Context: an optimization exercise on an open-source flow, tuned for small area. The choices shown serve that exercise and are no tape-out recipe.
Only simulation tests tie the RTL to the original design; equivalence was not proved.
Not every run is shown, and edits may drop behaviour that the tests do not exercise.

==> flow/design.v <==
`timescale 1ns / 1ps
module Posit_mult_N32_ES6_PIPE6(clk, in1, in2, start, out, inf, zero, done);
input clk;
input [31:0] in1, in2;
input start;
output [31:0] out;
output inf, zero;
output done;
wire nz1, nz2, sg1, sg2, rc1, rc2;
wire [4:0]  k1, k2;      
wire [28:0] g1n, g2n;    
posit_dec u_dec1 (.in(in1), .nz(nz1), .sgn(sg1), .rc(rc1), .k(k1), .fn(g1n));
posit_dec u_dec2 (.in(in2), .nz(nz2), .sgn(sg2), .rc(rc2), .k(k2), .fn(g2n));
wire [12:0] sc1 = {{2{~rc1}}, k1 ^ {5{~rc1}}, ~g1n[28:23]};
wire [12:0] sc2 = {{2{~rc2}}, k2 ^ {5{~rc2}}, ~g2n[28:23]};
wire kill_t = ~(nz1 & nz2);                  
wire inf_t  = (sg1 & ~nz1) | (sg2 & ~nz2);
wire zero_t = ~(sg1 | nz1) & ~(sg2 | nz2);
reg        d1, s1, n1, z1;
reg [12:0] e1;
reg [22:0] fa1n, fb1n;
always @(posedge clk) begin
    d1   <= start;
    s1   <= kill_t ? inf_t : (sg1 ^ sg2);
    n1   <= ~kill_t & (sg1 ^ sg2);
    z1   <= zero_t;
    e1   <= kill_t ? 13'h1000 : sc1 + sc2;
    fa1n <= g1n[22:0];
    fb1n <= g2n[22:0];
end
wire [47:0] px, py;
mul24 u_mul (.an(fa1n), .bn(fb1n), .x(px), .y(py));
wire [28:0] ph;          
wire        pz;          
cpa48 u_cpa (.x(px), .y(py), .sh(ph), .zlo(pz));
wire ovf = ph[28];
wire [12:0] ctl0, ctl1;
pack_ctl u_ctl0 (.e(e1),        .ctl(ctl0));
pack_ctl u_ctl1 (.e(e1 + 13'd1), .ctl(ctl1));
wire [12:0] ctl = ovf ? ctl1 : ctl0;
wire        neg = ctl[12];
wire [5:0]  eo  = ctl[11:6];
wire        rnd = ctl[5];
wire [4:0]  shm = ctl[4:0];
wire [26:0] mfn;
genvar gi;
generate for (gi = 0; gi < 27; gi = gi + 1) begin : g_norm
    muxi_cell u_m (.a0(ph[gi]), .a1(ph[gi+1]), .s(ovf), .y(mfn[gi]));
end endgenerate
wire st0n = pz & ~(ovf & ph[0]);
reg        d2, s2, n2, z2, r2;
reg [4:0]  sh2;
reg [34:0] v2n;          
always @(posedge clk) begin
    d2  <= d1;
    s2  <= s1;
    n2  <= n1;
    z2  <= z1;
    r2  <= rnd;
    sh2 <= shm;
    v2n <= {~neg, ~eo, mfn, st0n};
end
wire [33:2] w;
wire stk;
pack u_pack (.vn(v2n), .shm(sh2), .w(w), .stk(stk));
wire [30:0] y = {v2n[34], w[33:4]};          
wire g = w[3], r = w[2];
wire ulp = g & (r | stk | y[0]) & r2;
wire inc = n2 ? ~g : ulp;
wire [30:0] t = y ^ {31{n2}};
wire [30:0] mag;
inc31 u_inc (.a(t), .ci(inc), .s(mag));
assign out  = {s2, mag};
assign inf  = s2 & ~n2;
assign zero = z2;
assign done = d2;
endmodule
module pack_ctl(e, ctl);
input [12:0] e;
output [12:0] ctl;
wire       neg = e[12];
wire [5:0] q   = e[11:6] ^ {6{neg}};          
wire       sat = q[5] | (&q[4:1]);
assign ctl = {neg, e[5:0], q < 6'd23, sat ? 5'd30 : q[4:0]};
endmodule
module inc31(a, ci, s);
input [30:0] a;
input ci;
output [30:0] s;
wire [31:0] c;
assign c[0] = ci;
genvar i;
generate for (i = 0; i < 31; i = i + 1) begin : g_b
    if (i % 4 == 3 || i == 30) begin : g_skip
        ha_cell u_h (.a(a[i]), .b(c[i]), .s(s[i]), .co());
        assign c[i+1] = c[i - (i % 4)] & (&a[i:i - (i % 4)]);
    end else begin : g_rip
        ha_cell u_h (.a(a[i]), .b(c[i]), .s(s[i]), .co(c[i+1]));
    end
end endgenerate
endmodule
module posit_dec(in, nz, sgn, rc, k, fn);
input  [31:0] in;
output nz, sgn, rc;
output [4:0] k;        
output [28:0] fn;      
assign sgn = in[31];
wire [30:0] po;
wire po1 = in[1] | in[0];
wire po2 = in[3] | in[2];
wire po3 = in[5] | in[4];
wire po4 = in[7] | in[6];
wire po5 = in[9] | in[8];
wire po6 = in[11] | in[10];
wire po7 = in[13] | in[12];
wire po8 = in[15] | in[14];
wire po9 = in[17] | in[16];
wire po10 = in[19] | in[18];
wire po11 = in[21] | in[20];
wire po12 = in[23] | in[22];
wire po13 = in[25] | in[24];
wire po14 = in[27] | in[26];
wire po15 = in[29] | in[28];
wire po16 = in[2] | po1;
wire po17 = po2 | po1;
wire po18 = in[6] | po3;
wire po19 = po4 | po3;
wire po20 = in[10] | po5;
wire po21 = po6 | po5;
wire po22 = in[14] | po7;
wire po23 = po8 | po7;
wire po24 = in[18] | po9;
wire po25 = po10 | po9;
wire po26 = in[22] | po11;
wire po27 = po12 | po11;
wire po28 = in[26] | po13;
wire po29 = po14 | po13;
wire po30 = in[30] | po15;
wire po31 = in[4] | po17;
wire po32 = po3 | po17;
wire po33 = po18 | po17;
wire po34 = po19 | po17;
wire po35 = in[12] | po21;
wire po36 = po7 | po21;
wire po37 = po22 | po21;
wire po38 = po23 | po21;
wire po39 = in[20] | po25;
wire po40 = po11 | po25;
wire po41 = po26 | po25;
wire po42 = po27 | po25;
wire po43 = in[28] | po29;
wire po44 = po15 | po29;
wire po45 = po30 | po29;
wire po46 = in[8] | po34;
wire po47 = po5 | po34;
wire po48 = po20 | po34;
wire po49 = po21 | po34;
wire po50 = po35 | po34;
wire po51 = po36 | po34;
wire po52 = po37 | po34;
wire po53 = po38 | po34;
wire po54 = in[24] | po42;
wire po55 = po13 | po42;
wire po56 = po28 | po42;
wire po57 = po29 | po42;
wire po58 = po43 | po42;
wire po59 = po44 | po42;
wire po60 = po45 | po42;
wire po61 = in[16] | po53;
wire po62 = po9 | po53;
wire po63 = po24 | po53;
wire po64 = po25 | po53;
wire po65 = po39 | po53;
wire po66 = po40 | po53;
wire po67 = po41 | po53;
wire po68 = po42 | po53;
wire po69 = po54 | po53;
wire po70 = po55 | po53;
wire po71 = po56 | po53;
wire po72 = po57 | po53;
wire po73 = po58 | po53;
wire po74 = po59 | po53;
wire po75 = po60 | po53;
assign po[0] = in[0];
assign po[1] = po1;
assign po[2] = po16;
assign po[3] = po17;
assign po[4] = po31;
assign po[5] = po32;
assign po[6] = po33;
assign po[7] = po34;
assign po[8] = po46;
assign po[9] = po47;
assign po[10] = po48;
assign po[11] = po49;
assign po[12] = po50;
assign po[13] = po51;
assign po[14] = po52;
assign po[15] = po53;
assign po[16] = po61;
assign po[17] = po62;
assign po[18] = po63;
assign po[19] = po64;
assign po[20] = po65;
assign po[21] = po66;
assign po[22] = po67;
assign po[23] = po68;
assign po[24] = po69;
assign po[25] = po70;
assign po[26] = po71;
assign po[27] = po72;
assign po[28] = po73;
assign po[29] = po74;
assign po[30] = po75;
assign nz = po[30];
wire [30:0] xin;
assign xin[0] = in[0];
assign xin[1] = in[1] ^ (sgn & po[0]);
assign xin[2] = in[2] ^ (sgn & po[1]);
assign xin[3] = in[3] ^ (sgn & po[2]);
assign xin[4] = in[4] ^ (sgn & po[3]);
assign xin[5] = in[5] ^ (sgn & po[4]);
assign xin[6] = in[6] ^ (sgn & po[5]);
assign xin[7] = in[7] ^ (sgn & po[6]);
assign xin[8] = in[8] ^ (sgn & po[7]);
assign xin[9] = in[9] ^ (sgn & po[8]);
assign xin[10] = in[10] ^ (sgn & po[9]);
assign xin[11] = in[11] ^ (sgn & po[10]);
assign xin[12] = in[12] ^ (sgn & po[11]);
assign xin[13] = in[13] ^ (sgn & po[12]);
assign xin[14] = in[14] ^ (sgn & po[13]);
assign xin[15] = in[15] ^ (sgn & po[14]);
assign xin[16] = in[16] ^ (sgn & po[15]);
assign xin[17] = in[17] ^ (sgn & po[16]);
assign xin[18] = in[18] ^ (sgn & po[17]);
assign xin[19] = in[19] ^ (sgn & po[18]);
assign xin[20] = in[20] ^ (sgn & po[19]);
assign xin[21] = in[21] ^ (sgn & po[20]);
assign xin[22] = in[22] ^ (sgn & po[21]);
assign xin[23] = in[23] ^ (sgn & po[22]);
assign xin[24] = in[24] ^ (sgn & po[23]);
assign xin[25] = in[25] ^ (sgn & po[24]);
assign xin[26] = in[26] ^ (sgn & po[25]);
assign xin[27] = in[27] ^ (sgn & po[26]);
assign xin[28] = in[28] ^ (sgn & po[27]);
assign xin[29] = in[29] ^ (sgn & po[28]);
assign xin[30] = in[30] ^ (sgn & po[29]);
assign rc = xin[30];
wire [29:0] xr = xin[29:0] ^ {30{rc}};
wire [31:0] lz = {xr, 2'b11};
lzc32 u_lzc (.in(lz), .k(k));
wire zf76 = k[4] | ~xin[0];
wire zf77 = k[4] | ~xin[1];
wire zf78 = k[4] | ~xin[2];
wire zf79 = k[4] | ~xin[3];
wire zf80 = k[4] | ~xin[4];
wire zf81 = k[4] | ~xin[5];
wire zf82 = k[4] | ~xin[6];
wire zf83 = k[4] | ~xin[7];
wire zf84 = k[4] | ~xin[8];
wire zf85 = k[4] | ~xin[9];
wire zf86 = k[4] | ~xin[10];
wire zf87 = k[4] | ~xin[11];
wire zf88 = k[4] | ~xin[12];
wire zf89 = k[4] | ~xin[13];
wire zf90 = k[4] | ~xin[14];
wire zf91 = k[4] | ~xin[15];
wire mx92; muxi_cell u_mx92 (.a0(xin[16]), .a1(xin[0]), .s(k[4]), .y(mx92));
wire mx93; muxi_cell u_mx93 (.a0(xin[17]), .a1(xin[1]), .s(k[4]), .y(mx93));
wire mx94; muxi_cell u_mx94 (.a0(xin[18]), .a1(xin[2]), .s(k[4]), .y(mx94));
wire mx95; muxi_cell u_mx95 (.a0(xin[19]), .a1(xin[3]), .s(k[4]), .y(mx95));
wire mx96; muxi_cell u_mx96 (.a0(xin[20]), .a1(xin[4]), .s(k[4]), .y(mx96));
wire mx97; muxi_cell u_mx97 (.a0(xin[21]), .a1(xin[5]), .s(k[4]), .y(mx97));
wire mx98; muxi_cell u_mx98 (.a0(xin[22]), .a1(xin[6]), .s(k[4]), .y(mx98));
wire mx99; muxi_cell u_mx99 (.a0(xin[23]), .a1(xin[7]), .s(k[4]), .y(mx99));
wire mx100; muxi_cell u_mx100 (.a0(xin[24]), .a1(xin[8]), .s(k[4]), .y(mx100));
wire mx101; muxi_cell u_mx101 (.a0(xin[25]), .a1(xin[9]), .s(k[4]), .y(mx101));
wire mx102; muxi_cell u_mx102 (.a0(xin[26]), .a1(xin[10]), .s(k[4]), .y(mx102));
wire mx103; muxi_cell u_mx103 (.a0(xin[27]), .a1(xin[11]), .s(k[4]), .y(mx103));
wire mx104; muxi_cell u_mx104 (.a0(xin[28]), .a1(xin[12]), .s(k[4]), .y(mx104));
wire zf105 = ~(k[3] | zf76);
wire zf106 = ~(k[3] | zf77);
wire zf107 = ~(k[3] | zf78);
wire zf108 = ~(k[3] | zf79);
wire zf109 = ~(k[3] | zf80);
wire zf110 = ~(k[3] | zf81);
wire zf111 = ~(k[3] | zf82);
wire zf112 = ~(k[3] | zf83);
wire mx113; muxi_cell u_mx113 (.a0(zf84), .a1(zf76), .s(k[3]), .y(mx113));
wire mx114; muxi_cell u_mx114 (.a0(zf85), .a1(zf77), .s(k[3]), .y(mx114));
wire mx115; muxi_cell u_mx115 (.a0(zf86), .a1(zf78), .s(k[3]), .y(mx115));
wire mx116; muxi_cell u_mx116 (.a0(zf87), .a1(zf79), .s(k[3]), .y(mx116));
wire mx117; muxi_cell u_mx117 (.a0(zf88), .a1(zf80), .s(k[3]), .y(mx117));
wire mx118; muxi_cell u_mx118 (.a0(zf89), .a1(zf81), .s(k[3]), .y(mx118));
wire mx119; muxi_cell u_mx119 (.a0(zf90), .a1(zf82), .s(k[3]), .y(mx119));
wire mx120; muxi_cell u_mx120 (.a0(zf91), .a1(zf83), .s(k[3]), .y(mx120));
wire mx121; muxi_cell u_mx121 (.a0(mx92), .a1(zf84), .s(k[3]), .y(mx121));
wire mx122; muxi_cell u_mx122 (.a0(mx93), .a1(zf85), .s(k[3]), .y(mx122));
wire mx123; muxi_cell u_mx123 (.a0(mx94), .a1(zf86), .s(k[3]), .y(mx123));
wire mx124; muxi_cell u_mx124 (.a0(mx95), .a1(zf87), .s(k[3]), .y(mx124));
wire mx125; muxi_cell u_mx125 (.a0(mx96), .a1(zf88), .s(k[3]), .y(mx125));
wire mx126; muxi_cell u_mx126 (.a0(mx97), .a1(zf89), .s(k[3]), .y(mx126));
wire mx127; muxi_cell u_mx127 (.a0(mx98), .a1(zf90), .s(k[3]), .y(mx127));
wire mx128; muxi_cell u_mx128 (.a0(mx99), .a1(zf91), .s(k[3]), .y(mx128));
wire mx129; muxi_cell u_mx129 (.a0(mx100), .a1(mx92), .s(k[3]), .y(mx129));
wire mx130; muxi_cell u_mx130 (.a0(mx101), .a1(mx93), .s(k[3]), .y(mx130));
wire mx131; muxi_cell u_mx131 (.a0(mx102), .a1(mx94), .s(k[3]), .y(mx131));
wire mx132; muxi_cell u_mx132 (.a0(mx103), .a1(mx95), .s(k[3]), .y(mx132));
wire mx133; muxi_cell u_mx133 (.a0(mx104), .a1(mx96), .s(k[3]), .y(mx133));
wire zf134 = k[2] | ~zf105;
wire zf135 = k[2] | ~zf106;
wire zf136 = k[2] | ~zf107;
wire zf137 = k[2] | ~zf108;
wire mx138; muxi_cell u_mx138 (.a0(zf109), .a1(zf105), .s(k[2]), .y(mx138));
wire mx139; muxi_cell u_mx139 (.a0(zf110), .a1(zf106), .s(k[2]), .y(mx139));
wire mx140; muxi_cell u_mx140 (.a0(zf111), .a1(zf107), .s(k[2]), .y(mx140));
wire mx141; muxi_cell u_mx141 (.a0(zf112), .a1(zf108), .s(k[2]), .y(mx141));
wire mx142; muxi_cell u_mx142 (.a0(mx113), .a1(zf109), .s(k[2]), .y(mx142));
wire mx143; muxi_cell u_mx143 (.a0(mx114), .a1(zf110), .s(k[2]), .y(mx143));
wire mx144; muxi_cell u_mx144 (.a0(mx115), .a1(zf111), .s(k[2]), .y(mx144));
wire mx145; muxi_cell u_mx145 (.a0(mx116), .a1(zf112), .s(k[2]), .y(mx145));
wire mx146; muxi_cell u_mx146 (.a0(mx117), .a1(mx113), .s(k[2]), .y(mx146));
wire mx147; muxi_cell u_mx147 (.a0(mx118), .a1(mx114), .s(k[2]), .y(mx147));
wire mx148; muxi_cell u_mx148 (.a0(mx119), .a1(mx115), .s(k[2]), .y(mx148));
wire mx149; muxi_cell u_mx149 (.a0(mx120), .a1(mx116), .s(k[2]), .y(mx149));
wire mx150; muxi_cell u_mx150 (.a0(mx121), .a1(mx117), .s(k[2]), .y(mx150));
wire mx151; muxi_cell u_mx151 (.a0(mx122), .a1(mx118), .s(k[2]), .y(mx151));
wire mx152; muxi_cell u_mx152 (.a0(mx123), .a1(mx119), .s(k[2]), .y(mx152));
wire mx153; muxi_cell u_mx153 (.a0(mx124), .a1(mx120), .s(k[2]), .y(mx153));
wire mx154; muxi_cell u_mx154 (.a0(mx125), .a1(mx121), .s(k[2]), .y(mx154));
wire mx155; muxi_cell u_mx155 (.a0(mx126), .a1(mx122), .s(k[2]), .y(mx155));
wire mx156; muxi_cell u_mx156 (.a0(mx127), .a1(mx123), .s(k[2]), .y(mx156));
wire mx157; muxi_cell u_mx157 (.a0(mx128), .a1(mx124), .s(k[2]), .y(mx157));
wire mx158; muxi_cell u_mx158 (.a0(mx129), .a1(mx125), .s(k[2]), .y(mx158));
wire mx159; muxi_cell u_mx159 (.a0(mx130), .a1(mx126), .s(k[2]), .y(mx159));
wire mx160; muxi_cell u_mx160 (.a0(mx131), .a1(mx127), .s(k[2]), .y(mx160));
wire mx161; muxi_cell u_mx161 (.a0(mx132), .a1(mx128), .s(k[2]), .y(mx161));
wire mx162; muxi_cell u_mx162 (.a0(mx133), .a1(mx129), .s(k[2]), .y(mx162));
wire zf163 = ~(k[1] | zf134);
wire zf164 = ~(k[1] | zf135);
wire mx165; muxi_cell u_mx165 (.a0(zf136), .a1(zf134), .s(k[1]), .y(mx165));
wire mx166; muxi_cell u_mx166 (.a0(zf137), .a1(zf135), .s(k[1]), .y(mx166));
wire mx167; muxi_cell u_mx167 (.a0(mx138), .a1(zf136), .s(k[1]), .y(mx167));
wire mx168; muxi_cell u_mx168 (.a0(mx139), .a1(zf137), .s(k[1]), .y(mx168));
wire mx169; muxi_cell u_mx169 (.a0(mx140), .a1(mx138), .s(k[1]), .y(mx169));
wire mx170; muxi_cell u_mx170 (.a0(mx141), .a1(mx139), .s(k[1]), .y(mx170));
wire mx171; muxi_cell u_mx171 (.a0(mx142), .a1(mx140), .s(k[1]), .y(mx171));
wire mx172; muxi_cell u_mx172 (.a0(mx143), .a1(mx141), .s(k[1]), .y(mx172));
wire mx173; muxi_cell u_mx173 (.a0(mx144), .a1(mx142), .s(k[1]), .y(mx173));
wire mx174; muxi_cell u_mx174 (.a0(mx145), .a1(mx143), .s(k[1]), .y(mx174));
wire mx175; muxi_cell u_mx175 (.a0(mx146), .a1(mx144), .s(k[1]), .y(mx175));
wire mx176; muxi_cell u_mx176 (.a0(mx147), .a1(mx145), .s(k[1]), .y(mx176));
wire mx177; muxi_cell u_mx177 (.a0(mx148), .a1(mx146), .s(k[1]), .y(mx177));
wire mx178; muxi_cell u_mx178 (.a0(mx149), .a1(mx147), .s(k[1]), .y(mx178));
wire mx179; muxi_cell u_mx179 (.a0(mx150), .a1(mx148), .s(k[1]), .y(mx179));
wire mx180; muxi_cell u_mx180 (.a0(mx151), .a1(mx149), .s(k[1]), .y(mx180));
wire mx181; muxi_cell u_mx181 (.a0(mx152), .a1(mx150), .s(k[1]), .y(mx181));
wire mx182; muxi_cell u_mx182 (.a0(mx153), .a1(mx151), .s(k[1]), .y(mx182));
wire mx183; muxi_cell u_mx183 (.a0(mx154), .a1(mx152), .s(k[1]), .y(mx183));
wire mx184; muxi_cell u_mx184 (.a0(mx155), .a1(mx153), .s(k[1]), .y(mx184));
wire mx185; muxi_cell u_mx185 (.a0(mx156), .a1(mx154), .s(k[1]), .y(mx185));
wire mx186; muxi_cell u_mx186 (.a0(mx157), .a1(mx155), .s(k[1]), .y(mx186));
wire mx187; muxi_cell u_mx187 (.a0(mx158), .a1(mx156), .s(k[1]), .y(mx187));
wire mx188; muxi_cell u_mx188 (.a0(mx159), .a1(mx157), .s(k[1]), .y(mx188));
wire mx189; muxi_cell u_mx189 (.a0(mx160), .a1(mx158), .s(k[1]), .y(mx189));
wire mx190; muxi_cell u_mx190 (.a0(mx161), .a1(mx159), .s(k[1]), .y(mx190));
wire mx191; muxi_cell u_mx191 (.a0(mx162), .a1(mx160), .s(k[1]), .y(mx191));
wire zf192 = k[0] | ~zf163;
wire mx193; muxi_cell u_mx193 (.a0(zf164), .a1(zf163), .s(k[0]), .y(mx193));
wire mx194; muxi_cell u_mx194 (.a0(mx165), .a1(zf164), .s(k[0]), .y(mx194));
wire mx195; muxi_cell u_mx195 (.a0(mx166), .a1(mx165), .s(k[0]), .y(mx195));
wire mx196; muxi_cell u_mx196 (.a0(mx167), .a1(mx166), .s(k[0]), .y(mx196));
wire mx197; muxi_cell u_mx197 (.a0(mx168), .a1(mx167), .s(k[0]), .y(mx197));
wire mx198; muxi_cell u_mx198 (.a0(mx169), .a1(mx168), .s(k[0]), .y(mx198));
wire mx199; muxi_cell u_mx199 (.a0(mx170), .a1(mx169), .s(k[0]), .y(mx199));
wire mx200; muxi_cell u_mx200 (.a0(mx171), .a1(mx170), .s(k[0]), .y(mx200));
wire mx201; muxi_cell u_mx201 (.a0(mx172), .a1(mx171), .s(k[0]), .y(mx201));
wire mx202; muxi_cell u_mx202 (.a0(mx173), .a1(mx172), .s(k[0]), .y(mx202));
wire mx203; muxi_cell u_mx203 (.a0(mx174), .a1(mx173), .s(k[0]), .y(mx203));
wire mx204; muxi_cell u_mx204 (.a0(mx175), .a1(mx174), .s(k[0]), .y(mx204));
wire mx205; muxi_cell u_mx205 (.a0(mx176), .a1(mx175), .s(k[0]), .y(mx205));
wire mx206; muxi_cell u_mx206 (.a0(mx177), .a1(mx176), .s(k[0]), .y(mx206));
wire mx207; muxi_cell u_mx207 (.a0(mx178), .a1(mx177), .s(k[0]), .y(mx207));
wire mx208; muxi_cell u_mx208 (.a0(mx179), .a1(mx178), .s(k[0]), .y(mx208));
wire mx209; muxi_cell u_mx209 (.a0(mx180), .a1(mx179), .s(k[0]), .y(mx209));
wire mx210; muxi_cell u_mx210 (.a0(mx181), .a1(mx180), .s(k[0]), .y(mx210));
wire mx211; muxi_cell u_mx211 (.a0(mx182), .a1(mx181), .s(k[0]), .y(mx211));
wire mx212; muxi_cell u_mx212 (.a0(mx183), .a1(mx182), .s(k[0]), .y(mx212));
wire mx213; muxi_cell u_mx213 (.a0(mx184), .a1(mx183), .s(k[0]), .y(mx213));
wire mx214; muxi_cell u_mx214 (.a0(mx185), .a1(mx184), .s(k[0]), .y(mx214));
wire mx215; muxi_cell u_mx215 (.a0(mx186), .a1(mx185), .s(k[0]), .y(mx215));
wire mx216; muxi_cell u_mx216 (.a0(mx187), .a1(mx186), .s(k[0]), .y(mx216));
wire mx217; muxi_cell u_mx217 (.a0(mx188), .a1(mx187), .s(k[0]), .y(mx217));
wire mx218; muxi_cell u_mx218 (.a0(mx189), .a1(mx188), .s(k[0]), .y(mx218));
wire mx219; muxi_cell u_mx219 (.a0(mx190), .a1(mx189), .s(k[0]), .y(mx219));
wire mx220; muxi_cell u_mx220 (.a0(mx191), .a1(mx190), .s(k[0]), .y(mx220));
assign fn[0] = zf192;
assign fn[1] = mx193;
assign fn[2] = mx194;
assign fn[3] = mx195;
assign fn[4] = mx196;
assign fn[5] = mx197;
assign fn[6] = mx198;
assign fn[7] = mx199;
assign fn[8] = mx200;
assign fn[9] = mx201;
assign fn[10] = mx202;
assign fn[11] = mx203;
assign fn[12] = mx204;
assign fn[13] = mx205;
assign fn[14] = mx206;
assign fn[15] = mx207;
assign fn[16] = mx208;
assign fn[17] = mx209;
assign fn[18] = mx210;
assign fn[19] = mx211;
assign fn[20] = mx212;
assign fn[21] = mx213;
assign fn[22] = mx214;
assign fn[23] = mx215;
assign fn[24] = mx216;
assign fn[25] = mx217;
assign fn[26] = mx218;
assign fn[27] = mx219;
assign fn[28] = mx220;
endmodule
module lzc32(in, k);
input [31:0] in;
output [4:0] k;
wire [3:0] kl, kh;
wire vl, vh;
lzc16 u_h (.in(in[31:16]), .k(kh), .v(vh));
lzc16 u_l (.in(in[15:0]),  .k(kl), .v(vl));
assign k = vh ? {1'b0, kh} : {1'b1, kl};
endmodule
module lzc16(in, k, v);
input [15:0] in;
output [3:0] k;
output v;
wire [2:0] kl, kh;
wire vl, vh;
lzc8 u_h (.in(in[15:8]), .k(kh), .v(vh));
lzc8 u_l (.in(in[7:0]),  .k(kl), .v(vl));
assign k = vh ? {1'b0, kh} : {1'b1, kl};
assign v = vh | vl;
endmodule
module lzc8(in, k, v);
input [7:0] in;
output [2:0] k;
output v;
assign v = |in;
assign k = in[7] ? 3'd0 : in[6] ? 3'd1 : in[5] ? 3'd2 : in[4] ? 3'd3 :
           in[3] ? 3'd4 : in[2] ? 3'd5 : in[1] ? 3'd6 : 3'd7;
endmodule
module mul24(an, bn, x, y);
input [22:0] an, bn;
output [47:0] x, y;
wire pp0_0 = ~(an[0] | bn[0]);
wire pp0_1 = ~(an[0] | bn[1]);
wire pp0_2 = ~(an[0] | bn[2]);
wire pp0_3 = ~(an[0] | bn[3]);
wire pp0_4 = ~(an[0] | bn[4]);
wire pp0_5 = ~(an[0] | bn[5]);
wire pp0_6 = ~(an[0] | bn[6]);
wire pp0_7 = ~(an[0] | bn[7]);
wire pp0_8 = ~(an[0] | bn[8]);
wire pp0_9 = ~(an[0] | bn[9]);
wire pp0_10 = ~(an[0] | bn[10]);
wire pp0_11 = ~(an[0] | bn[11]);
wire pp0_12 = ~(an[0] | bn[12]);
wire pp0_13 = ~(an[0] | bn[13]);
wire pp0_14 = ~(an[0] | bn[14]);
wire pp0_15 = ~(an[0] | bn[15]);
wire pp0_16 = ~(an[0] | bn[16]);
wire pp0_17 = ~(an[0] | bn[17]);
wire pp0_18 = ~(an[0] | bn[18]);
wire pp0_19 = ~(an[0] | bn[19]);
wire pp0_20 = ~(an[0] | bn[20]);
wire pp0_21 = ~(an[0] | bn[21]);
wire pp0_22 = ~(an[0] | bn[22]);
wire pp1_0 = ~(an[1] | bn[0]);
wire pp1_1 = ~(an[1] | bn[1]);
wire pp1_2 = ~(an[1] | bn[2]);
wire pp1_3 = ~(an[1] | bn[3]);
wire pp1_4 = ~(an[1] | bn[4]);
wire pp1_5 = ~(an[1] | bn[5]);
wire pp1_6 = ~(an[1] | bn[6]);
wire pp1_7 = ~(an[1] | bn[7]);
wire pp1_8 = ~(an[1] | bn[8]);
wire pp1_9 = ~(an[1] | bn[9]);
wire pp1_10 = ~(an[1] | bn[10]);
wire pp1_11 = ~(an[1] | bn[11]);
wire pp1_12 = ~(an[1] | bn[12]);
wire pp1_13 = ~(an[1] | bn[13]);
wire pp1_14 = ~(an[1] | bn[14]);
wire pp1_15 = ~(an[1] | bn[15]);
wire pp1_16 = ~(an[1] | bn[16]);
wire pp1_17 = ~(an[1] | bn[17]);
wire pp1_18 = ~(an[1] | bn[18]);
wire pp1_19 = ~(an[1] | bn[19]);
wire pp1_20 = ~(an[1] | bn[20]);
wire pp1_21 = ~(an[1] | bn[21]);
wire pp1_22 = ~(an[1] | bn[22]);
wire pp2_0 = ~(an[2] | bn[0]);
wire pp2_1 = ~(an[2] | bn[1]);
wire pp2_2 = ~(an[2] | bn[2]);
wire pp2_3 = ~(an[2] | bn[3]);
wire pp2_4 = ~(an[2] | bn[4]);
wire pp2_5 = ~(an[2] | bn[5]);
wire pp2_6 = ~(an[2] | bn[6]);
wire pp2_7 = ~(an[2] | bn[7]);
wire pp2_8 = ~(an[2] | bn[8]);
wire pp2_9 = ~(an[2] | bn[9]);
wire pp2_10 = ~(an[2] | bn[10]);
wire pp2_11 = ~(an[2] | bn[11]);
wire pp2_12 = ~(an[2] | bn[12]);
wire pp2_13 = ~(an[2] | bn[13]);
wire pp2_14 = ~(an[2] | bn[14]);
wire pp2_15 = ~(an[2] | bn[15]);
wire pp2_16 = ~(an[2] | bn[16]);
wire pp2_17 = ~(an[2] | bn[17]);
wire pp2_18 = ~(an[2] | bn[18]);
wire pp2_19 = ~(an[2] | bn[19]);
wire pp2_20 = ~(an[2] | bn[20]);
wire pp2_21 = ~(an[2] | bn[21]);
wire pp2_22 = ~(an[2] | bn[22]);
wire pp3_0 = ~(an[3] | bn[0]);
wire pp3_1 = ~(an[3] | bn[1]);
wire pp3_2 = ~(an[3] | bn[2]);
wire pp3_3 = ~(an[3] | bn[3]);
wire pp3_4 = ~(an[3] | bn[4]);
wire pp3_5 = ~(an[3] | bn[5]);
wire pp3_6 = ~(an[3] | bn[6]);
wire pp3_7 = ~(an[3] | bn[7]);
wire pp3_8 = ~(an[3] | bn[8]);
wire pp3_9 = ~(an[3] | bn[9]);
wire pp3_10 = ~(an[3] | bn[10]);
wire pp3_11 = ~(an[3] | bn[11]);
wire pp3_12 = ~(an[3] | bn[12]);
wire pp3_13 = ~(an[3] | bn[13]);
wire pp3_14 = ~(an[3] | bn[14]);
wire pp3_15 = ~(an[3] | bn[15]);
wire pp3_16 = ~(an[3] | bn[16]);
wire pp3_17 = ~(an[3] | bn[17]);
wire pp3_18 = ~(an[3] | bn[18]);
wire pp3_19 = ~(an[3] | bn[19]);
wire pp3_20 = ~(an[3] | bn[20]);
wire pp3_21 = ~(an[3] | bn[21]);
wire pp3_22 = ~(an[3] | bn[22]);
wire pp4_0 = ~(an[4] | bn[0]);
wire pp4_1 = ~(an[4] | bn[1]);
wire pp4_2 = ~(an[4] | bn[2]);
wire pp4_3 = ~(an[4] | bn[3]);
wire pp4_4 = ~(an[4] | bn[4]);
wire pp4_5 = ~(an[4] | bn[5]);
wire pp4_6 = ~(an[4] | bn[6]);
wire pp4_7 = ~(an[4] | bn[7]);
wire pp4_8 = ~(an[4] | bn[8]);
wire pp4_9 = ~(an[4] | bn[9]);
wire pp4_10 = ~(an[4] | bn[10]);
wire pp4_11 = ~(an[4] | bn[11]);
wire pp4_12 = ~(an[4] | bn[12]);
wire pp4_13 = ~(an[4] | bn[13]);
wire pp4_14 = ~(an[4] | bn[14]);
wire pp4_15 = ~(an[4] | bn[15]);
wire pp4_16 = ~(an[4] | bn[16]);
wire pp4_17 = ~(an[4] | bn[17]);
wire pp4_18 = ~(an[4] | bn[18]);
wire pp4_19 = ~(an[4] | bn[19]);
wire pp4_20 = ~(an[4] | bn[20]);
wire pp4_21 = ~(an[4] | bn[21]);
wire pp4_22 = ~(an[4] | bn[22]);
wire pp5_0 = ~(an[5] | bn[0]);
wire pp5_1 = ~(an[5] | bn[1]);
wire pp5_2 = ~(an[5] | bn[2]);
wire pp5_3 = ~(an[5] | bn[3]);
wire pp5_4 = ~(an[5] | bn[4]);
wire pp5_5 = ~(an[5] | bn[5]);
wire pp5_6 = ~(an[5] | bn[6]);
wire pp5_7 = ~(an[5] | bn[7]);
wire pp5_8 = ~(an[5] | bn[8]);
wire pp5_9 = ~(an[5] | bn[9]);
wire pp5_10 = ~(an[5] | bn[10]);
wire pp5_11 = ~(an[5] | bn[11]);
wire pp5_12 = ~(an[5] | bn[12]);
wire pp5_13 = ~(an[5] | bn[13]);
wire pp5_14 = ~(an[5] | bn[14]);
wire pp5_15 = ~(an[5] | bn[15]);
wire pp5_16 = ~(an[5] | bn[16]);
wire pp5_17 = ~(an[5] | bn[17]);
wire pp5_18 = ~(an[5] | bn[18]);
wire pp5_19 = ~(an[5] | bn[19]);
wire pp5_20 = ~(an[5] | bn[20]);
wire pp5_21 = ~(an[5] | bn[21]);
wire pp5_22 = ~(an[5] | bn[22]);
wire pp6_0 = ~(an[6] | bn[0]);
wire pp6_1 = ~(an[6] | bn[1]);
wire pp6_2 = ~(an[6] | bn[2]);
wire pp6_3 = ~(an[6] | bn[3]);
wire pp6_4 = ~(an[6] | bn[4]);
wire pp6_5 = ~(an[6] | bn[5]);
wire pp6_6 = ~(an[6] | bn[6]);
wire pp6_7 = ~(an[6] | bn[7]);
wire pp6_8 = ~(an[6] | bn[8]);
wire pp6_9 = ~(an[6] | bn[9]);
wire pp6_10 = ~(an[6] | bn[10]);
wire pp6_11 = ~(an[6] | bn[11]);
wire pp6_12 = ~(an[6] | bn[12]);
wire pp6_13 = ~(an[6] | bn[13]);
wire pp6_14 = ~(an[6] | bn[14]);
wire pp6_15 = ~(an[6] | bn[15]);
wire pp6_16 = ~(an[6] | bn[16]);
wire pp6_17 = ~(an[6] | bn[17]);
wire pp6_18 = ~(an[6] | bn[18]);
wire pp6_19 = ~(an[6] | bn[19]);
wire pp6_20 = ~(an[6] | bn[20]);
wire pp6_21 = ~(an[6] | bn[21]);
wire pp6_22 = ~(an[6] | bn[22]);
wire pp7_0 = ~(an[7] | bn[0]);
wire pp7_1 = ~(an[7] | bn[1]);
wire pp7_2 = ~(an[7] | bn[2]);
wire pp7_3 = ~(an[7] | bn[3]);
wire pp7_4 = ~(an[7] | bn[4]);
wire pp7_5 = ~(an[7] | bn[5]);
wire pp7_6 = ~(an[7] | bn[6]);
wire pp7_7 = ~(an[7] | bn[7]);
wire pp7_8 = ~(an[7] | bn[8]);
wire pp7_9 = ~(an[7] | bn[9]);
wire pp7_10 = ~(an[7] | bn[10]);
wire pp7_11 = ~(an[7] | bn[11]);
wire pp7_12 = ~(an[7] | bn[12]);
wire pp7_13 = ~(an[7] | bn[13]);
wire pp7_14 = ~(an[7] | bn[14]);
wire pp7_15 = ~(an[7] | bn[15]);
wire pp7_16 = ~(an[7] | bn[16]);
wire pp7_17 = ~(an[7] | bn[17]);
wire pp7_18 = ~(an[7] | bn[18]);
wire pp7_19 = ~(an[7] | bn[19]);
wire pp7_20 = ~(an[7] | bn[20]);
wire pp7_21 = ~(an[7] | bn[21]);
wire pp7_22 = ~(an[7] | bn[22]);
wire pp8_0 = ~(an[8] | bn[0]);
wire pp8_1 = ~(an[8] | bn[1]);
wire pp8_2 = ~(an[8] | bn[2]);
wire pp8_3 = ~(an[8] | bn[3]);
wire pp8_4 = ~(an[8] | bn[4]);
wire pp8_5 = ~(an[8] | bn[5]);
wire pp8_6 = ~(an[8] | bn[6]);
wire pp8_7 = ~(an[8] | bn[7]);
wire pp8_8 = ~(an[8] | bn[8]);
wire pp8_9 = ~(an[8] | bn[9]);
wire pp8_10 = ~(an[8] | bn[10]);
wire pp8_11 = ~(an[8] | bn[11]);
wire pp8_12 = ~(an[8] | bn[12]);
wire pp8_13 = ~(an[8] | bn[13]);
wire pp8_14 = ~(an[8] | bn[14]);
wire pp8_15 = ~(an[8] | bn[15]);
wire pp8_16 = ~(an[8] | bn[16]);
wire pp8_17 = ~(an[8] | bn[17]);
wire pp8_18 = ~(an[8] | bn[18]);
wire pp8_19 = ~(an[8] | bn[19]);
wire pp8_20 = ~(an[8] | bn[20]);
wire pp8_21 = ~(an[8] | bn[21]);
wire pp8_22 = ~(an[8] | bn[22]);
wire pp9_0 = ~(an[9] | bn[0]);
wire pp9_1 = ~(an[9] | bn[1]);
wire pp9_2 = ~(an[9] | bn[2]);
wire pp9_3 = ~(an[9] | bn[3]);
wire pp9_4 = ~(an[9] | bn[4]);
wire pp9_5 = ~(an[9] | bn[5]);
wire pp9_6 = ~(an[9] | bn[6]);
wire pp9_7 = ~(an[9] | bn[7]);
wire pp9_8 = ~(an[9] | bn[8]);
wire pp9_9 = ~(an[9] | bn[9]);
wire pp9_10 = ~(an[9] | bn[10]);
wire pp9_11 = ~(an[9] | bn[11]);
wire pp9_12 = ~(an[9] | bn[12]);
wire pp9_13 = ~(an[9] | bn[13]);
wire pp9_14 = ~(an[9] | bn[14]);
wire pp9_15 = ~(an[9] | bn[15]);
wire pp9_16 = ~(an[9] | bn[16]);
wire pp9_17 = ~(an[9] | bn[17]);
wire pp9_18 = ~(an[9] | bn[18]);
wire pp9_19 = ~(an[9] | bn[19]);
wire pp9_20 = ~(an[9] | bn[20]);
wire pp9_21 = ~(an[9] | bn[21]);
wire pp9_22 = ~(an[9] | bn[22]);
wire pp10_0 = ~(an[10] | bn[0]);
wire pp10_1 = ~(an[10] | bn[1]);
wire pp10_2 = ~(an[10] | bn[2]);
wire pp10_3 = ~(an[10] | bn[3]);
wire pp10_4 = ~(an[10] | bn[4]);
wire pp10_5 = ~(an[10] | bn[5]);
wire pp10_6 = ~(an[10] | bn[6]);
wire pp10_7 = ~(an[10] | bn[7]);
wire pp10_8 = ~(an[10] | bn[8]);
wire pp10_9 = ~(an[10] | bn[9]);
wire pp10_10 = ~(an[10] | bn[10]);
wire pp10_11 = ~(an[10] | bn[11]);
wire pp10_12 = ~(an[10] | bn[12]);
wire pp10_13 = ~(an[10] | bn[13]);
wire pp10_14 = ~(an[10] | bn[14]);
wire pp10_15 = ~(an[10] | bn[15]);
wire pp10_16 = ~(an[10] | bn[16]);
wire pp10_17 = ~(an[10] | bn[17]);
wire pp10_18 = ~(an[10] | bn[18]);
wire pp10_19 = ~(an[10] | bn[19]);
wire pp10_20 = ~(an[10] | bn[20]);
wire pp10_21 = ~(an[10] | bn[21]);
wire pp10_22 = ~(an[10] | bn[22]);
wire pp11_0 = ~(an[11] | bn[0]);
wire pp11_1 = ~(an[11] | bn[1]);
wire pp11_2 = ~(an[11] | bn[2]);
wire pp11_3 = ~(an[11] | bn[3]);
wire pp11_4 = ~(an[11] | bn[4]);
wire pp11_5 = ~(an[11] | bn[5]);
wire pp11_6 = ~(an[11] | bn[6]);
wire pp11_7 = ~(an[11] | bn[7]);
wire pp11_8 = ~(an[11] | bn[8]);
wire pp11_9 = ~(an[11] | bn[9]);
wire pp11_10 = ~(an[11] | bn[10]);
wire pp11_11 = ~(an[11] | bn[11]);
wire pp11_12 = ~(an[11] | bn[12]);
wire pp11_13 = ~(an[11] | bn[13]);
wire pp11_14 = ~(an[11] | bn[14]);
wire pp11_15 = ~(an[11] | bn[15]);
wire pp11_16 = ~(an[11] | bn[16]);
wire pp11_17 = ~(an[11] | bn[17]);
wire pp11_18 = ~(an[11] | bn[18]);
wire pp11_19 = ~(an[11] | bn[19]);
wire pp11_20 = ~(an[11] | bn[20]);
wire pp11_21 = ~(an[11] | bn[21]);
wire pp11_22 = ~(an[11] | bn[22]);
wire pp12_0 = ~(an[12] | bn[0]);
wire pp12_1 = ~(an[12] | bn[1]);
wire pp12_2 = ~(an[12] | bn[2]);
wire pp12_3 = ~(an[12] | bn[3]);
wire pp12_4 = ~(an[12] | bn[4]);
wire pp12_5 = ~(an[12] | bn[5]);
wire pp12_6 = ~(an[12] | bn[6]);
wire pp12_7 = ~(an[12] | bn[7]);
wire pp12_8 = ~(an[12] | bn[8]);
wire pp12_9 = ~(an[12] | bn[9]);
wire pp12_10 = ~(an[12] | bn[10]);
wire pp12_11 = ~(an[12] | bn[11]);
wire pp12_12 = ~(an[12] | bn[12]);
wire pp12_13 = ~(an[12] | bn[13]);
wire pp12_14 = ~(an[12] | bn[14]);
wire pp12_15 = ~(an[12] | bn[15]);
wire pp12_16 = ~(an[12] | bn[16]);
wire pp12_17 = ~(an[12] | bn[17]);
wire pp12_18 = ~(an[12] | bn[18]);
wire pp12_19 = ~(an[12] | bn[19]);
wire pp12_20 = ~(an[12] | bn[20]);
wire pp12_21 = ~(an[12] | bn[21]);
wire pp12_22 = ~(an[12] | bn[22]);
wire pp13_0 = ~(an[13] | bn[0]);
wire pp13_1 = ~(an[13] | bn[1]);
wire pp13_2 = ~(an[13] | bn[2]);
wire pp13_3 = ~(an[13] | bn[3]);
wire pp13_4 = ~(an[13] | bn[4]);
wire pp13_5 = ~(an[13] | bn[5]);
wire pp13_6 = ~(an[13] | bn[6]);
wire pp13_7 = ~(an[13] | bn[7]);
wire pp13_8 = ~(an[13] | bn[8]);
wire pp13_9 = ~(an[13] | bn[9]);
wire pp13_10 = ~(an[13] | bn[10]);
wire pp13_11 = ~(an[13] | bn[11]);
wire pp13_12 = ~(an[13] | bn[12]);
wire pp13_13 = ~(an[13] | bn[13]);
wire pp13_14 = ~(an[13] | bn[14]);
wire pp13_15 = ~(an[13] | bn[15]);
wire pp13_16 = ~(an[13] | bn[16]);
wire pp13_17 = ~(an[13] | bn[17]);
wire pp13_18 = ~(an[13] | bn[18]);
wire pp13_19 = ~(an[13] | bn[19]);
wire pp13_20 = ~(an[13] | bn[20]);
wire pp13_21 = ~(an[13] | bn[21]);
wire pp13_22 = ~(an[13] | bn[22]);
wire pp14_0 = ~(an[14] | bn[0]);
wire pp14_1 = ~(an[14] | bn[1]);
wire pp14_2 = ~(an[14] | bn[2]);
wire pp14_3 = ~(an[14] | bn[3]);
wire pp14_4 = ~(an[14] | bn[4]);
wire pp14_5 = ~(an[14] | bn[5]);
wire pp14_6 = ~(an[14] | bn[6]);
wire pp14_7 = ~(an[14] | bn[7]);
wire pp14_8 = ~(an[14] | bn[8]);
wire pp14_9 = ~(an[14] | bn[9]);
wire pp14_10 = ~(an[14] | bn[10]);
wire pp14_11 = ~(an[14] | bn[11]);
wire pp14_12 = ~(an[14] | bn[12]);
wire pp14_13 = ~(an[14] | bn[13]);
wire pp14_14 = ~(an[14] | bn[14]);
wire pp14_15 = ~(an[14] | bn[15]);
wire pp14_16 = ~(an[14] | bn[16]);
wire pp14_17 = ~(an[14] | bn[17]);
wire pp14_18 = ~(an[14] | bn[18]);
wire pp14_19 = ~(an[14] | bn[19]);
wire pp14_20 = ~(an[14] | bn[20]);
wire pp14_21 = ~(an[14] | bn[21]);
wire pp14_22 = ~(an[14] | bn[22]);
wire pp15_0 = ~(an[15] | bn[0]);
wire pp15_1 = ~(an[15] | bn[1]);
wire pp15_2 = ~(an[15] | bn[2]);
wire pp15_3 = ~(an[15] | bn[3]);
wire pp15_4 = ~(an[15] | bn[4]);
wire pp15_5 = ~(an[15] | bn[5]);
wire pp15_6 = ~(an[15] | bn[6]);
wire pp15_7 = ~(an[15] | bn[7]);
wire pp15_8 = ~(an[15] | bn[8]);
wire pp15_9 = ~(an[15] | bn[9]);
wire pp15_10 = ~(an[15] | bn[10]);
wire pp15_11 = ~(an[15] | bn[11]);
wire pp15_12 = ~(an[15] | bn[12]);
wire pp15_13 = ~(an[15] | bn[13]);
wire pp15_14 = ~(an[15] | bn[14]);
wire pp15_15 = ~(an[15] | bn[15]);
wire pp15_16 = ~(an[15] | bn[16]);
wire pp15_17 = ~(an[15] | bn[17]);
wire pp15_18 = ~(an[15] | bn[18]);
wire pp15_19 = ~(an[15] | bn[19]);
wire pp15_20 = ~(an[15] | bn[20]);
wire pp15_21 = ~(an[15] | bn[21]);
wire pp15_22 = ~(an[15] | bn[22]);
wire pp16_0 = ~(an[16] | bn[0]);
wire pp16_1 = ~(an[16] | bn[1]);
wire pp16_2 = ~(an[16] | bn[2]);
wire pp16_3 = ~(an[16] | bn[3]);
wire pp16_4 = ~(an[16] | bn[4]);
wire pp16_5 = ~(an[16] | bn[5]);
wire pp16_6 = ~(an[16] | bn[6]);
wire pp16_7 = ~(an[16] | bn[7]);
wire pp16_8 = ~(an[16] | bn[8]);
wire pp16_9 = ~(an[16] | bn[9]);
wire pp16_10 = ~(an[16] | bn[10]);
wire pp16_11 = ~(an[16] | bn[11]);
wire pp16_12 = ~(an[16] | bn[12]);
wire pp16_13 = ~(an[16] | bn[13]);
wire pp16_14 = ~(an[16] | bn[14]);
wire pp16_15 = ~(an[16] | bn[15]);
wire pp16_16 = ~(an[16] | bn[16]);
wire pp16_17 = ~(an[16] | bn[17]);
wire pp16_18 = ~(an[16] | bn[18]);
wire pp16_19 = ~(an[16] | bn[19]);
wire pp16_20 = ~(an[16] | bn[20]);
wire pp16_21 = ~(an[16] | bn[21]);
wire pp16_22 = ~(an[16] | bn[22]);
wire pp17_0 = ~(an[17] | bn[0]);
wire pp17_1 = ~(an[17] | bn[1]);
wire pp17_2 = ~(an[17] | bn[2]);
wire pp17_3 = ~(an[17] | bn[3]);
wire pp17_4 = ~(an[17] | bn[4]);
wire pp17_5 = ~(an[17] | bn[5]);
wire pp17_6 = ~(an[17] | bn[6]);
wire pp17_7 = ~(an[17] | bn[7]);
wire pp17_8 = ~(an[17] | bn[8]);
wire pp17_9 = ~(an[17] | bn[9]);
wire pp17_10 = ~(an[17] | bn[10]);
wire pp17_11 = ~(an[17] | bn[11]);
wire pp17_12 = ~(an[17] | bn[12]);
wire pp17_13 = ~(an[17] | bn[13]);
wire pp17_14 = ~(an[17] | bn[14]);
wire pp17_15 = ~(an[17] | bn[15]);
wire pp17_16 = ~(an[17] | bn[16]);
wire pp17_17 = ~(an[17] | bn[17]);
wire pp17_18 = ~(an[17] | bn[18]);
wire pp17_19 = ~(an[17] | bn[19]);
wire pp17_20 = ~(an[17] | bn[20]);
wire pp17_21 = ~(an[17] | bn[21]);
wire pp17_22 = ~(an[17] | bn[22]);
wire pp18_0 = ~(an[18] | bn[0]);
wire pp18_1 = ~(an[18] | bn[1]);
wire pp18_2 = ~(an[18] | bn[2]);
wire pp18_3 = ~(an[18] | bn[3]);
wire pp18_4 = ~(an[18] | bn[4]);
wire pp18_5 = ~(an[18] | bn[5]);
wire pp18_6 = ~(an[18] | bn[6]);
wire pp18_7 = ~(an[18] | bn[7]);
wire pp18_8 = ~(an[18] | bn[8]);
wire pp18_9 = ~(an[18] | bn[9]);
wire pp18_10 = ~(an[18] | bn[10]);
wire pp18_11 = ~(an[18] | bn[11]);
wire pp18_12 = ~(an[18] | bn[12]);
wire pp18_13 = ~(an[18] | bn[13]);
wire pp18_14 = ~(an[18] | bn[14]);
wire pp18_15 = ~(an[18] | bn[15]);
wire pp18_16 = ~(an[18] | bn[16]);
wire pp18_17 = ~(an[18] | bn[17]);
wire pp18_18 = ~(an[18] | bn[18]);
wire pp18_19 = ~(an[18] | bn[19]);
wire pp18_20 = ~(an[18] | bn[20]);
wire pp18_21 = ~(an[18] | bn[21]);
wire pp18_22 = ~(an[18] | bn[22]);
wire pp19_0 = ~(an[19] | bn[0]);
wire pp19_1 = ~(an[19] | bn[1]);
wire pp19_2 = ~(an[19] | bn[2]);
wire pp19_3 = ~(an[19] | bn[3]);
wire pp19_4 = ~(an[19] | bn[4]);
wire pp19_5 = ~(an[19] | bn[5]);
wire pp19_6 = ~(an[19] | bn[6]);
wire pp19_7 = ~(an[19] | bn[7]);
wire pp19_8 = ~(an[19] | bn[8]);
wire pp19_9 = ~(an[19] | bn[9]);
wire pp19_10 = ~(an[19] | bn[10]);
wire pp19_11 = ~(an[19] | bn[11]);
wire pp19_12 = ~(an[19] | bn[12]);
wire pp19_13 = ~(an[19] | bn[13]);
wire pp19_14 = ~(an[19] | bn[14]);
wire pp19_15 = ~(an[19] | bn[15]);
wire pp19_16 = ~(an[19] | bn[16]);
wire pp19_17 = ~(an[19] | bn[17]);
wire pp19_18 = ~(an[19] | bn[18]);
wire pp19_19 = ~(an[19] | bn[19]);
wire pp19_20 = ~(an[19] | bn[20]);
wire pp19_21 = ~(an[19] | bn[21]);
wire pp19_22 = ~(an[19] | bn[22]);
wire pp20_0 = ~(an[20] | bn[0]);
wire pp20_1 = ~(an[20] | bn[1]);
wire pp20_2 = ~(an[20] | bn[2]);
wire pp20_3 = ~(an[20] | bn[3]);
wire pp20_4 = ~(an[20] | bn[4]);
wire pp20_5 = ~(an[20] | bn[5]);
wire pp20_6 = ~(an[20] | bn[6]);
wire pp20_7 = ~(an[20] | bn[7]);
wire pp20_8 = ~(an[20] | bn[8]);
wire pp20_9 = ~(an[20] | bn[9]);
wire pp20_10 = ~(an[20] | bn[10]);
wire pp20_11 = ~(an[20] | bn[11]);
wire pp20_12 = ~(an[20] | bn[12]);
wire pp20_13 = ~(an[20] | bn[13]);
wire pp20_14 = ~(an[20] | bn[14]);
wire pp20_15 = ~(an[20] | bn[15]);
wire pp20_16 = ~(an[20] | bn[16]);
wire pp20_17 = ~(an[20] | bn[17]);
wire pp20_18 = ~(an[20] | bn[18]);
wire pp20_19 = ~(an[20] | bn[19]);
wire pp20_20 = ~(an[20] | bn[20]);
wire pp20_21 = ~(an[20] | bn[21]);
wire pp20_22 = ~(an[20] | bn[22]);
wire pp21_0 = ~(an[21] | bn[0]);
wire pp21_1 = ~(an[21] | bn[1]);
wire pp21_2 = ~(an[21] | bn[2]);
wire pp21_3 = ~(an[21] | bn[3]);
wire pp21_4 = ~(an[21] | bn[4]);
wire pp21_5 = ~(an[21] | bn[5]);
wire pp21_6 = ~(an[21] | bn[6]);
wire pp21_7 = ~(an[21] | bn[7]);
wire pp21_8 = ~(an[21] | bn[8]);
wire pp21_9 = ~(an[21] | bn[9]);
wire pp21_10 = ~(an[21] | bn[10]);
wire pp21_11 = ~(an[21] | bn[11]);
wire pp21_12 = ~(an[21] | bn[12]);
wire pp21_13 = ~(an[21] | bn[13]);
wire pp21_14 = ~(an[21] | bn[14]);
wire pp21_15 = ~(an[21] | bn[15]);
wire pp21_16 = ~(an[21] | bn[16]);
wire pp21_17 = ~(an[21] | bn[17]);
wire pp21_18 = ~(an[21] | bn[18]);
wire pp21_19 = ~(an[21] | bn[19]);
wire pp21_20 = ~(an[21] | bn[20]);
wire pp21_21 = ~(an[21] | bn[21]);
wire pp21_22 = ~(an[21] | bn[22]);
wire pp22_0 = ~(an[22] | bn[0]);
wire pp22_1 = ~(an[22] | bn[1]);
wire pp22_2 = ~(an[22] | bn[2]);
wire pp22_3 = ~(an[22] | bn[3]);
wire pp22_4 = ~(an[22] | bn[4]);
wire pp22_5 = ~(an[22] | bn[5]);
wire pp22_6 = ~(an[22] | bn[6]);
wire pp22_7 = ~(an[22] | bn[7]);
wire pp22_8 = ~(an[22] | bn[8]);
wire pp22_9 = ~(an[22] | bn[9]);
wire pp22_10 = ~(an[22] | bn[10]);
wire pp22_11 = ~(an[22] | bn[11]);
wire pp22_12 = ~(an[22] | bn[12]);
wire pp22_13 = ~(an[22] | bn[13]);
wire pp22_14 = ~(an[22] | bn[14]);
wire pp22_15 = ~(an[22] | bn[15]);
wire pp22_16 = ~(an[22] | bn[16]);
wire pp22_17 = ~(an[22] | bn[17]);
wire pp22_18 = ~(an[22] | bn[18]);
wire pp22_19 = ~(an[22] | bn[19]);
wire pp22_20 = ~(an[22] | bn[20]);
wire pp22_21 = ~(an[22] | bn[21]);
wire pp22_22 = ~(an[22] | bn[22]);
wire ra0 = ~an[0];
wire rb0 = ~bn[0];
wire ra1 = ~an[1];
wire rb1 = ~bn[1];
wire ra2 = ~an[2];
wire rb2 = ~bn[2];
wire ra3 = ~an[3];
wire rb3 = ~bn[3];
wire ra4 = ~an[4];
wire rb4 = ~bn[4];
wire ra5 = ~an[5];
wire rb5 = ~bn[5];
wire ra6 = ~an[6];
wire rb6 = ~bn[6];
wire ra7 = ~an[7];
wire rb7 = ~bn[7];
wire ra8 = ~an[8];
wire rb8 = ~bn[8];
wire ra9 = ~an[9];
wire rb9 = ~bn[9];
wire ra10 = ~an[10];
wire rb10 = ~bn[10];
wire ra11 = ~an[11];
wire rb11 = ~bn[11];
wire ra12 = ~an[12];
wire rb12 = ~bn[12];
wire ra13 = ~an[13];
wire rb13 = ~bn[13];
wire ra14 = ~an[14];
wire rb14 = ~bn[14];
wire ra15 = ~an[15];
wire rb15 = ~bn[15];
wire ra16 = ~an[16];
wire rb16 = ~bn[16];
wire ra17 = ~an[17];
wire rb17 = ~bn[17];
wire ra18 = ~an[18];
wire rb18 = ~bn[18];
wire ra19 = ~an[19];
wire rb19 = ~bn[19];
wire ra20 = ~an[20];
wire rb20 = ~bn[20];
wire ra21 = ~an[21];
wire rb21 = ~bn[21];
wire ra22 = ~an[22];
wire rb22 = ~bn[22];
wire hs1, hc2; ha_cell u_hs1 (.a(pp0_19), .b(pp1_18), .s(hs1), .co(hc2));
wire fs3, fc4; fa_cell u_fs3 (.a(pp0_20), .b(pp1_19), .c(pp2_18), .s(fs3), .co(fc4));
wire hs5, hc6; ha_cell u_hs5 (.a(pp3_17), .b(pp4_16), .s(hs5), .co(hc6));
wire fs7, fc8; fa_cell u_fs7 (.a(pp0_21), .b(pp1_20), .c(pp2_19), .s(fs7), .co(fc8));
wire fs9, fc10; fa_cell u_fs9 (.a(pp3_18), .b(pp4_17), .c(pp5_16), .s(fs9), .co(fc10));
wire hs11, hc12; ha_cell u_hs11 (.a(pp6_15), .b(pp7_14), .s(hs11), .co(hc12));
wire fs13, fc14; fa_cell u_fs13 (.a(pp0_22), .b(pp1_21), .c(pp2_20), .s(fs13), .co(fc14));
wire fs15, fc16; fa_cell u_fs15 (.a(pp3_19), .b(pp4_18), .c(pp5_17), .s(fs15), .co(fc16));
wire fs17, fc18; fa_cell u_fs17 (.a(pp6_16), .b(pp7_15), .c(pp8_14), .s(fs17), .co(fc18));
wire hs19, hc20; ha_cell u_hs19 (.a(pp9_13), .b(pp10_12), .s(hs19), .co(hc20));
wire fs21, fc22; fa_cell u_fs21 (.a(pp1_22), .b(pp2_21), .c(pp3_20), .s(fs21), .co(fc22));
wire fs23, fc24; fa_cell u_fs23 (.a(pp4_19), .b(pp5_18), .c(pp6_17), .s(fs23), .co(fc24));
wire fs25, fc26; fa_cell u_fs25 (.a(pp7_16), .b(pp8_15), .c(pp9_14), .s(fs25), .co(fc26));
wire fs27, fc28; fa_cell u_fs27 (.a(pp10_13), .b(pp11_12), .c(pp12_11), .s(fs27), .co(fc28));
wire hs29, hc30; ha_cell u_hs29 (.a(pp13_10), .b(pp14_9), .s(hs29), .co(hc30));
wire fs31, fc32; fa_cell u_fs31 (.a(pp2_22), .b(pp3_21), .c(pp4_20), .s(fs31), .co(fc32));
wire fs33, fc34; fa_cell u_fs33 (.a(pp5_19), .b(pp6_18), .c(pp7_17), .s(fs33), .co(fc34));
wire fs35, fc36; fa_cell u_fs35 (.a(pp8_16), .b(pp9_15), .c(pp10_14), .s(fs35), .co(fc36));
wire fs37, fc38; fa_cell u_fs37 (.a(pp11_13), .b(pp12_12), .c(pp13_11), .s(fs37), .co(fc38));
wire hs39, hc40; ha_cell u_hs39 (.a(pp14_10), .b(pp15_9), .s(hs39), .co(hc40));
wire fs41, fc42; fa_cell u_fs41 (.a(pp3_22), .b(pp4_21), .c(pp5_20), .s(fs41), .co(fc42));
wire fs43, fc44; fa_cell u_fs43 (.a(pp6_19), .b(pp7_18), .c(pp8_17), .s(fs43), .co(fc44));
wire fs45, fc46; fa_cell u_fs45 (.a(pp9_16), .b(pp10_15), .c(pp11_14), .s(fs45), .co(fc46));
wire fs47, fc48; fa_cell u_fs47 (.a(pp12_13), .b(pp13_12), .c(pp14_11), .s(fs47), .co(fc48));
wire fs49, fc50; fa_cell u_fs49 (.a(pp4_22), .b(pp5_21), .c(pp6_20), .s(fs49), .co(fc50));
wire fs51, fc52; fa_cell u_fs51 (.a(pp7_19), .b(pp8_18), .c(pp9_17), .s(fs51), .co(fc52));
wire fs53, fc54; fa_cell u_fs53 (.a(pp10_16), .b(pp11_15), .c(pp12_14), .s(fs53), .co(fc54));
wire fs55, fc56; fa_cell u_fs55 (.a(pp5_22), .b(pp6_21), .c(pp7_20), .s(fs55), .co(fc56));
wire fs57, fc58; fa_cell u_fs57 (.a(pp8_19), .b(pp9_18), .c(pp10_17), .s(fs57), .co(fc58));
wire fs59, fc60; fa_cell u_fs59 (.a(pp6_22), .b(pp7_21), .c(pp8_20), .s(fs59), .co(fc60));
wire hs61, hc62; ha_cell u_hs61 (.a(pp0_13), .b(pp1_12), .s(hs61), .co(hc62));
wire fs63, fc64; fa_cell u_fs63 (.a(pp0_14), .b(pp1_13), .c(pp2_12), .s(fs63), .co(fc64));
wire hs65, hc66; ha_cell u_hs65 (.a(pp3_11), .b(pp4_10), .s(hs65), .co(hc66));
wire fs67, fc68; fa_cell u_fs67 (.a(pp0_15), .b(pp1_14), .c(pp2_13), .s(fs67), .co(fc68));
wire fs69, fc70; fa_cell u_fs69 (.a(pp3_12), .b(pp4_11), .c(pp5_10), .s(fs69), .co(fc70));
wire hs71, hc72; ha_cell u_hs71 (.a(pp6_9), .b(pp7_8), .s(hs71), .co(hc72));
wire fs73, fc74; fa_cell u_fs73 (.a(pp0_16), .b(pp1_15), .c(pp2_14), .s(fs73), .co(fc74));
wire fs75, fc76; fa_cell u_fs75 (.a(pp3_13), .b(pp4_12), .c(pp5_11), .s(fs75), .co(fc76));
wire fs77, fc78; fa_cell u_fs77 (.a(pp6_10), .b(pp7_9), .c(pp8_8), .s(fs77), .co(fc78));
wire hs79, hc80; ha_cell u_hs79 (.a(pp9_7), .b(pp10_6), .s(hs79), .co(hc80));
wire fs81, fc82; fa_cell u_fs81 (.a(pp0_17), .b(pp1_16), .c(pp2_15), .s(fs81), .co(fc82));
wire fs83, fc84; fa_cell u_fs83 (.a(pp3_14), .b(pp4_13), .c(pp5_12), .s(fs83), .co(fc84));
wire fs85, fc86; fa_cell u_fs85 (.a(pp6_11), .b(pp7_10), .c(pp8_9), .s(fs85), .co(fc86));
wire fs87, fc88; fa_cell u_fs87 (.a(pp9_8), .b(pp10_7), .c(pp11_6), .s(fs87), .co(fc88));
wire hs89, hc90; ha_cell u_hs89 (.a(pp12_5), .b(pp13_4), .s(hs89), .co(hc90));
wire fs91, fc92; fa_cell u_fs91 (.a(pp0_18), .b(pp1_17), .c(pp2_16), .s(fs91), .co(fc92));
wire fs93, fc94; fa_cell u_fs93 (.a(pp3_15), .b(pp4_14), .c(pp5_13), .s(fs93), .co(fc94));
wire fs95, fc96; fa_cell u_fs95 (.a(pp6_12), .b(pp7_11), .c(pp8_10), .s(fs95), .co(fc96));
wire fs97, fc98; fa_cell u_fs97 (.a(pp9_9), .b(pp10_8), .c(pp11_7), .s(fs97), .co(fc98));
wire fs99, fc100; fa_cell u_fs99 (.a(pp12_6), .b(pp13_5), .c(pp14_4), .s(fs99), .co(fc100));
wire hs101, hc102; ha_cell u_hs101 (.a(pp15_3), .b(pp16_2), .s(hs101), .co(hc102));
wire fs103, fc104; fa_cell u_fs103 (.a(pp2_17), .b(pp3_16), .c(pp4_15), .s(fs103), .co(fc104));
wire fs105, fc106; fa_cell u_fs105 (.a(pp5_14), .b(pp6_13), .c(pp7_12), .s(fs105), .co(fc106));
wire fs107, fc108; fa_cell u_fs107 (.a(pp8_11), .b(pp9_10), .c(pp10_9), .s(fs107), .co(fc108));
wire fs109, fc110; fa_cell u_fs109 (.a(pp11_8), .b(pp12_7), .c(pp13_6), .s(fs109), .co(fc110));
wire fs111, fc112; fa_cell u_fs111 (.a(pp14_5), .b(pp15_4), .c(pp16_3), .s(fs111), .co(fc112));
wire fs113, fc114; fa_cell u_fs113 (.a(pp17_2), .b(pp18_1), .c(pp19_0), .s(fs113), .co(fc114));
wire fs115, fc116; fa_cell u_fs115 (.a(pp5_15), .b(pp6_14), .c(pp7_13), .s(fs115), .co(fc116));
wire fs117, fc118; fa_cell u_fs117 (.a(pp8_12), .b(pp9_11), .c(pp10_10), .s(fs117), .co(fc118));
wire fs119, fc120; fa_cell u_fs119 (.a(pp11_9), .b(pp12_8), .c(pp13_7), .s(fs119), .co(fc120));
wire fs121, fc122; fa_cell u_fs121 (.a(pp14_6), .b(pp15_5), .c(pp16_4), .s(fs121), .co(fc122));
wire fs123, fc124; fa_cell u_fs123 (.a(pp17_3), .b(pp18_2), .c(pp19_1), .s(fs123), .co(fc124));
wire fs125, fc126; fa_cell u_fs125 (.a(pp20_0), .b(hc2), .c(fs3), .s(fs125), .co(fc126));
wire fs127, fc128; fa_cell u_fs127 (.a(pp8_13), .b(pp9_12), .c(pp10_11), .s(fs127), .co(fc128));
wire fs129, fc130; fa_cell u_fs129 (.a(pp11_10), .b(pp12_9), .c(pp13_8), .s(fs129), .co(fc130));
wire fs131, fc132; fa_cell u_fs131 (.a(pp14_7), .b(pp15_6), .c(pp16_5), .s(fs131), .co(fc132));
wire fs133, fc134; fa_cell u_fs133 (.a(pp17_4), .b(pp18_3), .c(pp19_2), .s(fs133), .co(fc134));
wire fs135, fc136; fa_cell u_fs135 (.a(pp20_1), .b(pp21_0), .c(fc4), .s(fs135), .co(fc136));
wire fs137, fc138; fa_cell u_fs137 (.a(hc6), .b(fs7), .c(fs9), .s(fs137), .co(fc138));
wire fs139, fc140; fa_cell u_fs139 (.a(pp11_11), .b(pp12_10), .c(pp13_9), .s(fs139), .co(fc140));
wire fs141, fc142; fa_cell u_fs141 (.a(pp14_8), .b(pp15_7), .c(pp16_6), .s(fs141), .co(fc142));
wire fs143, fc144; fa_cell u_fs143 (.a(pp17_5), .b(pp18_4), .c(pp19_3), .s(fs143), .co(fc144));
wire fs145, fc146; fa_cell u_fs145 (.a(pp20_2), .b(pp21_1), .c(pp22_0), .s(fs145), .co(fc146));
wire fs147, fc148; fa_cell u_fs147 (.a(fc8), .b(fc10), .c(hc12), .s(fs147), .co(fc148));
wire fs149, fc150; fa_cell u_fs149 (.a(fs13), .b(fs15), .c(fs17), .s(fs149), .co(fc150));
wire fs151, fc152; fa_cell u_fs151 (.a(pp15_8), .b(pp16_7), .c(pp17_6), .s(fs151), .co(fc152));
wire fs153, fc154; fa_cell u_fs153 (.a(pp18_5), .b(pp19_4), .c(pp20_3), .s(fs153), .co(fc154));
wire fs155, fc156; fa_cell u_fs155 (.a(pp21_2), .b(pp22_1), .c(ra0), .s(fs155), .co(fc156));
wire fs157, fc158; fa_cell u_fs157 (.a(rb0), .b(fc14), .c(fc16), .s(fs157), .co(fc158));
wire fs159, fc160; fa_cell u_fs159 (.a(fc18), .b(hc20), .c(fs21), .s(fs159), .co(fc160));
wire fs161, fc162; fa_cell u_fs161 (.a(fs23), .b(fs25), .c(fs27), .s(fs161), .co(fc162));
wire fs163, fc164; fa_cell u_fs163 (.a(pp16_8), .b(pp17_7), .c(pp18_6), .s(fs163), .co(fc164));
wire fs165, fc166; fa_cell u_fs165 (.a(pp19_5), .b(pp20_4), .c(pp21_3), .s(fs165), .co(fc166));
wire fs167, fc168; fa_cell u_fs167 (.a(pp22_2), .b(ra1), .c(rb1), .s(fs167), .co(fc168));
wire fs169, fc170; fa_cell u_fs169 (.a(fc22), .b(fc24), .c(fc26), .s(fs169), .co(fc170));
wire fs171, fc172; fa_cell u_fs171 (.a(fc28), .b(hc30), .c(fs31), .s(fs171), .co(fc172));
wire fs173, fc174; fa_cell u_fs173 (.a(fs33), .b(fs35), .c(fs37), .s(fs173), .co(fc174));
wire fs175, fc176; fa_cell u_fs175 (.a(pp15_10), .b(pp16_9), .c(pp17_8), .s(fs175), .co(fc176));
wire fs177, fc178; fa_cell u_fs177 (.a(pp18_7), .b(pp19_6), .c(pp20_5), .s(fs177), .co(fc178));
wire fs179, fc180; fa_cell u_fs179 (.a(pp21_4), .b(pp22_3), .c(ra2), .s(fs179), .co(fc180));
wire fs181, fc182; fa_cell u_fs181 (.a(rb2), .b(fc32), .c(fc34), .s(fs181), .co(fc182));
wire fs183, fc184; fa_cell u_fs183 (.a(fc36), .b(fc38), .c(hc40), .s(fs183), .co(fc184));
wire fs185, fc186; fa_cell u_fs185 (.a(fs41), .b(fs43), .c(fs45), .s(fs185), .co(fc186));
wire fs187, fc188; fa_cell u_fs187 (.a(pp13_13), .b(pp14_12), .c(pp15_11), .s(fs187), .co(fc188));
wire fs189, fc190; fa_cell u_fs189 (.a(pp16_10), .b(pp17_9), .c(pp18_8), .s(fs189), .co(fc190));
wire fs191, fc192; fa_cell u_fs191 (.a(pp19_7), .b(pp20_6), .c(pp21_5), .s(fs191), .co(fc192));
wire fs193, fc194; fa_cell u_fs193 (.a(pp22_4), .b(ra3), .c(rb3), .s(fs193), .co(fc194));
wire fs195, fc196; fa_cell u_fs195 (.a(fc42), .b(fc44), .c(fc46), .s(fs195), .co(fc196));
wire fs197, fc198; fa_cell u_fs197 (.a(fc48), .b(fs49), .c(fs51), .s(fs197), .co(fc198));
wire fs199, fc200; fa_cell u_fs199 (.a(pp11_16), .b(pp12_15), .c(pp13_14), .s(fs199), .co(fc200));
wire fs201, fc202; fa_cell u_fs201 (.a(pp14_13), .b(pp15_12), .c(pp16_11), .s(fs201), .co(fc202));
wire fs203, fc204; fa_cell u_fs203 (.a(pp17_10), .b(pp18_9), .c(pp19_8), .s(fs203), .co(fc204));
wire fs205, fc206; fa_cell u_fs205 (.a(pp20_7), .b(pp21_6), .c(pp22_5), .s(fs205), .co(fc206));
wire fs207, fc208; fa_cell u_fs207 (.a(ra4), .b(rb4), .c(fc50), .s(fs207), .co(fc208));
wire fs209, fc210; fa_cell u_fs209 (.a(fc52), .b(fc54), .c(fs55), .s(fs209), .co(fc210));
wire fs211, fc212; fa_cell u_fs211 (.a(pp9_19), .b(pp10_18), .c(pp11_17), .s(fs211), .co(fc212));
wire fs213, fc214; fa_cell u_fs213 (.a(pp12_16), .b(pp13_15), .c(pp14_14), .s(fs213), .co(fc214));
wire fs215, fc216; fa_cell u_fs215 (.a(pp15_13), .b(pp16_12), .c(pp17_11), .s(fs215), .co(fc216));
wire fs217, fc218; fa_cell u_fs217 (.a(pp18_10), .b(pp19_9), .c(pp20_8), .s(fs217), .co(fc218));
wire fs219, fc220; fa_cell u_fs219 (.a(pp21_7), .b(pp22_6), .c(ra5), .s(fs219), .co(fc220));
wire fs221, fc222; fa_cell u_fs221 (.a(rb5), .b(fc56), .c(fc58), .s(fs221), .co(fc222));
wire fs223, fc224; fa_cell u_fs223 (.a(pp7_22), .b(pp8_21), .c(pp9_20), .s(fs223), .co(fc224));
wire fs225, fc226; fa_cell u_fs225 (.a(pp10_19), .b(pp11_18), .c(pp12_17), .s(fs225), .co(fc226));
wire fs227, fc228; fa_cell u_fs227 (.a(pp13_16), .b(pp14_15), .c(pp15_14), .s(fs227), .co(fc228));
wire fs229, fc230; fa_cell u_fs229 (.a(pp16_13), .b(pp17_12), .c(pp18_11), .s(fs229), .co(fc230));
wire fs231, fc232; fa_cell u_fs231 (.a(pp19_10), .b(pp20_9), .c(pp21_8), .s(fs231), .co(fc232));
wire fs233, fc234; fa_cell u_fs233 (.a(pp22_7), .b(ra6), .c(rb6), .s(fs233), .co(fc234));
wire fs235, fc236; fa_cell u_fs235 (.a(pp8_22), .b(pp9_21), .c(pp10_20), .s(fs235), .co(fc236));
wire fs237, fc238; fa_cell u_fs237 (.a(pp11_19), .b(pp12_18), .c(pp13_17), .s(fs237), .co(fc238));
wire fs239, fc240; fa_cell u_fs239 (.a(pp14_16), .b(pp15_15), .c(pp16_14), .s(fs239), .co(fc240));
wire fs241, fc242; fa_cell u_fs241 (.a(pp17_13), .b(pp18_12), .c(pp19_11), .s(fs241), .co(fc242));
wire fs243, fc244; fa_cell u_fs243 (.a(pp20_10), .b(pp21_9), .c(pp22_8), .s(fs243), .co(fc244));
wire fs245, fc246; fa_cell u_fs245 (.a(pp9_22), .b(pp10_21), .c(pp11_20), .s(fs245), .co(fc246));
wire fs247, fc248; fa_cell u_fs247 (.a(pp12_19), .b(pp13_18), .c(pp14_17), .s(fs247), .co(fc248));
wire fs249, fc250; fa_cell u_fs249 (.a(pp15_16), .b(pp16_15), .c(pp17_14), .s(fs249), .co(fc250));
wire fs251, fc252; fa_cell u_fs251 (.a(pp18_13), .b(pp19_12), .c(pp20_11), .s(fs251), .co(fc252));
wire fs253, fc254; fa_cell u_fs253 (.a(pp10_22), .b(pp11_21), .c(pp12_20), .s(fs253), .co(fc254));
wire fs255, fc256; fa_cell u_fs255 (.a(pp13_19), .b(pp14_18), .c(pp15_17), .s(fs255), .co(fc256));
wire fs257, fc258; fa_cell u_fs257 (.a(pp16_16), .b(pp17_15), .c(pp18_14), .s(fs257), .co(fc258));
wire fs259, fc260; fa_cell u_fs259 (.a(pp11_22), .b(pp12_21), .c(pp13_20), .s(fs259), .co(fc260));
wire fs261, fc262; fa_cell u_fs261 (.a(pp14_19), .b(pp15_18), .c(pp16_17), .s(fs261), .co(fc262));
wire fs263, fc264; fa_cell u_fs263 (.a(pp12_22), .b(pp13_21), .c(pp14_20), .s(fs263), .co(fc264));
wire hs265, hc266; ha_cell u_hs265 (.a(pp0_9), .b(pp1_8), .s(hs265), .co(hc266));
wire fs267, fc268; fa_cell u_fs267 (.a(pp0_10), .b(pp1_9), .c(pp2_8), .s(fs267), .co(fc268));
wire hs269, hc270; ha_cell u_hs269 (.a(pp3_7), .b(pp4_6), .s(hs269), .co(hc270));
wire fs271, fc272; fa_cell u_fs271 (.a(pp0_11), .b(pp1_10), .c(pp2_9), .s(fs271), .co(fc272));
wire fs273, fc274; fa_cell u_fs273 (.a(pp3_8), .b(pp4_7), .c(pp5_6), .s(fs273), .co(fc274));
wire hs275, hc276; ha_cell u_hs275 (.a(pp6_5), .b(pp7_4), .s(hs275), .co(hc276));
wire fs277, fc278; fa_cell u_fs277 (.a(pp0_12), .b(pp1_11), .c(pp2_10), .s(fs277), .co(fc278));
wire fs279, fc280; fa_cell u_fs279 (.a(pp3_9), .b(pp4_8), .c(pp5_7), .s(fs279), .co(fc280));
wire fs281, fc282; fa_cell u_fs281 (.a(pp6_6), .b(pp7_5), .c(pp8_4), .s(fs281), .co(fc282));
wire hs283, hc284; ha_cell u_hs283 (.a(pp9_3), .b(pp10_2), .s(hs283), .co(hc284));
wire fs285, fc286; fa_cell u_fs285 (.a(pp2_11), .b(pp3_10), .c(pp4_9), .s(fs285), .co(fc286));
wire fs287, fc288; fa_cell u_fs287 (.a(pp5_8), .b(pp6_7), .c(pp7_6), .s(fs287), .co(fc288));
wire fs289, fc290; fa_cell u_fs289 (.a(pp8_5), .b(pp9_4), .c(pp10_3), .s(fs289), .co(fc290));
wire fs291, fc292; fa_cell u_fs291 (.a(pp11_2), .b(pp12_1), .c(pp13_0), .s(fs291), .co(fc292));
wire fs293, fc294; fa_cell u_fs293 (.a(pp5_9), .b(pp6_8), .c(pp7_7), .s(fs293), .co(fc294));
wire fs295, fc296; fa_cell u_fs295 (.a(pp8_6), .b(pp9_5), .c(pp10_4), .s(fs295), .co(fc296));
wire fs297, fc298; fa_cell u_fs297 (.a(pp11_3), .b(pp12_2), .c(pp13_1), .s(fs297), .co(fc298));
wire fs299, fc300; fa_cell u_fs299 (.a(pp14_0), .b(hc62), .c(fs63), .s(fs299), .co(fc300));
wire fs301, fc302; fa_cell u_fs301 (.a(pp8_7), .b(pp9_6), .c(pp10_5), .s(fs301), .co(fc302));
wire fs303, fc304; fa_cell u_fs303 (.a(pp11_4), .b(pp12_3), .c(pp13_2), .s(fs303), .co(fc304));
wire fs305, fc306; fa_cell u_fs305 (.a(pp14_1), .b(pp15_0), .c(fc64), .s(fs305), .co(fc306));
wire fs307, fc308; fa_cell u_fs307 (.a(hc66), .b(fs67), .c(fs69), .s(fs307), .co(fc308));
wire fs309, fc310; fa_cell u_fs309 (.a(pp11_5), .b(pp12_4), .c(pp13_3), .s(fs309), .co(fc310));
wire fs311, fc312; fa_cell u_fs311 (.a(pp14_2), .b(pp15_1), .c(pp16_0), .s(fs311), .co(fc312));
wire fs313, fc314; fa_cell u_fs313 (.a(fc68), .b(fc70), .c(hc72), .s(fs313), .co(fc314));
wire fs315, fc316; fa_cell u_fs315 (.a(fs73), .b(fs75), .c(fs77), .s(fs315), .co(fc316));
wire fs317, fc318; fa_cell u_fs317 (.a(pp14_3), .b(pp15_2), .c(pp16_1), .s(fs317), .co(fc318));
wire fs319, fc320; fa_cell u_fs319 (.a(pp17_0), .b(fc74), .c(fc76), .s(fs319), .co(fc320));
wire fs321, fc322; fa_cell u_fs321 (.a(fc78), .b(hc80), .c(fs81), .s(fs321), .co(fc322));
wire fs323, fc324; fa_cell u_fs323 (.a(fs83), .b(fs85), .c(fs87), .s(fs323), .co(fc324));
wire fs325, fc326; fa_cell u_fs325 (.a(pp17_1), .b(pp18_0), .c(fc82), .s(fs325), .co(fc326));
wire fs327, fc328; fa_cell u_fs327 (.a(fc84), .b(fc86), .c(fc88), .s(fs327), .co(fc328));
wire fs329, fc330; fa_cell u_fs329 (.a(hc90), .b(fs91), .c(fs93), .s(fs329), .co(fc330));
wire fs331, fc332; fa_cell u_fs331 (.a(fs95), .b(fs97), .c(fs99), .s(fs331), .co(fc332));
wire fs333, fc334; fa_cell u_fs333 (.a(hs1), .b(fc92), .c(fc94), .s(fs333), .co(fc334));
wire fs335, fc336; fa_cell u_fs335 (.a(fc96), .b(fc98), .c(fc100), .s(fs335), .co(fc336));
wire fs337, fc338; fa_cell u_fs337 (.a(hc102), .b(fs103), .c(fs105), .s(fs337), .co(fc338));
wire fs339, fc340; fa_cell u_fs339 (.a(fs107), .b(fs109), .c(fs111), .s(fs339), .co(fc340));
wire fs341, fc342; fa_cell u_fs341 (.a(hs5), .b(fc104), .c(fc106), .s(fs341), .co(fc342));
wire fs343, fc344; fa_cell u_fs343 (.a(fc108), .b(fc110), .c(fc112), .s(fs343), .co(fc344));
wire fs345, fc346; fa_cell u_fs345 (.a(fc114), .b(fs115), .c(fs117), .s(fs345), .co(fc346));
wire fs347, fc348; fa_cell u_fs347 (.a(fs119), .b(fs121), .c(fs123), .s(fs347), .co(fc348));
wire fs349, fc350; fa_cell u_fs349 (.a(hs11), .b(fc116), .c(fc118), .s(fs349), .co(fc350));
wire fs351, fc352; fa_cell u_fs351 (.a(fc120), .b(fc122), .c(fc124), .s(fs351), .co(fc352));
wire fs353, fc354; fa_cell u_fs353 (.a(fc126), .b(fs127), .c(fs129), .s(fs353), .co(fc354));
wire fs355, fc356; fa_cell u_fs355 (.a(fs131), .b(fs133), .c(fs135), .s(fs355), .co(fc356));
wire fs357, fc358; fa_cell u_fs357 (.a(hs19), .b(fc128), .c(fc130), .s(fs357), .co(fc358));
wire fs359, fc360; fa_cell u_fs359 (.a(fc132), .b(fc134), .c(fc136), .s(fs359), .co(fc360));
wire fs361, fc362; fa_cell u_fs361 (.a(fc138), .b(fs139), .c(fs141), .s(fs361), .co(fc362));
wire fs363, fc364; fa_cell u_fs363 (.a(fs143), .b(fs145), .c(fs147), .s(fs363), .co(fc364));
wire fs365, fc366; fa_cell u_fs365 (.a(hs29), .b(fc140), .c(fc142), .s(fs365), .co(fc366));
wire fs367, fc368; fa_cell u_fs367 (.a(fc144), .b(fc146), .c(fc148), .s(fs367), .co(fc368));
wire fs369, fc370; fa_cell u_fs369 (.a(fc150), .b(fs151), .c(fs153), .s(fs369), .co(fc370));
wire fs371, fc372; fa_cell u_fs371 (.a(fs155), .b(fs157), .c(fs159), .s(fs371), .co(fc372));
wire fs373, fc374; fa_cell u_fs373 (.a(hs39), .b(fc152), .c(fc154), .s(fs373), .co(fc374));
wire fs375, fc376; fa_cell u_fs375 (.a(fc156), .b(fc158), .c(fc160), .s(fs375), .co(fc376));
wire fs377, fc378; fa_cell u_fs377 (.a(fc162), .b(fs163), .c(fs165), .s(fs377), .co(fc378));
wire fs379, fc380; fa_cell u_fs379 (.a(fs167), .b(fs169), .c(fs171), .s(fs379), .co(fc380));
wire fs381, fc382; fa_cell u_fs381 (.a(fs47), .b(fc164), .c(fc166), .s(fs381), .co(fc382));
wire fs383, fc384; fa_cell u_fs383 (.a(fc168), .b(fc170), .c(fc172), .s(fs383), .co(fc384));
wire fs385, fc386; fa_cell u_fs385 (.a(fc174), .b(fs175), .c(fs177), .s(fs385), .co(fc386));
wire fs387, fc388; fa_cell u_fs387 (.a(fs179), .b(fs181), .c(fs183), .s(fs387), .co(fc388));
wire fs389, fc390; fa_cell u_fs389 (.a(fs53), .b(fc176), .c(fc178), .s(fs389), .co(fc390));
wire fs391, fc392; fa_cell u_fs391 (.a(fc180), .b(fc182), .c(fc184), .s(fs391), .co(fc392));
wire fs393, fc394; fa_cell u_fs393 (.a(fc186), .b(fs187), .c(fs189), .s(fs393), .co(fc394));
wire fs395, fc396; fa_cell u_fs395 (.a(fs191), .b(fs193), .c(fs195), .s(fs395), .co(fc396));
wire fs397, fc398; fa_cell u_fs397 (.a(fs57), .b(fc188), .c(fc190), .s(fs397), .co(fc398));
wire fs399, fc400; fa_cell u_fs399 (.a(fc192), .b(fc194), .c(fc196), .s(fs399), .co(fc400));
wire fs401, fc402; fa_cell u_fs401 (.a(fc198), .b(fs199), .c(fs201), .s(fs401), .co(fc402));
wire fs403, fc404; fa_cell u_fs403 (.a(fs203), .b(fs205), .c(fs207), .s(fs403), .co(fc404));
wire fs405, fc406; fa_cell u_fs405 (.a(fs59), .b(fc200), .c(fc202), .s(fs405), .co(fc406));
wire fs407, fc408; fa_cell u_fs407 (.a(fc204), .b(fc206), .c(fc208), .s(fs407), .co(fc408));
wire fs409, fc410; fa_cell u_fs409 (.a(fc210), .b(fs211), .c(fs213), .s(fs409), .co(fc410));
wire fs411, fc412; fa_cell u_fs411 (.a(fs215), .b(fs217), .c(fs219), .s(fs411), .co(fc412));
wire fs413, fc414; fa_cell u_fs413 (.a(fc60), .b(fc212), .c(fc214), .s(fs413), .co(fc414));
wire fs415, fc416; fa_cell u_fs415 (.a(fc216), .b(fc218), .c(fc220), .s(fs415), .co(fc416));
wire fs417, fc418; fa_cell u_fs417 (.a(fc222), .b(fs223), .c(fs225), .s(fs417), .co(fc418));
wire fs419, fc420; fa_cell u_fs419 (.a(fs227), .b(fs229), .c(fs231), .s(fs419), .co(fc420));
wire fs421, fc422; fa_cell u_fs421 (.a(ra7), .b(rb7), .c(fc224), .s(fs421), .co(fc422));
wire fs423, fc424; fa_cell u_fs423 (.a(fc226), .b(fc228), .c(fc230), .s(fs423), .co(fc424));
wire fs425, fc426; fa_cell u_fs425 (.a(fc232), .b(fc234), .c(fs235), .s(fs425), .co(fc426));
wire fs427, fc428; fa_cell u_fs427 (.a(fs237), .b(fs239), .c(fs241), .s(fs427), .co(fc428));
wire fs429, fc430; fa_cell u_fs429 (.a(pp21_10), .b(pp22_9), .c(ra8), .s(fs429), .co(fc430));
wire fs431, fc432; fa_cell u_fs431 (.a(rb8), .b(fc236), .c(fc238), .s(fs431), .co(fc432));
wire fs433, fc434; fa_cell u_fs433 (.a(fc240), .b(fc242), .c(fc244), .s(fs433), .co(fc434));
wire fs435, fc436; fa_cell u_fs435 (.a(fs245), .b(fs247), .c(fs249), .s(fs435), .co(fc436));
wire fs437, fc438; fa_cell u_fs437 (.a(pp19_13), .b(pp20_12), .c(pp21_11), .s(fs437), .co(fc438));
wire fs439, fc440; fa_cell u_fs439 (.a(pp22_10), .b(ra9), .c(rb9), .s(fs439), .co(fc440));
wire fs441, fc442; fa_cell u_fs441 (.a(fc246), .b(fc248), .c(fc250), .s(fs441), .co(fc442));
wire fs443, fc444; fa_cell u_fs443 (.a(fc252), .b(fs253), .c(fs255), .s(fs443), .co(fc444));
wire fs445, fc446; fa_cell u_fs445 (.a(pp17_16), .b(pp18_15), .c(pp19_14), .s(fs445), .co(fc446));
wire fs447, fc448; fa_cell u_fs447 (.a(pp20_13), .b(pp21_12), .c(pp22_11), .s(fs447), .co(fc448));
wire fs449, fc450; fa_cell u_fs449 (.a(ra10), .b(rb10), .c(fc254), .s(fs449), .co(fc450));
wire fs451, fc452; fa_cell u_fs451 (.a(fc256), .b(fc258), .c(fs259), .s(fs451), .co(fc452));
wire fs453, fc454; fa_cell u_fs453 (.a(pp15_19), .b(pp16_18), .c(pp17_17), .s(fs453), .co(fc454));
wire fs455, fc456; fa_cell u_fs455 (.a(pp18_16), .b(pp19_15), .c(pp20_14), .s(fs455), .co(fc456));
wire fs457, fc458; fa_cell u_fs457 (.a(pp21_13), .b(pp22_12), .c(ra11), .s(fs457), .co(fc458));
wire fs459, fc460; fa_cell u_fs459 (.a(rb11), .b(fc260), .c(fc262), .s(fs459), .co(fc460));
wire fs461, fc462; fa_cell u_fs461 (.a(pp13_22), .b(pp14_21), .c(pp15_20), .s(fs461), .co(fc462));
wire fs463, fc464; fa_cell u_fs463 (.a(pp16_19), .b(pp17_18), .c(pp18_17), .s(fs463), .co(fc464));
wire fs465, fc466; fa_cell u_fs465 (.a(pp19_16), .b(pp20_15), .c(pp21_14), .s(fs465), .co(fc466));
wire fs467, fc468; fa_cell u_fs467 (.a(pp22_13), .b(ra12), .c(rb12), .s(fs467), .co(fc468));
wire fs469, fc470; fa_cell u_fs469 (.a(pp14_22), .b(pp15_21), .c(pp16_20), .s(fs469), .co(fc470));
wire fs471, fc472; fa_cell u_fs471 (.a(pp17_19), .b(pp18_18), .c(pp19_17), .s(fs471), .co(fc472));
wire fs473, fc474; fa_cell u_fs473 (.a(pp20_16), .b(pp21_15), .c(pp22_14), .s(fs473), .co(fc474));
wire fs475, fc476; fa_cell u_fs475 (.a(pp15_22), .b(pp16_21), .c(pp17_20), .s(fs475), .co(fc476));
wire fs477, fc478; fa_cell u_fs477 (.a(pp18_19), .b(pp19_18), .c(pp20_17), .s(fs477), .co(fc478));
wire fs479, fc480; fa_cell u_fs479 (.a(pp16_22), .b(pp17_21), .c(pp18_20), .s(fs479), .co(fc480));
wire hs481, hc482; ha_cell u_hs481 (.a(pp0_6), .b(pp1_5), .s(hs481), .co(hc482));
wire fs483, fc484; fa_cell u_fs483 (.a(pp0_7), .b(pp1_6), .c(pp2_5), .s(fs483), .co(fc484));
wire hs485, hc486; ha_cell u_hs485 (.a(pp3_4), .b(pp4_3), .s(hs485), .co(hc486));
wire fs487, fc488; fa_cell u_fs487 (.a(pp0_8), .b(pp1_7), .c(pp2_6), .s(fs487), .co(fc488));
wire fs489, fc490; fa_cell u_fs489 (.a(pp3_5), .b(pp4_4), .c(pp5_3), .s(fs489), .co(fc490));
wire hs491, hc492; ha_cell u_hs491 (.a(pp6_2), .b(pp7_1), .s(hs491), .co(hc492));
wire fs493, fc494; fa_cell u_fs493 (.a(pp2_7), .b(pp3_6), .c(pp4_5), .s(fs493), .co(fc494));
wire fs495, fc496; fa_cell u_fs495 (.a(pp5_4), .b(pp6_3), .c(pp7_2), .s(fs495), .co(fc496));
wire fs497, fc498; fa_cell u_fs497 (.a(pp8_1), .b(pp9_0), .c(hs265), .s(fs497), .co(fc498));
wire fs499, fc500; fa_cell u_fs499 (.a(pp5_5), .b(pp6_4), .c(pp7_3), .s(fs499), .co(fc500));
wire fs501, fc502; fa_cell u_fs501 (.a(pp8_2), .b(pp9_1), .c(pp10_0), .s(fs501), .co(fc502));
wire fs503, fc504; fa_cell u_fs503 (.a(hc266), .b(fs267), .c(hs269), .s(fs503), .co(fc504));
wire fs505, fc506; fa_cell u_fs505 (.a(pp8_3), .b(pp9_2), .c(pp10_1), .s(fs505), .co(fc506));
wire fs507, fc508; fa_cell u_fs507 (.a(pp11_0), .b(fc268), .c(hc270), .s(fs507), .co(fc508));
wire fs509, fc510; fa_cell u_fs509 (.a(fs271), .b(fs273), .c(hs275), .s(fs509), .co(fc510));
wire fs511, fc512; fa_cell u_fs511 (.a(pp11_1), .b(pp12_0), .c(fc272), .s(fs511), .co(fc512));
wire fs513, fc514; fa_cell u_fs513 (.a(fc274), .b(hc276), .c(fs277), .s(fs513), .co(fc514));
wire fs515, fc516; fa_cell u_fs515 (.a(fs279), .b(fs281), .c(hs283), .s(fs515), .co(fc516));
wire fs517, fc518; fa_cell u_fs517 (.a(hs61), .b(fc278), .c(fc280), .s(fs517), .co(fc518));
wire fs519, fc520; fa_cell u_fs519 (.a(fc282), .b(hc284), .c(fs285), .s(fs519), .co(fc520));
wire fs521, fc522; fa_cell u_fs521 (.a(fs287), .b(fs289), .c(fs291), .s(fs521), .co(fc522));
wire fs523, fc524; fa_cell u_fs523 (.a(hs65), .b(fc286), .c(fc288), .s(fs523), .co(fc524));
wire fs525, fc526; fa_cell u_fs525 (.a(fc290), .b(fc292), .c(fs293), .s(fs525), .co(fc526));
wire fs527, fc528; fa_cell u_fs527 (.a(fs295), .b(fs297), .c(fs299), .s(fs527), .co(fc528));
wire fs529, fc530; fa_cell u_fs529 (.a(hs71), .b(fc294), .c(fc296), .s(fs529), .co(fc530));
wire fs531, fc532; fa_cell u_fs531 (.a(fc298), .b(fc300), .c(fs301), .s(fs531), .co(fc532));
wire fs533, fc534; fa_cell u_fs533 (.a(fs303), .b(fs305), .c(fs307), .s(fs533), .co(fc534));
wire fs535, fc536; fa_cell u_fs535 (.a(hs79), .b(fc302), .c(fc304), .s(fs535), .co(fc536));
wire fs537, fc538; fa_cell u_fs537 (.a(fc306), .b(fc308), .c(fs309), .s(fs537), .co(fc538));
wire fs539, fc540; fa_cell u_fs539 (.a(fs311), .b(fs313), .c(fs315), .s(fs539), .co(fc540));
wire fs541, fc542; fa_cell u_fs541 (.a(hs89), .b(fc310), .c(fc312), .s(fs541), .co(fc542));
wire fs543, fc544; fa_cell u_fs543 (.a(fc314), .b(fc316), .c(fs317), .s(fs543), .co(fc544));
wire fs545, fc546; fa_cell u_fs545 (.a(fs319), .b(fs321), .c(fs323), .s(fs545), .co(fc546));
wire fs547, fc548; fa_cell u_fs547 (.a(hs101), .b(fc318), .c(fc320), .s(fs547), .co(fc548));
wire fs549, fc550; fa_cell u_fs549 (.a(fc322), .b(fc324), .c(fs325), .s(fs549), .co(fc550));
wire fs551, fc552; fa_cell u_fs551 (.a(fs327), .b(fs329), .c(fs331), .s(fs551), .co(fc552));
wire fs553, fc554; fa_cell u_fs553 (.a(fs113), .b(fc326), .c(fc328), .s(fs553), .co(fc554));
wire fs555, fc556; fa_cell u_fs555 (.a(fc330), .b(fc332), .c(fs333), .s(fs555), .co(fc556));
wire fs557, fc558; fa_cell u_fs557 (.a(fs335), .b(fs337), .c(fs339), .s(fs557), .co(fc558));
wire fs559, fc560; fa_cell u_fs559 (.a(fs125), .b(fc334), .c(fc336), .s(fs559), .co(fc560));
wire fs561, fc562; fa_cell u_fs561 (.a(fc338), .b(fc340), .c(fs341), .s(fs561), .co(fc562));
wire fs563, fc564; fa_cell u_fs563 (.a(fs343), .b(fs345), .c(fs347), .s(fs563), .co(fc564));
wire fs565, fc566; fa_cell u_fs565 (.a(fs137), .b(fc342), .c(fc344), .s(fs565), .co(fc566));
wire fs567, fc568; fa_cell u_fs567 (.a(fc346), .b(fc348), .c(fs349), .s(fs567), .co(fc568));
wire fs569, fc570; fa_cell u_fs569 (.a(fs351), .b(fs353), .c(fs355), .s(fs569), .co(fc570));
wire fs571, fc572; fa_cell u_fs571 (.a(fs149), .b(fc350), .c(fc352), .s(fs571), .co(fc572));
wire fs573, fc574; fa_cell u_fs573 (.a(fc354), .b(fc356), .c(fs357), .s(fs573), .co(fc574));
wire fs575, fc576; fa_cell u_fs575 (.a(fs359), .b(fs361), .c(fs363), .s(fs575), .co(fc576));
wire fs577, fc578; fa_cell u_fs577 (.a(fs161), .b(fc358), .c(fc360), .s(fs577), .co(fc578));
wire fs579, fc580; fa_cell u_fs579 (.a(fc362), .b(fc364), .c(fs365), .s(fs579), .co(fc580));
wire fs581, fc582; fa_cell u_fs581 (.a(fs367), .b(fs369), .c(fs371), .s(fs581), .co(fc582));
wire fs583, fc584; fa_cell u_fs583 (.a(fs173), .b(fc366), .c(fc368), .s(fs583), .co(fc584));
wire fs585, fc586; fa_cell u_fs585 (.a(fc370), .b(fc372), .c(fs373), .s(fs585), .co(fc586));
wire fs587, fc588; fa_cell u_fs587 (.a(fs375), .b(fs377), .c(fs379), .s(fs587), .co(fc588));
wire fs589, fc590; fa_cell u_fs589 (.a(fs185), .b(fc374), .c(fc376), .s(fs589), .co(fc590));
wire fs591, fc592; fa_cell u_fs591 (.a(fc378), .b(fc380), .c(fs381), .s(fs591), .co(fc592));
wire fs593, fc594; fa_cell u_fs593 (.a(fs383), .b(fs385), .c(fs387), .s(fs593), .co(fc594));
wire fs595, fc596; fa_cell u_fs595 (.a(fs197), .b(fc382), .c(fc384), .s(fs595), .co(fc596));
wire fs597, fc598; fa_cell u_fs597 (.a(fc386), .b(fc388), .c(fs389), .s(fs597), .co(fc598));
wire fs599, fc600; fa_cell u_fs599 (.a(fs391), .b(fs393), .c(fs395), .s(fs599), .co(fc600));
wire fs601, fc602; fa_cell u_fs601 (.a(fs209), .b(fc390), .c(fc392), .s(fs601), .co(fc602));
wire fs603, fc604; fa_cell u_fs603 (.a(fc394), .b(fc396), .c(fs397), .s(fs603), .co(fc604));
wire fs605, fc606; fa_cell u_fs605 (.a(fs399), .b(fs401), .c(fs403), .s(fs605), .co(fc606));
wire fs607, fc608; fa_cell u_fs607 (.a(fs221), .b(fc398), .c(fc400), .s(fs607), .co(fc608));
wire fs609, fc610; fa_cell u_fs609 (.a(fc402), .b(fc404), .c(fs405), .s(fs609), .co(fc610));
wire fs611, fc612; fa_cell u_fs611 (.a(fs407), .b(fs409), .c(fs411), .s(fs611), .co(fc612));
wire fs613, fc614; fa_cell u_fs613 (.a(fs233), .b(fc406), .c(fc408), .s(fs613), .co(fc614));
wire fs615, fc616; fa_cell u_fs615 (.a(fc410), .b(fc412), .c(fs413), .s(fs615), .co(fc616));
wire fs617, fc618; fa_cell u_fs617 (.a(fs415), .b(fs417), .c(fs419), .s(fs617), .co(fc618));
wire fs619, fc620; fa_cell u_fs619 (.a(fs243), .b(fc414), .c(fc416), .s(fs619), .co(fc620));
wire fs621, fc622; fa_cell u_fs621 (.a(fc418), .b(fc420), .c(fs421), .s(fs621), .co(fc622));
wire fs623, fc624; fa_cell u_fs623 (.a(fs423), .b(fs425), .c(fs427), .s(fs623), .co(fc624));
wire fs625, fc626; fa_cell u_fs625 (.a(fs251), .b(fc422), .c(fc424), .s(fs625), .co(fc626));
wire fs627, fc628; fa_cell u_fs627 (.a(fc426), .b(fc428), .c(fs429), .s(fs627), .co(fc628));
wire fs629, fc630; fa_cell u_fs629 (.a(fs431), .b(fs433), .c(fs435), .s(fs629), .co(fc630));
wire fs631, fc632; fa_cell u_fs631 (.a(fs257), .b(fc430), .c(fc432), .s(fs631), .co(fc632));
wire fs633, fc634; fa_cell u_fs633 (.a(fc434), .b(fc436), .c(fs437), .s(fs633), .co(fc634));
wire fs635, fc636; fa_cell u_fs635 (.a(fs439), .b(fs441), .c(fs443), .s(fs635), .co(fc636));
wire fs637, fc638; fa_cell u_fs637 (.a(fs261), .b(fc438), .c(fc440), .s(fs637), .co(fc638));
wire fs639, fc640; fa_cell u_fs639 (.a(fc442), .b(fc444), .c(fs445), .s(fs639), .co(fc640));
wire fs641, fc642; fa_cell u_fs641 (.a(fs447), .b(fs449), .c(fs451), .s(fs641), .co(fc642));
wire fs643, fc644; fa_cell u_fs643 (.a(fs263), .b(fc446), .c(fc448), .s(fs643), .co(fc644));
wire fs645, fc646; fa_cell u_fs645 (.a(fc450), .b(fc452), .c(fs453), .s(fs645), .co(fc646));
wire fs647, fc648; fa_cell u_fs647 (.a(fs455), .b(fs457), .c(fs459), .s(fs647), .co(fc648));
wire fs649, fc650; fa_cell u_fs649 (.a(fc264), .b(fc454), .c(fc456), .s(fs649), .co(fc650));
wire fs651, fc652; fa_cell u_fs651 (.a(fc458), .b(fc460), .c(fs461), .s(fs651), .co(fc652));
wire fs653, fc654; fa_cell u_fs653 (.a(fs463), .b(fs465), .c(fs467), .s(fs653), .co(fc654));
wire fs655, fc656; fa_cell u_fs655 (.a(ra13), .b(rb13), .c(fc462), .s(fs655), .co(fc656));
wire fs657, fc658; fa_cell u_fs657 (.a(fc464), .b(fc466), .c(fc468), .s(fs657), .co(fc658));
wire fs659, fc660; fa_cell u_fs659 (.a(fs469), .b(fs471), .c(fs473), .s(fs659), .co(fc660));
wire fs661, fc662; fa_cell u_fs661 (.a(pp21_16), .b(pp22_15), .c(ra14), .s(fs661), .co(fc662));
wire fs663, fc664; fa_cell u_fs663 (.a(rb14), .b(fc470), .c(fc472), .s(fs663), .co(fc664));
wire fs665, fc666; fa_cell u_fs665 (.a(fc474), .b(fs475), .c(fs477), .s(fs665), .co(fc666));
wire fs667, fc668; fa_cell u_fs667 (.a(pp19_19), .b(pp20_18), .c(pp21_17), .s(fs667), .co(fc668));
wire fs669, fc670; fa_cell u_fs669 (.a(pp22_16), .b(ra15), .c(rb15), .s(fs669), .co(fc670));
wire fs671, fc672; fa_cell u_fs671 (.a(fc476), .b(fc478), .c(fs479), .s(fs671), .co(fc672));
wire fs673, fc674; fa_cell u_fs673 (.a(pp17_22), .b(pp18_21), .c(pp19_20), .s(fs673), .co(fc674));
wire fs675, fc676; fa_cell u_fs675 (.a(pp20_19), .b(pp21_18), .c(pp22_17), .s(fs675), .co(fc676));
wire fs677, fc678; fa_cell u_fs677 (.a(ra16), .b(rb16), .c(fc480), .s(fs677), .co(fc678));
wire fs679, fc680; fa_cell u_fs679 (.a(pp18_22), .b(pp19_21), .c(pp20_20), .s(fs679), .co(fc680));
wire fs681, fc682; fa_cell u_fs681 (.a(pp21_19), .b(pp22_18), .c(ra17), .s(fs681), .co(fc682));
wire fs683, fc684; fa_cell u_fs683 (.a(pp19_22), .b(pp20_21), .c(pp21_20), .s(fs683), .co(fc684));
wire hs685, hc686; ha_cell u_hs685 (.a(pp0_4), .b(pp1_3), .s(hs685), .co(hc686));
wire fs687, fc688; fa_cell u_fs687 (.a(pp0_5), .b(pp1_4), .c(pp2_3), .s(fs687), .co(fc688));
wire hs689, hc690; ha_cell u_hs689 (.a(pp3_2), .b(pp4_1), .s(hs689), .co(hc690));
wire fs691, fc692; fa_cell u_fs691 (.a(pp2_4), .b(pp3_3), .c(pp4_2), .s(fs691), .co(fc692));
wire fs693, fc694; fa_cell u_fs693 (.a(pp5_1), .b(pp6_0), .c(hs481), .s(fs693), .co(fc694));
wire fs695, fc696; fa_cell u_fs695 (.a(pp5_2), .b(pp6_1), .c(pp7_0), .s(fs695), .co(fc696));
wire fs697, fc698; fa_cell u_fs697 (.a(hc482), .b(fs483), .c(hs485), .s(fs697), .co(fc698));
wire fs699, fc700; fa_cell u_fs699 (.a(pp8_0), .b(fc484), .c(hc486), .s(fs699), .co(fc700));
wire fs701, fc702; fa_cell u_fs701 (.a(fs487), .b(fs489), .c(hs491), .s(fs701), .co(fc702));
wire fs703, fc704; fa_cell u_fs703 (.a(fc488), .b(fc490), .c(hc492), .s(fs703), .co(fc704));
wire fs705, fc706; fa_cell u_fs705 (.a(fs493), .b(fs495), .c(fs497), .s(fs705), .co(fc706));
wire fs707, fc708; fa_cell u_fs707 (.a(fc494), .b(fc496), .c(fc498), .s(fs707), .co(fc708));
wire fs709, fc710; fa_cell u_fs709 (.a(fs499), .b(fs501), .c(fs503), .s(fs709), .co(fc710));
wire fs711, fc712; fa_cell u_fs711 (.a(fc500), .b(fc502), .c(fc504), .s(fs711), .co(fc712));
wire fs713, fc714; fa_cell u_fs713 (.a(fs505), .b(fs507), .c(fs509), .s(fs713), .co(fc714));
wire fs715, fc716; fa_cell u_fs715 (.a(fc506), .b(fc508), .c(fc510), .s(fs715), .co(fc716));
wire fs717, fc718; fa_cell u_fs717 (.a(fs511), .b(fs513), .c(fs515), .s(fs717), .co(fc718));
wire fs719, fc720; fa_cell u_fs719 (.a(fc512), .b(fc514), .c(fc516), .s(fs719), .co(fc720));
wire fs721, fc722; fa_cell u_fs721 (.a(fs517), .b(fs519), .c(fs521), .s(fs721), .co(fc722));
wire fs723, fc724; fa_cell u_fs723 (.a(fc518), .b(fc520), .c(fc522), .s(fs723), .co(fc724));
wire fs725, fc726; fa_cell u_fs725 (.a(fs523), .b(fs525), .c(fs527), .s(fs725), .co(fc726));
wire fs727, fc728; fa_cell u_fs727 (.a(fc524), .b(fc526), .c(fc528), .s(fs727), .co(fc728));
wire fs729, fc730; fa_cell u_fs729 (.a(fs529), .b(fs531), .c(fs533), .s(fs729), .co(fc730));
wire fs731, fc732; fa_cell u_fs731 (.a(fc530), .b(fc532), .c(fc534), .s(fs731), .co(fc732));
wire fs733, fc734; fa_cell u_fs733 (.a(fs535), .b(fs537), .c(fs539), .s(fs733), .co(fc734));
wire fs735, fc736; fa_cell u_fs735 (.a(fc536), .b(fc538), .c(fc540), .s(fs735), .co(fc736));
wire fs737, fc738; fa_cell u_fs737 (.a(fs541), .b(fs543), .c(fs545), .s(fs737), .co(fc738));
wire fs739, fc740; fa_cell u_fs739 (.a(fc542), .b(fc544), .c(fc546), .s(fs739), .co(fc740));
wire fs741, fc742; fa_cell u_fs741 (.a(fs547), .b(fs549), .c(fs551), .s(fs741), .co(fc742));
wire fs743, fc744; fa_cell u_fs743 (.a(fc548), .b(fc550), .c(fc552), .s(fs743), .co(fc744));
wire fs745, fc746; fa_cell u_fs745 (.a(fs553), .b(fs555), .c(fs557), .s(fs745), .co(fc746));
wire fs747, fc748; fa_cell u_fs747 (.a(fc554), .b(fc556), .c(fc558), .s(fs747), .co(fc748));
wire fs749, fc750; fa_cell u_fs749 (.a(fs559), .b(fs561), .c(fs563), .s(fs749), .co(fc750));
wire fs751, fc752; fa_cell u_fs751 (.a(fc560), .b(fc562), .c(fc564), .s(fs751), .co(fc752));
wire fs753, fc754; fa_cell u_fs753 (.a(fs565), .b(fs567), .c(fs569), .s(fs753), .co(fc754));
wire fs755, fc756; fa_cell u_fs755 (.a(fc566), .b(fc568), .c(fc570), .s(fs755), .co(fc756));
wire fs757, fc758; fa_cell u_fs757 (.a(fs571), .b(fs573), .c(fs575), .s(fs757), .co(fc758));
wire fs759, fc760; fa_cell u_fs759 (.a(fc572), .b(fc574), .c(fc576), .s(fs759), .co(fc760));
wire fs761, fc762; fa_cell u_fs761 (.a(fs577), .b(fs579), .c(fs581), .s(fs761), .co(fc762));
wire fs763, fc764; fa_cell u_fs763 (.a(fc578), .b(fc580), .c(fc582), .s(fs763), .co(fc764));
wire fs765, fc766; fa_cell u_fs765 (.a(fs583), .b(fs585), .c(fs587), .s(fs765), .co(fc766));
wire fs767, fc768; fa_cell u_fs767 (.a(fc584), .b(fc586), .c(fc588), .s(fs767), .co(fc768));
wire fs769, fc770; fa_cell u_fs769 (.a(fs589), .b(fs591), .c(fs593), .s(fs769), .co(fc770));
wire fs771, fc772; fa_cell u_fs771 (.a(fc590), .b(fc592), .c(fc594), .s(fs771), .co(fc772));
wire fs773, fc774; fa_cell u_fs773 (.a(fs595), .b(fs597), .c(fs599), .s(fs773), .co(fc774));
wire fs775, fc776; fa_cell u_fs775 (.a(fc596), .b(fc598), .c(fc600), .s(fs775), .co(fc776));
wire fs777, fc778; fa_cell u_fs777 (.a(fs601), .b(fs603), .c(fs605), .s(fs777), .co(fc778));
wire fs779, fc780; fa_cell u_fs779 (.a(fc602), .b(fc604), .c(fc606), .s(fs779), .co(fc780));
wire fs781, fc782; fa_cell u_fs781 (.a(fs607), .b(fs609), .c(fs611), .s(fs781), .co(fc782));
wire fs783, fc784; fa_cell u_fs783 (.a(fc608), .b(fc610), .c(fc612), .s(fs783), .co(fc784));
wire fs785, fc786; fa_cell u_fs785 (.a(fs613), .b(fs615), .c(fs617), .s(fs785), .co(fc786));
wire fs787, fc788; fa_cell u_fs787 (.a(fc614), .b(fc616), .c(fc618), .s(fs787), .co(fc788));
wire fs789, fc790; fa_cell u_fs789 (.a(fs619), .b(fs621), .c(fs623), .s(fs789), .co(fc790));
wire fs791, fc792; fa_cell u_fs791 (.a(fc620), .b(fc622), .c(fc624), .s(fs791), .co(fc792));
wire fs793, fc794; fa_cell u_fs793 (.a(fs625), .b(fs627), .c(fs629), .s(fs793), .co(fc794));
wire fs795, fc796; fa_cell u_fs795 (.a(fc626), .b(fc628), .c(fc630), .s(fs795), .co(fc796));
wire fs797, fc798; fa_cell u_fs797 (.a(fs631), .b(fs633), .c(fs635), .s(fs797), .co(fc798));
wire fs799, fc800; fa_cell u_fs799 (.a(fc632), .b(fc634), .c(fc636), .s(fs799), .co(fc800));
wire fs801, fc802; fa_cell u_fs801 (.a(fs637), .b(fs639), .c(fs641), .s(fs801), .co(fc802));
wire fs803, fc804; fa_cell u_fs803 (.a(fc638), .b(fc640), .c(fc642), .s(fs803), .co(fc804));
wire fs805, fc806; fa_cell u_fs805 (.a(fs643), .b(fs645), .c(fs647), .s(fs805), .co(fc806));
wire fs807, fc808; fa_cell u_fs807 (.a(fc644), .b(fc646), .c(fc648), .s(fs807), .co(fc808));
wire fs809, fc810; fa_cell u_fs809 (.a(fs649), .b(fs651), .c(fs653), .s(fs809), .co(fc810));
wire fs811, fc812; fa_cell u_fs811 (.a(fc650), .b(fc652), .c(fc654), .s(fs811), .co(fc812));
wire fs813, fc814; fa_cell u_fs813 (.a(fs655), .b(fs657), .c(fs659), .s(fs813), .co(fc814));
wire fs815, fc816; fa_cell u_fs815 (.a(fc656), .b(fc658), .c(fc660), .s(fs815), .co(fc816));
wire fs817, fc818; fa_cell u_fs817 (.a(fs661), .b(fs663), .c(fs665), .s(fs817), .co(fc818));
wire fs819, fc820; fa_cell u_fs819 (.a(fc662), .b(fc664), .c(fc666), .s(fs819), .co(fc820));
wire fs821, fc822; fa_cell u_fs821 (.a(fs667), .b(fs669), .c(fs671), .s(fs821), .co(fc822));
wire fs823, fc824; fa_cell u_fs823 (.a(fc668), .b(fc670), .c(fc672), .s(fs823), .co(fc824));
wire fs825, fc826; fa_cell u_fs825 (.a(fs673), .b(fs675), .c(fs677), .s(fs825), .co(fc826));
wire fs827, fc828; fa_cell u_fs827 (.a(rb17), .b(fc674), .c(fc676), .s(fs827), .co(fc828));
wire fs829, fc830; fa_cell u_fs829 (.a(fc678), .b(fs679), .c(fs681), .s(fs829), .co(fc830));
wire fs831, fc832; fa_cell u_fs831 (.a(pp22_19), .b(ra18), .c(rb18), .s(fs831), .co(fc832));
wire fs833, fc834; fa_cell u_fs833 (.a(fc680), .b(fc682), .c(fs683), .s(fs833), .co(fc834));
wire fs835, fc836; fa_cell u_fs835 (.a(pp20_22), .b(pp21_21), .c(pp22_20), .s(fs835), .co(fc836));
wire fs837, fc838; fa_cell u_fs837 (.a(ra19), .b(rb19), .c(fc684), .s(fs837), .co(fc838));
wire fs839, fc840; fa_cell u_fs839 (.a(pp21_22), .b(pp22_21), .c(ra20), .s(fs839), .co(fc840));
wire hs841, hc842; ha_cell u_hs841 (.a(pp0_3), .b(pp1_2), .s(hs841), .co(hc842));
wire fs843, fc844; fa_cell u_fs843 (.a(pp2_2), .b(pp3_1), .c(pp4_0), .s(fs843), .co(fc844));
wire fs845, fc846; fa_cell u_fs845 (.a(pp5_0), .b(hc686), .c(fs687), .s(fs845), .co(fc846));
wire fs847, fc848; fa_cell u_fs847 (.a(fc688), .b(hc690), .c(fs691), .s(fs847), .co(fc848));
wire fs849, fc850; fa_cell u_fs849 (.a(fc692), .b(fc694), .c(fs695), .s(fs849), .co(fc850));
wire fs851, fc852; fa_cell u_fs851 (.a(fc696), .b(fc698), .c(fs699), .s(fs851), .co(fc852));
wire fs853, fc854; fa_cell u_fs853 (.a(fc700), .b(fc702), .c(fs703), .s(fs853), .co(fc854));
wire fs855, fc856; fa_cell u_fs855 (.a(fc704), .b(fc706), .c(fs707), .s(fs855), .co(fc856));
wire fs857, fc858; fa_cell u_fs857 (.a(fc708), .b(fc710), .c(fs711), .s(fs857), .co(fc858));
wire fs859, fc860; fa_cell u_fs859 (.a(fc712), .b(fc714), .c(fs715), .s(fs859), .co(fc860));
wire fs861, fc862; fa_cell u_fs861 (.a(fc716), .b(fc718), .c(fs719), .s(fs861), .co(fc862));
wire fs863, fc864; fa_cell u_fs863 (.a(fc720), .b(fc722), .c(fs723), .s(fs863), .co(fc864));
wire fs865, fc866; fa_cell u_fs865 (.a(fc724), .b(fc726), .c(fs727), .s(fs865), .co(fc866));
wire fs867, fc868; fa_cell u_fs867 (.a(fc728), .b(fc730), .c(fs731), .s(fs867), .co(fc868));
wire fs869, fc870; fa_cell u_fs869 (.a(fc732), .b(fc734), .c(fs735), .s(fs869), .co(fc870));
wire fs871, fc872; fa_cell u_fs871 (.a(fc736), .b(fc738), .c(fs739), .s(fs871), .co(fc872));
wire fs873, fc874; fa_cell u_fs873 (.a(fc740), .b(fc742), .c(fs743), .s(fs873), .co(fc874));
wire fs875, fc876; fa_cell u_fs875 (.a(fc744), .b(fc746), .c(fs747), .s(fs875), .co(fc876));
wire fs877, fc878; fa_cell u_fs877 (.a(fc748), .b(fc750), .c(fs751), .s(fs877), .co(fc878));
wire fs879, fc880; fa_cell u_fs879 (.a(fc752), .b(fc754), .c(fs755), .s(fs879), .co(fc880));
wire fs881, fc882; fa_cell u_fs881 (.a(fc756), .b(fc758), .c(fs759), .s(fs881), .co(fc882));
wire fs883, fc884; fa_cell u_fs883 (.a(fc760), .b(fc762), .c(fs763), .s(fs883), .co(fc884));
wire fs885, fc886; fa_cell u_fs885 (.a(fc764), .b(fc766), .c(fs767), .s(fs885), .co(fc886));
wire fs887, fc888; fa_cell u_fs887 (.a(fc768), .b(fc770), .c(fs771), .s(fs887), .co(fc888));
wire fs889, fc890; fa_cell u_fs889 (.a(fc772), .b(fc774), .c(fs775), .s(fs889), .co(fc890));
wire fs891, fc892; fa_cell u_fs891 (.a(fc776), .b(fc778), .c(fs779), .s(fs891), .co(fc892));
wire fs893, fc894; fa_cell u_fs893 (.a(fc780), .b(fc782), .c(fs783), .s(fs893), .co(fc894));
wire fs895, fc896; fa_cell u_fs895 (.a(fc784), .b(fc786), .c(fs787), .s(fs895), .co(fc896));
wire fs897, fc898; fa_cell u_fs897 (.a(fc788), .b(fc790), .c(fs791), .s(fs897), .co(fc898));
wire fs899, fc900; fa_cell u_fs899 (.a(fc792), .b(fc794), .c(fs795), .s(fs899), .co(fc900));
wire fs901, fc902; fa_cell u_fs901 (.a(fc796), .b(fc798), .c(fs799), .s(fs901), .co(fc902));
wire fs903, fc904; fa_cell u_fs903 (.a(fc800), .b(fc802), .c(fs803), .s(fs903), .co(fc904));
wire fs905, fc906; fa_cell u_fs905 (.a(fc804), .b(fc806), .c(fs807), .s(fs905), .co(fc906));
wire fs907, fc908; fa_cell u_fs907 (.a(fc808), .b(fc810), .c(fs811), .s(fs907), .co(fc908));
wire fs909, fc910; fa_cell u_fs909 (.a(fc812), .b(fc814), .c(fs815), .s(fs909), .co(fc910));
wire fs911, fc912; fa_cell u_fs911 (.a(fc816), .b(fc818), .c(fs819), .s(fs911), .co(fc912));
wire fs913, fc914; fa_cell u_fs913 (.a(fc820), .b(fc822), .c(fs823), .s(fs913), .co(fc914));
wire fs915, fc916; fa_cell u_fs915 (.a(fc824), .b(fc826), .c(fs827), .s(fs915), .co(fc916));
wire fs917, fc918; fa_cell u_fs917 (.a(fc828), .b(fc830), .c(fs831), .s(fs917), .co(fc918));
wire fs919, fc920; fa_cell u_fs919 (.a(fc832), .b(fc834), .c(fs835), .s(fs919), .co(fc920));
wire fs921, fc922; fa_cell u_fs921 (.a(rb20), .b(fc836), .c(fc838), .s(fs921), .co(fc922));
wire fs923, fc924; fa_cell u_fs923 (.a(pp22_22), .b(ra21), .c(rb21), .s(fs923), .co(fc924));
wire hs925, hc926; ha_cell u_hs925 (.a(pp0_2), .b(pp1_1), .s(hs925), .co(hc926));
wire fs927, fc928; fa_cell u_fs927 (.a(pp2_1), .b(pp3_0), .c(hs841), .s(fs927), .co(fc928));
wire fs929, fc930; fa_cell u_fs929 (.a(hs685), .b(hc842), .c(fs843), .s(fs929), .co(fc930));
wire fs931, fc932; fa_cell u_fs931 (.a(hs689), .b(fc844), .c(fs845), .s(fs931), .co(fc932));
wire fs933, fc934; fa_cell u_fs933 (.a(fs693), .b(fc846), .c(fs847), .s(fs933), .co(fc934));
wire fs935, fc936; fa_cell u_fs935 (.a(fs697), .b(fc848), .c(fs849), .s(fs935), .co(fc936));
wire fs937, fc938; fa_cell u_fs937 (.a(fs701), .b(fc850), .c(fs851), .s(fs937), .co(fc938));
wire fs939, fc940; fa_cell u_fs939 (.a(fs705), .b(fc852), .c(fs853), .s(fs939), .co(fc940));
wire fs941, fc942; fa_cell u_fs941 (.a(fs709), .b(fc854), .c(fs855), .s(fs941), .co(fc942));
wire fs943, fc944; fa_cell u_fs943 (.a(fs713), .b(fc856), .c(fs857), .s(fs943), .co(fc944));
wire fs945, fc946; fa_cell u_fs945 (.a(fs717), .b(fc858), .c(fs859), .s(fs945), .co(fc946));
wire fs947, fc948; fa_cell u_fs947 (.a(fs721), .b(fc860), .c(fs861), .s(fs947), .co(fc948));
wire fs949, fc950; fa_cell u_fs949 (.a(fs725), .b(fc862), .c(fs863), .s(fs949), .co(fc950));
wire fs951, fc952; fa_cell u_fs951 (.a(fs729), .b(fc864), .c(fs865), .s(fs951), .co(fc952));
wire fs953, fc954; fa_cell u_fs953 (.a(fs733), .b(fc866), .c(fs867), .s(fs953), .co(fc954));
wire fs955, fc956; fa_cell u_fs955 (.a(fs737), .b(fc868), .c(fs869), .s(fs955), .co(fc956));
wire fs957, fc958; fa_cell u_fs957 (.a(fs741), .b(fc870), .c(fs871), .s(fs957), .co(fc958));
wire fs959, fc960; fa_cell u_fs959 (.a(fs745), .b(fc872), .c(fs873), .s(fs959), .co(fc960));
wire fs961, fc962; fa_cell u_fs961 (.a(fs749), .b(fc874), .c(fs875), .s(fs961), .co(fc962));
wire fs963, fc964; fa_cell u_fs963 (.a(fs753), .b(fc876), .c(fs877), .s(fs963), .co(fc964));
wire fs965, fc966; fa_cell u_fs965 (.a(fs757), .b(fc878), .c(fs879), .s(fs965), .co(fc966));
wire fs967, fc968; fa_cell u_fs967 (.a(fs761), .b(fc880), .c(fs881), .s(fs967), .co(fc968));
wire fs969, fc970; fa_cell u_fs969 (.a(fs765), .b(fc882), .c(fs883), .s(fs969), .co(fc970));
wire fs971, fc972; fa_cell u_fs971 (.a(fs769), .b(fc884), .c(fs885), .s(fs971), .co(fc972));
wire fs973, fc974; fa_cell u_fs973 (.a(fs773), .b(fc886), .c(fs887), .s(fs973), .co(fc974));
wire fs975, fc976; fa_cell u_fs975 (.a(fs777), .b(fc888), .c(fs889), .s(fs975), .co(fc976));
wire fs977, fc978; fa_cell u_fs977 (.a(fs781), .b(fc890), .c(fs891), .s(fs977), .co(fc978));
wire fs979, fc980; fa_cell u_fs979 (.a(fs785), .b(fc892), .c(fs893), .s(fs979), .co(fc980));
wire fs981, fc982; fa_cell u_fs981 (.a(fs789), .b(fc894), .c(fs895), .s(fs981), .co(fc982));
wire fs983, fc984; fa_cell u_fs983 (.a(fs793), .b(fc896), .c(fs897), .s(fs983), .co(fc984));
wire fs985, fc986; fa_cell u_fs985 (.a(fs797), .b(fc898), .c(fs899), .s(fs985), .co(fc986));
wire fs987, fc988; fa_cell u_fs987 (.a(fs801), .b(fc900), .c(fs901), .s(fs987), .co(fc988));
wire fs989, fc990; fa_cell u_fs989 (.a(fs805), .b(fc902), .c(fs903), .s(fs989), .co(fc990));
wire fs991, fc992; fa_cell u_fs991 (.a(fs809), .b(fc904), .c(fs905), .s(fs991), .co(fc992));
wire fs993, fc994; fa_cell u_fs993 (.a(fs813), .b(fc906), .c(fs907), .s(fs993), .co(fc994));
wire fs995, fc996; fa_cell u_fs995 (.a(fs817), .b(fc908), .c(fs909), .s(fs995), .co(fc996));
wire fs997, fc998; fa_cell u_fs997 (.a(fs821), .b(fc910), .c(fs911), .s(fs997), .co(fc998));
wire fs999, fc1000; fa_cell u_fs999 (.a(fs825), .b(fc912), .c(fs913), .s(fs999), .co(fc1000));
wire fs1001, fc1002; fa_cell u_fs1001 (.a(fs829), .b(fc914), .c(fs915), .s(fs1001), .co(fc1002));
wire fs1003, fc1004; fa_cell u_fs1003 (.a(fs833), .b(fc916), .c(fs917), .s(fs1003), .co(fc1004));
wire fs1005, fc1006; fa_cell u_fs1005 (.a(fs837), .b(fc918), .c(fs919), .s(fs1005), .co(fc1006));
wire fs1007, fc1008; fa_cell u_fs1007 (.a(fs839), .b(fc920), .c(fs921), .s(fs1007), .co(fc1008));
wire fs1009, fc1010; fa_cell u_fs1009 (.a(fc840), .b(fc922), .c(fs923), .s(fs1009), .co(fc1010));
wire fs1011, fc1012; fa_cell u_fs1011 (.a(ra22), .b(rb22), .c(fc924), .s(fs1011), .co(fc1012));
assign x = {1'b0, 1'b1, fc1010, fc1008, fc1006, fc1004, fc1002, fc1000, fc998, fc996, fc994, fc992, fc990, fc988, fc986, fc984, fc982, fc980, fc978, fc976, fc974, fc972, fc970, fc968, fc966, fc964, fc962, fc960, fc958, fc956, fc954, fc952, fc950, fc948, fc946, fc944, fc942, fc940, fc938, fc936, fc934, fc932, fc930, fc928, hc926, pp2_0, pp0_1, pp0_0};
assign y = {1'b0, fc1012, fs1011, fs1009, fs1007, fs1005, fs1003, fs1001, fs999, fs997, fs995, fs993, fs991, fs989, fs987, fs985, fs983, fs981, fs979, fs977, fs975, fs973, fs971, fs969, fs967, fs965, fs963, fs961, fs959, fs957, fs955, fs953, fs951, fs949, fs947, fs945, fs943, fs941, fs939, fs937, fs935, fs933, fs931, fs929, fs927, hs925, pp1_0, 1'b0};
endmodule
module pack(vn, shm, w, stk);
input [34:0] vn;       
input [4:0] shm;       
output [33:2] w;       
output stk;            
wire neg = ~vn[34];
wire so1 = shm[4] & ~(vn[3] & vn[4] & vn[5] & vn[6] & vn[7] & vn[8] & vn[9] & vn[10] & vn[11] & vn[12] & vn[13] & vn[14] & vn[15] & vn[16] & vn[17] & vn[18]);
wire mx2; muxi_cell u_mx2 (.a0(vn[3]), .a1(vn[19]), .s(shm[4]), .y(mx2));
wire mx3; muxi_cell u_mx3 (.a0(vn[4]), .a1(vn[20]), .s(shm[4]), .y(mx3));
wire mx4; muxi_cell u_mx4 (.a0(vn[5]), .a1(vn[21]), .s(shm[4]), .y(mx4));
wire mx5; muxi_cell u_mx5 (.a0(vn[6]), .a1(vn[22]), .s(shm[4]), .y(mx5));
wire mx6; muxi_cell u_mx6 (.a0(vn[7]), .a1(vn[23]), .s(shm[4]), .y(mx6));
wire mx7; muxi_cell u_mx7 (.a0(vn[8]), .a1(vn[24]), .s(shm[4]), .y(mx7));
wire mx8; muxi_cell u_mx8 (.a0(vn[9]), .a1(vn[25]), .s(shm[4]), .y(mx8));
wire mx9; muxi_cell u_mx9 (.a0(vn[10]), .a1(vn[26]), .s(shm[4]), .y(mx9));
wire mx10; muxi_cell u_mx10 (.a0(vn[11]), .a1(vn[27]), .s(shm[4]), .y(mx10));
wire mx11; muxi_cell u_mx11 (.a0(vn[12]), .a1(vn[28]), .s(shm[4]), .y(mx11));
wire mx12; muxi_cell u_mx12 (.a0(vn[13]), .a1(vn[29]), .s(shm[4]), .y(mx12));
wire mx13; muxi_cell u_mx13 (.a0(vn[14]), .a1(vn[30]), .s(shm[4]), .y(mx13));
wire mx14; muxi_cell u_mx14 (.a0(vn[15]), .a1(vn[31]), .s(shm[4]), .y(mx14));
wire mx15; muxi_cell u_mx15 (.a0(vn[16]), .a1(vn[32]), .s(shm[4]), .y(mx15));
wire mx16; muxi_cell u_mx16 (.a0(vn[17]), .a1(vn[33]), .s(shm[4]), .y(mx16));
wire mx17; muxi_cell u_mx17 (.a0(vn[18]), .a1(vn[34]), .s(shm[4]), .y(mx17));
wire mx18; muxi_cell u_mx18 (.a0(vn[19]), .a1(neg), .s(shm[4]), .y(mx18));
wire mx19; muxi_cell u_mx19 (.a0(vn[20]), .a1(neg), .s(shm[4]), .y(mx19));
wire mx20; muxi_cell u_mx20 (.a0(vn[21]), .a1(neg), .s(shm[4]), .y(mx20));
wire mx21; muxi_cell u_mx21 (.a0(vn[22]), .a1(neg), .s(shm[4]), .y(mx21));
wire mx22; muxi_cell u_mx22 (.a0(vn[23]), .a1(neg), .s(shm[4]), .y(mx22));
wire mx23; muxi_cell u_mx23 (.a0(vn[24]), .a1(neg), .s(shm[4]), .y(mx23));
wire mx24; muxi_cell u_mx24 (.a0(vn[25]), .a1(neg), .s(shm[4]), .y(mx24));
wire mx25; muxi_cell u_mx25 (.a0(vn[26]), .a1(neg), .s(shm[4]), .y(mx25));
wire mx26; muxi_cell u_mx26 (.a0(vn[27]), .a1(neg), .s(shm[4]), .y(mx26));
wire mx27; muxi_cell u_mx27 (.a0(vn[28]), .a1(neg), .s(shm[4]), .y(mx27));
wire mx28; muxi_cell u_mx28 (.a0(vn[29]), .a1(neg), .s(shm[4]), .y(mx28));
wire mx29; muxi_cell u_mx29 (.a0(vn[30]), .a1(neg), .s(shm[4]), .y(mx29));
wire mx30; muxi_cell u_mx30 (.a0(vn[31]), .a1(neg), .s(shm[4]), .y(mx30));
wire mx31; muxi_cell u_mx31 (.a0(vn[32]), .a1(neg), .s(shm[4]), .y(mx31));
wire mx32; muxi_cell u_mx32 (.a0(vn[33]), .a1(neg), .s(shm[4]), .y(mx32));
wire mx33; muxi_cell u_mx33 (.a0(vn[34]), .a1(neg), .s(shm[4]), .y(mx33));
wire so34 = shm[3] & (mx2 | mx3 | mx4 | mx5 | mx6 | mx7 | mx8 | mx9);
wire mx35; muxi_cell u_mx35 (.a0(mx2), .a1(mx10), .s(shm[3]), .y(mx35));
wire mx36; muxi_cell u_mx36 (.a0(mx3), .a1(mx11), .s(shm[3]), .y(mx36));
wire mx37; muxi_cell u_mx37 (.a0(mx4), .a1(mx12), .s(shm[3]), .y(mx37));
wire mx38; muxi_cell u_mx38 (.a0(mx5), .a1(mx13), .s(shm[3]), .y(mx38));
wire mx39; muxi_cell u_mx39 (.a0(mx6), .a1(mx14), .s(shm[3]), .y(mx39));
wire mx40; muxi_cell u_mx40 (.a0(mx7), .a1(mx15), .s(shm[3]), .y(mx40));
wire mx41; muxi_cell u_mx41 (.a0(mx8), .a1(mx16), .s(shm[3]), .y(mx41));
wire mx42; muxi_cell u_mx42 (.a0(mx9), .a1(mx17), .s(shm[3]), .y(mx42));
wire mx43; muxi_cell u_mx43 (.a0(mx10), .a1(mx18), .s(shm[3]), .y(mx43));
wire mx44; muxi_cell u_mx44 (.a0(mx11), .a1(mx19), .s(shm[3]), .y(mx44));
wire mx45; muxi_cell u_mx45 (.a0(mx12), .a1(mx20), .s(shm[3]), .y(mx45));
wire mx46; muxi_cell u_mx46 (.a0(mx13), .a1(mx21), .s(shm[3]), .y(mx46));
wire mx47; muxi_cell u_mx47 (.a0(mx14), .a1(mx22), .s(shm[3]), .y(mx47));
wire mx48; muxi_cell u_mx48 (.a0(mx15), .a1(mx23), .s(shm[3]), .y(mx48));
wire mx49; muxi_cell u_mx49 (.a0(mx16), .a1(mx24), .s(shm[3]), .y(mx49));
wire mx50; muxi_cell u_mx50 (.a0(mx17), .a1(mx25), .s(shm[3]), .y(mx50));
wire mx51; muxi_cell u_mx51 (.a0(mx18), .a1(mx26), .s(shm[3]), .y(mx51));
wire mx52; muxi_cell u_mx52 (.a0(mx19), .a1(mx27), .s(shm[3]), .y(mx52));
wire mx53; muxi_cell u_mx53 (.a0(mx20), .a1(mx28), .s(shm[3]), .y(mx53));
wire mx54; muxi_cell u_mx54 (.a0(mx21), .a1(mx29), .s(shm[3]), .y(mx54));
wire mx55; muxi_cell u_mx55 (.a0(mx22), .a1(mx30), .s(shm[3]), .y(mx55));
wire mx56; muxi_cell u_mx56 (.a0(mx23), .a1(mx31), .s(shm[3]), .y(mx56));
wire mx57; muxi_cell u_mx57 (.a0(mx24), .a1(mx32), .s(shm[3]), .y(mx57));
wire mx58; muxi_cell u_mx58 (.a0(mx25), .a1(mx33), .s(shm[3]), .y(mx58));
wire mx59; muxi_cell u_mx59 (.a0(mx26), .a1(vn[34]), .s(shm[3]), .y(mx59));
wire mx60; muxi_cell u_mx60 (.a0(mx27), .a1(vn[34]), .s(shm[3]), .y(mx60));
wire mx61; muxi_cell u_mx61 (.a0(mx28), .a1(vn[34]), .s(shm[3]), .y(mx61));
wire mx62; muxi_cell u_mx62 (.a0(mx29), .a1(vn[34]), .s(shm[3]), .y(mx62));
wire mx63; muxi_cell u_mx63 (.a0(mx30), .a1(vn[34]), .s(shm[3]), .y(mx63));
wire mx64; muxi_cell u_mx64 (.a0(mx31), .a1(vn[34]), .s(shm[3]), .y(mx64));
wire mx65; muxi_cell u_mx65 (.a0(mx32), .a1(vn[34]), .s(shm[3]), .y(mx65));
wire mx66; muxi_cell u_mx66 (.a0(mx33), .a1(vn[34]), .s(shm[3]), .y(mx66));
wire so67 = shm[2] & ~(mx35 & mx36 & mx37 & mx38);
wire mx68; muxi_cell u_mx68 (.a0(mx35), .a1(mx39), .s(shm[2]), .y(mx68));
wire mx69; muxi_cell u_mx69 (.a0(mx36), .a1(mx40), .s(shm[2]), .y(mx69));
wire mx70; muxi_cell u_mx70 (.a0(mx37), .a1(mx41), .s(shm[2]), .y(mx70));
wire mx71; muxi_cell u_mx71 (.a0(mx38), .a1(mx42), .s(shm[2]), .y(mx71));
wire mx72; muxi_cell u_mx72 (.a0(mx39), .a1(mx43), .s(shm[2]), .y(mx72));
wire mx73; muxi_cell u_mx73 (.a0(mx40), .a1(mx44), .s(shm[2]), .y(mx73));
wire mx74; muxi_cell u_mx74 (.a0(mx41), .a1(mx45), .s(shm[2]), .y(mx74));
wire mx75; muxi_cell u_mx75 (.a0(mx42), .a1(mx46), .s(shm[2]), .y(mx75));
wire mx76; muxi_cell u_mx76 (.a0(mx43), .a1(mx47), .s(shm[2]), .y(mx76));
wire mx77; muxi_cell u_mx77 (.a0(mx44), .a1(mx48), .s(shm[2]), .y(mx77));
wire mx78; muxi_cell u_mx78 (.a0(mx45), .a1(mx49), .s(shm[2]), .y(mx78));
wire mx79; muxi_cell u_mx79 (.a0(mx46), .a1(mx50), .s(shm[2]), .y(mx79));
wire mx80; muxi_cell u_mx80 (.a0(mx47), .a1(mx51), .s(shm[2]), .y(mx80));
wire mx81; muxi_cell u_mx81 (.a0(mx48), .a1(mx52), .s(shm[2]), .y(mx81));
wire mx82; muxi_cell u_mx82 (.a0(mx49), .a1(mx53), .s(shm[2]), .y(mx82));
wire mx83; muxi_cell u_mx83 (.a0(mx50), .a1(mx54), .s(shm[2]), .y(mx83));
wire mx84; muxi_cell u_mx84 (.a0(mx51), .a1(mx55), .s(shm[2]), .y(mx84));
wire mx85; muxi_cell u_mx85 (.a0(mx52), .a1(mx56), .s(shm[2]), .y(mx85));
wire mx86; muxi_cell u_mx86 (.a0(mx53), .a1(mx57), .s(shm[2]), .y(mx86));
wire mx87; muxi_cell u_mx87 (.a0(mx54), .a1(mx58), .s(shm[2]), .y(mx87));
wire mx88; muxi_cell u_mx88 (.a0(mx55), .a1(mx59), .s(shm[2]), .y(mx88));
wire mx89; muxi_cell u_mx89 (.a0(mx56), .a1(mx60), .s(shm[2]), .y(mx89));
wire mx90; muxi_cell u_mx90 (.a0(mx57), .a1(mx61), .s(shm[2]), .y(mx90));
wire mx91; muxi_cell u_mx91 (.a0(mx58), .a1(mx62), .s(shm[2]), .y(mx91));
wire mx92; muxi_cell u_mx92 (.a0(mx59), .a1(mx63), .s(shm[2]), .y(mx92));
wire mx93; muxi_cell u_mx93 (.a0(mx60), .a1(mx64), .s(shm[2]), .y(mx93));
wire mx94; muxi_cell u_mx94 (.a0(mx61), .a1(mx65), .s(shm[2]), .y(mx94));
wire mx95; muxi_cell u_mx95 (.a0(mx62), .a1(mx66), .s(shm[2]), .y(mx95));
wire mx96; muxi_cell u_mx96 (.a0(mx63), .a1(neg), .s(shm[2]), .y(mx96));
wire mx97; muxi_cell u_mx97 (.a0(mx64), .a1(neg), .s(shm[2]), .y(mx97));
wire mx98; muxi_cell u_mx98 (.a0(mx65), .a1(neg), .s(shm[2]), .y(mx98));
wire mx99; muxi_cell u_mx99 (.a0(mx66), .a1(neg), .s(shm[2]), .y(mx99));
wire so100 = shm[1] & (mx68 | mx69);
wire mx101; muxi_cell u_mx101 (.a0(mx68), .a1(mx70), .s(shm[1]), .y(mx101));
wire mx102; muxi_cell u_mx102 (.a0(mx69), .a1(mx71), .s(shm[1]), .y(mx102));
wire mx103; muxi_cell u_mx103 (.a0(mx70), .a1(mx72), .s(shm[1]), .y(mx103));
wire mx104; muxi_cell u_mx104 (.a0(mx71), .a1(mx73), .s(shm[1]), .y(mx104));
wire mx105; muxi_cell u_mx105 (.a0(mx72), .a1(mx74), .s(shm[1]), .y(mx105));
wire mx106; muxi_cell u_mx106 (.a0(mx73), .a1(mx75), .s(shm[1]), .y(mx106));
wire mx107; muxi_cell u_mx107 (.a0(mx74), .a1(mx76), .s(shm[1]), .y(mx107));
wire mx108; muxi_cell u_mx108 (.a0(mx75), .a1(mx77), .s(shm[1]), .y(mx108));
wire mx109; muxi_cell u_mx109 (.a0(mx76), .a1(mx78), .s(shm[1]), .y(mx109));
wire mx110; muxi_cell u_mx110 (.a0(mx77), .a1(mx79), .s(shm[1]), .y(mx110));
wire mx111; muxi_cell u_mx111 (.a0(mx78), .a1(mx80), .s(shm[1]), .y(mx111));
wire mx112; muxi_cell u_mx112 (.a0(mx79), .a1(mx81), .s(shm[1]), .y(mx112));
wire mx113; muxi_cell u_mx113 (.a0(mx80), .a1(mx82), .s(shm[1]), .y(mx113));
wire mx114; muxi_cell u_mx114 (.a0(mx81), .a1(mx83), .s(shm[1]), .y(mx114));
wire mx115; muxi_cell u_mx115 (.a0(mx82), .a1(mx84), .s(shm[1]), .y(mx115));
wire mx116; muxi_cell u_mx116 (.a0(mx83), .a1(mx85), .s(shm[1]), .y(mx116));
wire mx117; muxi_cell u_mx117 (.a0(mx84), .a1(mx86), .s(shm[1]), .y(mx117));
wire mx118; muxi_cell u_mx118 (.a0(mx85), .a1(mx87), .s(shm[1]), .y(mx118));
wire mx119; muxi_cell u_mx119 (.a0(mx86), .a1(mx88), .s(shm[1]), .y(mx119));
wire mx120; muxi_cell u_mx120 (.a0(mx87), .a1(mx89), .s(shm[1]), .y(mx120));
wire mx121; muxi_cell u_mx121 (.a0(mx88), .a1(mx90), .s(shm[1]), .y(mx121));
wire mx122; muxi_cell u_mx122 (.a0(mx89), .a1(mx91), .s(shm[1]), .y(mx122));
wire mx123; muxi_cell u_mx123 (.a0(mx90), .a1(mx92), .s(shm[1]), .y(mx123));
wire mx124; muxi_cell u_mx124 (.a0(mx91), .a1(mx93), .s(shm[1]), .y(mx124));
wire mx125; muxi_cell u_mx125 (.a0(mx92), .a1(mx94), .s(shm[1]), .y(mx125));
wire mx126; muxi_cell u_mx126 (.a0(mx93), .a1(mx95), .s(shm[1]), .y(mx126));
wire mx127; muxi_cell u_mx127 (.a0(mx94), .a1(mx96), .s(shm[1]), .y(mx127));
wire mx128; muxi_cell u_mx128 (.a0(mx95), .a1(mx97), .s(shm[1]), .y(mx128));
wire mx129; muxi_cell u_mx129 (.a0(mx96), .a1(mx98), .s(shm[1]), .y(mx129));
wire mx130; muxi_cell u_mx130 (.a0(mx97), .a1(mx99), .s(shm[1]), .y(mx130));
wire mx131; muxi_cell u_mx131 (.a0(mx98), .a1(vn[34]), .s(shm[1]), .y(mx131));
wire mx132; muxi_cell u_mx132 (.a0(mx99), .a1(vn[34]), .s(shm[1]), .y(mx132));
wire so133 = shm[0] & ~(mx101);
wire mx134; muxi_cell u_mx134 (.a0(mx101), .a1(mx102), .s(shm[0]), .y(mx134));
wire mx135; muxi_cell u_mx135 (.a0(mx102), .a1(mx103), .s(shm[0]), .y(mx135));
wire mx136; muxi_cell u_mx136 (.a0(mx103), .a1(mx104), .s(shm[0]), .y(mx136));
wire mx137; muxi_cell u_mx137 (.a0(mx104), .a1(mx105), .s(shm[0]), .y(mx137));
wire mx138; muxi_cell u_mx138 (.a0(mx105), .a1(mx106), .s(shm[0]), .y(mx138));
wire mx139; muxi_cell u_mx139 (.a0(mx106), .a1(mx107), .s(shm[0]), .y(mx139));
wire mx140; muxi_cell u_mx140 (.a0(mx107), .a1(mx108), .s(shm[0]), .y(mx140));
wire mx141; muxi_cell u_mx141 (.a0(mx108), .a1(mx109), .s(shm[0]), .y(mx141));
wire mx142; muxi_cell u_mx142 (.a0(mx109), .a1(mx110), .s(shm[0]), .y(mx142));
wire mx143; muxi_cell u_mx143 (.a0(mx110), .a1(mx111), .s(shm[0]), .y(mx143));
wire mx144; muxi_cell u_mx144 (.a0(mx111), .a1(mx112), .s(shm[0]), .y(mx144));
wire mx145; muxi_cell u_mx145 (.a0(mx112), .a1(mx113), .s(shm[0]), .y(mx145));
wire mx146; muxi_cell u_mx146 (.a0(mx113), .a1(mx114), .s(shm[0]), .y(mx146));
wire mx147; muxi_cell u_mx147 (.a0(mx114), .a1(mx115), .s(shm[0]), .y(mx147));
wire mx148; muxi_cell u_mx148 (.a0(mx115), .a1(mx116), .s(shm[0]), .y(mx148));
wire mx149; muxi_cell u_mx149 (.a0(mx116), .a1(mx117), .s(shm[0]), .y(mx149));
wire mx150; muxi_cell u_mx150 (.a0(mx117), .a1(mx118), .s(shm[0]), .y(mx150));
wire mx151; muxi_cell u_mx151 (.a0(mx118), .a1(mx119), .s(shm[0]), .y(mx151));
wire mx152; muxi_cell u_mx152 (.a0(mx119), .a1(mx120), .s(shm[0]), .y(mx152));
wire mx153; muxi_cell u_mx153 (.a0(mx120), .a1(mx121), .s(shm[0]), .y(mx153));
wire mx154; muxi_cell u_mx154 (.a0(mx121), .a1(mx122), .s(shm[0]), .y(mx154));
wire mx155; muxi_cell u_mx155 (.a0(mx122), .a1(mx123), .s(shm[0]), .y(mx155));
wire mx156; muxi_cell u_mx156 (.a0(mx123), .a1(mx124), .s(shm[0]), .y(mx156));
wire mx157; muxi_cell u_mx157 (.a0(mx124), .a1(mx125), .s(shm[0]), .y(mx157));
wire mx158; muxi_cell u_mx158 (.a0(mx125), .a1(mx126), .s(shm[0]), .y(mx158));
wire mx159; muxi_cell u_mx159 (.a0(mx126), .a1(mx127), .s(shm[0]), .y(mx159));
wire mx160; muxi_cell u_mx160 (.a0(mx127), .a1(mx128), .s(shm[0]), .y(mx160));
wire mx161; muxi_cell u_mx161 (.a0(mx128), .a1(mx129), .s(shm[0]), .y(mx161));
wire mx162; muxi_cell u_mx162 (.a0(mx129), .a1(mx130), .s(shm[0]), .y(mx162));
wire mx163; muxi_cell u_mx163 (.a0(mx130), .a1(mx131), .s(shm[0]), .y(mx163));
wire mx164; muxi_cell u_mx164 (.a0(mx131), .a1(mx132), .s(shm[0]), .y(mx164));
wire mx165; muxi_cell u_mx165 (.a0(mx132), .a1(neg), .s(shm[0]), .y(mx165));
assign w[2] = mx134;
assign w[3] = mx135;
assign w[4] = mx136;
assign w[5] = mx137;
assign w[6] = mx138;
assign w[7] = mx139;
assign w[8] = mx140;
assign w[9] = mx141;
assign w[10] = mx142;
assign w[11] = mx143;
assign w[12] = mx144;
assign w[13] = mx145;
assign w[14] = mx146;
assign w[15] = mx147;
assign w[16] = mx148;
assign w[17] = mx149;
assign w[18] = mx150;
assign w[19] = mx151;
assign w[20] = mx152;
assign w[21] = mx153;
assign w[22] = mx154;
assign w[23] = mx155;
assign w[24] = mx156;
assign w[25] = mx157;
assign w[26] = mx158;
assign w[27] = mx159;
assign w[28] = mx160;
assign w[29] = mx161;
assign w[30] = mx162;
assign w[31] = mx163;
assign w[32] = mx164;
assign w[33] = mx165;
assign stk = ~vn[0] | ~vn[1] | ~vn[2] | so1 | so34 | so67 | so100 | so133;
endmodule
module fa_cell(a, b, c, s, co);
input a, b, c;
output s, co;
assign s  = a ^ b ^ c;
assign co = (a & b) | (a & c) | (b & c);
endmodule
module ha_cell(a, b, s, co);
input a, b;
output s, co;
assign s  = a ^ b;
assign co = a & b;
endmodule
module muxi_cell(a0, a1, s, y);
input a0, a1, s;
output y;
assign y = ~(s ? a1 : a0);
endmodule
module cpa48(x, y, sh, zlo);
input [47:0] x, y;
output [28:0] sh;
output zlo;
wire g0_0 = x[0] & y[0];
wire p0_0 = x[0] ^ y[0];
wire g1_1 = x[1] & y[1];
wire p1_1 = x[1] ^ y[1];
wire g2_2 = x[2] & y[2];
wire p2_2 = x[2] ^ y[2];
wire g3_3 = x[3] & y[3];
wire p3_3 = x[3] ^ y[3];
wire g4_4 = x[4] & y[4];
wire p4_4 = x[4] ^ y[4];
wire g5_5 = x[5] & y[5];
wire p5_5 = x[5] ^ y[5];
wire g6_6 = x[6] & y[6];
wire p6_6 = x[6] ^ y[6];
wire g7_7 = x[7] & y[7];
wire p7_7 = x[7] ^ y[7];
wire g8_8 = x[8] & y[8];
wire p8_8 = x[8] ^ y[8];
wire g9_9 = x[9] & y[9];
wire p9_9 = x[9] ^ y[9];
wire g10_10 = x[10] & y[10];
wire p10_10 = x[10] ^ y[10];
wire g11_11 = x[11] & y[11];
wire p11_11 = x[11] ^ y[11];
wire g12_12 = x[12] & y[12];
wire p12_12 = x[12] ^ y[12];
wire g13_13 = x[13] & y[13];
wire p13_13 = x[13] ^ y[13];
wire g14_14 = x[14] & y[14];
wire p14_14 = x[14] ^ y[14];
wire g15_15 = x[15] & y[15];
wire p15_15 = x[15] ^ y[15];
wire g16_16 = x[16] & y[16];
wire p16_16 = x[16] ^ y[16];
wire g17_17 = x[17] & y[17];
wire p17_17 = x[17] ^ y[17];
wire g18_18 = x[18] & y[18];
wire p18_18 = x[18] ^ y[18];
wire g19_19 = x[19] & y[19];
wire p19_19 = x[19] ^ y[19];
wire g20_20 = x[20] & y[20];
wire p20_20 = x[20] ^ y[20];
wire g21_21 = x[21] & y[21];
wire p21_21 = x[21] ^ y[21];
wire g22_22 = x[22] & y[22];
wire p22_22 = x[22] ^ y[22];
wire g23_23 = x[23] & y[23];
wire p23_23 = x[23] ^ y[23];
wire g24_24 = x[24] & y[24];
wire p24_24 = x[24] ^ y[24];
wire g25_25 = x[25] & y[25];
wire p25_25 = x[25] ^ y[25];
wire g26_26 = x[26] & y[26];
wire p26_26 = x[26] ^ y[26];
wire g27_27 = x[27] & y[27];
wire p27_27 = x[27] ^ y[27];
wire g28_28 = x[28] & y[28];
wire p28_28 = x[28] ^ y[28];
wire g29_29 = x[29] & y[29];
wire p29_29 = x[29] ^ y[29];
wire g30_30 = x[30] & y[30];
wire p30_30 = x[30] ^ y[30];
wire g31_31 = x[31] & y[31];
wire p31_31 = x[31] ^ y[31];
wire g32_32 = x[32] & y[32];
wire p32_32 = x[32] ^ y[32];
wire g33_33 = x[33] & y[33];
wire p33_33 = x[33] ^ y[33];
wire g34_34 = x[34] & y[34];
wire p34_34 = x[34] ^ y[34];
wire g35_35 = x[35] & y[35];
wire p35_35 = x[35] ^ y[35];
wire g36_36 = x[36] & y[36];
wire p36_36 = x[36] ^ y[36];
wire g37_37 = x[37] & y[37];
wire p37_37 = x[37] ^ y[37];
wire g38_38 = x[38] & y[38];
wire p38_38 = x[38] ^ y[38];
wire g39_39 = x[39] & y[39];
wire p39_39 = x[39] ^ y[39];
wire g40_40 = x[40] & y[40];
wire p40_40 = x[40] ^ y[40];
wire g41_41 = x[41] & y[41];
wire p41_41 = x[41] ^ y[41];
wire g42_42 = x[42] & y[42];
wire p42_42 = x[42] ^ y[42];
wire g43_43 = x[43] & y[43];
wire p43_43 = x[43] ^ y[43];
wire g44_44 = x[44] & y[44];
wire p44_44 = x[44] ^ y[44];
wire g45_45 = x[45] & y[45];
wire p45_45 = x[45] ^ y[45];
wire g46_46 = x[46] & y[46];
wire p46_46 = x[46] ^ y[46];
wire g47_47 = x[47] & y[47];
wire p47_47 = x[47] ^ y[47];
wire g1_0 = g1_1 | (p1_1 & g0_0);
wire p1_0 = p1_1 & p0_0;
wire g3_2 = g3_3 | (p3_3 & g2_2);
wire p3_2 = p3_3 & p2_2;
wire g5_4 = g5_5 | (p5_5 & g4_4);
wire p5_4 = p5_5 & p4_4;
wire g7_6 = g7_7 | (p7_7 & g6_6);
wire p7_6 = p7_7 & p6_6;
wire g9_8 = g9_9 | (p9_9 & g8_8);
wire p9_8 = p9_9 & p8_8;
wire g11_10 = g11_11 | (p11_11 & g10_10);
wire p11_10 = p11_11 & p10_10;
wire g13_12 = g13_13 | (p13_13 & g12_12);
wire p13_12 = p13_13 & p12_12;
wire g15_14 = g15_15 | (p15_15 & g14_14);
wire p15_14 = p15_15 & p14_14;
wire g17_16 = g17_17 | (p17_17 & g16_16);
wire p17_16 = p17_17 & p16_16;
wire g19_18 = g19_19 | (p19_19 & g18_18);
wire p19_18 = p19_19 & p18_18;
wire g21_20 = g21_21 | (p21_21 & g20_20);
wire p21_20 = p21_21 & p20_20;
wire g23_22 = g23_23 | (p23_23 & g22_22);
wire p23_22 = p23_23 & p22_22;
wire g25_24 = g25_25 | (p25_25 & g24_24);
wire p25_24 = p25_25 & p24_24;
wire g27_26 = g27_27 | (p27_27 & g26_26);
wire p27_26 = p27_27 & p26_26;
wire g29_28 = g29_29 | (p29_29 & g28_28);
wire p29_28 = p29_29 & p28_28;
wire g31_30 = g31_31 | (p31_31 & g30_30);
wire p31_30 = p31_31 & p30_30;
wire g33_32 = g33_33 | (p33_33 & g32_32);
wire p33_32 = p33_33 & p32_32;
wire g35_34 = g35_35 | (p35_35 & g34_34);
wire p35_34 = p35_35 & p34_34;
wire g37_36 = g37_37 | (p37_37 & g36_36);
wire p37_36 = p37_37 & p36_36;
wire g39_38 = g39_39 | (p39_39 & g38_38);
wire p39_38 = p39_39 & p38_38;
wire g41_40 = g41_41 | (p41_41 & g40_40);
wire p41_40 = p41_41 & p40_40;
wire g43_42 = g43_43 | (p43_43 & g42_42);
wire p43_42 = p43_43 & p42_42;
wire g45_44 = g45_45 | (p45_45 & g44_44);
wire p45_44 = p45_45 & p44_44;
wire g47_46 = g47_47 | (p47_47 & g46_46);
wire p47_46 = p47_47 & p46_46;
wire g3_0 = g3_2 | (p3_2 & g1_0);
wire p3_0 = p3_2 & p1_0;
wire g7_4 = g7_6 | (p7_6 & g5_4);
wire p7_4 = p7_6 & p5_4;
wire g11_8 = g11_10 | (p11_10 & g9_8);
wire p11_8 = p11_10 & p9_8;
wire g15_12 = g15_14 | (p15_14 & g13_12);
wire p15_12 = p15_14 & p13_12;
wire g19_16 = g19_18 | (p19_18 & g17_16);
wire p19_16 = p19_18 & p17_16;
wire g23_20 = g23_22 | (p23_22 & g21_20);
wire p23_20 = p23_22 & p21_20;
wire g27_24 = g27_26 | (p27_26 & g25_24);
wire p27_24 = p27_26 & p25_24;
wire g31_28 = g31_30 | (p31_30 & g29_28);
wire p31_28 = p31_30 & p29_28;
wire g35_32 = g35_34 | (p35_34 & g33_32);
wire p35_32 = p35_34 & p33_32;
wire g39_36 = g39_38 | (p39_38 & g37_36);
wire p39_36 = p39_38 & p37_36;
wire g43_40 = g43_42 | (p43_42 & g41_40);
wire p43_40 = p43_42 & p41_40;
wire g47_44 = g47_46 | (p47_46 & g45_44);
wire p47_44 = p47_46 & p45_44;
wire g7_0 = g7_4 | (p7_4 & g3_0);
wire p7_0 = p7_4 & p3_0;
wire g15_8 = g15_12 | (p15_12 & g11_8);
wire p15_8 = p15_12 & p11_8;
wire g23_16 = g23_20 | (p23_20 & g19_16);
wire p23_16 = p23_20 & p19_16;
wire g31_24 = g31_28 | (p31_28 & g27_24);
wire p31_24 = p31_28 & p27_24;
wire g39_32 = g39_36 | (p39_36 & g35_32);
wire p39_32 = p39_36 & p35_32;
wire g47_40 = g47_44 | (p47_44 & g43_40);
wire p47_40 = p47_44 & p43_40;
wire g15_0 = g15_8 | (p15_8 & g7_0);
wire p15_0 = p15_8 & p7_0;
wire g31_16 = g31_24 | (p31_24 & g23_16);
wire p31_16 = p31_24 & p23_16;
wire g47_32 = g47_40 | (p47_40 & g39_32);
wire p47_32 = p47_40 & p39_32;
wire g31_0 = g31_16 | (p31_16 & g15_0);
wire p31_0 = p31_16 & p15_0;
wire g2_0 = g2_2 | (p2_2 & g1_0);
wire g4_0 = g4_4 | (p4_4 & g3_0);
wire g5_0 = g5_4 | (p5_4 & g3_0);
wire g6_0 = g6_6 | (p6_6 & g5_0);
wire g8_0 = g8_8 | (p8_8 & g7_0);
wire g9_0 = g9_8 | (p9_8 & g7_0);
wire g10_0 = g10_10 | (p10_10 & g9_0);
wire g11_0 = g11_8 | (p11_8 & g7_0);
wire g12_0 = g12_12 | (p12_12 & g11_0);
wire g13_0 = g13_12 | (p13_12 & g11_0);
wire g14_0 = g14_14 | (p14_14 & g13_0);
wire g16_0 = g16_16 | (p16_16 & g15_0);
wire g17_0 = g17_16 | (p17_16 & g15_0);
wire g18_0 = g18_18 | (p18_18 & g17_0);
wire g19_0 = g19_16 | (p19_16 & g15_0);
wire g20_0 = g20_20 | (p20_20 & g19_0);
wire g21_0 = g21_20 | (p21_20 & g19_0);
wire g22_0 = g22_22 | (p22_22 & g21_0);
wire g23_0 = g23_16 | (p23_16 & g15_0);
wire g24_0 = g24_24 | (p24_24 & g23_0);
wire g25_0 = g25_24 | (p25_24 & g23_0);
wire g26_0 = g26_26 | (p26_26 & g25_0);
wire g27_0 = g27_24 | (p27_24 & g23_0);
wire g28_0 = g28_28 | (p28_28 & g27_0);
wire g29_0 = g29_28 | (p29_28 & g27_0);
wire g30_0 = g30_30 | (p30_30 & g29_0);
wire g32_0 = g32_32 | (p32_32 & g31_0);
wire g33_0 = g33_32 | (p33_32 & g31_0);
wire g34_0 = g34_34 | (p34_34 & g33_0);
wire g35_0 = g35_32 | (p35_32 & g31_0);
wire g36_0 = g36_36 | (p36_36 & g35_0);
wire g37_0 = g37_36 | (p37_36 & g35_0);
wire g38_0 = g38_38 | (p38_38 & g37_0);
wire g39_0 = g39_32 | (p39_32 & g31_0);
wire g40_0 = g40_40 | (p40_40 & g39_0);
wire g41_0 = g41_40 | (p41_40 & g39_0);
wire g42_0 = g42_42 | (p42_42 & g41_0);
wire g43_0 = g43_40 | (p43_40 & g39_0);
wire g44_0 = g44_44 | (p44_44 & g43_0);
wire g45_0 = g45_44 | (p45_44 & g43_0);
wire g46_0 = g46_46 | (p46_46 & g45_0);
wire g47_0 = g47_32 | (p47_32 & g31_0);
assign sh[0] = p19_19 ^ g18_0;
assign sh[1] = p20_20 ^ g19_0;
assign sh[2] = p21_21 ^ g20_0;
assign sh[3] = p22_22 ^ g21_0;
assign sh[4] = p23_23 ^ g22_0;
assign sh[5] = p24_24 ^ g23_0;
assign sh[6] = p25_25 ^ g24_0;
assign sh[7] = p26_26 ^ g25_0;
assign sh[8] = p27_27 ^ g26_0;
assign sh[9] = p28_28 ^ g27_0;
assign sh[10] = p29_29 ^ g28_0;
assign sh[11] = p30_30 ^ g29_0;
assign sh[12] = p31_31 ^ g30_0;
assign sh[13] = p32_32 ^ g31_0;
assign sh[14] = p33_33 ^ g32_0;
assign sh[15] = p34_34 ^ g33_0;
assign sh[16] = p35_35 ^ g34_0;
assign sh[17] = p36_36 ^ g35_0;
assign sh[18] = p37_37 ^ g36_0;
assign sh[19] = p38_38 ^ g37_0;
assign sh[20] = p39_39 ^ g38_0;
assign sh[21] = p40_40 ^ g39_0;
assign sh[22] = p41_41 ^ g40_0;
assign sh[23] = p42_42 ^ g41_0;
assign sh[24] = p43_43 ^ g42_0;
assign sh[25] = p44_44 ^ g43_0;
assign sh[26] = p45_45 ^ g44_0;
assign sh[27] = p46_46 ^ g45_0;
assign sh[28] = p47_47 ^ g46_0;
assign zlo = ~p0_0 & ~(p1_1 ^ (x[0] | y[0])) & ~(p2_2 ^ (x[1] | y[1])) & ~(p3_3 ^ (x[2] | y[2])) & ~(p4_4 ^ (x[3] | y[3])) & ~(p5_5 ^ (x[4] | y[4])) & ~(p6_6 ^ (x[5] | y[5])) & ~(p7_7 ^ (x[6] | y[6])) & ~(p8_8 ^ (x[7] | y[7])) & ~(p9_9 ^ (x[8] | y[8])) & ~(p10_10 ^ (x[9] | y[9])) & ~(p11_11 ^ (x[10] | y[10])) & ~(p12_12 ^ (x[11] | y[11])) & ~(p13_13 ^ (x[12] | y[12])) & ~(p14_14 ^ (x[13] | y[13])) & ~(p15_15 ^ (x[14] | y[14])) & ~(p16_16 ^ (x[15] | y[15])) & ~(p17_17 ^ (x[16] | y[16])) & ~(p18_18 ^ (x[17] | y[17]));
endmodule
==> flow/run.sh <==
#!/bin/bash
# synth_recipe.tcl (not shown) runs the flow's synth.tcl, then flattens the netlist and writes it again
# the make line also repeats each setting of config.mk as NAME=value (left out here)
make -C /OpenROAD-flow-scripts/flow DESIGN_CONFIG=/design/flow/config.mk WORK_HOME=/design/flow/orfs CLKGATE_MAP_FILE= SYNTH_SCRIPT=/design/flow/synth_recipe.tcl finish
==> flow/config.mk <==
export PLATFORM = sky130hd
export DESIGN_NAME = Posit_mult_N32_ES6_PIPE6
export DESIGN_NICKNAME = Posit_mult_N32_ES6_PIPE6
export VERILOG_FILES = /design/flow/design.v
export SDC_FILE = /design/flow/constraint.sdc
export NUM_CORES = 4
export LEC_CHECK = 0
export CAP_MARGIN = 20
export CORE_MARGIN = 2
export CORE_UTILIZATION = 40
export SLEW_MARGIN = 20
export SYNTH_HIERARCHICAL = 1
export SYNTH_MINIMUM_KEEP_SIZE = 0
==> flow/constraint.sdc <==
create_clock -name core_clock -period 9.0 [get_ports {clk}]
set_input_delay 1.8000 -clock core_clock [delete_from_list [all_inputs] [get_ports {clk}]]
set_output_delay 1.8000 -clock core_clock [all_outputs]
set_load 0.01 [all_outputs]
run_1/gate_families.png
(1.5 px per um)
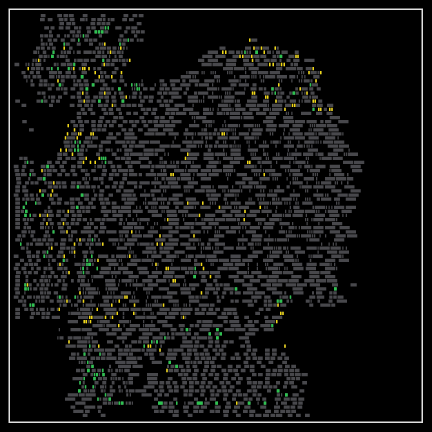
Key: NAND gates = green [cells 128]; inverters = yellow [cells 164]
fraction of area in multi-input gates: 0.799
fin cells: 3833

run_1/clock_map.png
(1.5 px per um)
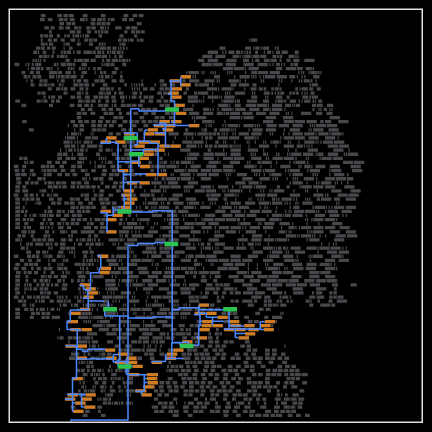
Key: flip-flops = orange [count 108]; cells driving clock nets = green [count 9]; clock wires = blue [length 1420 um]
There are 10 routed clock nets.

==> out/metrics.cfg, run 1 <==
[global_route]
grt_pass1_vias=21300
gr-total-overflow=0
grt_usage=0.202
antenna_found_initial=0
grt_max_degree=35
grt_first_pass_wirelength_um=119000

[logic_synthesis]
ys_warn_count=7
syn_avg_cell_area_um2=9.70
syn_inst=3013
netlist_area_um2=29200

[timing]
drv_slew=0
setup_tns_ps=0
min_period_ps=8060
rsz0062_at_grt=no
worstMarginPinSlew_ps=1070
setup_viol_count_final=0
fin_skew_ps=16.2
fmax_mhz=124
finalCritPeriodShare=0.895
finalHoldViolCount=0
max-slew-margin-rel=0.285
setup_slack_ps=941

[worst_hold_path]
hold_start=n1
hold_depth=0
hold_path_end=n2
hold_class=register to register

[routing]
ant_nets=0
dr_total_vias=20400
drc=0
wl_per_cell_um=19.6
dr.pass1.iters=5
routed_via_density=5.33
wirelength_um=75200
drt_iter0_drc=1448

[clocking]
root_buffer=clkbuf_16
postCtsSetupBuffers=0
clkTransAtPathRegs_ps=90
cts_resized=0
cts_sinks=108
tritoncts=done
cts_buffers=9
cts_hold_buffers=0
cts-htree-levels=3
clk_path_buf_depth=2
clock_latency_ps=380

[die]
die_x_um=274
num_rows=99
start_util=0.402
dieArea_um2=75300
fp.dieH_um=274
boundaryPins=101
core_area_um2=72700

[critical_path]
start_kind=input pin
crit_path_end=e1[10]
critical_path.most_common_cell=mux2i_1
crit_required_ps=9280
worstPathArrival_ps=8340
cp_num_cells=23
crit_family=simple AND/OR/NAND/NOR gates
reg2regPathDepth=21
critPathMaxFanout=26
r2r_end=v2n[5]
crit_chain=clkdlybuf4s50_1, nor4_1, nand4_1, or3b_1, nor2_1, xnor2_1, nor4_2, nand3_1, or2_2, inv_1, mux2i_1, mux2i_1, mux2i_1, mux2i_1, mux2i_1, inv_1, ha_1, fa_1, a21oi_2, o211ai_2, a221oi_4, o21bai_2, mux2_4
cp-startpoint=in2[16]
worstSetupPathType=input pin to register
end_kind=register
slowest_stage=nor4_1
r2r_slack_ps=960
r2r_start=fb1n[14]
worst-path-buf-inv=3
critical_path.max_stage_delay_ps=600

[run_status]
status=finished clean

[run]
max_cap_violations=0

[placed_design]
dp_slack_ps=575
numPortBuffers=100
gp_congestion=0.894
place_hpwl_um=60300

[layout]
layout-drive-gt1-share=0.0727
antenna_cells=0
layout.nets=3564
layout_commonest_cell=nor2_1
layout_common_cells=nor2_1, fa_1, mux2i_1

run_1/drive_strength.png
(2 px per um)
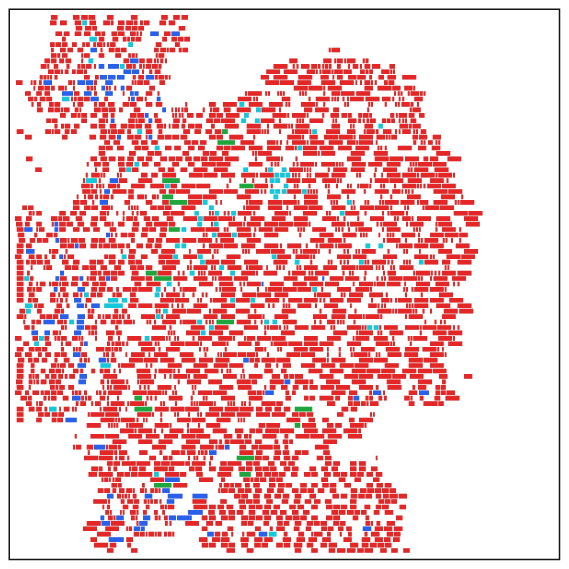
Key: drive 3 to 4 = cyan [cells 92, share 3.2%, most used buf_4]; drive 2 = blue [cells 100, share 3.5%, most used mux2_2]; drive 6 and up = green [cells 17, share 0.59%, most used clkbuf_16]; drive 1 or less = red [cells 2665, share 93%, most used nor2_1]
Buffers excl. clock: 183
synth-to-layout area growth: 1.26%
fin area: 29600 um^2

## run 1: final cells by class
type | instances | area (um^2)
fillers | 7146 | 43100
multi-input cells | 2403 | 23700
flip-flops and latches | 108 | 2170
repair buffers | 183 | 1640
well taps | 959 | 1200
inverters | 164 | 616
clock buffers | 9 | 225
clock inverters | 7 | 93.8
## run 1: stage by stage
stage,utilization,cells,cell area (um^2),hold slack (ps)
2_1_floorplan,-,3015,29200,310
3_3_place_gp,0.403,3817,29300,311
3_5_place_dp,0.403,3817,29300,315
4_1_cts,0.407,3833,29600,332
5_1_grt,0.407,3833,29600,337
6_report,0.407,3833,29600,330
## run 1: sequential cells by signal, summed over array words and instances, names as in the netlist
signal	cells
fa1n	23
r2	1
n1	1
d1	1
s2	1
d2	1
v2n	35
z1	1
n2	1
s1	1
e1	13
sh2	5
fb1n	23
z2	1
## run 1: per-layer routing
layer,vias to the layer above,GRT usage,share of wire
li1,9354,-,-
met1,10200,0.267,0.43
met2,690,0.338,0.48
met3,122,0.0242,0.058
met4,0,0.0767,0.037
met5,-,0,0
## Run 2: large edit since run 1, in outline
flow/design.v: 2028 -> 1947 lines; modules unchanged: 12
  mul24: edited, 1087 -> 986 lines
  sel_cell: new, 5 lines
  xor_cell: new, 5 lines
  xnor_cell: new, 5 lines
  or_cell: new, 5 lines
==> module xnor_cell as of run 2 <==
module xnor_cell(a, b, y);
input a, b;
output y;
assign y = ~(a ^ b);
endmodule
==> module or_cell as of run 2 <==
module or_cell(a, b, y);
input a, b;
output y;
assign y = a | b;
endmodule
==> module xor_cell as of run 2 <==
module xor_cell(a, b, y);
input a, b;
output y;
assign y = a ^ b;
endmodule
==> module sel_cell as of run 2 <==
module sel_cell(onen, an0, twon, an1, y);
input onen, an0, twon, an1;
output y;
assign y = ~((onen | an0) & (twon | an1));
endmodule
run_2/zoom.png
Window x 116 to 146, y 63 to 93 um. Cells in gray, sequential cells in the stronger gray; small squares are vias.
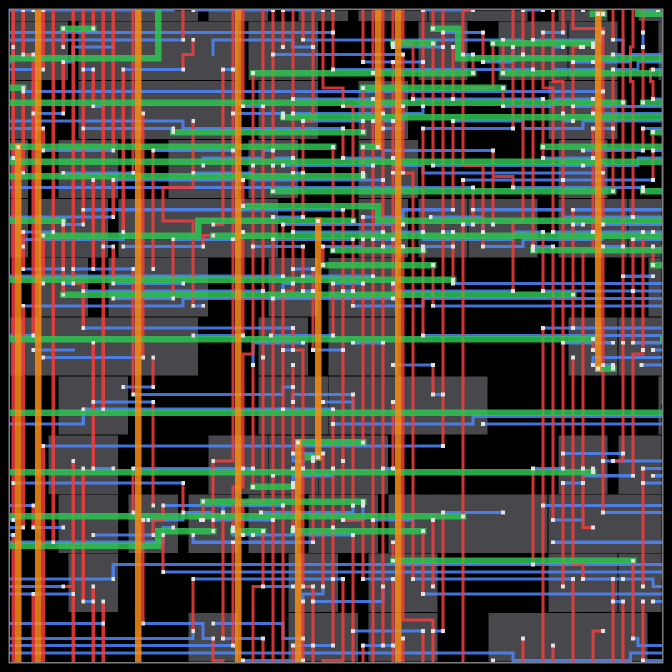
Key: met3 = green; met4 = orange; met2 = red; met1 = blue
Sequential cells in the window: 0. Most frequent: o22ai_1 (23), xor2_1 (19), fa_1 (8). 56 logic cells have their middle in the window.

run_2/gate_families.png
(1.5 px per um)
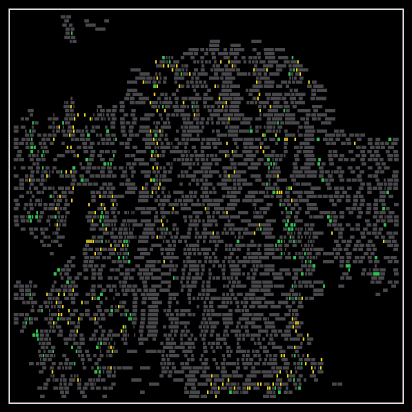
Key: inverters = yellow [cells 180]; NAND gates = green [cells 146]
fin cells: 3642
most common cell after layout, fill and taps aside: mux2i_1

==> run 2 against run 1 <==
Against the previous run: register-to-register slack lost 300 ps; still clean on timing, DRC and antenna; final area is 6.0% lower; worst hold slack improved by 1.0 ps; critical endpoint is now v2n[3].
==> out/metrics.cfg, run 2 <==
[timing]
fmax_mhz=120
worstMarginPinSlew_ps=1070
setup_tns_ps=0
fin_skew_ps=22.6
min_period_ps=8340
max-slew-margin-rel=0.283
setup_slack_ps=656
setup_viol_count_final=0
finalCritPeriodShare=0.927
rsz0062_at_grt=no
drv_slew=0
finalHoldViolCount=0

[clocking]
cts-htree-levels=3
tritoncts=done
clock_latency_ps=400
clkTransAtPathRegs_ps=90
postCtsSetupBuffers=0
cts_sinks=108
root_buffer=clkbuf_16
clk_path_buf_depth=2
cts_hold_buffers=0
cts_resized=0
cts_buffers=9

[critical_path]
worstSetupPathType=register to register
critical_path.most_common_cell=fa_1
r2r_start=fb1n[9]
end_kind=register
critical_path.max_stage_delay_ps=590
critPathMaxFanout=16
crit_required_ps=9270
crit_chain=inv_1, ha_1, nand2_1, a21boi_2, buf_4, o22ai_1, xor2_1, fa_1, fa_1, fa_1, fa_1, inv_1, ha_1, nand4_1, nor3_1, a2111oi_4, a211oi_1, or2_1, a21o_1, a221o_1, fa_1, xnor2_4, buf_4, mux2i_1
r2r_end=v2n[3]
r2r_slack_ps=660
worstPathArrival_ps=8610
start_kind=register
reg2regPathDepth=24
crit_family=adder cells
slowest_stage=fa_1
worst-path-buf-inv=4

[routing]
dr_total_vias=20800
drt_iter0_drc=1696
wl_per_cell_um=20.7
routed_via_density=5.70
drc=0
wirelength_um=75500
ant_nets=0
dr.pass1.iters=7

[worst_hold_path]
hold_depth=0
hold_path_end=n2
hold_class=register to register
hold_start=n1

[global_route]
grt_pass1_vias=21700
grt.met3_usage=0.0350
grt_first_pass_wirelength_um=119000
antenna_found_initial=0
use_met1=0.271
grt_busiest_layer=met2
grt_usage=0.219
grt_max_degree=35
gr-total-overflow=0
grt_use_met2=0.385

[logic_synthesis]
syn_avg_cell_area_um2=9.37
ys_warn_count=7
syn_inst=2834
netlist_area_um2=26600

[run_status]
status=finished clean

[layout]
layout-drive-gt1-share=0.0781
layout-area-overhead-vs-synth_pct=4.82
antenna_cells=0
largestRegisters=v2n x35, fa1n x23, fb1n x23
final_area_um2=27800
layout_common_cells=mux2i_1, xor2_1, fa_1
layout.nets=3267
regMostFlops=v2n
largest_reg_flops=35

[die]
num_rows=94
start_util=0.404
dieArea_um2=68500
boundaryPins=101
core_area_um2=65700

[placed_design]
dp_cells=3626
place_hpwl_um=61500
gp_congestion=0.946
placed_area_um2=27500
dp_slack_ps=508
numPortBuffers=100

[run]
max_cap_violations=0

run_2/drive_strength.png
(2 px per um)
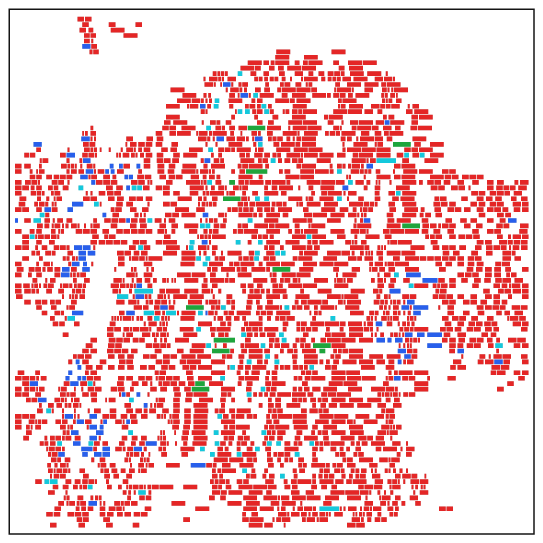
Key: drive 3 to 4 = cyan [cells 98, share 3.5%, most used buf_4]; drive 6 and up = green [cells 14, share 0.50%, most used clkbuf_16]; drive 2 = blue [cells 105, share 3.8%, most used mux2_2]; drive 1 or less = red [cells 2561, share 92%, most used mux2i_1]

run_2/final_all.png
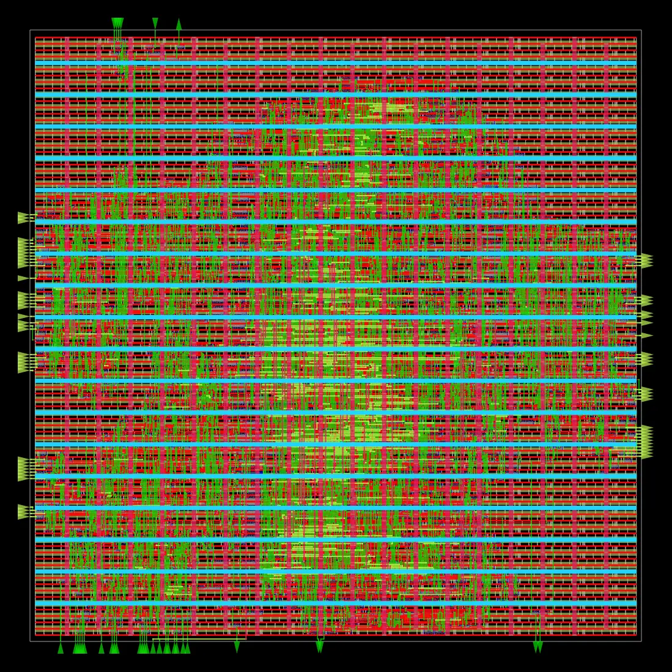
die outline height: 262 um
die width: 262 um

## run 2: worst max path at each step
stage	from	endpoint	slack, ps	depth (start not counted)
global placement	in2[6]	e1[10]	600	23
floorplan	fb1n[19]	r2	3	25
CTS	fb1n[11]	v2n[3]	660	23
finish	fb1n[9]	v2n[3]	660	24
global route	fb1n[11]	v2n[3]	220	23
detailed placement	in2[6]	e1[10]	510	23
## run 2: area by class of cell
| type | count | area (um^2) |
|---|---|---|
| Tap cell | 864 | 1080 |
| Multi-Input combinational cell | 2288 | 21900 |
| Sequential cell | 108 | 2170 |
| Clock inverter | 4 | 77.6 |
| Inverter | 180 | 676 |
| Clock buffer | 12 | 246 |
| Fill cell | 6334 | 37900 |
| Timing Repair Buffer | 186 | 1640 |
## run 2: metrics by stage
step           hold WS [ps]  utilization
3_5_place_dp            315        0.418
2_1_floorplan           310            -
5_1_grt                 344        0.423
3_3_place_gp            313        0.418
6_report                331        0.423
4_1_cts                 334        0.423
## run 2: routing by layer
layer / vias to the layer above / part of all wire
li1: 9678 / -
met1: 10200 / 0.42
met2: 776 / 0.49
met3: 146 / 0.064
met4: 0 / 0.031
met5: - / 0

afterwards: timing with drivers on the ports:
Ports are ideal in the flow. The routed layouts listed here were re-timed in OpenROAD.
Step 1, drivers: a clkbuf_16 drives clk and a buf_2 each remaining input, both assumed.
Step 2, shift: input delay + t, output delay - t, t = (earliest + latest rising clock arrival at the registers) / 2. This alone moves slack from input paths to output paths.
Slacks: ideal ports / drivers / drivers and shift; pairs: ideal ports / drivers.
run	t (ns)	setup slack, ns	hold WS [ns]	pins driven straight from the clock port
run 1	0.427	0.941 / 0.960 / 0.544	0.330 / 0.330 / 0.330	1
run 2	0.438	0.656 / 0.656 / 0.518	0.331 / 0.331 / 0.331	1
After both steps every run listed still meets setup and hold. The setup slack of run 1, which loses most, moves by +0.019 ns with the drivers and by -0.397 ns with both steps.
